What follows belongs to an exercise in optimizing a design on an open flow for small area; a production flow would make more cautious choices.
RTL that was checked went through simulation tests only; none was proved equivalent to the original.
Not every run is shown, and edits may drop behaviour that the tests do not exercise.
For runs 7 and 8, only the layout was checked, not whether the RTL still works.

File: flow/flow/run.sh
#!/bin/bash
# Own layout flow: the standard synthesis, then an area-oriented re-mapping of
# the combinational logic only (every register instance is kept as synthesized),
# then the standard layout steps from floorplan to finish.
set -euo pipefail
WORK=$(pwd)
FLOWDIR=$(cd "$(dirname "${BASH_SOURCE[0]}")" && pwd)
R=$WORK/orfs/results/$FLOW_PLATFORM/tv80_cpu/base
YOSYS=$FLOW_HOME/../tools/install/yosys/bin/yosys
[ -x "$YOSYS" ] || YOSYS=yosys

bash standard.sh synth > $WORK/log_synth.txt 2>&1

cp $R/1_2_yosys.v $WORK/std_1_2_yosys.v
LIB=$FLOW_HOME/platforms/$FLOW_PLATFORM/lib/sky130_fd_sc_hd__tt_025C_1v80.lib \
IN=$WORK/std_1_2_yosys.v OUT=$WORK/reopt.v TOP=$FLOW_TOP \
  $YOSYS -c $FLOWDIR/reopt.tcl > $WORK/log_reopt.txt 2>&1
cp $WORK/reopt.v $R/1_2_yosys.v
rm -f $R/1_synth.odb $R/1_synth.sdc

# Clock tree: smaller buffers, larger sink clusters, no dummy loads.
CTS="-sink_clustering_enable -repair_clock_nets -dont_use_dummy_load -buf_list sky130_fd_sc_hd__clkbuf_8 -sink_clustering_size 12 -sink_clustering_max_diameter 50"
bash standard.sh "CTS_ARGS=$CTS" "BUFFER_PORTS_ARGS=-buffer_cell sky130_fd_sc_hd__buf_1" finish > $WORK/log_finish.txt 2>&1
File: flow/config.mk
export PLATFORM = sky130hd
export DESIGN_NAME = tv80_cpu
export DESIGN_NICKNAME = tv80_cpu
export VERILOG_FILES = /design/flow/design.v
export SDC_FILE = /design/flow/constraint.sdc
export NUM_CORES = 4
export LEC_CHECK = 0
export CAP_MARGIN = 20
export CORE_MARGIN = 2
export CORE_UTILIZATION = 40
export GPL_TIMING_DRIVEN = 0
export SETUP_SLACK_MARGIN = 0.5
export SLEW_MARGIN = 20
File: flow/design.v
`timescale 1ps / 1ps
module tv80_alu ( 
  Q, F_Out, 
  Arith16, Z16, ALU_Op, IR, ISet, BusA, BusB, F_In
  );
  parameter		Mode   = 0;
  parameter		Flag_C = 0;
  parameter		Flag_N = 1;
  parameter		Flag_P = 2;
  parameter		Flag_X = 3;
  parameter		Flag_H = 4;
  parameter		Flag_Y = 5;
  parameter		Flag_Z = 6;
  parameter		Flag_S = 7;
  input 		Arith16;
  input 		Z16;
  input [3:0]           ALU_Op ;
  input [5:0]           IR;
  input [1:0]           ISet;
  input [7:0]           BusA;
  input [7:0]           BusB;
  input [7:0]           F_In;
  output [7:0]          Q;
  output [7:0]          F_Out;
  reg [7:0]             Q;
  reg [7:0]             F_Out;
  function [4:0] AddSub4;
    input [3:0] A;
    input [3:0] B;
    input Sub;
    input Carry_In;
    begin
      AddSub4 = { 1'b0, A } + { 1'b0, (Sub)?~B:B } + {4'h0,Carry_In};
    end
  endfunction  
  function [3:0] AddSub3;
    input [2:0] A;
    input [2:0] B;
    input Sub;
    input Carry_In;
    begin
      AddSub3 = { 1'b0, A } + { 1'b0, (Sub)?~B:B } + {3'h0,Carry_In};
    end
  endfunction  
  function [1:0] AddSub1;
    input A;
    input B;
    input Sub;
    input Carry_In;
    begin
      AddSub1 = { 1'b0, A } + { 1'b0, (Sub)?~B:B } + {1'h0,Carry_In};
    end
  endfunction  
  reg UseCarry;
  reg Carry7_v;
  reg OverFlow_v;
  reg HalfCarry_v;
  reg Carry_v;
  reg [7:0] Q_v;
  reg [7:0] BitMask;
  always @( ALU_Op or BusA or BusB or F_In or IR)
    begin
      case (IR[5:3])
        3'b000 : BitMask = 8'b00000001;
        3'b001 : BitMask = 8'b00000010;
        3'b010 : BitMask = 8'b00000100; 
        3'b011 : BitMask = 8'b00001000; 
        3'b100 : BitMask = 8'b00010000; 
        3'b101 : BitMask = 8'b00100000; 
        3'b110 : BitMask = 8'b01000000; 
        default: BitMask = 8'b10000000; 
      endcase  
      UseCarry = ~ ALU_Op[2] && ALU_Op[0];
      { HalfCarry_v, Q_v[3:0] } = AddSub4(BusA[3:0], BusB[3:0], ALU_Op[1], ALU_Op[1] ^ (UseCarry && F_In[Flag_C]) );
      { Carry7_v, Q_v[6:4]  } = AddSub3(BusA[6:4], BusB[6:4], ALU_Op[1], HalfCarry_v);
      { Carry_v, Q_v[7] } = AddSub1(BusA[7], BusB[7], ALU_Op[1], Carry7_v);
      OverFlow_v = Carry_v ^ Carry7_v;
    end  
  reg [7:0] Q_t;
  reg [8:0] DAA_Q;
  always @ ( ALU_Op or Arith16 or BitMask or BusA or BusB
	    or Carry_v or F_In or HalfCarry_v or IR or ISet
	    or OverFlow_v or Q_v or Z16)
    begin
      Q_t = 8'hxx;
      DAA_Q = {9{1'bx}};
      F_Out = F_In;
      case (ALU_Op)
	4'b0000, 4'b0001,  4'b0010, 4'b0011, 4'b0100, 4'b0101, 4'b0110, 4'b0111 :
          begin
	    F_Out[Flag_N] = 1'b0;
	    F_Out[Flag_C] = 1'b0;
	    case (ALU_Op[2:0])
	      3'b000, 3'b001 :  
                begin
		  Q_t = Q_v;
		  F_Out[Flag_C] = Carry_v;
		  F_Out[Flag_H] = HalfCarry_v;
		  F_Out[Flag_P] = OverFlow_v;
                end
	      3'b010, 3'b011, 3'b111 :  
                begin
		  Q_t = Q_v;
		  F_Out[Flag_N] = 1'b1;
		  F_Out[Flag_C] = ~ Carry_v;
		  F_Out[Flag_H] = ~ HalfCarry_v;
		  F_Out[Flag_P] = OverFlow_v;
                end
	      3'b100 :  
                begin
		  Q_t[7:0] = BusA & BusB;
		  F_Out[Flag_H] = 1'b1;
                end
	      3'b101 :  
                begin
		  Q_t[7:0] = BusA ^ BusB;
		  F_Out[Flag_H] = 1'b0;
                end
	      default :  
                begin
		  Q_t[7:0] = BusA | BusB;
		  F_Out[Flag_H] = 1'b0;
                end
	    endcase  
	    if (ALU_Op[2:0] == 3'b111 ) 
              begin  
		F_Out[Flag_X] = BusB[3];
		F_Out[Flag_Y] = BusB[5];
	      end 
            else 
              begin
		F_Out[Flag_X] = Q_t[3];
		F_Out[Flag_Y] = Q_t[5];
	      end
	    if (Q_t[7:0] == 8'b00000000 ) 
              begin
		F_Out[Flag_Z] = 1'b1;
		if (Z16 == 1'b1 ) 
                  begin
		    F_Out[Flag_Z] = F_In[Flag_Z];	 
		  end
	      end 
            else 
              begin
		F_Out[Flag_Z] = 1'b0;
	      end  
	    F_Out[Flag_S] = Q_t[7];
	    case (ALU_Op[2:0])
	      3'b000, 3'b001, 3'b010, 3'b011, 3'b111 :  
                ;
	      default :
	        F_Out[Flag_P] = ~(^Q_t);                    
	    endcase  
	    if (Arith16 == 1'b1 ) 
              begin
		F_Out[Flag_S] = F_In[Flag_S];
		F_Out[Flag_Z] = F_In[Flag_Z];
		F_Out[Flag_P] = F_In[Flag_P];
	      end
          end  
	4'b1100 :
          begin
	    F_Out[Flag_H] = F_In[Flag_H];
	    F_Out[Flag_C] = F_In[Flag_C];
	    DAA_Q[7:0] = BusA;
	    DAA_Q[8] = 1'b0;
	    if (F_In[Flag_N] == 1'b0 ) 
              begin
		if (DAA_Q[3:0] > 9 || F_In[Flag_H] == 1'b1 ) 
                  begin
		    if ((DAA_Q[3:0] > 9) ) 
                      begin
			F_Out[Flag_H] = 1'b1;
		      end 
                    else 
                      begin
			F_Out[Flag_H] = 1'b0;
		      end
		    DAA_Q = DAA_Q + 6;
		  end  
		if (DAA_Q[8:4] > 9 || F_In[Flag_C] == 1'b1 ) 
                  begin
		    DAA_Q = DAA_Q + 96;  
		  end
	      end 
            else 
              begin
		if (DAA_Q[3:0] > 9 || F_In[Flag_H] == 1'b1 ) 
                  begin
		    if (DAA_Q[3:0] > 5 ) 
                      begin
			F_Out[Flag_H] = 1'b0;
		      end
		    DAA_Q[7:0] = DAA_Q[7:0] - 6;
		  end
		if (BusA > 153 || F_In[Flag_C] == 1'b1 ) 
                  begin
		    DAA_Q = DAA_Q - 352;  
		  end
	      end  
	    F_Out[Flag_X] = DAA_Q[3];
	    F_Out[Flag_Y] = DAA_Q[5];
	    F_Out[Flag_C] = F_In[Flag_C] || DAA_Q[8];
	    Q_t = DAA_Q[7:0];
	    if (DAA_Q[7:0] == 8'b00000000 ) 
              begin
		F_Out[Flag_Z] = 1'b1;
	      end 
            else 
              begin
		F_Out[Flag_Z] = 1'b0;
	      end
	    F_Out[Flag_S] = DAA_Q[7];
	    F_Out[Flag_P] = ~ (^DAA_Q);
          end  
	4'b1101, 4'b1110 :
          begin
	    Q_t[7:4] = BusA[7:4];
	    if (ALU_Op[0] == 1'b1 ) 
              begin
		Q_t[3:0] = BusB[7:4];
	      end 
            else 
              begin
		Q_t[3:0] = BusB[3:0];
	      end
	    F_Out[Flag_H] = 1'b0;
	    F_Out[Flag_N] = 1'b0;
	    F_Out[Flag_X] = Q_t[3];
	    F_Out[Flag_Y] = Q_t[5];
	    if (Q_t[7:0] == 8'b00000000 ) 
              begin
		F_Out[Flag_Z] = 1'b1;
	      end 
            else 
              begin
		F_Out[Flag_Z] = 1'b0;
	      end
	    F_Out[Flag_S] = Q_t[7];
            F_Out[Flag_P] = ~(^Q_t);
          end  
	4'b1001 :
          begin
	    Q_t[7:0] = BusB & BitMask;
	    F_Out[Flag_S] = Q_t[7];
	    if (Q_t[7:0] == 8'b00000000 ) 
              begin
		F_Out[Flag_Z] = 1'b1;
		F_Out[Flag_P] = 1'b1;
	      end 
            else 
              begin
		F_Out[Flag_Z] = 1'b0;
		F_Out[Flag_P] = 1'b0;
	      end
	    F_Out[Flag_H] = 1'b1;
	    F_Out[Flag_N] = 1'b0;
	    F_Out[Flag_X] = 1'b0;
	    F_Out[Flag_Y] = 1'b0;
	    if (IR[2:0] != 3'b110 ) 
              begin
		F_Out[Flag_X] = BusB[3];
		F_Out[Flag_Y] = BusB[5];
	      end
          end  
	4'b1010 :
	  Q_t[7:0] = BusB | BitMask;
	4'b1011 :
	  Q_t[7:0] = BusB & ~ BitMask;
	4'b1000 :
          begin
	    case (IR[5:3])
	      3'b000 :  
                begin
		  Q_t[7:1] = BusA[6:0];
		  Q_t[0] = BusA[7];
		  F_Out[Flag_C] = BusA[7];
                end
	      3'b010 :  
                begin
		  Q_t[7:1] = BusA[6:0];
		  Q_t[0] = F_In[Flag_C];
		  F_Out[Flag_C] = BusA[7];
                end
	      3'b001 :  
                begin
		  Q_t[6:0] = BusA[7:1];
		  Q_t[7] = BusA[0];
		  F_Out[Flag_C] = BusA[0];
                end
	      3'b011 :  
                begin                        
		  Q_t[6:0] = BusA[7:1];
		  Q_t[7] = F_In[Flag_C];
		  F_Out[Flag_C] = BusA[0];
                end
	      3'b100 :  
                begin
		  Q_t[7:1] = BusA[6:0];
		  Q_t[0] = 1'b0;
		  F_Out[Flag_C] = BusA[7];
                end
	      3'b110 :  
                begin
		  if (Mode == 3 ) 
                    begin
		      Q_t[7:4] = BusA[3:0];
		      Q_t[3:0] = BusA[7:4];
		      F_Out[Flag_C] = 1'b0;                            
		    end 
                  else 
                    begin
		      Q_t[7:1] = BusA[6:0];
		      Q_t[0] = 1'b1;
		      F_Out[Flag_C] = BusA[7];
		    end  
                end  
	      3'b101 :  
                begin
		  Q_t[6:0] = BusA[7:1];
		  Q_t[7] = BusA[7];
		  F_Out[Flag_C] = BusA[0];
                end
	      default :  
                begin
		  Q_t[6:0] = BusA[7:1];
		  Q_t[7] = 1'b0;
		  F_Out[Flag_C] = BusA[0];
                end
	    endcase  
	    F_Out[Flag_H] = 1'b0;
	    F_Out[Flag_N] = 1'b0;
	    F_Out[Flag_X] = Q_t[3];
	    F_Out[Flag_Y] = Q_t[5];
	    F_Out[Flag_S] = Q_t[7];
	    if (Q_t[7:0] == 8'b00000000 ) 
              begin
		F_Out[Flag_Z] = 1'b1;
	      end 
            else 
              begin
		F_Out[Flag_Z] = 1'b0;
	      end
            F_Out[Flag_P] = ~(^Q_t);
	    if (ISet == 2'b00 ) 
              begin
		F_Out[Flag_P] = F_In[Flag_P];
		F_Out[Flag_S] = F_In[Flag_S];
		F_Out[Flag_Z] = F_In[Flag_Z];
	      end
          end  
	default :
	  ;
      endcase  
      Q = Q_t;
    end  
endmodule  
`timescale 1ps / 1ps
module tv80_mcode 
  ( 
  MCycles, TStates, Prefix, Inc_PC, Inc_WZ, IncDec_16, Read_To_Reg, 
  Read_To_Acc, Set_BusA_To, Set_BusB_To, ALU_Op, Save_ALU, PreserveC, 
  Arith16, Set_Addr_To, IORQ, Jump, JumpE, JumpXY, Call, RstP, LDZ, 
  LDW, LDSPHL, Special_LD, ExchangeDH, ExchangeRp, ExchangeAF, 
  ExchangeRS, I_DJNZ, I_CPL, I_CCF, I_SCF, I_RETN, I_BT, I_BC, I_BTR, 
  I_RLD, I_RRD, I_INRC, SetDI, SetEI, IMode, Halt, NoRead, Write, 
  IR, ISet, MCycle, F, NMICycle, IntCycle
  );
  parameter             Mode   = 0;
  parameter             Flag_C = 0;
  parameter             Flag_N = 1;
  parameter             Flag_P = 2;
  parameter             Flag_X = 3;
  parameter             Flag_H = 4;
  parameter             Flag_Y = 5;
  parameter             Flag_Z = 6;
  parameter             Flag_S = 7;
  input [7:0]           IR;
  input [1:0]           ISet                    ;
  input [6:0]           MCycle                  ;
  input [7:0]           F                       ;
  input                 NMICycle                ;
  input                 IntCycle                ;
  output [2:0]          MCycles                 ;
  output [2:0]          TStates                 ;
  output [1:0]          Prefix                  ;  
  output                Inc_PC                  ;
  output                Inc_WZ                  ;
  output [3:0]          IncDec_16               ;  
  output                Read_To_Reg             ;
  output                Read_To_Acc             ;
  output [3:0]          Set_BusA_To     ;  
  output [3:0]          Set_BusB_To     ;  
  output [3:0]          ALU_Op                  ;
  output                Save_ALU                ;
  output                PreserveC               ;
  output                Arith16                 ;
  output [2:0]          Set_Addr_To             ;  
  output                IORQ                    ;
  output                Jump                    ;
  output                JumpE                   ;
  output                JumpXY                  ;
  output                Call                    ;
  output                RstP                    ;
  output                LDZ                     ;
  output                LDW                     ;
  output                LDSPHL                  ;
  output [2:0]          Special_LD              ;  
  output                ExchangeDH              ;
  output                ExchangeRp              ;
  output                ExchangeAF              ;
  output                ExchangeRS              ;
  output                I_DJNZ                  ;
  output                I_CPL                   ;
  output                I_CCF                   ;
  output                I_SCF                   ;
  output                I_RETN                  ;
  output                I_BT                    ;
  output                I_BC                    ;
  output                I_BTR                   ;
  output                I_RLD                   ;
  output                I_RRD                   ;
  output                I_INRC                  ;
  output                SetDI                   ;
  output                SetEI                   ;
  output [1:0]          IMode                   ;
  output                Halt                    ;
  output                NoRead                  ;
  output                Write   ;                
  reg [2:0]             MCycles                 ;
  reg [2:0]             TStates                 ;
  reg [1:0]             Prefix                  ;  
  reg                   Inc_PC                  ;
  reg                   Inc_WZ                  ;
  reg [3:0]             IncDec_16               ;  
  reg                   Read_To_Reg             ;
  reg                   Read_To_Acc             ;
  reg [3:0]             Set_BusA_To     ;  
  reg [3:0]             Set_BusB_To     ;  
  reg [3:0]             ALU_Op                  ;
  reg                   Save_ALU                ;
  reg                   PreserveC               ;
  reg                   Arith16                 ;
  reg [2:0]             Set_Addr_To             ;  
  reg                   IORQ                    ;
  reg                   Jump                    ;
  reg                   JumpE                   ;
  reg                   JumpXY                  ;
  reg                   Call                    ;
  reg                   RstP                    ;
  reg                   LDZ                     ;
  reg                   LDW                     ;
  reg                   LDSPHL                  ;
  reg [2:0]             Special_LD              ;  
  reg                   ExchangeDH              ;
  reg                   ExchangeRp              ;
  reg                   ExchangeAF              ;
  reg                   ExchangeRS              ;
  reg                   I_DJNZ                  ;
  reg                   I_CPL                   ;
  reg                   I_CCF                   ;
  reg                   I_SCF                   ;
  reg                   I_RETN                  ;
  reg                   I_BT                    ;
  reg                   I_BC                    ;
  reg                   I_BTR                   ;
  reg                   I_RLD                   ;
  reg                   I_RRD                   ;
  reg                   I_INRC                  ;
  reg                   SetDI                   ;
  reg                   SetEI                   ;
  reg [1:0]             IMode                   ;
  reg                   Halt                    ;
  reg                   NoRead                  ;
  reg                   Write   ;                
  parameter             aNone   = 3'b111;
  parameter             aBC     = 3'b000;
  parameter             aDE     = 3'b001;
  parameter             aXY     = 3'b010;
  parameter             aIOA    = 3'b100;
  parameter             aSP     = 3'b101;
  parameter             aZI     = 3'b110;
  function is_cc_true;
    input [7:0] FF;
    input [2:0] cc;
    begin
      if (Mode == 3 ) 
        begin
          case (cc)
            3'b000  : is_cc_true = FF[7] == 1'b0;  
            3'b001  : is_cc_true = FF[7] == 1'b1;  
            3'b010  : is_cc_true = FF[4] == 1'b0;  
            3'b011  : is_cc_true = FF[4] == 1'b1;  
            3'b100  : is_cc_true = 0;
            3'b101  : is_cc_true = 0;
            3'b110  : is_cc_true = 0;
            3'b111  : is_cc_true = 0;
          endcase
        end 
      else 
        begin
          case (cc)
            3'b000  : is_cc_true = FF[6] == 1'b0;  
            3'b001  : is_cc_true = FF[6] == 1'b1;  
            3'b010  : is_cc_true = FF[0] == 1'b0;  
            3'b011  : is_cc_true = FF[0] == 1'b1;  
            3'b100  : is_cc_true = FF[2] == 1'b0;  
            3'b101  : is_cc_true = FF[2] == 1'b1;  
            3'b110  : is_cc_true = FF[7] == 1'b0;  
            3'b111  : is_cc_true = FF[7] == 1'b1;  
          endcase
        end
    end
  endfunction  
  reg [2:0] DDD;
  reg [2:0] SSS;
  reg [1:0] DPAIR;
  always @ ( F or IR or ISet or IntCycle or MCycle
            or NMICycle)
    begin
      DDD = IR[5:3];
      SSS = IR[2:0];
      DPAIR = IR[5:4];
      MCycles = 3'b001;
      if (MCycle[0] ) 
        begin
          TStates = 3'b100;
        end 
      else 
        begin
          TStates = 3'b011;
        end
      Prefix = 2'b00;
      Inc_PC = 1'b0;
      Inc_WZ = 1'b0;
      IncDec_16 = 4'b0000;
      Read_To_Acc = 1'b0;
      Read_To_Reg = 1'b0;
      Set_BusB_To = 4'b0000;
      Set_BusA_To = 4'b0000;
      ALU_Op = { 1'b0, IR[5:3] };
      Save_ALU = 1'b0;
      PreserveC = 1'b0;
      Arith16 = 1'b0;
      IORQ = 1'b0;
      Set_Addr_To = aNone;
      Jump = 1'b0;
      JumpE = 1'b0;
      JumpXY = 1'b0;
      Call = 1'b0;
      RstP = 1'b0;
      LDZ = 1'b0;
      LDW = 1'b0;
      LDSPHL = 1'b0;
      Special_LD = 3'b000;
      ExchangeDH = 1'b0;
      ExchangeRp = 1'b0;
      ExchangeAF = 1'b0;
      ExchangeRS = 1'b0;
      I_DJNZ = 1'b0;
      I_CPL = 1'b0;
      I_CCF = 1'b0;
      I_SCF = 1'b0;
      I_RETN = 1'b0;
      I_BT = 1'b0;
      I_BC = 1'b0;
      I_BTR = 1'b0;
      I_RLD = 1'b0;
      I_RRD = 1'b0;
      I_INRC = 1'b0;
      SetDI = 1'b0;
      SetEI = 1'b0;
      IMode = 2'b11;
      Halt = 1'b0;
      NoRead = 1'b0;
      Write = 1'b0;
      case (ISet)
        2'b00  :
          begin
            casez (IR)
              8'b01zzzzzz :
                begin
                  if (IR[5:0] == 6'b110110)
                    Halt = 1'b1;
                  else if (IR[2:0] == 3'b110)
                    begin
                      MCycles = 3'b010;
                      if (MCycle[0])
                        Set_Addr_To = aXY;
                      if (MCycle[1])
                        begin
                          Set_BusA_To[2:0] = DDD;
                          Read_To_Reg = 1'b1;
                        end
                    end  
                  else if (IR[5:3] == 3'b110)
                    begin
                      MCycles = 3'b010;
                      if (MCycle[0])
                        begin
                          Set_Addr_To = aXY;
                          Set_BusB_To[2:0] = SSS;
                          Set_BusB_To[3] = 1'b0;
                        end
                      if (MCycle[1])
                        Write = 1'b1;
                    end  
                  else
                    begin
                      Set_BusB_To[2:0] = SSS;
                      ExchangeRp = 1'b1;
                      Set_BusA_To[2:0] = DDD;
                      Read_To_Reg = 1'b1;
                    end  
                end  
              8'b00zzz110 :
                begin
                  if (IR[5:3] == 3'b110)
                    begin
                      MCycles = 3'b011;
                      if (MCycle[1])
                        begin
                          Inc_PC = 1'b1;
                          Set_Addr_To = aXY;
                          Set_BusB_To[2:0] = SSS;
                          Set_BusB_To[3] = 1'b0;
                        end
                      if (MCycle[2])
                        Write = 1'b1;
                    end  
                  else
                    begin
                      MCycles = 3'b010;
                      if (MCycle[1])
                        begin
                          Inc_PC = 1'b1;
                          Set_BusA_To[2:0] = DDD;
                          Read_To_Reg = 1'b1;
                        end
                    end
                end
              8'b00001010  :
                begin
                  MCycles = 3'b010;
                  if (MCycle[0])
                    Set_Addr_To = aBC;
                  if (MCycle[1])
                    Read_To_Acc = 1'b1;
                end  
              8'b00011010  :
                begin
                  MCycles = 3'b010;
                  if (MCycle[0])
                    Set_Addr_To = aDE;
                  if (MCycle[1])
                    Read_To_Acc = 1'b1;
                end  
              8'b00111010  :
                begin
                  if (Mode == 3 ) 
                    begin
                      MCycles = 3'b010;
                      if (MCycle[0])
                        Set_Addr_To = aXY;
                      if (MCycle[1])
                        begin
                          Read_To_Acc = 1'b1;
                          IncDec_16 = 4'b1110;
                        end
                    end 
                  else 
                    begin
                      MCycles = 3'b100;
                      if (MCycle[1])
                        begin
                          Inc_PC = 1'b1;
                          LDZ = 1'b1;
                        end
                      if (MCycle[2])
                        begin
                          Set_Addr_To = aZI;
                          Inc_PC = 1'b1;
                        end
                      if (MCycle[3])
                        begin
                          Read_To_Acc = 1'b1;
                        end
                    end  
                end  
              8'b00000010  :
                begin
                  MCycles = 3'b010;
                  if (MCycle[0])
                    begin
                      Set_Addr_To = aBC;
                      Set_BusB_To = 4'b0111;
                    end
                  if (MCycle[1])
                    begin
                      Write = 1'b1;
                    end
                end  
              8'b00010010  :
                begin
                  MCycles = 3'b010;
                  case (1'b1)  
                    MCycle[0] :
                      begin
                        Set_Addr_To = aDE;
                        Set_BusB_To = 4'b0111;
                      end
                    MCycle[1] :
                      Write = 1'b1;
                    default :;
                  endcase  
                end  
              8'b00110010  :
                begin
                  if (Mode == 3 ) 
                    begin
                      MCycles = 3'b010;
                      case (1'b1)  
                        MCycle[0] :
                          begin
                            Set_Addr_To = aXY;
                            Set_BusB_To = 4'b0111;
                          end
                        MCycle[1] :
                          begin
                            Write = 1'b1;
                            IncDec_16 = 4'b1110;
                          end
                        default :;
                      endcase  
                    end 
                  else 
                    begin
                      MCycles = 3'b100;
                      case (1'b1)  
                        MCycle[1] :
                          begin
                            Inc_PC = 1'b1;
                            LDZ = 1'b1;
                          end
                        MCycle[2] :
                          begin
                            Set_Addr_To = aZI;
                            Inc_PC = 1'b1;
                            Set_BusB_To = 4'b0111;
                          end
                        MCycle[3] :
                          begin
                            Write = 1'b1;
                          end
                        default :;
                      endcase
                    end  
                end  
              8'b00000001,8'b00010001,8'b00100001,8'b00110001  :
                begin
                  MCycles = 3'b011;
                  case (1'b1)  
                    MCycle[1] :
                      begin
                        Inc_PC = 1'b1;
                        Read_To_Reg = 1'b1;
                        if (DPAIR == 2'b11 ) 
                          begin
                            Set_BusA_To[3:0] = 4'b1000;
                          end 
                        else 
                          begin
                            Set_BusA_To[2:1] = DPAIR;
                            Set_BusA_To[0] = 1'b1;
                          end
                      end  
                    MCycle[2] :
                      begin
                        Inc_PC = 1'b1;
                        Read_To_Reg = 1'b1;
                        if (DPAIR == 2'b11 ) 
                          begin
                            Set_BusA_To[3:0] = 4'b1001;
                          end 
                        else 
                          begin
                            Set_BusA_To[2:1] = DPAIR;
                            Set_BusA_To[0] = 1'b0;
                          end
                      end  
                    default :;
                  endcase  
                end  
              8'b00101010  :
                begin
                  if (Mode == 3 ) 
                    begin
                      MCycles = 3'b010;
                      case (1'b1)  
                        MCycle[0] :
                          Set_Addr_To = aXY;
                        MCycle[1] :
                          begin
                            Read_To_Acc = 1'b1;
                            IncDec_16 = 4'b0110;
                          end
                        default :;
                      endcase
                    end 
                  else 
                    begin
                      MCycles = 3'b101;
                      case (1'b1)  
                        MCycle[1] :
                          begin
                            Inc_PC = 1'b1;
                            LDZ = 1'b1;
                          end
                        MCycle[2] :
                          begin
                            Set_Addr_To = aZI;
                            Inc_PC = 1'b1;
                            LDW = 1'b1;
                          end
                        MCycle[3] :
                          begin
                            Set_BusA_To[2:0] = 3'b101;  
                            Read_To_Reg = 1'b1;
                            Inc_WZ = 1'b1;
                            Set_Addr_To = aZI;
                          end
                        MCycle[4] :
                          begin
                            Set_BusA_To[2:0] = 3'b100;  
                            Read_To_Reg = 1'b1;
                          end
                        default :;
                      endcase
                    end  
                end  
              8'b00100010  :
                begin
                  if (Mode == 3 ) 
                    begin
                      MCycles = 3'b010;
                      case (1'b1)  
                        MCycle[0] :
                          begin
                            Set_Addr_To = aXY;
                            Set_BusB_To = 4'b0111;
                          end
                        MCycle[1] :
                          begin
                            Write = 1'b1;
                            IncDec_16 = 4'b0110;
                          end
                        default :;
                      endcase
                    end 
                  else 
                    begin
                      MCycles = 3'b101;
                      case (1'b1)  
                        MCycle[1] :
                          begin
                            Inc_PC = 1'b1;
                            LDZ = 1'b1;
                          end
                        MCycle[2] :
                          begin
                            Set_Addr_To = aZI;
                            Inc_PC = 1'b1;
                            LDW = 1'b1;
                            Set_BusB_To = 4'b0101;  
                          end
                        MCycle[3] :
                          begin
                            Inc_WZ = 1'b1;
                            Set_Addr_To = aZI;
                            Write = 1'b1;
                            Set_BusB_To = 4'b0100;  
                          end
                        MCycle[4] :                          
                          Write = 1'b1;
                        default :;
                      endcase
                    end  
                end  
              8'b11111001  :
                begin
                  TStates = 3'b110;
                  LDSPHL = 1'b1;
                end
              8'b11zz0101 :
                begin
                  MCycles = 3'b011;
                  case (1'b1)  
                    MCycle[0] :
                      begin
                        TStates = 3'b101;
                        IncDec_16 = 4'b1111;
                        Set_Addr_To = aSP;
                        if (DPAIR == 2'b11 ) 
                          begin
                            Set_BusB_To = 4'b0111;
                          end 
                        else
                          begin
                            Set_BusB_To[2:1] = DPAIR;
                            Set_BusB_To[0] = 1'b0;
                            Set_BusB_To[3] = 1'b0;
                          end
                      end  
                    MCycle[1] :
                      begin
                        IncDec_16 = 4'b1111;
                        Set_Addr_To = aSP;
                        if (DPAIR == 2'b11 ) 
                          begin
                            Set_BusB_To = 4'b1011;
                          end 
                        else 
                          begin
                            Set_BusB_To[2:1] = DPAIR;
                            Set_BusB_To[0] = 1'b1;
                            Set_BusB_To[3] = 1'b0;
                          end
                        Write = 1'b1;
                      end  
                    MCycle[2] :
                      Write = 1'b1;
                    default :;
                  endcase  
                end  
              8'b11zz0001 :
                begin
                  MCycles = 3'b011;
                  case (1'b1)  
                    MCycle[0] :
                      Set_Addr_To = aSP;
                    MCycle[1] :
                      begin
                        IncDec_16 = 4'b0111;
                        Set_Addr_To = aSP;
                        Read_To_Reg = 1'b1;
                        if (DPAIR == 2'b11 ) 
                          begin
                            Set_BusA_To[3:0] = 4'b1011;
                          end 
                        else 
                          begin
                            Set_BusA_To[2:1] = DPAIR;
                            Set_BusA_To[0] = 1'b1;
                          end
                      end  
                    MCycle[2] :
                      begin
                        IncDec_16 = 4'b0111;
                        Read_To_Reg = 1'b1;
                        if (DPAIR == 2'b11 ) 
                          begin
                            Set_BusA_To[3:0] = 4'b0111;
                          end 
                        else 
                          begin
                            Set_BusA_To[2:1] = DPAIR;
                            Set_BusA_To[0] = 1'b0;
                          end
                      end  
                    default :;
                  endcase  
                end  
              8'b11101011  :
                begin
                  if (Mode != 3 ) 
                    begin
                      ExchangeDH = 1'b1;
                    end
                end
              8'b00001000  :
                begin
                  if (Mode == 3 ) 
                    begin
                      MCycles = 3'b101;
                      case (1'b1)  
                        MCycle[1] :
                          begin
                            Inc_PC = 1'b1;
                            LDZ = 1'b1;
                          end
                        MCycle[2] :
                          begin
                            Set_Addr_To = aZI;
                            Inc_PC = 1'b1;
                            LDW = 1'b1;
                            Set_BusB_To = 4'b1000;
                          end
                        MCycle[3] :
                          begin
                            Inc_WZ = 1'b1;
                            Set_Addr_To = aZI;
                            Write = 1'b1;
                            Set_BusB_To = 4'b1001;
                          end
                        MCycle[4] :
                          Write = 1'b1;
                        default :;
                      endcase
                    end 
                  else if (Mode < 2 ) 
                    begin
                      ExchangeAF = 1'b1;
                    end
                end  
              8'b11011001  :
                begin
                  if (Mode == 3 ) 
                    begin
                      MCycles = 3'b011;
                      case (1'b1)  
                        MCycle[0] :
                          Set_Addr_To = aSP;
                        MCycle[1] :
                          begin
                            IncDec_16 = 4'b0111;
                            Set_Addr_To = aSP;
                            LDZ = 1'b1;
                          end
                        MCycle[2] :
                          begin
                            Jump = 1'b1;
                            IncDec_16 = 4'b0111;
                            I_RETN = 1'b1;
                            SetEI = 1'b1;
                          end
                        default :;
                      endcase
                    end 
                  else if (Mode < 2 ) 
                    begin
                      ExchangeRS = 1'b1;
                    end
                end  
              8'b11100011  :
                begin
                  if (Mode != 3 ) 
                    begin
                      MCycles = 3'b101;
                      case (1'b1)  
                        MCycle[0] :
                          Set_Addr_To = aSP;
                        MCycle[1] :
                          begin
                            Read_To_Reg = 1'b1;
                            Set_BusA_To = 4'b0101;
                            Set_BusB_To = 4'b0101;
                            Set_Addr_To = aSP;
                          end
                        MCycle[2] :
                          begin
                            IncDec_16 = 4'b0111;
                            Set_Addr_To = aSP;
                            TStates = 3'b100;
                            Write = 1'b1;
                          end
                        MCycle[3] :
                          begin
                            Read_To_Reg = 1'b1;
                            Set_BusA_To = 4'b0100;
                            Set_BusB_To = 4'b0100;
                            Set_Addr_To = aSP;
                          end
                        MCycle[4] :
                          begin
                            IncDec_16 = 4'b1111;
                            TStates = 3'b101;
                            Write = 1'b1;
                          end
                        default :;
                      endcase
                    end  
                end  
              8'b10zzzzzz :
                begin
                  if (IR[2:0] == 3'b110)
                    begin
                      MCycles = 3'b010;
                      case (1'b1)  
                        MCycle[0] :
                          Set_Addr_To = aXY;
                        MCycle[1] :
                          begin
                            Read_To_Reg = 1'b1;
                            Save_ALU = 1'b1;
                            Set_BusB_To[2:0] = SSS;
                            Set_BusA_To[2:0] = 3'b111;
                          end
                        default :;
                      endcase  
                    end  
                  else
                    begin
                      Set_BusB_To[2:0] = SSS;
                      Set_BusA_To[2:0] = 3'b111;
                      Read_To_Reg = 1'b1;
                      Save_ALU = 1'b1;
                    end  
                end  
              8'b11zzz110 :
                begin
                  MCycles = 3'b010;
                  if (MCycle[1] ) 
                    begin
                      Inc_PC = 1'b1;
                      Read_To_Reg = 1'b1;
                      Save_ALU = 1'b1;
                      Set_BusB_To[2:0] = SSS;
                      Set_BusA_To[2:0] = 3'b111;
                    end
                end
              8'b00zzz100 :
                begin
                  if (IR[5:3] == 3'b110)
                    begin
                      MCycles = 3'b011;
                      case (1'b1)  
                        MCycle[0] :
                          Set_Addr_To = aXY;
                        MCycle[1] :
                          begin
                            TStates = 3'b100;
                            Set_Addr_To = aXY;
                            Read_To_Reg = 1'b1;
                            Save_ALU = 1'b1;
                            PreserveC = 1'b1;
                            ALU_Op = 4'b0000;
                            Set_BusB_To = 4'b1010;
                            Set_BusA_To[2:0] = DDD;
                          end  
                        MCycle[2] :
                          Write = 1'b1;
                        default :;
                      endcase  
                    end  
                  else
                    begin
                      Set_BusB_To = 4'b1010;
                      Set_BusA_To[2:0] = DDD;
                      Read_To_Reg = 1'b1;
                      Save_ALU = 1'b1;
                      PreserveC = 1'b1;
                      ALU_Op = 4'b0000;
                    end
                end
              8'b00zzz101 :
                begin               
                  if (IR[5:3] == 3'b110)
                    begin
                      MCycles = 3'b011;
                      case (1'b1)  
                        MCycle[0] :
                          Set_Addr_To = aXY;
                        MCycle[1] :
                          begin
                            TStates = 3'b100;
                            Set_Addr_To = aXY;
                            ALU_Op = 4'b0010;
                            Read_To_Reg = 1'b1;
                            Save_ALU = 1'b1;
                            PreserveC = 1'b1;
                            Set_BusB_To = 4'b1010;
                            Set_BusA_To[2:0] = DDD;
                          end  
                        MCycle[2] :
                          Write = 1'b1;
                        default :;
                      endcase  
                    end
                  else
                    begin
                      Set_BusB_To = 4'b1010;
                      Set_BusA_To[2:0] = DDD;
                      Read_To_Reg = 1'b1;
                      Save_ALU = 1'b1;
                      PreserveC = 1'b1;
                      ALU_Op = 4'b0010;
                    end
                end
              8'b00100111  :
                begin
                  Set_BusA_To[2:0] = 3'b111;
                  Read_To_Reg = 1'b1;
                  ALU_Op = 4'b1100;
                  Save_ALU = 1'b1;
                end
              8'b00101111  :
                I_CPL = 1'b1;
              8'b00111111  :
                I_CCF = 1'b1;
              8'b00110111  :
                I_SCF = 1'b1;
              8'b00000000  :
                begin
                  if (NMICycle == 1'b1 ) 
                    begin
                      MCycles = 3'b011;
                      case (1'b1)  
                        MCycle[0] :
                          begin
                            TStates = 3'b101;
                            IncDec_16 = 4'b1111;
                            Set_Addr_To = aSP;
                            Set_BusB_To = 4'b1101;
                          end
                        MCycle[1] :
                          begin
                            TStates = 3'b100;
                            Write = 1'b1;
                            IncDec_16 = 4'b1111;
                            Set_Addr_To = aSP;
                            Set_BusB_To = 4'b1100;
                          end
                        MCycle[2] :
                          begin
                            TStates = 3'b100;
                            Write = 1'b1;
                          end
                        default :;
                      endcase  
                    end 
                  else if (IntCycle == 1'b1 ) 
                    begin
                      MCycles = 3'b101;
                      case (1'b1)  
                        MCycle[0] :
                          begin
                            LDZ = 1'b1;
                            TStates = 3'b101;
                            IncDec_16 = 4'b1111;
                            Set_Addr_To = aSP;
                            Set_BusB_To = 4'b1101;
                          end
                        MCycle[1] :
                          begin
                            TStates = 3'b100;
                            Write = 1'b1;
                            IncDec_16 = 4'b1111;
                            Set_Addr_To = aSP;
                            Set_BusB_To = 4'b1100;
                          end
                        MCycle[2] :
                          begin
                            TStates = 3'b100;
                            Write = 1'b1;
                          end
                        MCycle[3] :
                          begin
                            Inc_PC = 1'b1;
                            LDZ = 1'b1;
                          end
                        MCycle[4] :
                          Jump = 1'b1;
                        default :;
                      endcase
                    end
                end  
              8'b11110011  :
                SetDI = 1'b1;
              8'b11111011  :
                SetEI = 1'b1;
              8'b00zz1001  :
                begin
                  MCycles = 3'b011;
                  case (1'b1)  
                    MCycle[1] :
                      begin
                        NoRead = 1'b1;
                        ALU_Op = 4'b0000;
                        Read_To_Reg = 1'b1;
                        Save_ALU = 1'b1;
                        Set_BusA_To[2:0] = 3'b101;
                        case (IR[5:4])
                          0,1,2  :
                            begin
                              Set_BusB_To[2:1] = IR[5:4];
                              Set_BusB_To[0] = 1'b1;
                            end
                          default :
                            Set_BusB_To = 4'b1000;
                        endcase  
                        TStates = 3'b100;
                        Arith16 = 1'b1;
                      end  
                    MCycle[2] :
                      begin
                        NoRead = 1'b1;
                        Read_To_Reg = 1'b1;
                        Save_ALU = 1'b1;
                        ALU_Op = 4'b0001;
                        Set_BusA_To[2:0] = 3'b100;
                        case (IR[5:4])
                          0,1,2  :
                            Set_BusB_To[2:1] = IR[5:4];
                          default :
                            Set_BusB_To = 4'b1001;
                        endcase
                        Arith16 = 1'b1;
                      end  
                    default :;
                  endcase  
                end  
              8'b00zz0011 :
                begin
                  TStates = 3'b110;
                  IncDec_16[3:2] = 2'b01;
                  IncDec_16[1:0] = DPAIR;
                end
              8'b00zz1011 :
                begin
                  TStates = 3'b110;
                  IncDec_16[3:2] = 2'b11;
                  IncDec_16[1:0] = DPAIR;
                end
              8'b00000111,
                  8'b00010111,
                  8'b00001111,
                  8'b00011111 :
                    begin
                      Set_BusA_To[2:0] = 3'b111;
                      ALU_Op = 4'b1000;
                      Read_To_Reg = 1'b1;
                      Save_ALU = 1'b1;
                    end  
              8'b11000011  :
                begin
                  MCycles = 3'b011;
                  if (MCycle[1])
                    begin
                      Inc_PC = 1'b1;
                      LDZ = 1'b1;
                    end
                  if (MCycle[2])
                    begin
                      Inc_PC = 1'b1;
                      Jump = 1'b1;
                    end
                end  
              8'b11zzz010  :
                begin
                  if (IR[5] == 1'b1 && Mode == 3 ) 
                    begin
                      case (IR[4:3])
                        2'b00  :
                          begin
                            MCycles = 3'b010;
                            case (1'b1)  
                              MCycle[0] :
                                begin
                                  Set_Addr_To = aBC;
                                  Set_BusB_To   = 4'b0111;
                                end
                              MCycle[1] :
                                begin
                                  Write = 1'b1;
                                  IORQ = 1'b1;
                                end
                              default :;
                            endcase  
                          end  
                        2'b01  :
                          begin
                            MCycles = 3'b100;
                            case (1'b1)  
                              MCycle[1] :
                                begin
                                  Inc_PC = 1'b1;
                                  LDZ = 1'b1;
                                end
                              MCycle[2] :
                                begin
                                  Set_Addr_To = aZI;
                                  Inc_PC = 1'b1;
                                  Set_BusB_To = 4'b0111;
                                end
                              MCycle[3] :
                                Write = 1'b1;
                              default :;
                            endcase  
                          end  
                        2'b10  :
                          begin
                            MCycles = 3'b010;
                            case (1'b1)  
                              MCycle[0] :
                                Set_Addr_To = aBC;
                              MCycle[1] :
                                begin
                                  Read_To_Acc = 1'b1;
                                  IORQ = 1'b1;
                                end
                              default :;
                            endcase  
                          end  
                        2'b11  :
                          begin
                            MCycles = 3'b100;
                            case (1'b1)  
                              MCycle[1] :
                                begin
                                  Inc_PC = 1'b1;
                                  LDZ = 1'b1;
                                end
                              MCycle[2] :
                                begin
                                  Set_Addr_To = aZI;
                                  Inc_PC = 1'b1;
                                end
                              MCycle[3] :
                                Read_To_Acc = 1'b1;
                              default :;
                            endcase  
                          end
                      endcase
                    end 
                  else 
                    begin
                      MCycles = 3'b011;
                      case (1'b1)  
                        MCycle[1] :
                          begin
                            Inc_PC = 1'b1;
                            LDZ = 1'b1;
                          end
                        MCycle[2] :
                          begin
                            Inc_PC = 1'b1;
                            if (is_cc_true(F, IR[5:3]) ) 
                              begin
                                Jump = 1'b1;
                              end
                          end
                        default :;
                      endcase
                    end  
                end  
              8'b00011000  :
                begin
                  if (Mode != 2 ) 
                    begin
                      MCycles = 3'b011;
                      case (1'b1)  
                        MCycle[1] :
                          Inc_PC = 1'b1;
                        MCycle[2] :
                          begin
                            NoRead = 1'b1;
                            JumpE = 1'b1;
                            TStates = 3'b101;
                          end
                        default :;
                      endcase
                    end  
                end  
              8'b001zz000  :
                begin
                  if (Mode != 2 ) 
                    begin
                      MCycles = 3'd3;
                      case (1'b1)  
                        MCycle[1] :
                          begin
                            Inc_PC = 1'b1;
                            case (IR[4:3])
                              0 : MCycles = (F[Flag_Z]) ? 3'd2 : 3'd3;
                              1 : MCycles = (!F[Flag_Z]) ? 3'd2 : 3'd3;
                              2 : MCycles = (F[Flag_C]) ? 3'd2 : 3'd3;
                              3 : MCycles = (!F[Flag_C]) ? 3'd2 : 3'd3;
                            endcase
                          end
                        MCycle[2] :
                          begin
                            NoRead = 1'b1;
                            JumpE = 1'b1;
                            TStates = 3'd5;
                          end
                        default :;
                      endcase
                    end  
                end  
              8'b11101001  :
                JumpXY = 1'b1;
              8'b00010000  :
                begin
                  if (Mode == 3 ) 
                    begin
                      I_DJNZ = 1'b1;
                    end 
                  else if (Mode < 2 ) 
                    begin
                      MCycles = 3'b011;
                      case (1'b1)  
                        MCycle[0] :
                          begin
                            TStates = 3'b101;
                            I_DJNZ = 1'b1;
                            Set_BusB_To = 4'b1010;
                            Set_BusA_To[2:0] = 3'b000;
                            Read_To_Reg = 1'b1;
                            Save_ALU = 1'b1;
                            ALU_Op = 4'b0010;
                          end
                        MCycle[1] :
                          begin
                            I_DJNZ = 1'b1;
                            Inc_PC = 1'b1;
                          end
                        MCycle[2] :
                          begin
                            NoRead = 1'b1;
                            JumpE = 1'b1;
                            TStates = 3'b101;
                          end
                        default :;
                      endcase
                    end  
                end  
              8'b11001101  :
                begin
                  MCycles = 3'b101;
                  case (1'b1)  
                    MCycle[1] :
                      begin
                        Inc_PC = 1'b1;
                        LDZ = 1'b1;
                      end
                    MCycle[2] :
                      begin
                        IncDec_16 = 4'b1111;
                        Inc_PC = 1'b1;
                        TStates = 3'b100;
                        Set_Addr_To = aSP;
                        LDW = 1'b1;
                        Set_BusB_To = 4'b1101;
                      end
                    MCycle[3] :
                      begin
                        Write = 1'b1;
                        IncDec_16 = 4'b1111;
                        Set_Addr_To = aSP;
                        Set_BusB_To = 4'b1100;
                      end
                    MCycle[4] :
                      begin
                        Write = 1'b1;
                        Call = 1'b1;
                      end
                    default :;
                  endcase  
                end  
              8'b11zzz100  :
                begin
                  if (IR[5] == 1'b0 || Mode != 3 ) 
                    begin
                      MCycles = 3'b101;
                      case (1'b1)  
                        MCycle[1] :
                          begin
                            Inc_PC = 1'b1;
                            LDZ = 1'b1;
                          end
                        MCycle[2] :
                          begin
                            Inc_PC = 1'b1;
                            LDW = 1'b1;
                            if (is_cc_true(F, IR[5:3]) ) 
                              begin
                                IncDec_16 = 4'b1111;
                                Set_Addr_To = aSP;
                                TStates = 3'b100;
                                Set_BusB_To = 4'b1101;
                              end 
                            else 
                              begin
                                MCycles = 3'b011;
                              end  
                          end  
                        MCycle[3] :
                          begin
                            Write = 1'b1;
                            IncDec_16 = 4'b1111;
                            Set_Addr_To = aSP;
                            Set_BusB_To = 4'b1100;
                          end
                        MCycle[4] :
                          begin
                            Write = 1'b1;
                            Call = 1'b1;
                          end
                        default :;
                      endcase
                    end  
                end  
              8'b11001001  :
                begin
                  MCycles = 3'b011;
                  case (1'b1)  
                    MCycle[0] :
                      begin
                        TStates = 3'b101;
                        Set_Addr_To = aSP;
                      end
                    MCycle[1] :
                      begin
                        IncDec_16 = 4'b0111;
                        Set_Addr_To = aSP;
                        LDZ = 1'b1;
                      end
                    MCycle[2] :
                      begin
                        Jump = 1'b1;
                        IncDec_16 = 4'b0111;
                      end
                    default :;
                  endcase  
                end  
              8'b11000000,8'b11001000,8'b11010000,8'b11011000,8'b11100000,8'b11101000,8'b11110000,8'b11111000  :
                begin                  
                  if (IR[5] == 1'b1 && Mode == 3 ) 
                    begin
                      case (IR[4:3])
                        2'b00  :
                          begin
                            MCycles = 3'b011;
                            case (1'b1)  
                              MCycle[1] :
                                begin
                                  Inc_PC = 1'b1;
                                  Set_Addr_To = aIOA;
                                  Set_BusB_To   = 4'b0111;
                                end
                              MCycle[2] :
                                Write = 1'b1;
                              default :;
                            endcase  
                          end  
                        2'b01  :
                          begin
                            MCycles = 3'b011;
                            case (1'b1)  
                              MCycle[1] :
                                begin
                                  ALU_Op = 4'b0000;
                                  Inc_PC = 1'b1;
                                  Read_To_Reg = 1'b1;
                                  Save_ALU = 1'b1;
                                  Set_BusA_To = 4'b1000;
                                  Set_BusB_To = 4'b0110;
                                end
                              MCycle[2] :
                                begin
                                  NoRead = 1'b1;
                                  Read_To_Reg = 1'b1;
                                  Save_ALU = 1'b1;
                                  ALU_Op = 4'b0001;
                                  Set_BusA_To = 4'b1001;
                                  Set_BusB_To = 4'b1110;         
                                end
                              default :;
                            endcase  
                          end  
                        2'b10  :
                          begin
                            MCycles = 3'b011;
                            case (1'b1)  
                              MCycle[1] :
                                begin
                                  Inc_PC = 1'b1;
                                  Set_Addr_To = aIOA;
                                end
                              MCycle[2] :
                                Read_To_Acc = 1'b1;
                              default :;
                            endcase  
                          end  
                        2'b11  :
                          begin
                            MCycles = 3'b101;
                            case (1'b1)  
                              MCycle[1] :
                                begin
                                  Inc_PC = 1'b1;
                                  LDZ = 1'b1;
                                end
                              MCycle[2] :
                                begin
                                  Set_Addr_To = aZI;
                                  Inc_PC = 1'b1;
                                  LDW = 1'b1;
                                end
                              MCycle[3] :
                                begin
                                  Set_BusA_To[2:0] = 3'b101;  
                                  Read_To_Reg = 1'b1;
                                  Inc_WZ = 1'b1;
                                  Set_Addr_To = aZI;
                                end
                              MCycle[4] :
                                begin
                                  Set_BusA_To[2:0] = 3'b100;  
                                  Read_To_Reg = 1'b1;
                                end
                              default :;
                            endcase  
                          end  
                      endcase  
                    end 
                  else 
                    begin
                      MCycles = 3'b011;
                      case (1'b1)  
                        MCycle[0] :
                          begin
                            if (is_cc_true(F, IR[5:3]) )                              
                              begin
                                Set_Addr_To = aSP;
                              end 
                            else 
                              begin
                                MCycles = 3'b001;
                              end
                            TStates = 3'b101;
                          end  
                        MCycle[1] :
                          begin
                            IncDec_16 = 4'b0111;
                            Set_Addr_To = aSP;
                            LDZ = 1'b1;
                          end
                        MCycle[2] :
                          begin
                            Jump = 1'b1;
                            IncDec_16 = 4'b0111;
                          end
                        default :;
                      endcase
                    end  
                end  
              8'b11000111,8'b11001111,8'b11010111,8'b11011111,8'b11100111,8'b11101111,8'b11110111,8'b11111111  :
                begin
                  MCycles = 3'b011;
                  case (1'b1)  
                    MCycle[0] :
                      begin
                        TStates = 3'b101;
                        IncDec_16 = 4'b1111;
                        Set_Addr_To = aSP;
                        Set_BusB_To = 4'b1101;
                      end
                    MCycle[1] :
                      begin
                        Write = 1'b1;
                        IncDec_16 = 4'b1111;
                        Set_Addr_To = aSP;
                        Set_BusB_To = 4'b1100;
                      end
                    MCycle[2] :
                      begin
                        Write = 1'b1;
                        RstP = 1'b1;
                      end
                    default :;
                  endcase  
                end  
              8'b11011011  :
                begin
                  if (Mode != 3 ) 
                    begin
                      MCycles = 3'b011;
                      case (1'b1)  
                        MCycle[1] :
                          begin
                            Inc_PC = 1'b1;
                            Set_Addr_To = aIOA;
                          end
                        MCycle[2] :
                          begin
                            Read_To_Acc = 1'b1;
                            IORQ = 1'b1;
                          end
                        default :;
                      endcase
                    end  
                end  
              8'b11010011  :
                begin
                  if (Mode != 3 ) 
                    begin
                      MCycles = 3'b011;
                      case (1'b1)  
                        MCycle[1] :
                          begin
                            Inc_PC = 1'b1;
                            Set_Addr_To = aIOA;
                            Set_BusB_To = 4'b0111;
                          end
                        MCycle[2] :
                          begin
                            Write = 1'b1;
                            IORQ = 1'b1;
                          end
                        default :;
                      endcase
                    end  
                end  
              8'b11001011  :
                begin
                  if (Mode != 2 ) 
                    begin
                      Prefix = 2'b01;
                    end
                end              
              8'b11101101  :
                begin
                  if (Mode < 2 ) 
                    begin
                      Prefix = 2'b10;
                    end
                end
              8'b11011101,8'b11111101  :
                begin
                  if (Mode < 2 ) 
                    begin
                      Prefix = 2'b11;
                    end
                end
            endcase  
          end  
        2'b01  :
          begin
            Set_BusA_To[2:0] = IR[2:0];
            Set_BusB_To[2:0] = IR[2:0];
            casez (IR)
              8'b00000000,8'b00000001,8'b00000010,8'b00000011,8'b00000100,8'b00000101,8'b00000111,
              8'b00010000,8'b00010001,8'b00010010,8'b00010011,8'b00010100,8'b00010101,8'b00010111,
              8'b00001000,8'b00001001,8'b00001010,8'b00001011,8'b00001100,8'b00001101,8'b00001111,
              8'b00011000,8'b00011001,8'b00011010,8'b00011011,8'b00011100,8'b00011101,8'b00011111,
              8'b00100000,8'b00100001,8'b00100010,8'b00100011,8'b00100100,8'b00100101,8'b00100111,
              8'b00101000,8'b00101001,8'b00101010,8'b00101011,8'b00101100,8'b00101101,8'b00101111,
              8'b00110000,8'b00110001,8'b00110010,8'b00110011,8'b00110100,8'b00110101,8'b00110111,
              8'b00111000,8'b00111001,8'b00111010,8'b00111011,8'b00111100,8'b00111101,8'b00111111 :
                begin
                  if (MCycle[0] ) begin
                    ALU_Op = 4'b1000;
                    Read_To_Reg = 1'b1;
                    Save_ALU = 1'b1;
                  end
                end  
              8'b00zzz110  :
                begin
                  MCycles = 3'b011;
                  case (1'b1)  
                    MCycle[0], MCycle[6] :
                      Set_Addr_To = aXY;
                    MCycle[1] :
                      begin
                        ALU_Op = 4'b1000;
                        Read_To_Reg = 1'b1;
                        Save_ALU = 1'b1;
                        Set_Addr_To = aXY;
                        TStates = 3'b100;
                      end
                    MCycle[2] :
                      Write = 1'b1;
                    default :;
                  endcase  
                end  
              8'b01000000,8'b01000001,8'b01000010,8'b01000011,8'b01000100,8'b01000101,8'b01000111,
                  8'b01001000,8'b01001001,8'b01001010,8'b01001011,8'b01001100,8'b01001101,8'b01001111,
                  8'b01010000,8'b01010001,8'b01010010,8'b01010011,8'b01010100,8'b01010101,8'b01010111,
                  8'b01011000,8'b01011001,8'b01011010,8'b01011011,8'b01011100,8'b01011101,8'b01011111,
                  8'b01100000,8'b01100001,8'b01100010,8'b01100011,8'b01100100,8'b01100101,8'b01100111,
                  8'b01101000,8'b01101001,8'b01101010,8'b01101011,8'b01101100,8'b01101101,8'b01101111,
                  8'b01110000,8'b01110001,8'b01110010,8'b01110011,8'b01110100,8'b01110101,8'b01110111,
                  8'b01111000,8'b01111001,8'b01111010,8'b01111011,8'b01111100,8'b01111101,8'b01111111 :
                    begin
                      if (MCycle[0] )
                        begin
                          Set_BusB_To[2:0] = IR[2:0];
                          ALU_Op = 4'b1001;
                        end
                    end  
              8'b01000110,8'b01001110,8'b01010110,8'b01011110,8'b01100110,8'b01101110,8'b01110110,8'b01111110  :
                begin
                  MCycles = 3'b010;
                  case (1'b1)  
                    MCycle[0], MCycle[6] :
                      Set_Addr_To = aXY;
                    MCycle[1] :
                      begin
                        ALU_Op = 4'b1001;
                        TStates = 3'b100;
                      end
                    default :;
                  endcase  
                end  
              8'b11000000,8'b11000001,8'b11000010,8'b11000011,8'b11000100,8'b11000101,8'b11000111,
                  8'b11001000,8'b11001001,8'b11001010,8'b11001011,8'b11001100,8'b11001101,8'b11001111,
                  8'b11010000,8'b11010001,8'b11010010,8'b11010011,8'b11010100,8'b11010101,8'b11010111,
                  8'b11011000,8'b11011001,8'b11011010,8'b11011011,8'b11011100,8'b11011101,8'b11011111,
                  8'b11100000,8'b11100001,8'b11100010,8'b11100011,8'b11100100,8'b11100101,8'b11100111,
                  8'b11101000,8'b11101001,8'b11101010,8'b11101011,8'b11101100,8'b11101101,8'b11101111,
                  8'b11110000,8'b11110001,8'b11110010,8'b11110011,8'b11110100,8'b11110101,8'b11110111,
                  8'b11111000,8'b11111001,8'b11111010,8'b11111011,8'b11111100,8'b11111101,8'b11111111 :
                    begin
                      if (MCycle[0] ) 
                        begin
                          ALU_Op = 4'b1010;
                          Read_To_Reg = 1'b1;
                          Save_ALU = 1'b1;
                        end
                    end  
              8'b11000110,8'b11001110,8'b11010110,8'b11011110,8'b11100110,8'b11101110,8'b11110110,8'b11111110  :
                begin
                  MCycles = 3'b011;
                  case (1'b1)  
                    MCycle[0], MCycle[6] :
                      Set_Addr_To = aXY;
                    MCycle[1] :
                      begin
                        ALU_Op = 4'b1010;
                        Read_To_Reg = 1'b1;
                        Save_ALU = 1'b1;
                        Set_Addr_To = aXY;
                        TStates = 3'b100;
                      end
                    MCycle[2] :
                      Write = 1'b1;
                    default :;
                  endcase  
                end  
              8'b10000000,8'b10000001,8'b10000010,8'b10000011,8'b10000100,8'b10000101,8'b10000111,
                  8'b10001000,8'b10001001,8'b10001010,8'b10001011,8'b10001100,8'b10001101,8'b10001111,
                  8'b10010000,8'b10010001,8'b10010010,8'b10010011,8'b10010100,8'b10010101,8'b10010111,
                  8'b10011000,8'b10011001,8'b10011010,8'b10011011,8'b10011100,8'b10011101,8'b10011111,
                  8'b10100000,8'b10100001,8'b10100010,8'b10100011,8'b10100100,8'b10100101,8'b10100111,
                  8'b10101000,8'b10101001,8'b10101010,8'b10101011,8'b10101100,8'b10101101,8'b10101111,
                  8'b10110000,8'b10110001,8'b10110010,8'b10110011,8'b10110100,8'b10110101,8'b10110111,
                  8'b10111000,8'b10111001,8'b10111010,8'b10111011,8'b10111100,8'b10111101,8'b10111111 :
                    begin
                      if (MCycle[0] ) 
                        begin
                          ALU_Op = 4'b1011;
                          Read_To_Reg = 1'b1;
                          Save_ALU = 1'b1;
                        end
                    end  
              8'b10000110,8'b10001110,8'b10010110,8'b10011110,8'b10100110,8'b10101110,8'b10110110,8'b10111110  :
                begin
                  MCycles = 3'b011;
                  case (1'b1)  
                    MCycle[0], MCycle[6] :
                      Set_Addr_To = aXY;
                    MCycle[1] :
                      begin
                        ALU_Op = 4'b1011;
                        Read_To_Reg = 1'b1;
                        Save_ALU = 1'b1;
                        Set_Addr_To = aXY;
                        TStates = 3'b100;
                      end
                    MCycle[2] :
                      Write = 1'b1;
                    default :;
                  endcase  
                end  
            endcase  
          end  
        default :
          begin : default_ed_block
            casez (IR)
              8'b01010111  :
                begin
                  Special_LD = 3'b100;
                  TStates = 3'b101;
                end
              8'b01011111  :
                begin
                  Special_LD = 3'b101;
                  TStates = 3'b101;
                end
              8'b01000111  :
                begin
                  Special_LD = 3'b110;
                  TStates = 3'b101;
                end
              8'b01001111  :
                begin
                  Special_LD = 3'b111;
                  TStates = 3'b101;
                end
              8'b01001011,8'b01011011,8'b01101011,8'b01111011  :
                begin
                  MCycles = 3'b101;
                  case (1'b1)  
                    MCycle[1] :
                      begin
                        Inc_PC = 1'b1;
                        LDZ = 1'b1;
                      end
                    MCycle[2] :
                      begin
                        Set_Addr_To = aZI;
                        Inc_PC = 1'b1;
                        LDW = 1'b1;
                      end
                    MCycle[3] :
                      begin
                        Read_To_Reg = 1'b1;
                        if (IR[5:4] == 2'b11 ) 
                          begin
                            Set_BusA_To = 4'b1000;
                          end 
                        else 
                          begin
                            Set_BusA_To[2:1] = IR[5:4];
                            Set_BusA_To[0] = 1'b1;
                          end
                        Inc_WZ = 1'b1;
                        Set_Addr_To = aZI;
                      end  
                    MCycle[4] :
                      begin
                        Read_To_Reg = 1'b1;
                        if (IR[5:4] == 2'b11 ) 
                          begin
                            Set_BusA_To = 4'b1001;
                          end 
                        else 
                          begin
                            Set_BusA_To[2:1] = IR[5:4];
                            Set_BusA_To[0] = 1'b0;
                          end
                      end  
                    default :;
                  endcase  
                end  
              8'b01000011,8'b01010011,8'b01100011,8'b01110011  :
                begin
                  MCycles = 3'b101;
                  case (1'b1)  
                    MCycle[1] :
                      begin
                        Inc_PC = 1'b1;
                        LDZ = 1'b1;
                      end
                    MCycle[2] :
                      begin
                        Set_Addr_To = aZI;
                        Inc_PC = 1'b1;
                        LDW = 1'b1;
                        if (IR[5:4] == 2'b11 ) 
                          begin
                            Set_BusB_To = 4'b1000;
                          end 
                        else 
                          begin
                            Set_BusB_To[2:1] = IR[5:4];
                            Set_BusB_To[0] = 1'b1;
                            Set_BusB_To[3] = 1'b0;
                          end
                      end  
                    MCycle[3] :
                      begin
                        Inc_WZ = 1'b1;
                        Set_Addr_To = aZI;
                        Write = 1'b1;
                        if (IR[5:4] == 2'b11 ) 
                          begin
                            Set_BusB_To = 4'b1001;
                          end 
                        else 
                          begin
                            Set_BusB_To[2:1] = IR[5:4];
                            Set_BusB_To[0] = 1'b0;
                            Set_BusB_To[3] = 1'b0;
                          end
                      end  
                    MCycle[4] :
                      begin
                        Write = 1'b1;
                      end
                    default :;
                  endcase  
                end  
              8'b10100000 , 8'b10101000 , 8'b10110000 , 8'b10111000  :
                begin
                  MCycles = 3'b100;
                  case (1'b1)  
                    MCycle[0] :
                      begin
                        Set_Addr_To = aXY;
                        IncDec_16 = 4'b1100;  
                      end
                    MCycle[1] :
                      begin
                        Set_BusB_To = 4'b0110;
                        Set_BusA_To[2:0] = 3'b111;
                        ALU_Op = 4'b0000;
                        Set_Addr_To = aDE;
                        if (IR[3] == 1'b0 ) 
                          begin
                            IncDec_16 = 4'b0110;  
                          end 
                        else 
                          begin
                            IncDec_16 = 4'b1110;
                          end
                      end  
                    MCycle[2] :
                      begin
                        I_BT = 1'b1;
                        TStates = 3'b101;
                        Write = 1'b1;
                        if (IR[3] == 1'b0 ) 
                          begin
                            IncDec_16 = 4'b0101;  
                          end 
                        else 
                          begin
                            IncDec_16 = 4'b1101;
                          end
                      end  
                    MCycle[3] :
                      begin
                        NoRead = 1'b1;
                        TStates = 3'b101;
                      end
                    default :;
                  endcase  
                end  
              8'b10100001 , 8'b10101001 , 8'b10110001 , 8'b10111001  :
                begin
                  MCycles = 3'b100;
                  case (1'b1)  
                    MCycle[0] :
                      begin
                        Set_Addr_To = aXY;
                        IncDec_16 = 4'b1100;  
                      end
                    MCycle[1] :
                      begin
                        Set_BusB_To = 4'b0110;
                        Set_BusA_To[2:0] = 3'b111;
                        ALU_Op = 4'b0111;
                        Save_ALU = 1'b1;
                        PreserveC = 1'b1;
                        if (IR[3] == 1'b0 ) 
                          begin
                            IncDec_16 = 4'b0110;
                          end 
                        else 
                          begin
                            IncDec_16 = 4'b1110;
                          end
                      end  
                    MCycle[2] :
                      begin
                        NoRead = 1'b1;
                        I_BC = 1'b1;
                        TStates = 3'b101;
                      end
                    MCycle[3] :
                      begin
                        NoRead = 1'b1;
                        TStates = 3'b101;
                      end
                    default :;
                  endcase  
                end  
              8'b01000100,8'b01001100,8'b01010100,8'b01011100,8'b01100100,8'b01101100,8'b01110100,8'b01111100  :
                begin
                  ALU_Op = 4'b0010;
                  Set_BusB_To = 4'b0111;
                  Set_BusA_To = 4'b1010;
                  Read_To_Acc = 1'b1;
                  Save_ALU = 1'b1;
                end
              8'b01000110,8'b01001110,8'b01100110,8'b01101110  :
                begin
                  IMode = 2'b00;
                end
              8'b01010110,8'b01110110  :
                IMode = 2'b01;
              8'b01011110,8'b01110111  :
                IMode = 2'b10;
              8'b01001010,8'b01011010,8'b01101010,8'b01111010  :
                begin
                  MCycles = 3'b011;
                  case (1'b1)  
                    MCycle[1] :
                      begin
                        NoRead = 1'b1;
                        ALU_Op = 4'b0001;
                        Read_To_Reg = 1'b1;
                        Save_ALU = 1'b1;
                        Set_BusA_To[2:0] = 3'b101;
                        case (IR[5:4])
                          0,1,2  :
                            begin
                              Set_BusB_To[2:1] = IR[5:4];
                              Set_BusB_To[0] = 1'b1;
                            end
                          default :
                            Set_BusB_To = 4'b1000;
                        endcase
                        TStates = 3'b100;
                      end  
                    MCycle[2] :
                      begin
                        NoRead = 1'b1;
                        Read_To_Reg = 1'b1;
                        Save_ALU = 1'b1;
                        ALU_Op = 4'b0001;
                        Set_BusA_To[2:0] = 3'b100;
                        case (IR[5:4])
                          0,1,2  :
                            begin
                              Set_BusB_To[2:1] = IR[5:4];
                              Set_BusB_To[0] = 1'b0;
                            end
                          default :
                            Set_BusB_To = 4'b1001;
                        endcase  
                      end  
                    default :;
                  endcase  
                end  
              8'b01000010,8'b01010010,8'b01100010,8'b01110010  :
                begin
                  MCycles = 3'b011;
                  case (1'b1)  
                    MCycle[1] :
                      begin
                        NoRead = 1'b1;
                        ALU_Op = 4'b0011;
                        Read_To_Reg = 1'b1;
                        Save_ALU = 1'b1;
                        Set_BusA_To[2:0] = 3'b101;
                        case (IR[5:4])
                          0,1,2  :
                            begin
                              Set_BusB_To[2:1] = IR[5:4];
                              Set_BusB_To[0] = 1'b1;
                            end
                          default :
                            Set_BusB_To = 4'b1000;
                        endcase
                        TStates = 3'b100;
                      end  
                    MCycle[2] :
                      begin
                        NoRead = 1'b1;
                        ALU_Op = 4'b0011;
                        Read_To_Reg = 1'b1;
                        Save_ALU = 1'b1;
                        Set_BusA_To[2:0] = 3'b100;
                        case (IR[5:4])
                          0,1,2  :
                            Set_BusB_To[2:1] = IR[5:4];
                          default :
                            Set_BusB_To = 4'b1001;
                        endcase
                      end  
                    default :;
                  endcase  
                end  
              8'b01101111  :
                begin
                  MCycles = 3'b100;
                  case (1'b1)  
                    MCycle[1] :
                      begin
                        NoRead = 1'b1;
                        Set_Addr_To = aXY;
                      end
                    MCycle[2] :
                      begin
                        Read_To_Reg = 1'b1;
                        Set_BusB_To[2:0] = 3'b110;
                        Set_BusA_To[2:0] = 3'b111;
                        ALU_Op = 4'b1101;
                        TStates = 3'b100;
                        Set_Addr_To = aXY;
                        Save_ALU = 1'b1;
                      end
                    MCycle[3] :
                      begin
                        I_RLD = 1'b1;
                        Write = 1'b1;
                      end
                    default :;
                  endcase  
                end  
              8'b01100111  :
                begin
                  MCycles = 3'b100;
                  case (1'b1)  
                    MCycle[1] :
                      Set_Addr_To = aXY;
                    MCycle[2] :
                      begin
                        Read_To_Reg = 1'b1;
                        Set_BusB_To[2:0] = 3'b110;
                        Set_BusA_To[2:0] = 3'b111;
                        ALU_Op = 4'b1110;
                        TStates = 3'b100;
                        Set_Addr_To = aXY;
                        Save_ALU = 1'b1;
                      end
                    MCycle[3] :
                      begin
                        I_RRD = 1'b1;
                        Write = 1'b1;
                      end
                    default :;
                  endcase  
                end  
              8'b01000101,8'b01001101,8'b01010101,8'b01011101,8'b01100101,8'b01101101,8'b01110101,8'b01111101  :
                begin
                  MCycles = 3'b011;
                  case (1'b1)  
                    MCycle[0] :
                      Set_Addr_To = aSP;
                    MCycle[1] :
                      begin
                        IncDec_16 = 4'b0111;
                        Set_Addr_To = aSP;
                        LDZ = 1'b1;
                      end
                    MCycle[2] :
                      begin
                        Jump = 1'b1;
                        IncDec_16 = 4'b0111;
                        I_RETN = 1'b1;
                      end
                    default :;
                  endcase  
                end  
              8'b01000000,8'b01001000,8'b01010000,8'b01011000,8'b01100000,8'b01101000,8'b01110000,8'b01111000  :
                begin
                  MCycles = 3'b010;
                  case (1'b1)  
                    MCycle[0] :
                      Set_Addr_To = aBC;
                    MCycle[1] :
                      begin
                        IORQ = 1'b1;
                        if (IR[5:3] != 3'b110 ) 
                          begin
                            Read_To_Reg = 1'b1;
                            Set_BusA_To[2:0] = IR[5:3];
                          end
                        I_INRC = 1'b1;
                      end
                    default :;
                  endcase  
                end  
              8'b01000001,8'b01001001,8'b01010001,8'b01011001,8'b01100001,8'b01101001,8'b01110001,8'b01111001  :
                begin
                  MCycles = 3'b010;
                  case (1'b1)  
                    MCycle[0] :
                      begin
                        Set_Addr_To = aBC;
                        Set_BusB_To[2:0]        = IR[5:3];
                        if (IR[5:3] == 3'b110 ) 
                          begin
                            Set_BusB_To[3] = 1'b1;
                          end
                      end
                    MCycle[1] :
                      begin
                        Write = 1'b1;
                        IORQ = 1'b1;
                      end
                    default :;
                  endcase  
                end  
              8'b10100010 , 8'b10101010 , 8'b10110010 , 8'b10111010  :
                begin
                  MCycles = 3'b100;
                  case (1'b1)  
                    MCycle[0] :
                      begin
                        Set_Addr_To = aBC;
                        Set_BusB_To = 4'b1010;
                        Set_BusA_To = 4'b0000;
                        Read_To_Reg = 1'b1;
                        Save_ALU = 1'b1;
                        ALU_Op = 4'b0010;
                      end
                    MCycle[1] :
                      begin
                        IORQ = 1'b1;
                        Set_BusB_To = 4'b0110;
                        Set_Addr_To = aXY;
                      end
                    MCycle[2] :
                      begin
                        if (IR[3] == 1'b0 ) 
                          begin
			    IncDec_16 = 4'b0110;
                          end 
                        else 
                          begin
			    IncDec_16 = 4'b1110;
                          end
                        TStates = 3'b100;
                        Write = 1'b1;
                        I_BTR = 1'b1;
                      end  
                    MCycle[3] :
                      begin
                        NoRead = 1'b1;
                        TStates = 3'b101;
                      end
                    default :;
                  endcase  
                end  
              8'b10100011 , 8'b10101011 , 8'b10110011 , 8'b10111011  :
                begin
                  MCycles = 3'b100;
                  case (1'b1)  
                    MCycle[0] :
                      begin
                        TStates = 3'b101;
                        Set_Addr_To = aXY;
                        Set_BusB_To = 4'b1010;
                        Set_BusA_To = 4'b0000;
                        Read_To_Reg = 1'b1;
                        Save_ALU = 1'b1;
                        ALU_Op = 4'b0010;
                      end
                    MCycle[1] :
                      begin
                        Set_BusB_To = 4'b0110;
                        Set_Addr_To = aBC;
                        if (IR[3] == 1'b0 ) 
                          begin
                            IncDec_16 = 4'b0110;
                          end 
                        else 
                          begin
                            IncDec_16 = 4'b1110;
                          end
                      end
                    MCycle[2] :
                      begin
                        if (IR[3] == 1'b0 ) 
                          begin
                            IncDec_16 = 4'b0010;
                          end 
                        else 
                          begin
                            IncDec_16 = 4'b1010;
                          end
                        IORQ = 1'b1;
                        Write = 1'b1;
                        I_BTR = 1'b1;
                      end  
                    MCycle[3] :
                      begin
                        NoRead = 1'b1;
                        TStates = 3'b101;
                      end
                    default :;
                  endcase  
                end  
              default : ;
            endcase  
          end  
      endcase  
      if (Mode == 1 ) 
        begin
          if (MCycle[0] ) 
            begin
            end 
          else 
            begin
              TStates = 3'b011;
            end
        end
      if (Mode == 3 ) 
        begin
          if (MCycle[0] ) 
            begin
            end 
          else 
            begin
              TStates = 3'b100;
            end
        end
      if (Mode < 2 ) 
        begin
          if (MCycle[5] ) 
            begin
              Inc_PC = 1'b1;
              if (Mode == 1 ) 
                begin
                  Set_Addr_To = aXY;
                  TStates = 3'b100;
                  Set_BusB_To[2:0] = SSS;
                  Set_BusB_To[3] = 1'b0;
                end
              if (IR == 8'b00110110 || IR == 8'b11001011 ) 
                begin
                  Set_Addr_To = aNone;
                end
            end
          if (MCycle[6] ) 
            begin
              if (Mode == 0 ) 
                begin
                  TStates = 3'b101;
                end
              if (ISet != 2'b01 ) 
                begin
                  Set_Addr_To = aXY;
                end
              Set_BusB_To[2:0] = SSS;
              Set_BusB_To[3] = 1'b0;
              if (IR == 8'b00110110 || ISet == 2'b01 ) 
                begin
                  Inc_PC = 1'b1;
                end 
              else 
                begin
                  NoRead = 1'b1;
                end
            end
        end  
    end  
endmodule  
`timescale 1ps / 1ps
module tv80_reg ( 
  DOBH, DOAL, DOCL, DOBL, DOCH, DOAH, 
  AddrC, AddrA, AddrB, DIH, DIL, clk, CEN, WEH, WEL
  );
    input  [2:0] AddrC;
    output [7:0] DOBH;
    input  [2:0] AddrA;
    input  [2:0] AddrB;
    input  [7:0] DIH;
    output [7:0] DOAL;
    output [7:0] DOCL;
    input  [7:0] DIL;
    output [7:0] DOBL;
    output [7:0] DOCH;
    output [7:0] DOAH;
    input  clk, CEN, WEH, WEL;
  reg [7:0] RegsH [0:7];
  reg [7:0] RegsL [0:7];
  always @(posedge clk)
    begin
      if (CEN)
        begin
          if (WEH) RegsH[AddrA] <= DIH;
          if (WEL) RegsL[AddrA] <= DIL;
        end
    end
  assign DOAH = RegsH[AddrA];
  assign DOAL = RegsL[AddrA];
  assign DOBH = RegsH[AddrB];
  assign DOBL = RegsL[AddrB];
  assign DOCH = RegsH[AddrC];
  assign DOCL = RegsL[AddrC];
  wire [7:0] B = RegsH[0];
  wire [7:0] C = RegsL[0];
  wire [7:0] D = RegsH[1];
  wire [7:0] E = RegsL[1];
  wire [7:0] H = RegsH[2];
  wire [7:0] L = RegsL[2];
  wire [15:0] IX = { RegsH[3], RegsL[3] };
  wire [15:0] IY = { RegsH[7], RegsL[7] };
endmodule
`timescale 1ps / 1ps
module tv80_core ( 
  m1_n, iorq, no_read, write, rfsh_n, halt_n, busak_n, A, dout, mc,
  ts, intcycle_n, IntE, stop,
  reset_n, clk, cen, wait_n, int_n, nmi_n, busrq_n, dinst, di
  );
  parameter Mode = 1;    
  parameter IOWait = 1;  
  parameter Flag_C = 0;
  parameter Flag_N = 1;
  parameter Flag_P = 2;
  parameter Flag_X = 3;
  parameter Flag_H = 4;
  parameter Flag_Y = 5;
  parameter Flag_Z = 6;
  parameter Flag_S = 7;
  input     reset_n;            
  input     clk;                
  input     cen;                
  input     wait_n;             
  input     int_n;              
  input     nmi_n;              
  input     busrq_n;            
  output    m1_n;               
  output    iorq;               
  output    no_read;            
  output    write;              
  output    rfsh_n;             
  output    halt_n;             
  output    busak_n;            
  output [15:0] A; 
  input [7:0]   dinst;  
  input [7:0]   di;     
  output [7:0]  dout;     
  output [6:0]  mc;     
  output [6:0]  ts;     
  output        intcycle_n;     
  output        IntE;           
  output        stop;           
  reg    m1_n;          
  reg    iorq; 
  reg    halt_n;                
  reg    busak_n;               
  reg [15:0] A; 
  reg [7:0]  dout;        
  reg [6:0]  mc;        
  reg [6:0]  ts;        
  reg   intcycle_n;     
  reg   IntE;           
  reg   stop;           
  parameter     aNone    = 3'b111;
  parameter     aBC      = 3'b000;
  parameter     aDE      = 3'b001;
  parameter     aXY      = 3'b010;
  parameter     aIOA     = 3'b100;
  parameter     aSP      = 3'b101;
  parameter     aZI      = 3'b110;
  reg [7:0]     ACC, F;
  reg [7:0]     Ap, Fp;
  reg [7:0]     I;
  reg [15:0]    SP, PC;
  reg [7:0]     RegDIH;
  reg [7:0]     RegDIL;
  wire [15:0]   RegBusA;
  wire [15:0]   RegBusB;
  wire [15:0]   RegBusC;
  reg [2:0]     RegAddrA_r;
  reg [2:0]     RegAddrA;
  reg [2:0]     RegAddrB_r;
  reg [2:0]     RegAddrB;
  reg [2:0]     RegAddrC;
  reg           RegWEH;
  reg           RegWEL;
  reg           Alternate;
  reg [15:0]    TmpAddr;         
  reg [7:0]     IR;              
  reg [1:0]     ISet;            
  reg           DHswap0, DHswap1;  
  wire [1:0]    DHswap = {DHswap1, DHswap0};
  wire [2:0]    RegAddrA_p, RegAddrB_p, RegAddrC_p;
  reg [15:0]    ID16;
  reg [7:0]     Save_Mux;
  reg [2:0]     tst;
  reg [2:0]     mcyc;
  wire [6:0]    tstate = 7'b0000001 << tst;
  wire [6:0]    mcycle = 7'b0000001 << mcyc;
  reg           last_mcycle, last_tstate;
  reg           IntE_FF1;
  reg           IntE_FF2;
  reg           Halt_FF;
  reg           BusReq_s;
  reg           BusAck;
  reg           ClkEn;
  reg           NMI_s;
  reg           INT_s;
  reg [1:0]     IStatus;
  reg [7:0]     DI_Reg;
  reg           T_Res;
  reg [1:0]     XY_State;
  reg [2:0]     Pre_XY_F_M;
  reg           NextIs_XY_Fetch;
  reg           XY_Ind;
  reg           No_BTR;
  reg           BTR_r;
  reg           Auto_Wait;
  reg           Auto_Wait_t1;
  reg           Auto_Wait_t2;
  reg           IncDecZ;
  reg [7:0]     BusB;
  reg [7:0]     BusA;
  wire [7:0]    ALU_Q;
  wire [7:0]    F_Out;
  reg [4:0]     Read_To_Reg_r;
  reg           Arith16_r;
  reg           Z16_r;
  reg [3:0]     ALU_Op_r;
  reg           Save_ALU_r;
  reg           PreserveC_r;
  reg [2:0]     mcycles;
  wire [2:0]    mcycles_d;
  wire [2:0]    tstates;
  reg           IntCycle;
  reg           NMICycle;
  wire          Inc_PC;
  wire          Inc_WZ;
  wire [3:0]    IncDec_16;
  wire [1:0]    Prefix;
  wire          Read_To_Acc;
  wire          Read_To_Reg;
  wire [3:0]     Set_BusB_To;
  wire [3:0]     Set_BusA_To;
  wire [3:0]     ALU_Op;
  wire           Save_ALU;
  wire           PreserveC;
  wire           Arith16;
  wire [2:0]     Set_Addr_To;
  wire           Jump;
  wire           JumpE;
  wire           JumpXY;
  wire           Call;
  wire           RstP;
  wire           LDZ;
  wire           LDW;
  wire           LDSPHL;
  wire           iorq_i;
  wire [2:0]     Special_LD;
  wire           ExchangeDH;
  wire           ExchangeRp;
  wire           ExchangeAF;
  wire           ExchangeRS;
  wire           I_DJNZ;
  wire           I_CPL;
  wire           I_CCF;
  wire           I_SCF;
  wire           I_RETN;
  wire           I_BT;
  wire           I_BC;
  wire           I_BTR;
  wire           I_RLD;
  wire           I_RRD;
  wire           I_INRC;
  wire           SetDI;
  wire           SetEI;
  wire [1:0]     IMode;
  wire           Halt;
  reg [15:0]     PC16;
  reg [15:0]     PC16_B;
  reg [15:0]     SP16, SP16_A, SP16_B;
  reg [15:0]     ID16_B;
  reg            Oldnmi_n;
  tv80_mcode #(Mode, Flag_C, Flag_N, Flag_P, Flag_X, Flag_H, Flag_Y, Flag_Z, Flag_S) i_mcode
    (
     .IR                   (IR),
     .ISet                 (ISet),
     .MCycle               (mcycle),
     .F                    (F),
     .NMICycle             (NMICycle),
     .IntCycle             (IntCycle),
     .MCycles              (mcycles_d),
     .TStates              (tstates),
     .Prefix               (Prefix),
     .Inc_PC               (Inc_PC),
     .Inc_WZ               (Inc_WZ),
     .IncDec_16            (IncDec_16),
     .Read_To_Acc          (Read_To_Acc),
     .Read_To_Reg          (Read_To_Reg),
     .Set_BusB_To          (Set_BusB_To),
     .Set_BusA_To          (Set_BusA_To),
     .ALU_Op               (ALU_Op),
     .Save_ALU             (Save_ALU),
     .PreserveC            (PreserveC),
     .Arith16              (Arith16),
     .Set_Addr_To          (Set_Addr_To),
     .IORQ                 (iorq_i),
     .Jump                 (Jump),
     .JumpE                (JumpE),
     .JumpXY               (JumpXY),
     .Call                 (Call),
     .RstP                 (RstP),
     .LDZ                  (LDZ),
     .LDW                  (LDW),
     .LDSPHL               (LDSPHL),
     .Special_LD           (Special_LD),
     .ExchangeDH           (ExchangeDH),
     .ExchangeRp           (ExchangeRp),
     .ExchangeAF           (ExchangeAF),
     .ExchangeRS           (ExchangeRS),
     .I_DJNZ               (I_DJNZ),
     .I_CPL                (I_CPL),
     .I_CCF                (I_CCF),
     .I_SCF                (I_SCF),
     .I_RETN               (I_RETN),
     .I_BT                 (I_BT),
     .I_BC                 (I_BC),
     .I_BTR                (I_BTR),
     .I_RLD                (I_RLD),
     .I_RRD                (I_RRD),
     .I_INRC               (I_INRC),
     .SetDI                (SetDI),
     .SetEI                (SetEI),
     .IMode                (IMode),
     .Halt                 (Halt),
     .NoRead               (no_read),
     .Write                (write)
     );
  tv80_alu #(Mode, Flag_C, Flag_N, Flag_P, Flag_X, Flag_H, Flag_Y, Flag_Z, Flag_S) i_alu
    (
     .Arith16              (Arith16_r),
     .Z16                  (Z16_r),
     .ALU_Op               (ALU_Op_r),
     .IR                   (IR[5:0]),
     .ISet                 (ISet),
     .BusA                 (BusA),
     .BusB                 (BusB),
     .F_In                 (F),
     .Q                    (ALU_Q),
     .F_Out                (F_Out)
     );
  function [6:0] number_to_bitvec;
    input [2:0] num;
    begin
      case (num)
        1 : number_to_bitvec = 7'b0000001;
        2 : number_to_bitvec = 7'b0000010;
        3 : number_to_bitvec = 7'b0000100;
        4 : number_to_bitvec = 7'b0001000;
        5 : number_to_bitvec = 7'b0010000;
        6 : number_to_bitvec = 7'b0100000;
        7 : number_to_bitvec = 7'b1000000;
        default : number_to_bitvec = 7'bx;
      endcase  
    end
  endfunction  
  function [2:0] mcyc_to_number;
    input [6:0] mcyc;
    begin
      casez (mcyc)
        7'b1zzzzzz : mcyc_to_number = 3'h7;
        7'b01zzzzz : mcyc_to_number = 3'h6;
        7'b001zzzz : mcyc_to_number = 3'h5;
        7'b0001zzz : mcyc_to_number = 3'h4;
        7'b00001zz : mcyc_to_number = 3'h3;
        7'b000001z : mcyc_to_number = 3'h2;
        7'b0000001 : mcyc_to_number = 3'h1;
        default : mcyc_to_number = 3'h1;
      endcase
    end
  endfunction
  always @( mcycle or mcycles or tstate or tstates)
    begin
      case (mcycles)
        1 : last_mcycle = mcycle[0];
        2 : last_mcycle = mcycle[1];
        3 : last_mcycle = mcycle[2];
        4 : last_mcycle = mcycle[3];
        5 : last_mcycle = mcycle[4];
        6 : last_mcycle = mcycle[5];
        7 : last_mcycle = mcycle[6];
        default : last_mcycle = 1'bx;
      endcase  
      case (tstates)
        0 : last_tstate = tstate[0];
        1 : last_tstate = tstate[1];
        2 : last_tstate = tstate[2];
        3 : last_tstate = tstate[3];
        4 : last_tstate = tstate[4];
        5 : last_tstate = tstate[5];
        6 : last_tstate = tstate[6];
        default : last_tstate = 1'bx;
      endcase
    end  
  always @( ALU_Q or BusAck or BusB or DI_Reg
	   or ExchangeRp or IR or Save_ALU_r or Set_Addr_To or XY_Ind
	   or XY_State or cen or last_tstate or mcycle)
    begin
      ClkEn = cen && ~ BusAck;
      if (last_tstate)
        T_Res = 1'b1;
      else T_Res = 1'b0;
      if (XY_State != 2'b00 && XY_Ind == 1'b0 &&
          ((Set_Addr_To == aXY) ||
           (mcycle[0] && IR == 8'b11001011) ||
           (mcycle[0] && IR == 8'b00110110)))
        NextIs_XY_Fetch = 1'b1;
      else 
        NextIs_XY_Fetch = 1'b0;
      if (ExchangeRp)
        Save_Mux = BusB;
      else if (!Save_ALU_r)
        Save_Mux = DI_Reg;
      else
        Save_Mux = ALU_Q;
    end  
  always @ (posedge clk or negedge reset_n)
    begin
      if (reset_n == 1'b0 ) 
        begin
          PC <= 0;   
          A <= 0;
          TmpAddr <= 0;
          IR <= 8'b00000000;
          ISet <= 2'b00;
          XY_State <= 2'b00;
          IStatus <= 2'b00;
          mcycles <= 3'b000;
          dout <= 8'b00000000;
          ACC <= 8'hFF;
          F <= 8'hFF;
          Ap <= 8'hFF;
          Fp <= 8'hFF;
          I <= 0;
          SP <= 16'hFFFF;
          Alternate <= 1'b0;
          Read_To_Reg_r <= 5'b00000;
          Arith16_r <= 1'b0;
          BTR_r <= 1'b0;
          Z16_r <= 1'b0;
          ALU_Op_r <= 4'b0000;
          Save_ALU_r <= 1'b0;
          PreserveC_r <= 1'b0;
          XY_Ind <= 1'b0;
        end 
      else 
        begin
          if (ClkEn == 1'b1 ) 
            begin
              ALU_Op_r <= 4'b0000;
              Save_ALU_r <= 1'b0;
              Read_To_Reg_r <= 5'b00000;
              mcycles <= mcycles_d;
              if (IMode != 2'b11 ) 
                begin
                  IStatus <= IMode;
                end
              Arith16_r <= Arith16;
              PreserveC_r <= PreserveC;
              if (ISet == 2'b10 && ALU_Op[2] == 1'b0 && ALU_Op[0] == 1'b1 && mcycle[2] ) 
                begin
                  Z16_r <= 1'b1;
                end 
              else 
                begin
                  Z16_r <= 1'b0;
                end
              if (mcycle[0] && (tstate[1] | tstate[2] | tstate[3] )) 
                begin
                  if (tstate[2] && wait_n == 1'b1 ) 
                    begin
                      if (Jump == 1'b0 && Call == 1'b0 && NMICycle == 1'b0 && IntCycle == 1'b0 && ~ (Halt_FF == 1'b1 || Halt == 1'b1) ) 
                        begin
                          PC <= PC16;
                        end
                      if (IntCycle == 1'b1 && IStatus == 2'b01 ) 
                        begin
                          IR <= 8'b11111111;
                        end 
                      else if (Halt_FF == 1'b1 || (IntCycle == 1'b1 && IStatus == 2'b10) || NMICycle == 1'b1 ) 
                        begin
                          IR <= 8'b00000000;
			  TmpAddr[7:0] <= dinst;  
                        end 
                      else 
                        begin
                          IR <= dinst;
                        end
                      ISet <= 2'b00;
                      if (Prefix != 2'b00 ) 
                        begin
                          if (Prefix == 2'b11 ) 
                            begin
                              if (IR[5] == 1'b1 ) 
                                begin
                                  XY_State <= 2'b10;
                                end 
                              else 
                                begin
                                  XY_State <= 2'b01;
                                end
                            end 
                          else 
                            begin
                              if (Prefix == 2'b10 ) 
                                begin
                                  XY_State <= 2'b00;
                                  XY_Ind <= 1'b0;
                                end
                              ISet <= Prefix;
                            end
                        end 
                      else 
                        begin
                          XY_State <= 2'b00;
                          XY_Ind <= 1'b0;
                        end
                    end  
                end 
              else 
                begin
                  if (mcycle[5] ) 
                    begin
                      XY_Ind <= 1'b1;
                      if (Prefix == 2'b01 ) 
                        begin
                          ISet <= 2'b01;
                        end
                    end
                  if (T_Res == 1'b1 ) 
                    begin
                      BTR_r <= (I_BT || I_BC || I_BTR) && ~ No_BTR;
                      if (Jump == 1'b1 ) 
                        begin
                          A[15:8] <= DI_Reg;
                          A[7:0] <= TmpAddr[7:0];
                          PC[15:8] <= DI_Reg;
                          PC[7:0] <= TmpAddr[7:0];
                        end 
                      else if (JumpXY == 1'b1 ) 
                        begin
                          A <= RegBusC;
                          PC <= RegBusC;
                        end else if (Call == 1'b1 || RstP == 1'b1 ) 
                          begin
                            A <= TmpAddr;
                            PC <= TmpAddr;
                          end 
                        else if (last_mcycle && NMICycle == 1'b1 ) 
                          begin
                            A <= 16'b0000000001100110;
                            PC <= 16'b0000000001100110;
                          end 
                        else if (mcycle[2] && IntCycle == 1'b1 && IStatus == 2'b10 ) 
                          begin
                            A[15:8] <= I;
                            A[7:0] <= TmpAddr[7:0];
                            PC[15:8] <= I;
                            PC[7:0] <= TmpAddr[7:0];
                          end 
                        else 
                          begin
                            case (Set_Addr_To)
                              aXY :
                                begin
                                  if (XY_State == 2'b00 ) 
                                    begin
                                      A <= RegBusC;
                                    end 
                                  else 
                                    begin
                                      if (NextIs_XY_Fetch == 1'b1 )
                                        begin
                                          A <= PC;
                                        end 
                                      else 
                                        begin
                                          A <= TmpAddr;
                                        end
                                    end  
                                end  
                              aIOA :
                                begin
                                  if (Mode == 3 ) 
                                    begin
                                      A[15:8] <= 8'hFF;
                                    end 
                                  else if (Mode == 2 ) 
                                    begin
                                      A[15:8] <= DI_Reg;
                                    end 
                                  else 
                                    begin
                                      A[15:8] <= ACC;
                                    end
                                  A[7:0] <= DI_Reg;
                                end  
                              aSP :
                                begin
                                  A <= SP;
                                end
                              aBC :
                                begin
                                  if (Mode == 3 && iorq_i == 1'b1 ) 
                                    begin
                                      A[15:8] <= 8'hFF;
                                      A[7:0] <= RegBusC[7:0];
                                    end 
                                  else 
                                    begin
                                      A <= RegBusC;
                                    end
                                end  
                              aDE :
                                begin
                                  A <= RegBusC;
                                end
                              aZI :
                                begin                                  
                                  if (Inc_WZ == 1'b1 ) 
                                    begin
                                      A <= TmpAddr + 1;
                                    end 
                                  else 
                                    begin
                                      A[15:8] <= DI_Reg;
                                      A[7:0] <= TmpAddr[7:0];
                                    end
                                end  
                              default   :
                                begin                                    
                                  A <= PC;
                                end
                            endcase  
                          end  
                      Save_ALU_r <= Save_ALU;
                      ALU_Op_r <= ALU_Op;
                      if (I_CPL == 1'b1 ) 
                        begin
                          ACC <= ~ ACC;
                          F[Flag_Y] <= ~ ACC[5];
                          F[Flag_H] <= 1'b1;
                          F[Flag_X] <= ~ ACC[3];
                          F[Flag_N] <= 1'b1;
                        end
                      if (I_CCF == 1'b1 ) 
                        begin
                          F[Flag_C] <= ~ F[Flag_C];
                          F[Flag_Y] <= ACC[5];
                          F[Flag_H] <= F[Flag_C];
                          F[Flag_X] <= ACC[3];
                          F[Flag_N] <= 1'b0;
                        end
                      if (I_SCF == 1'b1 ) 
                        begin
                          F[Flag_C] <= 1'b1;
                          F[Flag_Y] <= ACC[5];
                          F[Flag_H] <= 1'b0;
                          F[Flag_X] <= ACC[3];
                          F[Flag_N] <= 1'b0;
                        end
                    end  
                  if (tstate[2] && wait_n == 1'b1 ) 
                    begin
                      if (ISet == 2'b01 && mcycle[6] ) 
                        begin
                          IR <= dinst;
                        end
                      if (JumpE == 1'b1 ) 
                        begin
                          PC <= PC16;
                        end 
                      else if (Inc_PC == 1'b1 ) 
                        begin
                          PC <= PC16;
                        end
                      if (BTR_r == 1'b1 ) 
                        begin
                          PC <= PC16;
                        end
                      if (RstP == 1'b1 ) 
                        begin
                          TmpAddr <= { 10'h0, IR[5:3], 3'h0 };
                        end
                    end
                  if (tstate[3] && mcycle[5] ) 
                    begin
                      TmpAddr <= SP16;
                    end
                  if ((tstate[2] && wait_n == 1'b1) || (tstate[4] && mcycle[0]) ) 
                    begin
                      if (IncDec_16[2:0] == 3'b111 ) 
                        begin
                          SP <= SP16;
                        end
                    end
                  if (LDSPHL == 1'b1 ) 
                    begin
                      SP <= RegBusC;
                    end
                  if (ExchangeAF == 1'b1 ) 
                    begin
                      Ap <= ACC;
                      ACC <= Ap;
                      Fp <= F;
                      F <= Fp;
                    end
                  if (ExchangeRS == 1'b1 ) 
                    begin
                      Alternate <= ~ Alternate;
                    end
                end  
              if (tstate[3] ) 
                begin
                  if (LDZ == 1'b1 ) 
                    begin
                      TmpAddr[7:0] <= DI_Reg;
                    end
                  if (LDW == 1'b1 ) 
                    begin
                      TmpAddr[15:8] <= DI_Reg;
                    end
                  if (Special_LD[2] == 1'b1 ) 
                    begin
                      case (Special_LD[1:0])
                        2'b00 :
                          begin
                            ACC <= I;
                            F[Flag_P] <= IntE_FF2;
			    F[Flag_Z] <= (I == 0);
			    F[Flag_S] <= I[7];
			    F[Flag_H] <= 0;
			    F[Flag_N] <= 0; 
                          end
                        2'b01 :
                          begin
                            ACC <= 0;
                            F[Flag_P] <= IntE_FF2;
			    F[Flag_Z] <= (I == 0);
			    F[Flag_S] <= I[7];
			    F[Flag_H] <= 0;
			    F[Flag_N] <= 0; 
                          end
                        2'b10 :
                          I <= ACC;
                        default : ;
                      endcase
                    end
                end  
              if ((I_DJNZ == 1'b0 && Save_ALU_r == 1'b1) || ALU_Op_r == 4'b1001 ) 
                begin
                  if (Mode == 3 ) 
                    begin
                      F[6] <= F_Out[6];
                      F[5] <= F_Out[5];
                      F[7] <= F_Out[7];
                      if (PreserveC_r == 1'b0 ) 
                        begin
                          F[4] <= F_Out[4];
                        end
                    end 
                  else 
                    begin
                      F[7:1] <= F_Out[7:1];
                      if (PreserveC_r == 1'b0 ) 
                        begin
                          F[Flag_C] <= F_Out[0];
                        end
                    end
                end  
              if (T_Res == 1'b1 && I_INRC == 1'b1 ) 
                begin
                  F[Flag_H] <= 1'b0;
                  F[Flag_N] <= 1'b0;
                  if (DI_Reg[7:0] == 8'b00000000 ) 
                    begin
                      F[Flag_Z] <= 1'b1;
                    end 
                  else 
                    begin
                      F[Flag_Z] <= 1'b0;
                    end
                  F[Flag_S] <= DI_Reg[7];
                  F[Flag_P] <= ~ (^DI_Reg[7:0]);
                end  
              if (tstate[1] && Auto_Wait_t1 == 1'b0 ) 
                begin
                  dout <= BusB;
                  if (I_RLD == 1'b1 ) 
                    begin
                      dout[3:0] <= BusA[3:0];
                      dout[7:4] <= BusB[3:0];
                    end
                  if (I_RRD == 1'b1 ) 
                    begin
                      dout[3:0] <= BusB[7:4];
                      dout[7:4] <= BusA[3:0];
                    end
                end
              if (T_Res == 1'b1 ) 
                begin
                  Read_To_Reg_r[3:0] <= Set_BusA_To;
                  Read_To_Reg_r[4] <= Read_To_Reg;
                  if (Read_To_Acc == 1'b1 ) 
                    begin
                      Read_To_Reg_r[3:0] <= 4'b0111;
                      Read_To_Reg_r[4] <= 1'b1;
                    end
                end
              if (tstate[1] && I_BT == 1'b1 ) 
                begin
                  F[Flag_X] <= ALU_Q[3];
                  F[Flag_Y] <= ALU_Q[1];
                  F[Flag_H] <= 1'b0;
                  F[Flag_N] <= 1'b0;
                end
              if (I_BC == 1'b1 || I_BT == 1'b1 ) 
                begin
                  F[Flag_P] <= IncDecZ;
                end
              if ((tstate[1] && Save_ALU_r == 1'b0 && Auto_Wait_t1 == 1'b0) ||
                  (Save_ALU_r == 1'b1 && ALU_Op_r != 4'b0111) ) 
                begin
                  case (Read_To_Reg_r)
                    5'b10111 :
                      ACC <= Save_Mux;
                    5'b10110 :
                      dout <= Save_Mux;
                    5'b11000 :
                      SP[7:0] <= Save_Mux;
                    5'b11001 :
                      SP[15:8] <= Save_Mux;
                    5'b11011 :
                      F <= Save_Mux;
                    default : ;
                  endcase
                end  
            end  
        end  
    end
  always @ (posedge clk)
    begin
      if (ClkEn == 1'b1 ) 
        begin
          RegAddrA_r <= { Alternate, Set_BusA_To[2:1] };
          if (XY_Ind == 1'b0 && XY_State != 2'b00 && Set_BusA_To[2:1] == 2'b10 ) 
            begin
              RegAddrA_r <= { XY_State[1],  2'b11 };
            end
          RegAddrB_r <= { Alternate, Set_BusB_To[2:1] };
          if (XY_Ind == 1'b0 && XY_State != 2'b00 && Set_BusB_To[2:1] == 2'b10 ) 
            begin
              RegAddrB_r <= { XY_State[1],  2'b11 };
            end
          RegAddrC <= { Alternate,  Set_Addr_To[1:0] };
          if ((JumpXY == 1'b1 || LDSPHL == 1'b1) ) 
            begin
              RegAddrC <= { Alternate, 2'b10 };
            end
          if (((JumpXY == 1'b1 || LDSPHL == 1'b1) && XY_State != 2'b00) || (mcycle[5]) ) 
            begin
              RegAddrC <= { XY_State[1],  2'b11 };
            end
          if (I_DJNZ == 1'b1 && Save_ALU_r == 1'b1 && Mode < 2 ) 
            begin
              IncDecZ <= F_Out[Flag_Z];
            end
          if ((tstate[2] || (tstate[3] && mcycle[0])) && IncDec_16[2:0] == 3'b100 ) 
            begin
              IncDecZ <= IncDec_16[3] ? (RegBusA != 16'h0001) : (RegBusA != 16'hFFFF);
            end
        end
    end  
  always @( Alternate or ExchangeDH or IncDec_16
	   or RegAddrA_r or RegAddrB_r or XY_State or mcycle or tstate)
    begin
      if ((tstate[2] || (tstate[3] && mcycle[0] && IncDec_16[2] == 1'b1)) && XY_State == 2'b00)
        RegAddrA = { Alternate, IncDec_16[1:0] };
      else if ((tstate[2] || (tstate[3] && mcycle[0] && IncDec_16[2] == 1'b1)) && IncDec_16[1:0] == 2'b10)
        RegAddrA = { XY_State[1], 2'b11 };
      else
        RegAddrA = RegAddrA_r;
      RegAddrB = RegAddrB_r;
    end  
  always @( ALU_Op_r or Auto_Wait_t1 or ExchangeDH
	   or IncDec_16 or Read_To_Reg_r or Save_ALU_r or mcycle
	   or tstate or wait_n)
    begin
      RegWEH = 1'b0;
      RegWEL = 1'b0;
      if ((tstate[1] && ~Save_ALU_r && ~Auto_Wait_t1) ||
          (Save_ALU_r && (ALU_Op_r != 4'b0111)) ) 
        begin
          case (Read_To_Reg_r)
            5'b10000 , 5'b10001 , 5'b10010 , 5'b10011 , 5'b10100 , 5'b10101 :
              begin
                RegWEH = ~ Read_To_Reg_r[0];
                RegWEL = Read_To_Reg_r[0];
              end  
            default : ;
          endcase  
        end  
      if (IncDec_16[2] && ((tstate[2] && wait_n && ~mcycle[0]) || (tstate[3] && mcycle[0])) ) 
        begin
          case (IncDec_16[1:0])
            2'b00 , 2'b01 , 2'b10 :
              begin
                RegWEH = 1'b1;
                RegWEL = 1'b1;
              end  
            default : ;
          endcase
        end
    end  
  always @( ID16 or IncDec_16
	   or Save_Mux or mcycle or tstate)
    begin
      RegDIH = Save_Mux;
      RegDIL = Save_Mux;
      if (IncDec_16[2] == 1'b1 && ((tstate[2] && ~mcycle[0]) || (tstate[3] && mcycle[0])) ) 
        begin
          RegDIH = ID16[15:8];
          RegDIL = ID16[7:0];
        end
    end
  assign RegAddrA_p = (DHswap[RegAddrA[2]] && (RegAddrA[1] ^ RegAddrA[0])) ? {RegAddrA[2], ~RegAddrA[1:0]} : RegAddrA;
  assign RegAddrB_p = (DHswap[RegAddrB[2]] && (RegAddrB[1] ^ RegAddrB[0])) ? {RegAddrB[2], ~RegAddrB[1:0]} : RegAddrB;
  assign RegAddrC_p = (DHswap[RegAddrC[2]] && (RegAddrC[1] ^ RegAddrC[0])) ? {RegAddrC[2], ~RegAddrC[1:0]} : RegAddrC;
  always @ (posedge clk or negedge reset_n)
    begin
      if (reset_n == 1'b0)
        begin
          DHswap0 <= 1'b0;
          DHswap1 <= 1'b0;
        end
      else if (ClkEn == 1'b1 && ExchangeDH == 1'b1 && tstate[4])
        begin
          if (Alternate)
            DHswap1 <= ~ DHswap1;
          else
            DHswap0 <= ~ DHswap0;
        end
    end
  tv80_reg i_reg
    (
     .clk                  (clk),
     .CEN                  (ClkEn),
     .WEH                  (RegWEH),
     .WEL                  (RegWEL),
     .AddrA                (RegAddrA_p),
     .AddrB                (RegAddrB_p),
     .AddrC                (RegAddrC_p),
     .DIH                  (RegDIH),
     .DIL                  (RegDIL),
     .DOAH                 (RegBusA[15:8]),
     .DOAL                 (RegBusA[7:0]),
     .DOBH                 (RegBusB[15:8]),
     .DOBL                 (RegBusB[7:0]),
     .DOCH                 (RegBusC[15:8]),
     .DOCL                 (RegBusC[7:0])
     );
  always @ (posedge clk)
    begin
      if (ClkEn == 1'b1 ) 
        begin
          case (Set_BusB_To)
            4'b0111 :
              BusB <= ACC;
            4'b0000 , 4'b0001 , 4'b0010 , 4'b0011 , 4'b0100 , 4'b0101 :
              begin
                if (Set_BusB_To[0] == 1'b1 ) 
                  begin
                    BusB <= RegBusB[7:0];
                  end 
                else 
                  begin
                    BusB <= RegBusB[15:8];
                  end
              end
            4'b0110 :
              BusB <= DI_Reg;
            4'b1000 :
              BusB <= SP[7:0];
            4'b1001 :
              BusB <= SP[15:8];
            4'b1010 :
              BusB <= 8'b00000001;
            4'b1011 :
              BusB <= F;
            4'b1100 :
              BusB <= PC[7:0];
            4'b1101 :
              BusB <= PC[15:8];
            4'b1110 :
              BusB <= 8'b00000000;
            default :
              BusB <= 8'h0;
          endcase
          case (Set_BusA_To)
            4'b0111 :
              BusA <= ACC;
            4'b0000 , 4'b0001 , 4'b0010 , 4'b0011 , 4'b0100 , 4'b0101 :
              begin
                if (Set_BusA_To[0] == 1'b1 )
                  begin
                    BusA <= RegBusA[7:0];
                  end 
                else 
                  begin
                    BusA <= RegBusA[15:8];
                  end
              end
            4'b0110 :
              BusA <= DI_Reg;
            4'b1000 :
              BusA <= SP[7:0];
            4'b1001 :
              BusA <= SP[15:8];
            4'b1010 :
              BusA <= 8'b00000000;
            default :
              BusA <= 8'h0;
          endcase
        end
    end
  assign rfsh_n = 1'b1;
  always @( BusAck or Halt_FF or I_DJNZ or IntCycle
	   or IntE_FF1 or di or iorq_i or mcycle or tstate)
    begin
      mc = mcycle;
      ts = tstate;
      DI_Reg = di;
      halt_n = ~ Halt_FF;
      busak_n = ~ BusAck;
      intcycle_n = ~ IntCycle;
      IntE = IntE_FF1;
      iorq = iorq_i;
      stop = I_DJNZ;
    end
  always @ (posedge clk or negedge reset_n)
    begin : sync_inputs
      if (~reset_n) 
        begin
          BusReq_s <= 1'b0;
          INT_s <= 1'b0;
          NMI_s <= 1'b0;
          Oldnmi_n <= 1'b0;
        end 
      else
        begin
          if (cen == 1'b1 ) 
            begin
              BusReq_s <= ~ busrq_n;
              INT_s <= ~ int_n;
              if (NMICycle == 1'b1 ) 
                begin
                  NMI_s <= 1'b0;
                end 
              else if (nmi_n == 1'b0 && Oldnmi_n == 1'b1 ) 
                begin
                  NMI_s <= 1'b1;
                end
              Oldnmi_n <= nmi_n;
            end
        end
    end
  always @ (posedge clk or negedge reset_n)
    begin
      if (reset_n == 1'b0 ) 
        begin
          mcyc <= 3'd0;
          tst <= 3'd0;
          Pre_XY_F_M <= 3'b000;
          Halt_FF <= 1'b0;
          BusAck <= 1'b0;
          NMICycle <= 1'b0;
          IntCycle <= 1'b0;
          IntE_FF1 <= 1'b0;
          IntE_FF2 <= 1'b0;
          No_BTR <= 1'b0;
          Auto_Wait_t1 <= 1'b0;
          Auto_Wait_t2 <= 1'b0;
          m1_n <= 1'b1;
        end 
      else
        begin
          if (cen == 1'b1 ) 
            begin
              if (T_Res == 1'b1 ) 
                begin
                  Auto_Wait_t1 <= 1'b0;
                end 
              else 
                begin
		  Auto_Wait_t1 <= Auto_Wait || (iorq_i & ~Auto_Wait_t2);
                end
              Auto_Wait_t2 <= Auto_Wait_t1 & !T_Res;
              No_BTR <= (I_BT && (~ IR[4] || ~ F[Flag_P])) ||
                        (I_BC && (~ IR[4] || F[Flag_Z] || ~ F[Flag_P])) ||
                        (I_BTR && (~ IR[4] || F[Flag_Z]));
              if (tstate[2] ) 
                begin
                  if (SetEI == 1'b1 ) 
                    begin
                      if (!NMICycle)
                        IntE_FF1 <= 1'b1;
                      IntE_FF2 <= 1'b1;
                    end
                  if (I_RETN == 1'b1 ) 
                    begin
                      IntE_FF1 <= IntE_FF2;
                    end
                end
              if (tstate[3] ) 
                begin
                  if (SetDI == 1'b1 ) 
                    begin
                      IntE_FF1 <= 1'b0;
                      IntE_FF2 <= 1'b0;
                    end
                end
              if (IntCycle == 1'b1 || NMICycle == 1'b1 ) 
                begin
                  Halt_FF <= 1'b0;
                end
              if (mcycle[0] && tstate[2] && wait_n == 1'b1 ) 
                begin
                  m1_n <= 1'b1;
                end
              if (BusReq_s == 1'b1 && BusAck == 1'b1 ) 
                begin
                end 
              else 
                begin
                  BusAck <= 1'b0;
                  if (tstate[2] && wait_n == 1'b0 ) 
                    begin
                    end 
                  else if (T_Res == 1'b1 ) 
                    begin
                      if (Halt == 1'b1 ) 
                        begin
                          Halt_FF <= 1'b1;
                        end
                      if (BusReq_s == 1'b1 ) 
                        begin
                          BusAck <= 1'b1;
                        end 
                      else 
                        begin
                          tst <= 3'd1;
                          if (NextIs_XY_Fetch == 1'b1 ) 
                            begin
                              mcyc <= 3'd5;
                              Pre_XY_F_M <= mcyc + 3'd1;
                              if (IR == 8'b00110110 && Mode == 0 ) 
                                begin
                                  Pre_XY_F_M <= 3'b010;
                                end
                            end 
                          else if ((mcycle[6]) || (mcycle[5] && Mode == 1 && ISet != 2'b01) ) 
                            begin
                              mcyc <= Pre_XY_F_M;
                            end 
                          else if ((last_mcycle) ||
                                   No_BTR == 1'b1 ||
                                   (mcycle[1] && I_DJNZ == 1'b1 && IncDecZ == 1'b1) ) 
                            begin
                              m1_n <= 1'b0;
                              mcyc <= 3'd0;
                              IntCycle <= 1'b0;
                              NMICycle <= 1'b0;
                              if (NMI_s == 1'b1 && Prefix == 2'b00 ) 
                                begin
                                  NMICycle <= 1'b1;
                                  IntE_FF1 <= 1'b0;
                                end 
                              else if ((IntE_FF1 == 1'b1 && INT_s == 1'b1) && Prefix == 2'b00 && SetEI == 1'b0 ) 
                                begin
                                  IntCycle <= 1'b1;
                                  IntE_FF1 <= 1'b0;
                                  IntE_FF2 <= 1'b0;
                                end
                            end 
                          else 
                            begin
                              mcyc <= (mcyc == 3'd6) ? 3'd0 : mcyc + 3'd1;
                            end
                        end
                    end 
                  else 
                    begin    
                      if ( ~(Auto_Wait == 1'b1 && Auto_Wait_t2 == 1'b0) &&
                           ~(IOWait == 1 && iorq_i == 1'b1 && Auto_Wait_t1 == 1'b0) ) 
                        begin
                          tst <= (tst == 3'd6) ? 3'd0 : tst + 3'd1;
                        end
                    end
                end
              if (tstate[0]) 
                begin
                  m1_n <= 1'b0;
                end
            end
        end
    end
  always @( BTR_r or DI_Reg or IncDec_16 or JumpE or PC
	   or RegBusA or RegBusC or SP or tstate or Inc_WZ or TmpAddr)
    begin
      if (JumpE == 1'b1 ) 
        begin
          PC16_B = { {8{DI_Reg[7]}}, DI_Reg };
        end 
      else if (BTR_r == 1'b1 ) 
        begin
          PC16_B = -2;
        end
      else
        begin
          PC16_B = 1;
        end
      if (tstate[3])
        begin
          SP16_A = RegBusC;
          SP16_B = { {8{DI_Reg[7]}}, DI_Reg };
        end
      else
        begin
          SP16_A = SP;
          if (IncDec_16[3] == 1'b1)
            SP16_B = -1;
          else
            SP16_B = 1;
        end
      if (IncDec_16[3])  
        ID16_B = -1;
      else
        ID16_B = 1;
      ID16 = RegBusA + ID16_B;
      PC16 = PC + PC16_B;
      SP16 = SP16_A + SP16_B;
    end  
  always @( IntCycle or NMICycle or mcycle)
    begin
      Auto_Wait = 1'b0;
      if (IntCycle == 1'b1 || NMICycle == 1'b1 ) 
        begin
          if (mcycle[0] ) 
            begin
              Auto_Wait = 1'b1;
            end
        end
    end  
endmodule  
`timescale 1ps / 1ps
module tv80e ( 
  m1_n, mreq_n, iorq_n, rd_n, wr_n, rfsh_n, halt_n, busak_n, A, dout, 
  reset_n, clk, cen, wait_n, int_n, nmi_n, busrq_n, di
  );
  parameter Mode = 0;     
  parameter T2Write = 1;  
  parameter IOWait  = 1;  
  input         reset_n;
  input         clk;
  input         cen;
  input         wait_n;
  input         int_n;
  input         nmi_n;
  input         busrq_n;
  output        m1_n;
  output        mreq_n;
  output        iorq_n;
  output        rd_n;
  output        wr_n;
  output        rfsh_n;
  output        halt_n;
  output        busak_n;
  output [15:0] A;
  input [7:0]   di;
  output [7:0]  dout;
  reg           mreq_n;
  reg           iorq_n;
  reg           rd_n;
  reg           wr_n;
  wire          intcycle_n;
  wire          no_read;
  wire          write;
  wire          iorq;
  reg [7:0]     di_reg;
  wire [6:0]    mcycle;
  wire [6:0]    tstate;
  tv80_core #(Mode, IOWait) i_tv80_core
    (
     .cen (cen),
     .m1_n (m1_n),
     .iorq (iorq),
     .no_read (no_read),
     .write (write),
     .rfsh_n (rfsh_n),
     .halt_n (halt_n),
     .wait_n (wait_n),
     .int_n (int_n),
     .nmi_n (nmi_n),
     .reset_n (reset_n),
     .busrq_n (busrq_n),
     .busak_n (busak_n),
     .clk (clk),
     .IntE (),
     .stop (),
     .A (A),
     .dinst (di),
     .di (di_reg),
     .dout (dout),
     .mc (mcycle),
     .ts (tstate),
     .intcycle_n (intcycle_n)
     );  
  always @(posedge clk or negedge reset_n)
    begin
      if (!reset_n)
        begin
          rd_n   <= 1'b1;
          wr_n   <= 1'b1;
          iorq_n <= 1'b1;
          mreq_n <= 1'b1;
          di_reg <= 0;
        end
      else if(cen)
        begin
          rd_n <= 1'b1;
          wr_n <= 1'b1;
          iorq_n <= 1'b1;
          mreq_n <= 1'b1;
          if (mcycle[0])
            begin
              if (tstate[1] || (tstate[2] && wait_n == 1'b0))
                begin
                  rd_n <= ~ intcycle_n;
                  mreq_n <= ~ intcycle_n;
                  iorq_n <= intcycle_n;
                end
            end  
          else
            begin
              if ((tstate[1] || (tstate[2] && wait_n == 1'b0)) && no_read == 1'b0 && write == 1'b0)
                begin
                  rd_n <= 1'b0;
                  iorq_n <= ~ iorq;
                  mreq_n <= iorq;
                end
              if (T2Write == 0)
                begin                          
                  if (tstate[2] && write == 1'b1)
                    begin
                      wr_n <= 1'b0;
                      iorq_n <= ~ iorq;
                      mreq_n <= iorq;
                    end
                end
              else
                begin
                  if ((tstate[1] || (tstate[2] && wait_n == 1'b0)) && write == 1'b1)
                    begin
                      wr_n <= 1'b0;
                      iorq_n <= ~ iorq;
                      mreq_n <= iorq;
                  end
                end  
            end  
          if (tstate[2] && wait_n == 1'b1)
            di_reg <= di;
        end  
    end  
endmodule  
module tv80_cpu (
  input         clk,
  input         reset_n,
  input         cen,
  input         wait_n,
  input         int_n,
  input         nmi_n,
  input         busrq_n,
  input  [7:0]  di,
  output        m1_n,
  output        mreq_n,
  output        iorq_n,
  output        rd_n,
  output        wr_n,
  output        rfsh_n,
  output        halt_n,
  output        busak_n,
  output [15:0] A,
  output [7:0]  dout
);
  tv80e #(
    .Mode(1),
    .IOWait(0)
  ) T80x (
    .reset_n (reset_n),
    .clk     (clk),
    .cen     (cen),
    .wait_n  (wait_n),
    .int_n   (int_n),
    .nmi_n   (nmi_n),
    .busrq_n (busrq_n),
    .mreq_n  (mreq_n),
    .rd_n    (rd_n),
    .wr_n    (wr_n),
    .A       (A),
    .di      (di),
    .dout    (dout),
    .m1_n    (m1_n),
    .iorq_n  (iorq_n),
    .rfsh_n  (rfsh_n),
    .halt_n  (halt_n),
    .busak_n (busak_n)
  );
endmodule
File: flow/constraint.sdc
create_clock -name core_clock -period 12.0 [get_ports {clk}]
set_input_delay 2.4000 -clock core_clock [delete_from_list [all_inputs] [get_ports {clk}]]
set_output_delay 2.4000 -clock core_clock [all_outputs]
set_load 0.01 [all_outputs]
File: flow/standard.sh
#!/bin/bash
# synth_recipe.tcl (not shown) runs the flow's synth.tcl, then flattens the netlist and writes it again
# the make line also repeats each setting of config.mk as NAME=value (left out here)
make -C /OpenROAD-flow-scripts/flow DESIGN_CONFIG=/design/flow/config.mk WORK_HOME=/design/flow/orfs CLKGATE_MAP_FILE= SYNTH_SCRIPT=/design/flow/synth_recipe.tcl "${@:-finish}"
File: flow/flow/reopt.tcl
# Re-map the combinational cells of the standard synthesis netlist for area.
# Register cells are black boxes here, so their instances and names are kept.
yosys -import
set lib $::env(LIB)
read_liberty -ignore_miss_func $lib
set ffs [list]
foreach c [split [exec grep -o {cell *( *"\?sky130_fd_sc_hd__[a-z0-9_]*} $lib] "\n"] {
  regexp {(sky130_fd_sc_hd__[a-z0-9_]*)} $c -> name
  if {[regexp {__(df|edf|sdf|dl|sdl|conb|tap|fill|decap|diode)} $name]} { lappend ffs $name }
}
blackbox {*}$ffs
read_verilog $::env(IN)
hierarchy -top $::env(TOP)
flatten
opt_clean -purge
set M "strash; dch -f; map -a; mfs2"
abc -liberty $lib -dont_use *probe* -dont_use *lpflow* -script "+$M; strash; &get -n; &deepsyn -T 300; &put; $M; $M; strash; dch -f; amap"
opt_clean -purge
hilomap -singleton -hicell sky130_fd_sc_hd__conb_1 HI -locell sky130_fd_sc_hd__conb_1 LO
splitnets
opt_clean -purge
stat -liberty $lib
write_verilog -noattr -nohex -nodec $::env(OUT)
==> reports/qor.yml, run 1 <==
detailed_routing:
  ant_nets: 0
  avgRoutedWirePerCell_um: 33.9
  first_iter_violations: 4874
  routed_wl_mm: 136
  vias: 28940
  vias_per_cell: 7.20
  first_pass_iters: 6
  drcViolationCount: 0
floorplan:
  dieWidth_um: 247
  coreArea_um2: 58700
  die_area_um2: 61000
  rows: 89
  num_io_pins: 47
  start_util_pct: 40.3
  fp.dieH_um: 247
synthesis:
  syn_inst: 3101
  syn_avg_cell_area_um2: 7.62
  syn_area_um2: 23600
  synth_nets: 3116
  yosysWarnings: 5
critical_path:
  crit_fanout: 17
  critPathMaxStageDelay_ns: 0.48
  worstPathRequired_ns: 12.40
  critPathMostFrequentCell: "o21ai_0"
  crit_type: "register to register"
  cp-start-kind: "register"
  cp-end-kind: "register"
  slowest_stage: "nor2_1"
  critPathArrivalTime_ns: 11.47
clocking:
  cts_hold_buffers: 0
  numCtsBuffers: 48
  cts_tree: "built"
  htreeDepth: 2
  insertion_delay_ns: 0.70
  cts_max_path_buffers: 3
  clkTransAtPathRegs_ns: 0.08
  root_buffer: "clkbuf_8"
sta:
  slew_viol_final: 0
  slew-limit-headroom_pct: 15.2
  setup_violations: 0
  worstMarginPinSlew_ns: 1.26
  fin_worst_skew_ns: 0.106
  hold_viol: 0
  fin_crit_ns: 11.07
  post-route-period-util_pct: 92.3
  timing.fmax_ghz: 0.0903
  rsz0062_at_grt: "no"
layout:
  fin_cells: 4017
  n_fill_cell: 6011
  top_regs: "T80x.i_tv80_core.i_reg.RegsH: 64 flops, T80x.i_tv80_core.i_reg.RegsL: 64 flops"
  drive_above_1_share_pct: 7.41
  nNetsFinal: 3255
  utilization_pct: 45.0
  syn_to_final_growth_pct: 11.8
placed_design:
  dpl.hpwl_mm: 103
  routabilityCongestion: 1.06
  dpl.cell_count: 3948
  io_buffer_count: 45
run:
  maxCapViolCount: 0
grt:
  grt_use_total_pct: 43.7
  grt_pass1_vias: 26513
  overflow: 0
  antenna_found_initial: 11
  grt_pass1_wl_mm: 192
  grt_start_max_net_pins: 38
status:
  status: "complete, no violations"
hold_path:
  min_path_type: "register to register"
run 1: placed cells by master (no fill, tap or decap), types with 51 or more instances in the layout:
cell,count
a221oi_1,51
nand2_1,199
o21ai_0,209
clkinv_1,354
o221ai_1,71
nor3_1,117
dfstp_2,53
nor2_1,661
a31oi_1,64
dfrtp_1,121
a21oi_1,198
edfxtp_1,154
o22ai_1,230
nand3_1,54
run 1: through the flow:
step | setup slack, ns | hold slack [ns] | TNS [ns] | cell area [µm²]
after global placement | -5.20 | 0.468 | -469.81 | 24800
after CTS | 0.527 | 0.491 | 0 | 26100
after detailed placement | -2.16 | 0.473 | -105.46 | 25300
after floorplan | 2.55 | 0.449 | 0 | 23600
final | 0.926 | 0.491 | 0 | 26400
after global routing | 0.500 | 0.508 | 0 | 26400
run 1: worst max-delay path, delay by kind of cell (launching register included):
kind | cells | cell delay, ns
AOI/OAI and AO/OA | 20 | 4.25
buffers and inverters | 6 | 1.76
DFF | 1 | 0.42
and+or+nand+nor | 16 | 4.38
run 1: layer usage:
metal	vias to the layer above	wire length, µm	GRT usage [%]
li1	12073	-	-
met1	13963	52900	59.1
met2	2324	56700	64.3
met3	568	18300	12.2
met4	12	8060	20.9
met5	-	98	0
run 1: area by class of cell:
cell class	count	area (µm²)	area share, %
antenna	6	15.0	0.0568
clock buffer	48	661	2.50
inverter	374	1460	5.54
multi-input combinational	2391	13400	50.6
sequential	336	9270	35.1
tap	773	967	3.66
timing repair buffer	89	676	2.56
run 1: final timing paths:
kind	startpoint	endpoint	slack [ns]	cells past startpoint
worst max-delay path	T80x.i_tv80_core.mcyc[1]	T80x.i_tv80_core.i_reg.RegsH[7][7]	0.93	42
max in group asynchronous	reset_n	T80x.i_tv80_core.m1_n	9.01	4
worst min register to register	T80x.i_tv80_core.BTR_r	T80x.i_tv80_core.BTR_r	0.49	1
worst max register to register	T80x.i_tv80_core.mcyc[1]	T80x.i_tv80_core.i_reg.RegsH[7][7]	0.93	42
min in group asynchronous	reset_n	T80x.di_reg[2]	1.76	1
worst min-delay path	T80x.i_tv80_core.BTR_r	T80x.i_tv80_core.BTR_r	0.49	1
run 1: what timing repair did:
| item | in CTS | in global routing |
|---|---|---|
| buffers inserted | 3 | 10 |
| setup endpoints to repair | 104 | 60 |
| gates resized for setup | 42 | 42 |
| pin swaps | 0 | 1 |
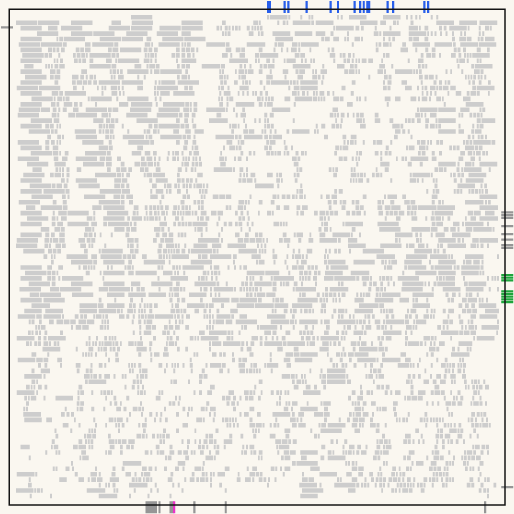
Run 1: I/O pins on the die edge
(2 px per µm) Pins as bars across the die edge, other pins in gray.
[magenta] rd_n | pins: 1 | direction: output | edge: bottom
[blue] A | pins: 16 | direction: output | edge: top
[green] di | pins: 8 | direction: input | edge: right

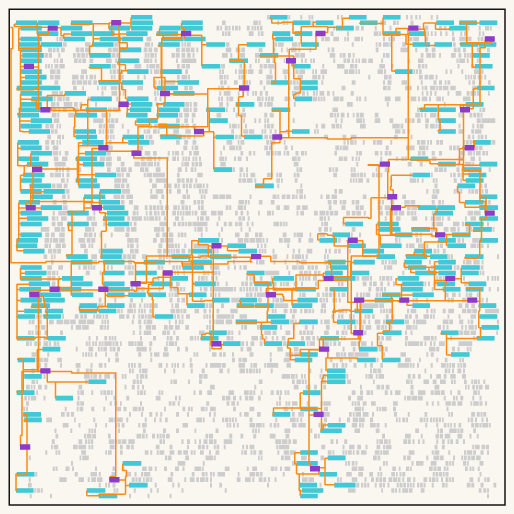
Run 1: clock wires, drivers and flops
(2 px per µm)
[cyan] flip-flops | count: 336
[orange] clock wires | length: 5,160 µm
[purple] clock-net drivers | count: 48
flops lie: widely spread

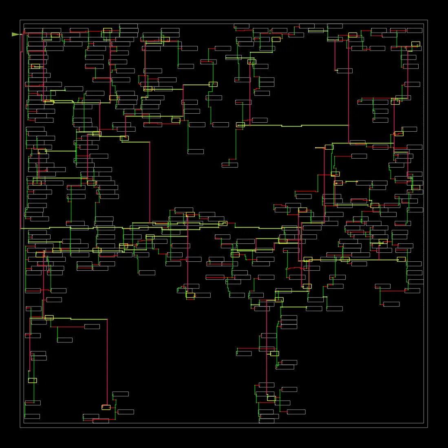
Run 1: the clock network
num sequential: 336
TritonCTS Sinks: 336

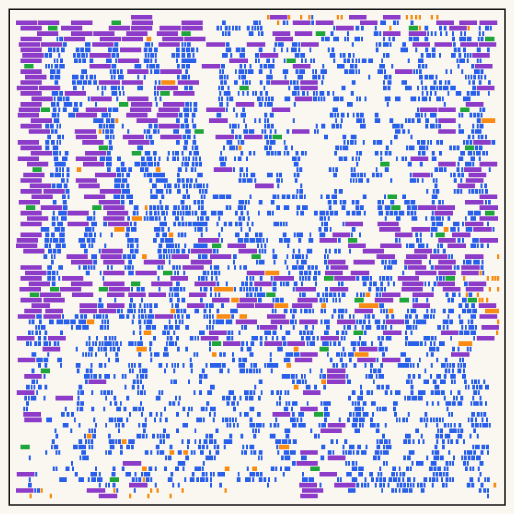
Run 1: cells colored by class
(2 px per µm)
[green] clock-net drivers | cells: 48
[blue] remaining logic cells | cells: 2,765
[purple] registers | cells: 336
[orange] remaining buffers and delay cells | cells: 89

Run 1, routed metal per tile:
(1.5 px per µm) 25 x 25 tiles, from dark blue (low) to red (high), scaled to the fullest tile. Values are wire area over tile area, all layers added.
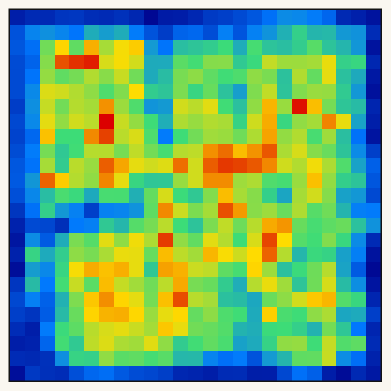

## Run 2: what changed since run 1
--- a/flow/flow/run.sh
+++ b/flow/flow/run.sh
@@ -14,5 +14,19 @@
 cp $R/1_2_yosys.v $WORK/std_1_2_yosys.v
-LIB=$FLOW_HOME/platforms/$FLOW_PLATFORM/lib/sky130_fd_sc_hd__tt_025C_1v80.lib \
-IN=$WORK/std_1_2_yosys.v OUT=$WORK/reopt.v TOP=$FLOW_TOP \
-  $YOSYS -c $FLOWDIR/reopt.tcl > $WORK/log_reopt.txt 2>&1
+# Several independent runs of the re-mapping (different random seeds of
+# ABC's &deepsyn), in parallel; the smallest netlist is kept.
+LIB=$FLOW_HOME/platforms/$FLOW_PLATFORM/lib/sky130_fd_sc_hd__tt_025C_1v80.lib
+NRUN=${NUM_CORES:-4}
+for k in $(seq 1 $NRUN); do
+  LIB=$LIB IN=$WORK/std_1_2_yosys.v OUT=$WORK/reopt_$k.v TOP=$FLOW_TOP DS_T=420 DS_SEED=$((k * 11)) \
+    $YOSYS -c $FLOWDIR/reopt.tcl > $WORK/log_reopt_$k.txt 2>&1 &
+done
+wait
+best=""; bestA=""
+for k in $(seq 1 $NRUN); do
+  a=$(grep "Chip area" $WORK/log_reopt_$k.txt | awk '{print $NF}') || true
+  [ -n "$a" ] && [ -s $WORK/reopt_$k.v ] || continue
+  if [ -z "$best" ] || awk -v a=$a -v b=$bestA 'BEGIN{exit !(a<b)}'; then best=$k; bestA=$a; fi
+done
+echo "kept run $best, area $bestA" | tee $WORK/log_reopt_choice.txt
+cp $WORK/reopt_$best.v $WORK/reopt.v
 cp $WORK/reopt.v $R/1_2_yosys.v
--- a/flow/flow/reopt.tcl
+++ b/flow/flow/reopt.tcl
@@ -16,3 +16,3 @@
 set M "strash; dch -f; map -a; mfs2"
-abc -liberty $lib -dont_use *probe* -dont_use *lpflow* -script "+$M; strash; &get -n; &deepsyn -T 300; &put; $M; $M; strash; dch -f; amap"
+abc -liberty $lib -dont_use *probe* -dont_use *lpflow* -script "+$M; strash; &get -n; &deepsyn -T $::env(DS_T) -S $::env(DS_SEED); &put; $M; $M; strash; dch -f; amap"
 opt_clean -purge
--- a/flow/config.mk
+++ b/flow/config.mk
@@ -11,3 +11,3 @@
 export GPL_TIMING_DRIVEN = 0
-export SETUP_SLACK_MARGIN = 0.5
+export SETUP_SLACK_MARGIN = 0.3
 export SLEW_MARGIN = 20
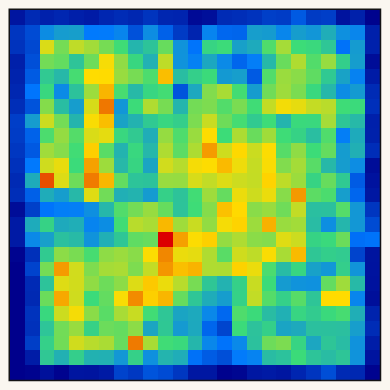
Run 2: routed metal per tile
(1.5 px per µm) 25 x 25 tiles, from dark blue (low) to red (high), scaled to the fullest tile. Values are wire area over tile area, all layers added.
densest ninth of the die: middle
fullest tile: 0.92
mean over tiles: 0.40
nearly empty tiles: 2.4%
tiles over half the peak: 42%

==> run 2 against run 1 <==
  * Final area fell by 1.1%
  * Setup slack got worse by 0.080 ns
  * Critical endpoint is now T80x.i_tv80_core.i_reg.RegsH[5][4]
==> reports/qor.yml, run 2 <==
placed_design:
  post-place-ws_ns: -0.155  # +2.01 ns
  io_buffer_count: 45  # unchanged
  routabilityCongestion: 1.04  # -1.2%
  dpl.hpwl_mm: 104  # +0.76%
detailed_routing:
  routed_wl_mm: 136  # -0.31%
  first_pass_iters: 9  # +3
  ant_nets: 0  # unchanged
  vias_per_cell: 7.26  # +0.71%
  avgRoutedWirePerCell_um: 34.1  # +0.62%
  drcViolationCount: 0  # unchanged
  vias: 28876  # -0.22%
  first_iter_violations: 5055  # +3.7%
clocking:
  cts_hold_buffers: 0  # unchanged
  cts_max_path_buffers: 3  # unchanged
  insertion_delay_ns: 0.71  # about the same
  root_buffer: "clkbuf_8"
  clkTransAtPathRegs_ns: 0.06  # -0.02 ns
  clkSinkCount: 336  # unchanged
  cts_tree: "built"
  htreeDepth: 2  # unchanged
  numCtsBuffers: 46  # -4.2%
sta:
  rsz0062_at_grt: "no"
  slew_viol_final: 0  # unchanged
  layout_setup_ws_ns: 0.846  # -0.0800 ns
  setup_violations: 0  # unchanged
  fin_crit_ns: 11.15  # +0.0800 ns
  hold_viol: 0  # unchanged
  fin_worst_skew_ns: 0.106  # -0.0000780 ns
  post-route-period-util_pct: 92.9  # +0.67 points
  slew-limit-headroom_pct: 15.1  # -0.11 points
  timing.fmax_ghz: 0.0897  # -0.72%
  worstMarginPinSlew_ns: 1.26  # -0.00305 ns
  tns_ns: 0  # unchanged
critical_path:
  cp-end-kind: "register"
  reg2regPathDepth: 36  # -14%
  reg2reg_setup_slack_ns: 0.85  # -0.08 ns
  worstPathRequired_ns: 12.43  # +0.03 ns
  slowest_stage: "a2111oi_1"
  crit_fanout: 18  # +1
  critPathMaxStageDelay_ns: 0.88  # +0.40 ns
  cp-start-kind: "register"
  reg2reg_from: "T80x.i_tv80_core.mcyc[0]"
  crit_type: "register to register"
  critPathMostFrequentCell: "clkinv_1"
  reg2reg_to: "T80x.i_tv80_core.i_reg.RegsH[5][4]"
  critPathArrivalTime_ns: 11.58  # +0.11 ns
run:
  maxCapViolCount: 0  # unchanged
synthesis:
  syn_avg_cell_area_um2: 7.64  # +0.22%
  synth_nets: 3095  # -0.67%
  yosysWarnings: 5  # unchanged
  syn_inst: 3080  # -0.68%
  syn_area_um2: 23500  # -0.46%
grt:
  grt_start_max_net_pins: 37  # -2.6%
  grt_pass1_vias: 26482  # -0.12%
  antenna_found_initial: 8  # -3
  grt_use_total_pct: 44.0  # +0.31 points
  grt_pass1_wl_mm: 193  # +0.33%
  overflow: 0  # unchanged
floorplan:
  die_area_um2: 60800  # -0.45%
  start_util_pct: 40.6  # +0.35 points
  fp.dieH_um: 247  # -0.23%
  num_io_pins: 47  # unchanged
  dieWidth_um: 247  # -0.23%
layout:
  layout_commonest_cell: "nor2_1"
  nNetsFinal: 3229  # -0.80%
  n_fill_cell: 5964  # -0.78%
  top_regs: "T80x.i_tv80_core.i_reg.RegsH: 64 flops, T80x.i_tv80_core.i_reg.RegsL: 64 flops"
  multi_input_area_um2: 13100  # -1.9%
  syn_to_final_growth_pct: 11.1
  seq_area_um2: 9250  # -0.15%
  layout_common_cells: "648 x nor2_1, 382 x clkinv_1, 232 x o22ai_1"
  drive_above_1_share_pct: 6.44  # -0.97 points
hold_path:
  hold_path_end: "T80x.mreq_n"
  min-delay-start: "T80x.mreq_n"
  min_path_type: "register to register"
  whs_path_depth: 2  # +1
status:
  status: "complete, no violations"
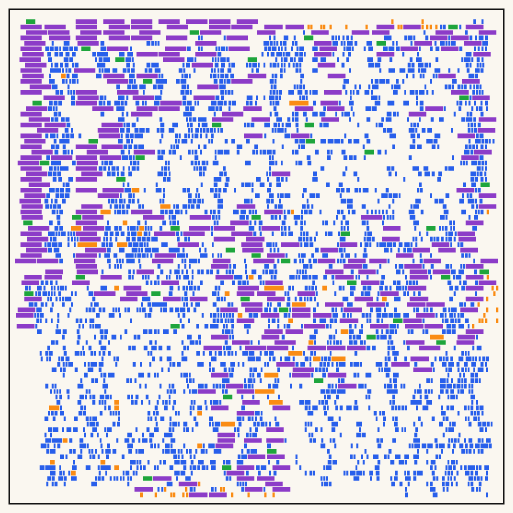
Run 2: cells colored by class
(2 px per µm)
sequential share of cell area: 35.4%
fin util: 45.1%
Core Area: 57,900 µm²
site row count: 88
final instance area: 26,100 µm²

==> run 2: worst max path at each step <==
stage                        startpoint  slack (ns)  cells after the start                                  to
3_3_place_gp                        cen       -5.83                     12              T80x.i_tv80_core.A[15]
5_1_grt          T80x.i_tv80_core.IR[4]        0.29                     43  T80x.i_tv80_core.i_reg.RegsH[5][4]
3_5_place_dp     T80x.i_tv80_core.IR[5]       -0.16                     41  T80x.i_tv80_core.i_reg.RegsH[7][4]
6_report       T80x.i_tv80_core.mcyc[0]        0.85                     36  T80x.i_tv80_core.i_reg.RegsH[5][4]
4_1_cts          T80x.i_tv80_core.IR[1]        0.37                     41  T80x.i_tv80_core.i_reg.RegsH[5][4]
2_1_floorplan                       cen        2.56                     12               T80x.i_tv80_core.A[8]
==> run 2: through the flow <==
step	cells	cell area (µm²)	hold WS, ns	util (%)
6_report	3980	26100	0.488	45.1
5_1_grt	3978	26100	0.512	45.1
4_1_cts	3970	26000	0.488	44.8
3_5_place_dp	3921	25300	0.478	43.7
3_3_place_gp	3890	24700	0.466	42.6
2_1_floorplan	3080	23500	0.445	-
==> run 2: worst max-delay path, delay by kind of cell (launching register included) <==
family / cells / cell delay [ns]
AO/OA/AOI/OAI: 16 / 4.37
flip-flops: 1 / 0.80
AND/OR/NAND/NOR: 14 / 3.85
buffers and inverters: 6 / 1.87
==> run 2: cell type report <==
type,count,area share [%]
Multi-Input combinational cell,2356,50.2
Sequential cell,336,35.4
Inverter,388,5.64
Tap cell,765,3.66
Timing Repair Buffer,86,2.65
Clock buffer,46,2.42
Antenna cell,3,0.0287
==> run 2: routing by layer <==
metal  vias up  GRT usage (%)  wire length [µm]
met5         -              0                66
met4        10           21.6              8900
met3       598           14.4             19300
met1     13728           59.7             53000
met2      2556           62.7             54500
li1      11984              -                 -
==> run 2: repair_timing <==
item | CTS | global route
hold endpoints to repair | 0 | 0
endpoints found under the setup margin | 39 | 64
pin swaps | 2 | 0
resized for setup | 2 | 24
buffers inserted | 3 | 7
Run 2, the clock network:
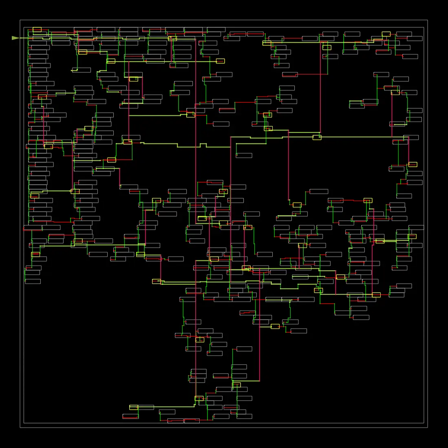

## Run 3: what changed since run 2
--- a/flow/config.mk
+++ b/flow/config.mk
@@ -7,3 +7,3 @@
 export LEC_CHECK = 0
-export CAP_MARGIN = 20
+export CAP_MARGIN = 15
 export CORE_MARGIN = 2
@@ -11,3 +11,3 @@
 export GPL_TIMING_DRIVEN = 0
-export SETUP_SLACK_MARGIN = 0.3
-export SLEW_MARGIN = 20
+export SETUP_SLACK_MARGIN = 0.4
+export SLEW_MARGIN = 15
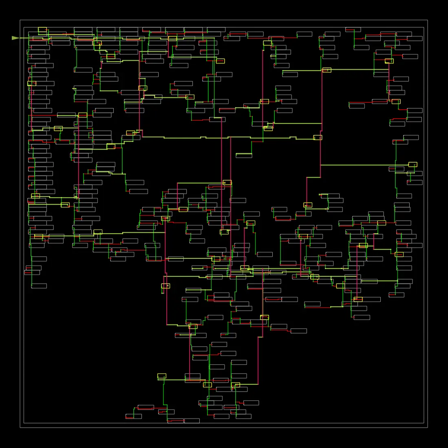
Run 3: the clock network
Skew-Pair Late Insertion Delay: 0.72 ns
Worst Skew: 0.102 ns
TritonCTS buffer count: 45

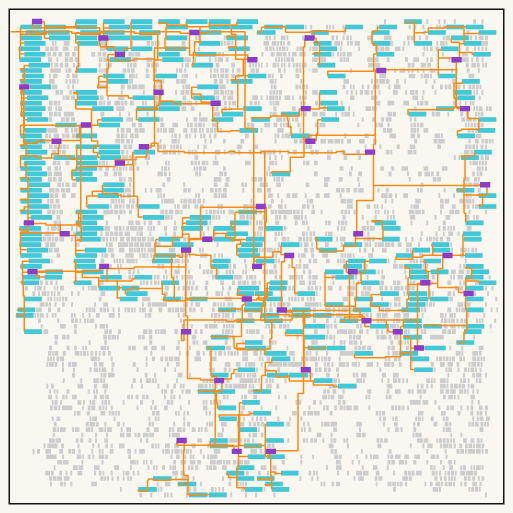
Run 3: clock wires, drivers and flops
(2 px per µm)
[cyan] flip-flops | count: 336
[orange] clock wires | length: 5,080 µm
[purple] clock-net drivers | count: 45
flops lie: widely spread

==> run 3 against run 2 <==
  * Largest cell class unchanged
  * Count of clock-buffer cells in the layout decreased by 1
  * First-iteration DRC count is 8.5% higher
  * Die area unchanged
  * Setup slack worse by 0.11 ns
==> reports/qor.yml, run 3 <==
status:
  status: "complete, no violations"
grt:
  grt_pass1_wl_mm: 193  # about the same
  overflow: 0  # unchanged
  antenna_found_initial: 12  # +4
  grt_start_max_net_pins: 37  # unchanged
  grt_use_total_pct: 43.9  # -0.14 points
  grt_pass1_vias: 26281  # -0.76%
detailed_routing:
  first_pass_iters: 13  # +4
  first_iter_violations: 5483  # +8.5%
  routed_wl_mm: 136  # +0.20%
  drcViolationCount: 0  # unchanged
  ant_nets: 0  # unchanged
  avgRoutedWirePerCell_um: 34.2  # +0.23%
  vias_per_cell: 7.30  # +0.59%
  vias: 29038  # +0.56%
layout:
  syn_to_final_growth_pct: 10.4
  layout_common_cells: "650 x nor2_1, 380 x clkinv_1, 235 x o22ai_1"
  layout_commonest_cell: "nor2_1"
  fin_cells: 3979  # -0.025%
  nNetsFinal: 3226  # -0.093%
  top_regs: "T80x.i_tv80_core.i_reg.RegsH: 64 flops, T80x.i_tv80_core.i_reg.RegsL: 64 flops"
  drive_above_1_share_pct: 6.01  # -0.43 points
sta:
  worstMarginPinSlew_ns: 1.37  # +0.108 ns
  timing.fmax_ghz: 0.0888  # -1.0%
  hold_viol: 0  # unchanged
  slew_viol_final: 0  # unchanged
  fin_crit_ns: 11.27  # +0.113 ns
  setup_violations: 0  # unchanged
  post-route-period-util_pct: 93.9  # +0.94 points
  slew-limit-headroom_pct: 8.32  # -6.8 points
  rsz0062_at_grt: "no"
floorplan:
  dieWidth_um: 247  # unchanged
  rows: 88  # unchanged
  die_area_um2: 60800  # unchanged
  fp.dieH_um: 247  # unchanged
  num_io_pins: 47  # unchanged
  start_util_pct: 40.6  # unchanged
  coreArea_um2: 57900  # unchanged
synthesis:
  syn_area_um2: 23500  # unchanged
  synth_nets: 3095  # unchanged
  syn_avg_cell_area_um2: 7.64  # unchanged
  syn_inst: 3080  # unchanged
  yosysWarnings: 5  # unchanged
clocking:
  cts_max_path_buffers: 3  # unchanged
  clkSinkCount: 336  # unchanged
  root_buffer: "clkbuf_8"
  clkTransAtPathRegs_ns: 0.09  # +0.03 ns
  cts_tree: "built"
  htreeDepth: 2  # unchanged
critical_path:
  cp-start-kind: "register"
  worstPathRequired_ns: 12.39  # -0.04 ns
  cp-end-kind: "register"
  critPathArrivalTime_ns: 11.66  # +0.08 ns
  crit_fanout: 32  # +14
  slowest_stage: "or2_1"
  critPathMaxStageDelay_ns: 0.85  # -0.03 ns
  crit_type: "register to register"
placed_design:
  dpl.hpwl_mm: 104  # -0.33%
  routabilityCongestion: 1.04  # unchanged
  dpl.cell_count: 3918  # -0.077%
  io_buffer_count: 45  # unchanged
run:
  maxCapViolCount: 0  # unchanged
hold_path:
  min_path_type: "register to register"
## run 3: final timing paths
kind	cells past startpoint	slack, ns	to	start
max in group asynchronous	5	9.03	T80x.i_tv80_core.Fp[1]	reset_n
setup / recovery	44	0.73	T80x.i_tv80_core.i_reg.RegsH[3][3]	T80x.i_tv80_core.IR[3]
min in group asynchronous	1	1.70	T80x.i_tv80_core.INT_s	reset_n
setup reg to reg	44	0.73	T80x.i_tv80_core.i_reg.RegsH[3][3]	T80x.i_tv80_core.IR[3]
hold reg to reg	1	0.47	T80x.i_tv80_core.BTR_r	T80x.i_tv80_core.No_BTR
hold / removal	1	0.47	T80x.i_tv80_core.BTR_r	T80x.i_tv80_core.No_BTR
## run 3: layer usage
layer  track usage, %  share of wire [%]
met5                0              0.073
met1             60.8                 39
met3             12.5                 15
met4             20.0                5.9
met2             63.1                 41
## run 3: per-stage QoR
step / utilization (%) / instance area, µm² / hold slack (ns) / setup slack, ns / setup TNS, ns
4_1_cts: 44.6 / 25800 / 0.459 / 0.455 / 0
5_1_grt: 44.8 / 26000 / 0.477 / 0.437 / 0
6_report: 44.9 / 26000 / 0.466 / 0.733 / 0
2_1_floorplan: - / 23500 / 0.445 / 2.56 / 0
3_3_place_gp: 42.6 / 24700 / 0.466 / -5.83 / -426.73
3_5_place_dp: 43.5 / 25200 / 0.478 / -0.304 / -4.68
## run 3: worst max-delay path: cells and delay by family (launching register included)
| family | cells | cell delay [ns] |
|---|---|---|
| AOI/OAI and AO/OA | 21 | 5.02 |
| and+or+nand+nor | 16 | 3.82 |
| buffers and inverters | 7 | 1.43 |
| DFF | 1 | 0.65 |
## run 3: final cells by class
| cell class | instances | area [µm²] |
|---|---|---|
| Timing Repair Buffer | 84 | 622 |
| Fill cell | 6019 | 31900 |
| Clock buffer | 45 | 619 |
| Antenna cell | 5 | 12.5 |
| Multi-Input combinational cell | 2356 | 13000 |
| Tap cell | 765 | 957 |
| Sequential cell | 336 | 9250 |
| Inverter | 388 | 1470 |
## run 3: timing repair
action	CTS	global route
endpoints found under the setup margin	56	64
cloned	0	0
hold buffers	0	0
pin swaps	2	0
setup buffers	4	6
resized for setup	5	19
Run 3, routed metal per tile:
(1.5 px per µm) 25 x 25 tiles, from dark blue (low) to red (high), scaled to the fullest tile. Values are wire area over tile area, all layers added.
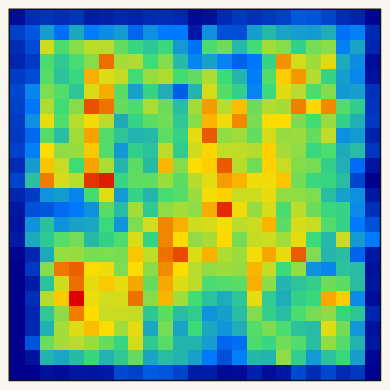

## Run 4: what changed since run 3
--- a/flow/flow/run.sh
+++ b/flow/flow/run.sh
@@ -35,3 +35,3 @@
 # Clock tree: smaller buffers, larger sink clusters, no dummy loads.
-CTS="-sink_clustering_enable -repair_clock_nets -dont_use_dummy_load -buf_list sky130_fd_sc_hd__clkbuf_8 -sink_clustering_size 12 -sink_clustering_max_diameter 50"
+CTS="-sink_clustering_enable -repair_clock_nets -dont_use_dummy_load -buf_list sky130_fd_sc_hd__clkbuf_8 -sink_clustering_size 14 -sink_clustering_max_diameter 55"
 bash standard.sh "CTS_ARGS=$CTS" "BUFFER_PORTS_ARGS=-buffer_cell sky130_fd_sc_hd__buf_1" finish > $WORK/log_finish.txt 2>&1
--- a/flow/config.mk
+++ b/flow/config.mk
@@ -9,5 +9,5 @@
 export CORE_MARGIN = 2
-export CORE_UTILIZATION = 40
+export CORE_UTILIZATION = 50
 export GPL_TIMING_DRIVEN = 0
-export SETUP_SLACK_MARGIN = 0.4
+export SETUP_SLACK_MARGIN = 0.45
 export SLEW_MARGIN = 15
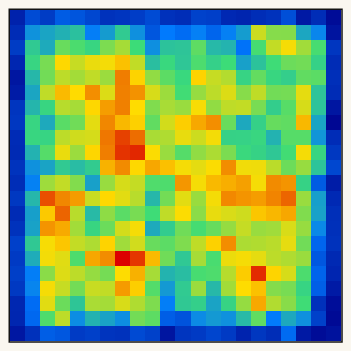
Run 4: routed metal per tile
(1.5 px per µm) 22 x 22 tiles, from dark blue (low) to red (high), scaled to the fullest tile. Values are wire area over tile area, all layers added.
WL final: 125 mm
Overall Global Routing Usage: 49.3%

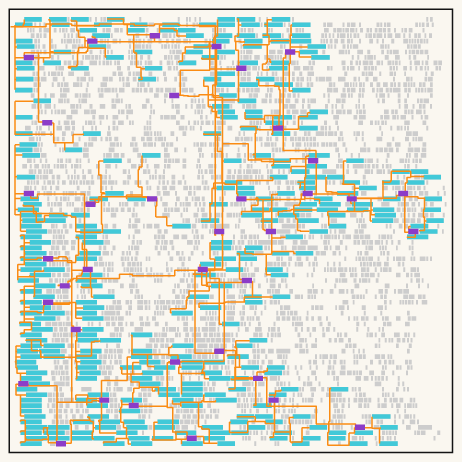
Run 4: clock wires, drivers and flops
(2 px per µm)
Skew-Pair Late Insertion Delay: 0.67 ns
Worst Skew: 0.0999 ns

==> run 4 against run 3 <==
  * Register-to-register slack improved by 0.06 ns
  * Clock skew fell by 0.0022 ns
  * Count of clock-buffer cells in the layout fell by 8
  * Synthesized cell count did not move
  * Synthesized area did not move
  * Cell count fell by 4.2%
  * First-iteration DRC count rose by 4.7%
  * Final area fell by 1.4%
  * Critical path depth fell by 5
  * Critical endpoint is now T80x.i_tv80_core.i_reg.RegsH[3][5]
==> reports/qor.yml, run 4 <==
status:
  status: "complete, no violations"
floorplan:
  start_util_pct: 50.6  # +10 points
  num_io_pins: 47  # unchanged
  coreArea_um2: 46500  # -20%
  fp.dieH_um: 221  # -10%
  dieWidth_um: 221  # -10%
  die_area_um2: 48800  # -20%
  rows: 79  # -10%
placed_design:
  io_buffer_count: 45  # unchanged
  placed_area_um2: 24900  # -1.1%
  routabilityCongestion: 1.13  # +8.8%
  post-place-ws_ns: 0.284  # +0.589 ns
  dpl.cell_count: 3755  # -4.2%
  dpl.hpwl_mm: 93.6  # -9.8%
detailed_routing:
  vias_per_cell: 7.66  # +5.0%
  first_iter_violations: 5743  # +4.7%
  drcViolationCount: 0  # unchanged
  ant_nets: 0  # unchanged
  vias: 29192  # +0.53%
  avgRoutedWirePerCell_um: 32.7  # -4.3%
  first_pass_iters: 8  # -5
layout:
  top_regs: "T80x.i_tv80_core.i_reg.RegsH: 64 flops, T80x.i_tv80_core.i_reg.RegsL: 64 flops"
  fin_cells: 3810  # -4.2%
  layout_common_cells: "650 x nor2_1, 379 x clkinv_1, 233 x o22ai_1"
  design_area_um2: 25600  # -1.4%
  drive_above_1_share_pct: 5.51  # -0.51 points
  layout_commonest_cell: "nor2_1"
  nNetsFinal: 3212  # -0.43%
  syn_to_final_growth_pct: 8.91
critical_path:
  critPathArrivalTime_ns: 11.43  # -0.23 ns
  cp-start-kind: "register"
  critPathMostFrequentCell: "o21ai_0"
  worstPathRequired_ns: 12.22  # -0.17 ns
  cp-end-kind: "register"
  slowest_stage: "dfrtp_1"
  critPathMaxStageDelay_ns: 0.88  # +0.03 ns
  crit_fanout: 18  # -44%
  crit_type: "register to register"
synthesis:
  syn_avg_cell_area_um2: 7.64  # unchanged
  syn_inst: 3080  # unchanged
  syn_area_um2: 23500  # unchanged
  synth_nets: 3095  # unchanged
  yosysWarnings: 5  # unchanged
grt:
  grt_pass1_wl_mm: 180  # -6.7%
  antenna_found_initial: 7  # -5
  grt_pass1_vias: 26766  # +1.8%
  overflow: 0  # unchanged
  grt_start_max_net_pins: 37  # unchanged
clocking:
  cts_max_path_buffers: 3  # unchanged
  clkSinkCount: 336  # unchanged
  htreeDepth: 2  # unchanged
  cts_tree: "built"
  clkTransAtPathRegs_ns: 0.09  # about the same
  numCtsBuffers: 37  # -18%
  root_buffer: "clkbuf_8"
sta:
  rsz0062_at_grt: "no"
  fin_crit_ns: 11.21  # -0.0596 ns
  slew-limit-headroom_pct: 8.81  # +0.49 points
  hold_viol: 0  # unchanged
  timing.fmax_ghz: 0.0892  # +0.53%
  layout_setup_ws_ns: 0.793  # +0.0596 ns
  post-route-period-util_pct: 93.4  # -0.50 points
  setup_violations: 0  # unchanged
  worstMarginPinSlew_ns: 1.36  # -0.00735 ns
  slew_viol_final: 0  # unchanged
  holdWs_ns: 0.486  # +0.0198 ns
hold_path:
  min_path_type: "register to register"
run:
  maxCapViolCount: 0  # unchanged
-- run 4: changes by cell type in the layout (fill, tap and decap cells not counted), sizes merged --
cell | before | now
clkinv | 382 | 380
clkbuf | 45 | 37
clkinvlp | 3 | 5
diode | 5 | 8
buf | 84 | 78
-- run 4: final cells by class --
| type | count | area, µm² |
|---|---|---|
| Multi-Input combinational cell | 2356 | 13000 |
| Antenna cell | 8 | 20.0 |
| Tap cell | 607 | 759 |
| Fill cell | 4479 | 20800 |
| Inverter | 388 | 1480 |
| Timing Repair Buffer | 78 | 582 |
| Sequential cell | 336 | 9250 |
| Clock buffer | 37 | 509 |
-- run 4: path summary, 6_finish.rpt --
| check | from | end | slack (ns) | cells after the start |
|---|---|---|---|---|
| hold reg to reg | T80x.mreq_n | T80x.mreq_n | 0.49 | 2 |
| setup reg to reg | T80x.i_tv80_core.IR[5] | T80x.i_tv80_core.i_reg.RegsH[3][5] | 0.79 | 39 |
| hold / removal | T80x.mreq_n | T80x.mreq_n | 0.49 | 2 |
| setup / recovery | T80x.i_tv80_core.IR[5] | T80x.i_tv80_core.i_reg.RegsH[3][5] | 0.79 | 39 |
| max in group asynchronous | reset_n | T80x.i_tv80_core.ACC[6] | 9.05 | 5 |
| min in group asynchronous | reset_n | T80x.i_tv80_core.dout[0] | 1.66 | 1 |
-- run 4: through the flow --
stage / utilization (%) / TNS (ns)
6_report: 55.2 / 0
5_1_grt: 55.1 / 0
4_1_cts: 54.7 / 0
3_5_place_dp: 53.6 / 0
3_3_place_gp: 52.6 / -328.87
2_1_floorplan: - / 0
-- run 4: repair_timing --
action / CTS / global route
setup endpoints to repair: 16 / 64
buffers inserted: 0 / 7
hold buffers: 0 / 0
pin swaps: 1 / 0
resized for setup: 2 / 22
-- run 4: per-layer routing --
layer | GRT usage [%] | wire length [µm]
met1 | 60.4 | 42300
met2 | 70.8 | 50500
met3 | 19.6 | 19900
met4 | 34.7 | 11700
met5 | 0 | 42
-- run 4: critical path: cells and delay by family (launching register included) --
family / cells / cell delay [ns]
simple gates: 15 / 3.59
buf+inv: 5 / 1.11
flops: 1 / 0.88
compound gates: 19 / 5.20
Run 4, the clock network:
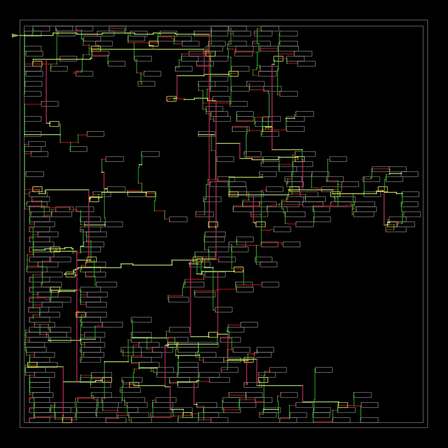

## Run 5: what changed since run 4
--- a/flow/config.mk
+++ b/flow/config.mk
@@ -9,3 +9,3 @@
 export CORE_MARGIN = 2
-export CORE_UTILIZATION = 50
+export CORE_UTILIZATION = 46
 export GPL_TIMING_DRIVEN = 0
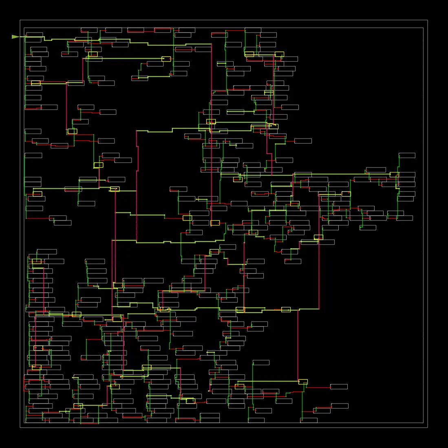
Run 5: the clock network
Worst Skew: 0.103 ns

==> run 5 against run 4 <==
  * Sequential cell count stayed put
  * Via count is 0.42% higher
  * Register-to-register slack better by 0.17 ns
  * Synthesized cell count unchanged
  * Global-route usage decreased by 1.3 points
  * Final area up 0.55%
  * Critical path depth increased by 2
  * Fmax rose by 1.5%
  * Routed wire length rose by 5.0%
==> reports/qor.yml, run 5 <==
status:
  status: "complete, no violations"
layout:
  layout_common_cells: "650 x nor2_1, 381 x clkinv_1, 232 x o22ai_1"
  utilization_pct: 51.2  # -3.9 points
  drive_above_1_share_pct: 5.75  # +0.24 points
  design_area_um2: 25800  # +0.55%
  nNetsFinal: 3215  # +0.093%
  syn_to_final_growth_pct: 9.51
floorplan:
  coreArea_um2: 50300  # +8.2%
  num_io_pins: 47  # unchanged
  start_util_pct: 46.8  # -3.8 points
  fp.dieH_um: 230  # +4.2%
  rows: 82  # +3.8%
sta:
  worstMarginPinSlew_ns: 1.42  # +0.0614 ns
  holdWs_ns: 0.461  # -0.0249 ns
  hold_viol: 0  # unchanged
  timing.fmax_ghz: 0.0906  # +1.5%
  slew-limit-headroom_pct: 4.57  # -4.2 points
  fin_crit_ns: 11.04  # -0.168 ns
grt:
  grt_use_total_pct: 48.0  # -1.3 points
  antenna_found_initial: 9  # +2
  grt_pass1_vias: 26812  # +0.17%
critical_path:
  cp-start-kind: "register"
  critPathMaxStageDelay_ns: 0.92  # +0.04 ns
  reg2regPathDepth: 41  # +5.1%
  reg2reg_to: "T80x.i_tv80_core.i_reg.RegsH[1][5]"
  crit_fanout: 19  # +1
  cp-end-kind: "register"
  crit_path_end: "T80x.i_tv80_core.i_reg.RegsH[1][5]"
  critPathArrivalTime_ns: 11.36  # -0.07 ns
synthesis:
  syn_avg_cell_area_um2: 7.64  # unchanged
  syn_inst: 3080  # unchanged
  yosysWarnings: 5  # unchanged
run:
  maxCapViolCount: 0  # unchanged
clocking:
  cts_tree: "built"
  numCtsBuffers: 36  # -2.7%
detailed_routing:
  avgRoutedWirePerCell_um: 33.7  # +3.2%
  vias_per_cell: 7.56  # -1.3%
  vias: 29316  # +0.42%
  first_pass_iters: 9  # +1
  drcViolationCount: 0  # unchanged
  first_iter_violations: 5415  # -5.7%
placed_design:
  dpl.hpwl_mm: 98.2  # +4.9%
  routabilityCongestion: 1.09  # -4.3%
hold_path:
  min-delay-start: "T80x.i_tv80_core.No_BTR"
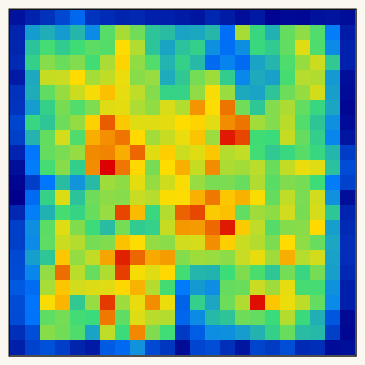
Run 5: routed metal per tile
(1.5 px per µm) 23 x 23 tiles, from dark blue (low) to red (high), scaled to the fullest tile. Values are wire area over tile area, all layers added.
emptiest ninth of the die: top right
nearly empty tiles: 1.5%
fullest tile: 0.93
densest ninth of the die: middle
tiles over half the peak: 57%
mean over tiles: 0.46

run 5: through the flow:
stage          cells  setup slack, ns
6_report        3876            0.961
2_1_floorplan   3080             2.56
5_1_grt         3871            0.490
3_5_place_dp    3821           -0.422
4_1_cts         3861            0.482
3_3_place_gp    3797            -5.91
run 5: worst min-delay path by stage:
stage / endpoint / slack [ns] / cells past startpoint
detailed placement: T80x.i_tv80_core.BTR_r / 0.48 / 1
global route: T80x.i_tv80_core.BTR_r / 0.47 / 1
CTS: T80x.i_tv80_core.BTR_r / 0.46 / 1
finish: T80x.i_tv80_core.BTR_r / 0.46 / 1
floorplan: T80x.i_tv80_core.BTR_r / 0.44 / 1
global placement: T80x.i_tv80_core.Pre_XY_F_M[1] / 0.46 / 2
run 5: layout make-up:
class	count	area, µm²
Inverter	388	1470
Clock buffer	36	495
Tap cell	672	841
Antenna cell	6	15.0
Multi-Input combinational cell	2356	13100
Timing Repair Buffer	82	632
Sequential cell	336	9250
Fill cell	4993	24500
run 5: critical path, delay by kind of cell (launching register included):
| kind | cells | cell delay [ns] |
|---|---|---|
| AO/OA/AOI/OAI | 18 | 4.52 |
| buffers and inverters | 7 | 1.57 |
| flip-flops | 1 | 0.92 |
| AND/OR/NAND/NOR | 16 | 3.66 |
run 5: repair_timing:
item / CTS / global route
setup endpoints to repair: 56 / 64
resized for setup: 6 / 22
setup buffers: 4 / 3
pin swaps: 2 / 0
run 5: layer usage:
metal | up-vias | global-route usage (%) | part of all wire [%]
li1 | 11945 | - | -
met5 | - | 0 | 0.059
met4 | 10 | 34.1 | 9.6
met3 | 826 | 16.7 | 15
met2 | 2844 | 69.2 | 40
met1 | 13691 | 59.8 | 35
Run 5, cells colored by class:
(2 px per µm)
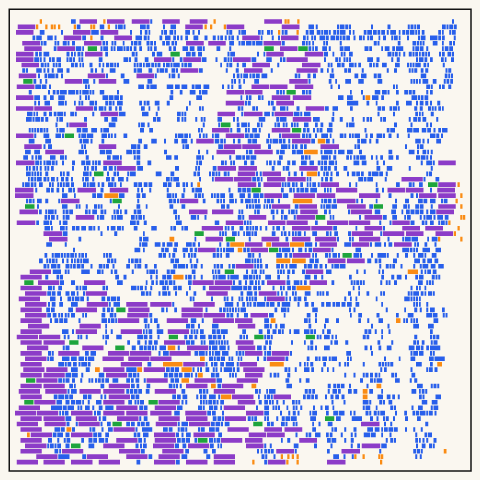

## Run 6: what changed since run 5
--- a/flow/config.mk
+++ b/flow/config.mk
@@ -7,7 +7,7 @@
 export LEC_CHECK = 0
-export CAP_MARGIN = 15
+export CAP_MARGIN = 20
 export CORE_MARGIN = 2
-export CORE_UTILIZATION = 46
+export CORE_UTILIZATION = 50
 export GPL_TIMING_DRIVEN = 0
-export SETUP_SLACK_MARGIN = 0.45
-export SLEW_MARGIN = 15
+export SETUP_SLACK_MARGIN = 0.5
+export SLEW_MARGIN = 20
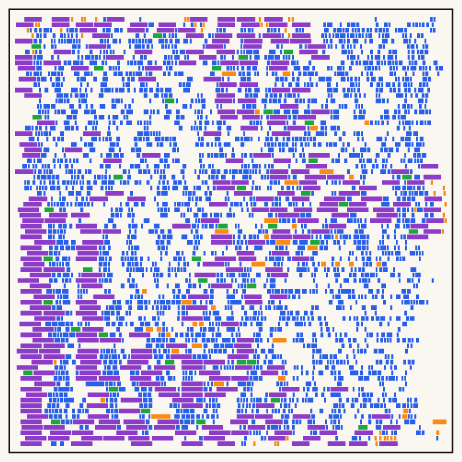
Run 6: cells colored by class
(2 px per µm)
[purple] registers | cells: 336
[blue] remaining logic cells | cells: 2,744
[orange] remaining buffers and delay cells | cells: 84
[green] clock-net drivers | cells: 39

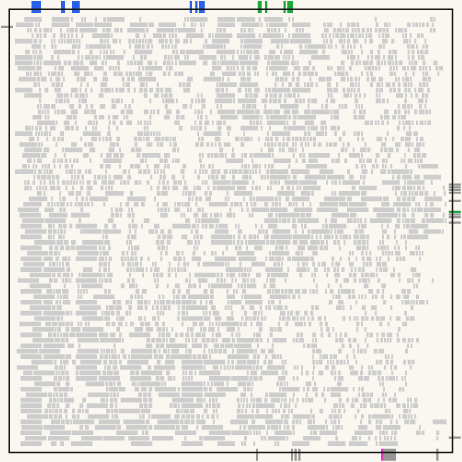
Run 6: I/O pins on the die edge
(2 px per µm) Pins as bars across the die edge, other pins in gray.
[blue] A | pins: 16 | direction: output | edge: top
[magenta] rd_n | pins: 1 | direction: output | edge: bottom
[green] di | pins: 8 | direction: input | edge: 7 top, 1 right
all pins by edge: 23 top, 13 bottom, 10 right, 1 left

==> run 6 against run 5 <==
  * Still clean
  * Count of clock-buffer cells in the layout grew 3
  * Sequential share of layout area about the same
  * Hold slack improved by 0.031 ns
  * Sequential cell count is the same
  * Critical endpoint is now T80x.i_tv80_core.i_reg.RegsH[6][4]
==> reports/qor.yml, run 6 <==
critical_path:
  crit_fanout: 18  # -1
  reg2regPathDepth: 42  # +2.4%
  cp_num_buf_inv: 8  # +1
  worstPathRequired_ns: 12.35
  reg2reg_from: "T80x.i_tv80_core.IR[1]"
  critPathMaxStageDelay_ns: 0.81  # -0.11 ns
  reg2reg_setup_slack_ns: 0.76
  path_delay_family: "compound AO/OA/AOI/OAI gates"
  slowest_stage: "dfrtp_1"
  critPathArrivalTime_ns: 11.59  # +0.23 ns
  cp-start-kind: "register"
  reg2reg_to: "T80x.i_tv80_core.i_reg.RegsH[6][4]"
  cp-end-kind: "register"
sta:
  timing.fmax_ghz: 0.0890  # -1.8%
  slew-limit-headroom_pct: 16.5  # +12 points
  fin_worst_skew_ns: 0.0764  # -0.0264 ns
  worstMarginPinSlew_ns: 1.25  # -0.171 ns
  post-route-period-util_pct: 93.7
  hold_viol: 0  # unchanged
  rsz0062_at_grt: "no"
  tns_ns: 0
  slew_viol_final: 0
  setup_violations: 0
  fin_crit_ns: 11.24  # +0.201 ns
detailed_routing:
  first_iter_violations: 6233  # +15%
  avgRoutedWirePerCell_um: 32.9  # -2.4%
  first_pass_iters: 9  # unchanged
  vias: 29410  # +0.32%
  routed_wl_mm: 126
  drcViolationCount: 0  # unchanged
  ant_nets: 0
  vias_per_cell: 7.71  # +1.9%
clocking:
  cts_tree: "built"
  clkTransAtPathRegs_ns: 0.09
  htreeDepth: 2
  insertion_delay_ns: 0.66
  numCtsBuffers: 39  # +8.3%
hold_path:
  min-delay-start: "T80x.mreq_n"
  whs_path_depth: 2  # +1
  hold_path_end: "T80x.mreq_n"
  min_path_type: "register to register"
layout:
  drive_above_1_share_pct: 5.87  # +0.12 points
  layout_common_cells: "648 x nor2_1, 382 x clkinv_1, 233 x o22ai_1"
  fin_cells: 3816  # -1.5%
  nNetsFinal: 3220  # +0.16%
  layout_commonest_cell: "nor2_1"
  utilization_pct: 55.4  # +4.2 points
  syn_to_final_growth_pct: 9.40
floorplan:
  num_io_pins: 47  # unchanged
  start_util_pct: 50.6  # +3.8 points
  fp.dieH_um: 221  # -4.0%
  rows: 79  # -3.7%
  coreArea_um2: 46500  # -7.6%
synthesis:
  syn_inst: 3080  # unchanged
  yosysWarnings: 5  # unchanged
  synth_nets: 3095
  syn_avg_cell_area_um2: 7.64  # unchanged
grt:
  antenna_found_initial: 12  # +3
  grt_use_total_pct: 49.5  # +1.5 points
  grt_pass1_vias: 26806  # -0.022%
  overflow: 0
status:
  status: "complete, no violations"
placed_design:
  routabilityCongestion: 1.13  # +4.5%
  dpl.hpwl_mm: 93.5  # -4.8%
  io_buffer_count: 45
  dpl.cell_count: 3757  # -1.7%
run:
  maxCapViolCount: 0  # unchanged
## run 6: final cells by class
cell class                      instances  area (µm²)
Antenna cell                            6        15.0
Fill cell                            4461       20700
Clock buffer                           39         537
Inverter                              388        1480
Timing Repair Buffer                   84         639
Tap cell                              607         759
Sequential cell                       336        9250
Multi-Input combinational cell       2356       13100
## run 6: how the worst max path moves through the flow
stage,from,end,cells after the start
finish,T80x.i_tv80_core.IR[1],T80x.i_tv80_core.i_reg.RegsH[6][4],42
global route,T80x.i_tv80_core.IR[5],T80x.i_tv80_core.i_reg.RegsH[3][5],44
CTS,T80x.i_tv80_core.IR[5],T80x.i_tv80_core.i_reg.RegsH[6][4],39
detailed placement,T80x.i_tv80_core.IR[5],T80x.i_tv80_core.i_reg.RegsH[0][5],40
global placement,cen,T80x.i_tv80_core.A[8],13
floorplan,cen,T80x.i_tv80_core.A[8],12
## run 6: worst min-delay path, cell delays in order, from the launching register on
cell and delay (ns):
dfstp_2 0.37, nor2_1 0.08, nor2_1 0.05
## run 6: per-stage QoR
step	hold slack, ns	cell area [µm²]	setup WS (ns)
6_report	0.492	25700	0.759
5_1_grt	0.519	25700	0.380
4_1_cts	0.494	25500	0.575
3_5_place_dp	0.481	25000	0.230
3_3_place_gp	0.464	24500	-5.59
2_1_floorplan	0.445	23500	2.56
## run 6: timing repair
item | in CTS | in global routing
setup endpoints to repair | 40 | 64
gates cloned | 0 | 0
resized for setup | 2 | 24
pin swaps | 2 | 0
buffers inserted | 5 | 7
hold buffers | 0 | 0
## run 6: routing by layer
layer,routed length [µm],global-route usage (%)
met4,12100,34.8
met3,20600,20.1
met5,57,0
met2,50400,70.6
met1,42500,60.9
Run 6, clock wires, drivers and flops:
(2 px per µm)
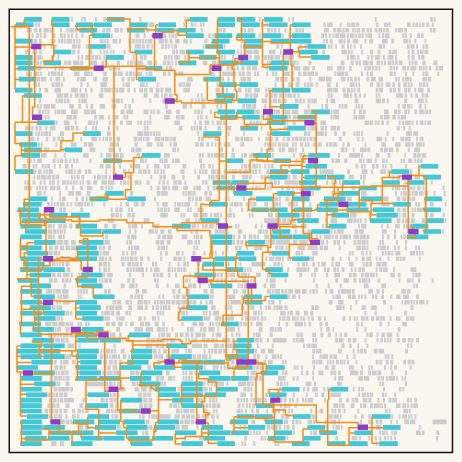

## Run 7: what changed since run 6
--- a/flow/design.v
+++ b/flow/design.v
@@ -2662,11 +2662,7 @@
   reg [1:0]     ISet;            
-  reg           DHswap0, DHswap1;  
-  wire [1:0]    DHswap = {DHswap1, DHswap0};
-  wire [2:0]    RegAddrA_p, RegAddrB_p, RegAddrC_p;
+  reg [15:0]    RegBusA_r;
   reg [15:0]    ID16;
   reg [7:0]     Save_Mux;
-  reg [2:0]     tst;
-  reg [2:0]     mcyc;
-  wire [6:0]    tstate = 7'b0000001 << tst;
-  wire [6:0]    mcycle = 7'b0000001 << mcyc;
+  reg [6:0]     tstate;
+  reg [6:0]     mcycle;
   reg           last_mcycle, last_tstate;
@@ -3351,4 +3347,12 @@
             begin
-              IncDecZ <= IncDec_16[3] ? (RegBusA != 16'h0001) : (RegBusA != 16'hFFFF);
+              if (ID16 == 0 ) 
+                begin
+                  IncDecZ <= 1'b0;
+                end 
+              else 
+                begin
+                  IncDecZ <= 1'b1;
+                end
             end
+          RegBusA_r <= RegBusA;
         end
@@ -3362,5 +3366,12 @@
         RegAddrA = { XY_State[1], 2'b11 };
+      else if (ExchangeDH == 1'b1 && tstate[3])
+        RegAddrA = { Alternate, 2'b10 };
+      else if (ExchangeDH == 1'b1 && tstate[4])
+        RegAddrA = { Alternate, 2'b01 };
       else
         RegAddrA = RegAddrA_r;
-      RegAddrB = RegAddrB_r;
+      if (ExchangeDH == 1'b1 && tstate[3])
+        RegAddrB = { Alternate, 2'b01 };
+      else
+        RegAddrB = RegAddrB_r;
     end  
@@ -3384,2 +3395,7 @@
         end  
+      if (ExchangeDH && (tstate[3] || tstate[4]) ) 
+        begin
+          RegWEH = 1'b1;
+          RegWEL = 1'b1;
+        end
       if (IncDec_16[2] && ((tstate[2] && wait_n && ~mcycle[0]) || (tstate[3] && mcycle[0])) ) 
@@ -3396,4 +3412,4 @@
     end  
-  always @( ID16 or IncDec_16
-	   or Save_Mux or mcycle or tstate)
+  always @( ExchangeDH or ID16 or IncDec_16 or RegBusA_r
+	   or RegBusB or Save_Mux or mcycle or tstate)
     begin
@@ -3401,24 +3417,16 @@
       RegDIL = Save_Mux;
-      if (IncDec_16[2] == 1'b1 && ((tstate[2] && ~mcycle[0]) || (tstate[3] && mcycle[0])) ) 
+      if (ExchangeDH == 1'b1 && tstate[3] ) 
         begin
-          RegDIH = ID16[15:8];
-          RegDIL = ID16[7:0];
+          RegDIH = RegBusB[15:8];
+          RegDIL = RegBusB[7:0];
         end
-    end
-  assign RegAddrA_p = (DHswap[RegAddrA[2]] && (RegAddrA[1] ^ RegAddrA[0])) ? {RegAddrA[2], ~RegAddrA[1:0]} : RegAddrA;
-  assign RegAddrB_p = (DHswap[RegAddrB[2]] && (RegAddrB[1] ^ RegAddrB[0])) ? {RegAddrB[2], ~RegAddrB[1:0]} : RegAddrB;
-  assign RegAddrC_p = (DHswap[RegAddrC[2]] && (RegAddrC[1] ^ RegAddrC[0])) ? {RegAddrC[2], ~RegAddrC[1:0]} : RegAddrC;
-  always @ (posedge clk or negedge reset_n)
-    begin
-      if (reset_n == 1'b0)
+      else if (ExchangeDH == 1'b1 && tstate[4] ) 
         begin
-          DHswap0 <= 1'b0;
-          DHswap1 <= 1'b0;
+          RegDIH = RegBusA_r[15:8];
+          RegDIL = RegBusA_r[7:0];
         end
-      else if (ClkEn == 1'b1 && ExchangeDH == 1'b1 && tstate[4])
+      else if (IncDec_16[2] == 1'b1 && ((tstate[2] && ~mcycle[0]) || (tstate[3] && mcycle[0])) ) 
         begin
-          if (Alternate)
-            DHswap1 <= ~ DHswap1;
-          else
-            DHswap0 <= ~ DHswap0;
+          RegDIH = ID16[15:8];
+          RegDIL = ID16[7:0];
         end
@@ -3431,5 +3439,5 @@
      .WEL                  (RegWEL),
-     .AddrA                (RegAddrA_p),
-     .AddrB                (RegAddrB_p),
-     .AddrC                (RegAddrC_p),
+     .AddrA                (RegAddrA),
+     .AddrB                (RegAddrB),
+     .AddrC                (RegAddrC),
      .DIH                  (RegDIH),
@@ -3552,4 +3560,4 @@
         begin
-          mcyc <= 3'd0;
-          tst <= 3'd0;
+          mcycle <= 7'b0000001;
+          tstate <= 7'b0000001;
           Pre_XY_F_M <= 3'b000;
@@ -3632,7 +3640,7 @@
                         begin
-                          tst <= 3'd1;
+                          tstate <= 7'b0000010;
                           if (NextIs_XY_Fetch == 1'b1 ) 
                             begin
-                              mcyc <= 3'd5;
-                              Pre_XY_F_M <= mcyc + 3'd1;
+                              mcycle <= 7'b0100000;
+                              Pre_XY_F_M <= mcyc_to_number(mcycle);
                               if (IR == 8'b00110110 && Mode == 0 ) 
@@ -3644,3 +3652,3 @@
                             begin
-                              mcyc <= Pre_XY_F_M;
+                              mcycle <= number_to_bitvec(Pre_XY_F_M + 1);
                             end 
@@ -3651,3 +3659,3 @@
                               m1_n <= 1'b0;
-                              mcyc <= 3'd0;
+                              mcycle <= 7'b0000001;
                               IntCycle <= 1'b0;
@@ -3668,3 +3676,3 @@
                             begin
-                              mcyc <= (mcyc == 3'd6) ? 3'd0 : mcyc + 3'd1;
+                              mcycle <= { mcycle[5:0], mcycle[6] };
                             end
@@ -3677,3 +3685,3 @@
                         begin
-                          tst <= (tst == 3'd6) ? 3'd0 : tst + 3'd1;
+                          tstate <= { tstate[5:0], tstate[6] };
                         end
@@ -3689,3 +3697,3 @@
   always @( BTR_r or DI_Reg or IncDec_16 or JumpE or PC
-	   or RegBusA or RegBusC or SP or tstate or Inc_WZ or TmpAddr)
+	   or RegBusA or RegBusC or SP or tstate)
     begin
==> flow/flow/run.sh (replaced) <==
#!/bin/bash
# Own layout flow: the standard synthesis, then an area-oriented re-mapping of
# the combinational logic only (every register instance is kept as synthesized),
# then the standard layout steps from floorplan to finish.
set -euo pipefail
WORK=$(pwd)
FLOWDIR=$(cd "$(dirname "${BASH_SOURCE[0]}")" && pwd)
R=$WORK/orfs/results/$FLOW_PLATFORM/tv80_cpu/base
YOSYS=$FLOW_HOME/../tools/install/yosys/bin/yosys
[ -x "$YOSYS" ] || YOSYS=yosys

bash standard.sh synth > $WORK/log_synth.txt 2>&1

cp $R/1_2_yosys.v $WORK/std_1_2_yosys.v
LIB=$FLOW_HOME/platforms/$FLOW_PLATFORM/lib/sky130_fd_sc_hd__tt_025C_1v80.lib \
IN=$WORK/std_1_2_yosys.v OUT=$WORK/reopt.v TOP=$FLOW_TOP \
  $YOSYS -c $FLOWDIR/reopt.tcl > $WORK/log_reopt.txt 2>&1
cp $WORK/reopt.v $R/1_2_yosys.v
rm -f $R/1_synth.odb $R/1_synth.sdc

bash standard.sh finish > $WORK/log_finish.txt 2>&1
--- a/flow/flow/reopt.tcl
+++ b/flow/flow/reopt.tcl
@@ -16,3 +16,3 @@
 set M "strash; dch -f; map -a; mfs2"
-abc -liberty $lib -dont_use *probe* -dont_use *lpflow* -script "+$M; strash; &get -n; &deepsyn -T $::env(DS_T) -S $::env(DS_SEED); &put; $M; $M; strash; dch -f; amap"
+abc -liberty $lib -dont_use *probe* -dont_use *lpflow* -script "+$M; $M; $M; $M; $M; strash; dch -f; amap"
 opt_clean -purge
--- a/flow/config.mk
+++ b/flow/config.mk
@@ -9,5 +9,3 @@
 export CORE_MARGIN = 2
-export CORE_UTILIZATION = 50
-export GPL_TIMING_DRIVEN = 0
-export SETUP_SLACK_MARGIN = 0.5
+export CORE_UTILIZATION = 40
 export SLEW_MARGIN = 20
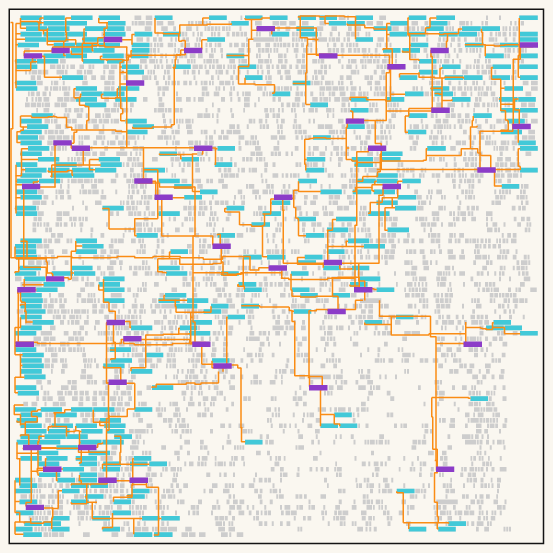
Run 7: clock wires, drivers and flops
(2 px per µm)
[orange] clock wires | length: 5,870 µm
[cyan] flip-flops | count: 358
[purple] clock-net drivers | count: 45
routed clock nets: 46

==> run 7 against run 6 <==
  * Non-clock buffer count is 151 higher
  * Clock skew down 0.047 ns
  * Sequential share of layout area decreased by 5.2 points
  * Sequential cell count is 22 higher
  * Cell count up 28%
  * Synthesized area up 17%
  * Synthesized cell count is 20% higher
==> reports/qor.yml, run 7 <==
status:
  status: "complete, no violations"
sta:
  slew_viol_final: 0  # unchanged
  rsz0062_at_grt: "no"
  fin_crit_ns: 11.11  # -0.128 ns
  post-route-period-util_pct: 92.6  # -1.1 points
  holdWs_ns: 0.466  # -0.0257 ns
  tns_ns: 0  # unchanged
  worstMarginPinSlew_ns: 1.30  # +0.0500 ns
  timing.fmax_ghz: 0.0900  # +1.1%
  setup_violations: 0  # unchanged
  fin_worst_skew_ns: 0.0293  # -0.0472 ns
grt:
  grt_use_total_pct: 49.2  # -0.33 points
  antenna_found_initial: 11  # -1
placed_design:
  dpl.hpwl_mm: 138  # +47%
  io_buffer_count: 45  # unchanged
  post-place-ws_ns: 0.921  # +0.691 ns
critical_path:
  slowest_stage: "or4_1"
  crit_fanout: 17  # -1
  critPathArrivalTime_ns: 11.45  # -0.14 ns
  worstPathRequired_ns: 12.34  # about the same
layout:
  n_fill_cell: 6955  # +56%
  seq_area_um2: 9880  # +6.8%
  layout_commonest_cell: "nor2_1"
  drive_above_1_share_pct: 8.45  # +2.6 points
  multi_input_area_um2: 16200  # +24%
synthesis:
  synth_nets: 3699  # +20%
  yosysWarnings: 5  # unchanged
  syn_avg_cell_area_um2: 7.47  # -2.1%
clocking:
  htreeDepth: 2  # unchanged
  post_cts_buffers: 0  # -5
floorplan:
  num_io_pins: 47  # unchanged
  fp.dieH_um: 266  # +21%
  start_util_pct: 40.3  # -10 points
  rows: 96  # +22%
detailed_routing:
  ant_nets: 0  # unchanged
  avgRoutedWirePerCell_um: 36.6  # +11%
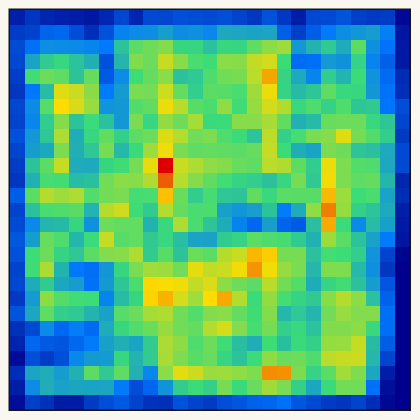
Run 7: routed metal per tile
(1.5 px per µm) 27 x 27 tiles, from dark blue (low) to red (high), scaled to the fullest tile. Values are wire area over tile area, all layers added.
tiles over half the peak: 43%
nearly empty tiles: 1.8%
mean over tiles: 0.47
emptiest ninth of the die: bottom left
fullest tile: 1.1

==> run 7: layout make-up <==
class	count	share of cell area, %
Multi-Input combinational cell	2893	50.3
Sequential cell	358	30.7
Timing Repair Buffer	235	5.87
Inverter	433	5.06
Clock buffer	62	3.76
Tap cell	882	3.43
Clock inverter	21	0.840
Antenna cell	2	0.0156
==> run 7: layer usage <==
| layer | wire length [µm] | global-route usage (%) |
|---|---|---|
| met1 | 65100 | 62.1 |
| met5 | 87 | 0 |
| met4 | 15600 | 32.6 |
| met3 | 26600 | 18.0 |
| met2 | 71400 | 70.1 |
==> run 7: final timing paths <==
path / from / to / slack, ns
setup / recovery: T80x.i_tv80_core.IR[1] / T80x.i_tv80_core.i_reg.RegsH[7][7] / 0.89
hold / removal: T80x.rd_n / T80x.rd_n / 0.47
setup reg to reg: T80x.i_tv80_core.IR[1] / T80x.i_tv80_core.i_reg.RegsH[7][7] / 0.89
hold reg to reg: T80x.rd_n / T80x.rd_n / 0.47
max in group asynchronous: reset_n / T80x.i_tv80_core.dout[2] / 8.92
min in group asynchronous: reset_n / T80x.i_tv80_core.Halt_FF / 1.78
==> run 7: what timing repair did <==
action | CTS | global route
setup endpoints to repair | 0 | 16
gates resized for setup | 0 | 4
hold buffers | 0 | 0
hold endpoints to repair | 0 | 0
==> run 7: critical path, delay by kind of cell, from the launching register on <==
family                 cells  cell delay, ns
AND/OR/NAND/NOR           25            4.76
AO/OA/AOI/OAI             17            3.18
buffers and inverters     11            2.28
flip-flops                 1            0.62
==> run 7: through the flow <==
step | cells | utilization (%) | cell area [µm²]
after detailed placement | 4799 | 44.8 | 30600
after global placement | 4799 | 44.8 | 30600
after floorplan | 3684 | - | 27500
final | 4886 | 47.1 | 32200
after global routing | 4884 | 47.1 | 32200
after CTS | 4882 | 47.0 | 32100
Run 7, cells colored by class:
(2 px per µm)
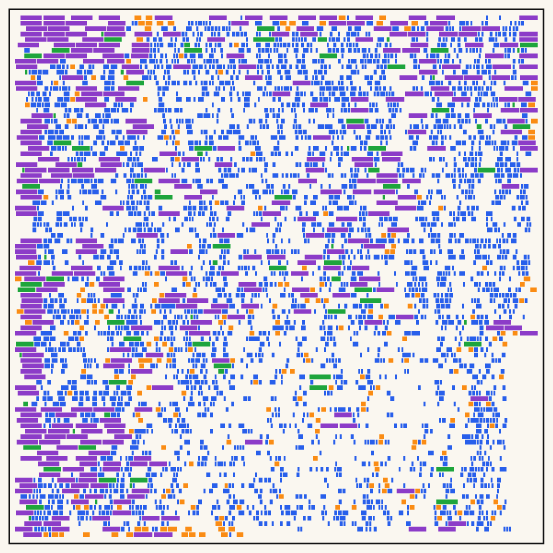

## Run 8: what changed since run 7
==> flow/run.sh (new file) <==
#!/bin/bash
# synth_recipe.tcl (not shown) runs the flow's synth.tcl, then flattens the netlist and writes it again
# the make line also repeats each setting of config.mk as NAME=value (left out here)
make -C /OpenROAD-flow-scripts/flow DESIGN_CONFIG=/design/flow/config.mk WORK_HOME=/design/flow/orfs CLKGATE_MAP_FILE= SYNTH_SCRIPT=/design/flow/synth_recipe.tcl finish
removed: flow/flow/run.sh
removed: flow/flow/reopt.tcl
removed: flow/standard.sh
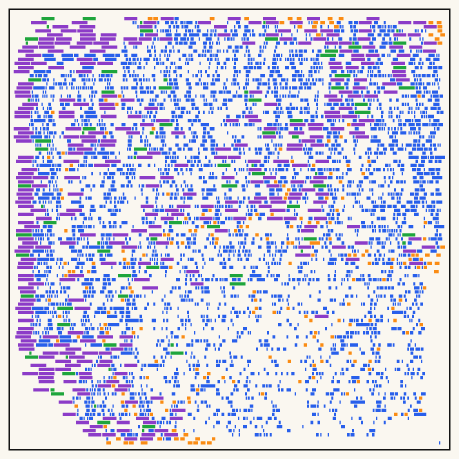
Run 8: cells colored by class
(1.5 px per µm)
Core Area: 82,200 µm²
fin util: 44.8%

==> run 8 against run 7 <==
  * Global-route usage decreased by 6.5 points
  * Highest routed layer unchanged
  * Die area increased by 21%
  * Critical path depth decreased by 23
  * Count of clock-buffer cells in the layout decreased by 9
  * Fmax increased by 15%
  * Still clean on timing, DRC and antenna
  * Cell count increased by 8.1%
==> reports/qor.yml, run 8 <==
critical_path:
  reg2reg_from: "T80x.i_tv80_core.IR[2]"
  crit_fanout: 27  # +10
  worstPathRequired_ns: 12.30  # -0.04 ns
  slowest_stage: "dfrtp_2"
  reg2reg_setup_slack_ns: 2.37  # +1.49 ns
  cp-start-kind: "register"
  critPathMostFrequentCell: "o21ai_0"
  reg2regPathDepth: 30
  reg2reg_to: "T80x.i_tv80_core.i_reg.RegsH[4][6]"
  crit_type: "register to register"
  critPathMaxStageDelay_ns: 0.63
  critPathArrivalTime_ns: 9.93  # -1.52 ns
detailed_routing:
  first_pass_iters: 8
  highest-signal-layer: "met5"
  routed-wl-met2_mm: 78.1  # +9.4%
  met1_length_mm: 72.9  # +12%
  ant_nets: 0  # unchanged
  vias: 37676
  avgRoutedWirePerCell_um: 35.6  # -2.7%
  wl_met3_mm: 23.2  # -13%
layout:
  top_regs: "T80x.i_tv80_core.i_reg.RegsH: 64 flops, T80x.i_tv80_core.i_reg.RegsL: 64 flops"
  drive_above_1_share_pct: 11.9  # +3.4 points
  layout_commonest_cell: "nand2_1"
  design_area_um2: 36800  # +14%
  nNetsFinal: 4293
placed_design:
  dpl.hpwl_mm: 141  # +2.6%
  routabilityCongestion: 1.07
  post-place-ws_ns: 2.73  # +1.81 ns
  io_buffer_count: 45  # unchanged
  placed_area_um2: 35200  # +15%
clocking:
  htreeDepth: 2  # unchanged
  cts_hold_buffers: 0  # unchanged
  cts-resized-gates: 0  # unchanged
  post_cts_buffers: 0  # unchanged
  cts_max_path_buffers: 3
  clkSinkCount: 358
  insertion_delay_ns: 0.63
  numCtsBuffers: 45
sta:
  slew_viol_final: 0  # unchanged
  slew-limit-headroom_pct: 17.5
  layout_setup_ws_ns: 2.37
  rsz0062_at_grt: "no"
  timing.fmax_ghz: 0.104  # +15%
  setup_violations: 0  # unchanged
  fin_crit_ns: 9.63  # -1.49 ns
  post-route-period-util_pct: 80.2  # -12 points
  worstMarginPinSlew_ns: 1.23  # -0.0698 ns
  hold_viol: 0
  fin_worst_skew_ns: 0.0365  # +0.00719 ns
  tns_ns: 0  # unchanged
grt:
  grt_start_max_net_pins: 88
  antenna_found_initial: 8  # -3
  grt_pass1_wl_mm: 266
  grt_use_total_pct: 42.8  # -6.5 points
floorplan:
  fp.dieH_um: 293  # +9.9%
  start_util_pct: 40.5  # +0.25 points
  die_area_um2: 85700
  rows: 105  # +9.4%
  num_io_pins: 47  # unchanged
hold_path:
  hold_path_end: "T80x.rd_n"
  min-delay-start: "T80x.rd_n"
  whs_path_depth: 2
  min_path_type: "register to register"
run:
  maxCapViolCount: 0
synthesis:
  syn_area_um2: 33300
  ys_ff_latch: 358
  synth_edf_count: 170
  synth_nets: 4366  # +18%
  async_flop_share_pct: 52.5
  yosysMostFrequentCell: "nand2_1"
  synth.top_cell.area_share_pct: 15.3
  yosysWarnings: 5  # unchanged
  syn_avg_cell_area_um2: 7.85  # +5.0%
  yosysTopAreaCell: "edfxtp_1"
  synthDistinctLibCells: 115
  ys.flop_type: "edfxtp_1"
  syn_inst: 4246
  synth_common_cells: "524 x nand2_1, 455 x nor2_1, 375 x a21oi_1"
  seq_area_frac_synth_pct: 29.6
status:
  status: "complete, no violations"
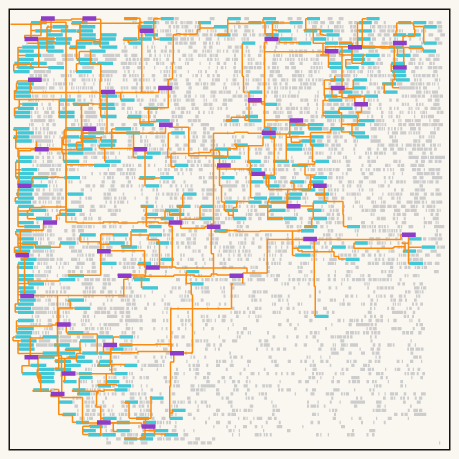
Run 8: clock wires, drivers and flops
(1.5 px per µm)
[purple] clock-net drivers | count: 45
[orange] clock wires | length: 6,100 µm
[cyan] flip-flops | count: 358
flops lie: widely spread
routed clock nets: 46

[run 8: worst max-delay path, delay by kind of cell, from the launching register on]
| family | cells | cell delay (ns) |
|---|---|---|
| AOI/OAI and AO/OA | 18 | 5.01 |
| adders and majority gates | 1 | 0.32 |
| and+or+nand+nor | 8 | 2.44 |
| xor gates and xnor gates | 1 | 0.16 |
| buffers and inverters | 2 | 0.71 |
| DFF | 1 | 0.63 |
[run 8: kinds of logic (layout without fill, tap and decap cells)]
logic type / count (synthesis) / in the layout / synth area share (%)
other: 1 / 3 / 0.0112
AND/OR/NAND/NOR: 1555 / 1555 / 21.5
XOR/XNOR: 102 / 102 / 2.70
flip-flops: 358 / 358 / 29.6
AO/OA/AOI/OAI: 1469 / 1469 / 29.1
buffers and inverters: 462 / 425 / 5.65
adder cells (fa/ha/maj): 105 / 105 / 4.12
multiplexers: 194 / 194 / 7.32
[run 8: cell type report]
cell class	count	area [µm²]
fill	8329	45400
tap	1070	1340
multi-input combinational	3426	21700
antenna	2	5.00
clock inverter	30	429
timing repair buffer	222	1800
inverter	120	453
clock buffer	53	1180
sequential	358	9890
[run 8: layer usage]
metal  track usage (%)  vias up
met5             0.737        -
met1              55.6    18324
met3              12.5      724
met4              25.9       10
met2              62.4     2818
li1                  -    15800
[run 8: worst max-delay path by stage]
stage,cells past startpoint,to,slack (ns),from
2_1_floorplan,32,T80x.i_tv80_core.i_reg.RegsH[0][6],5.37,T80x.i_tv80_core.IR[7]
3_3_place_gp,30,T80x.i_tv80_core.i_reg.RegsH[4][6],2.96,T80x.i_tv80_core.IR[2]
3_5_place_dp,30,T80x.i_tv80_core.i_reg.RegsH[1][6],2.73,T80x.i_tv80_core.IR[2]
4_1_cts,30,T80x.i_tv80_core.i_reg.RegsH[4][6],2.67,T80x.i_tv80_core.IR[2]
5_1_grt,30,T80x.i_tv80_core.i_reg.RegsH[2][6],1.80,T80x.i_tv80_core.IR[5]
6_report,30,T80x.i_tv80_core.i_reg.RegsH[4][6],2.37,T80x.i_tv80_core.IR[2]
[run 8: metrics by stage]
stage / hold slack, ns / cells
3_3_place_gp: 0.462 / 5195
5_1_grt: 0.502 / 5279
3_5_place_dp: 0.472 / 5195
2_1_floorplan: 0.443 / 4246
6_report: 0.479 / 5281
4_1_cts: 0.481 / 5278

==> layout pictures side by side <==
I/O pins on the die edge.
picture 1
(2 px per µm) Pins as bars across the die edge, other pins in gray.
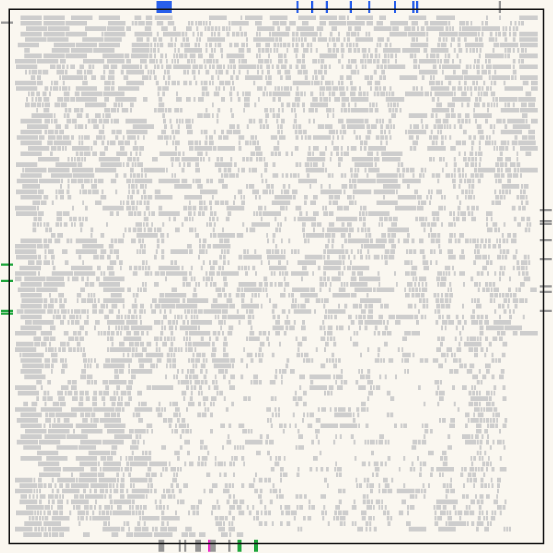
picture 2
(2 px per µm) Pins as bars across the die edge, other pins in gray.
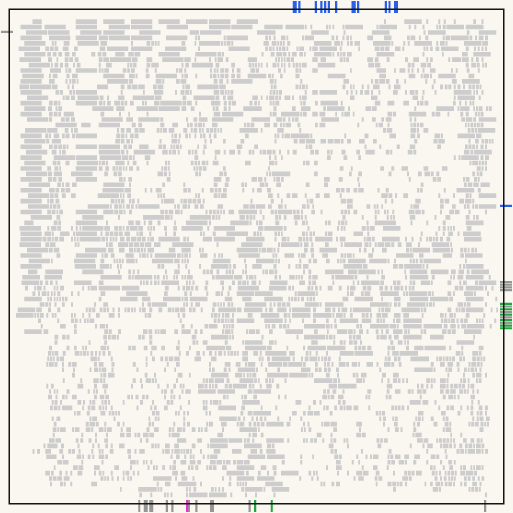
picture 3
(1.5 px per µm) Pins as bars across the die edge, other pins in gray.
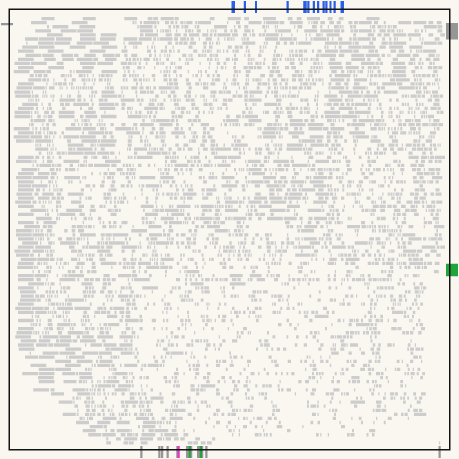
picture 4
(2 px per µm) Pins as bars across the die edge, other pins in gray.
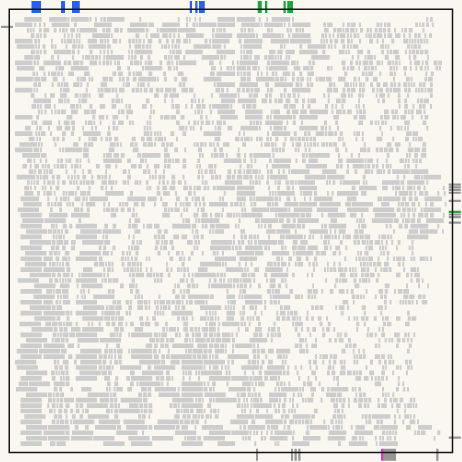
Of these, smallest die: picture 4
Of these, largest die: picture 3
| from | picture |
|---|---|
| run 3 | picture 2 |
| run 4 | picture 4 |
| run 8 | picture 3 |
| run 7 | picture 1 |

Key to picture 2:
[green] di | pins: 8 | direction: input | edge: 6 right, 2 bottom
[magenta] rd_n | pins: 1 | direction: output | edge: bottom
[blue] A | pins: 16 | direction: output | edge: 15 top, 1 right


==> screenshots <==
The clock network.
Plate I
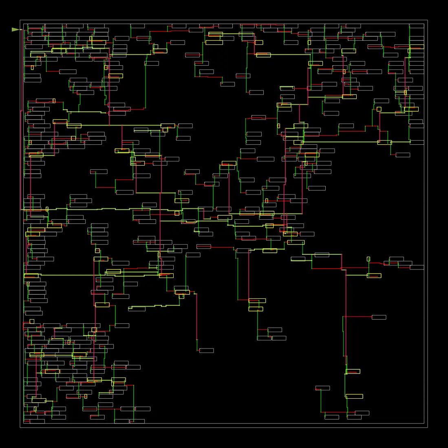
Plate II
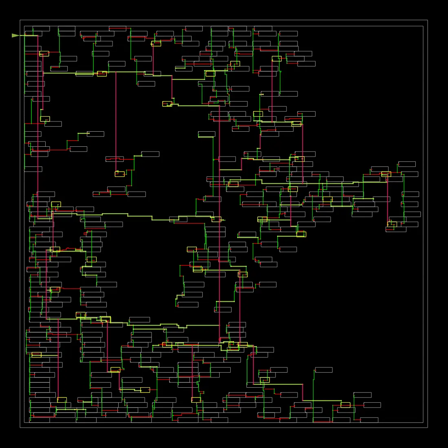
run 7 -> Plate I
run 6 -> Plate II
Of these, most clock buffers: Plate I

re-timing with driven ports:
Ports are ideal in the flow. The routed layouts listed here were re-timed in OpenROAD. Step 1 (the two cells are an assumption about what drives the block):
set clk [get_ports {clk}]
set_driving_cell -lib_cell sky130_fd_sc_hd__clkbuf_16 $clk
set_driving_cell -lib_cell sky130_fd_sc_hd__buf_2 [delete_from_list [all_inputs] $clk]
Step 2 also shifts input and output timing later by t, the mid clock arrival at the registers, as if the neighbouring blocks saw the same clock. a / b / c = no drivers / after step 1 / after step 2; a / b = the first two.
run	t (ns)	setup slack, ns	worst hold slack (ns)	latest minus earliest clock arrival (ns)	slew at the worst register clock pin (ns)
run 1	0.704	0.926 / 0.926 / 0.926	0.491 / 0.491 / 0.491	0.107 / 0.106	0.08 / 0.08
run 2	0.720	0.846 / 0.846 / 0.846	0.488 / 0.488 / 0.488	0.106 / 0.106	0.09 / 0.09
run 3	0.724	0.733 / 0.733 / 0.733	0.466 / 0.466 / 0.466	0.102 / 0.102	0.09 / 0.09
run 4	0.677	0.793 / 0.793 / 0.793	0.486 / 0.486 / 0.486	0.100 / 0.100	0.10 / 0.10
run 5	0.723	0.961 / 0.961 / 0.961	0.461 / 0.461 / 0.461	0.103 / 0.103	0.10 / 0.10
run 6	0.681	0.759 / 0.759 / 0.759	0.492 / 0.492 / 0.492	0.077 / 0.077	0.09 / 0.09
run 7	0.668	0.887 / 0.887 / 0.887	0.466 / 0.466 / 0.466	0.029 / 0.030	0.07 / 0.07
run 8	0.682	2.374 / 2.374 / 2.374	0.479 / 0.479 / 0.479	0.037 / 0.037	0.07 / 0.07
After both steps every run listed still meets setup and hold.
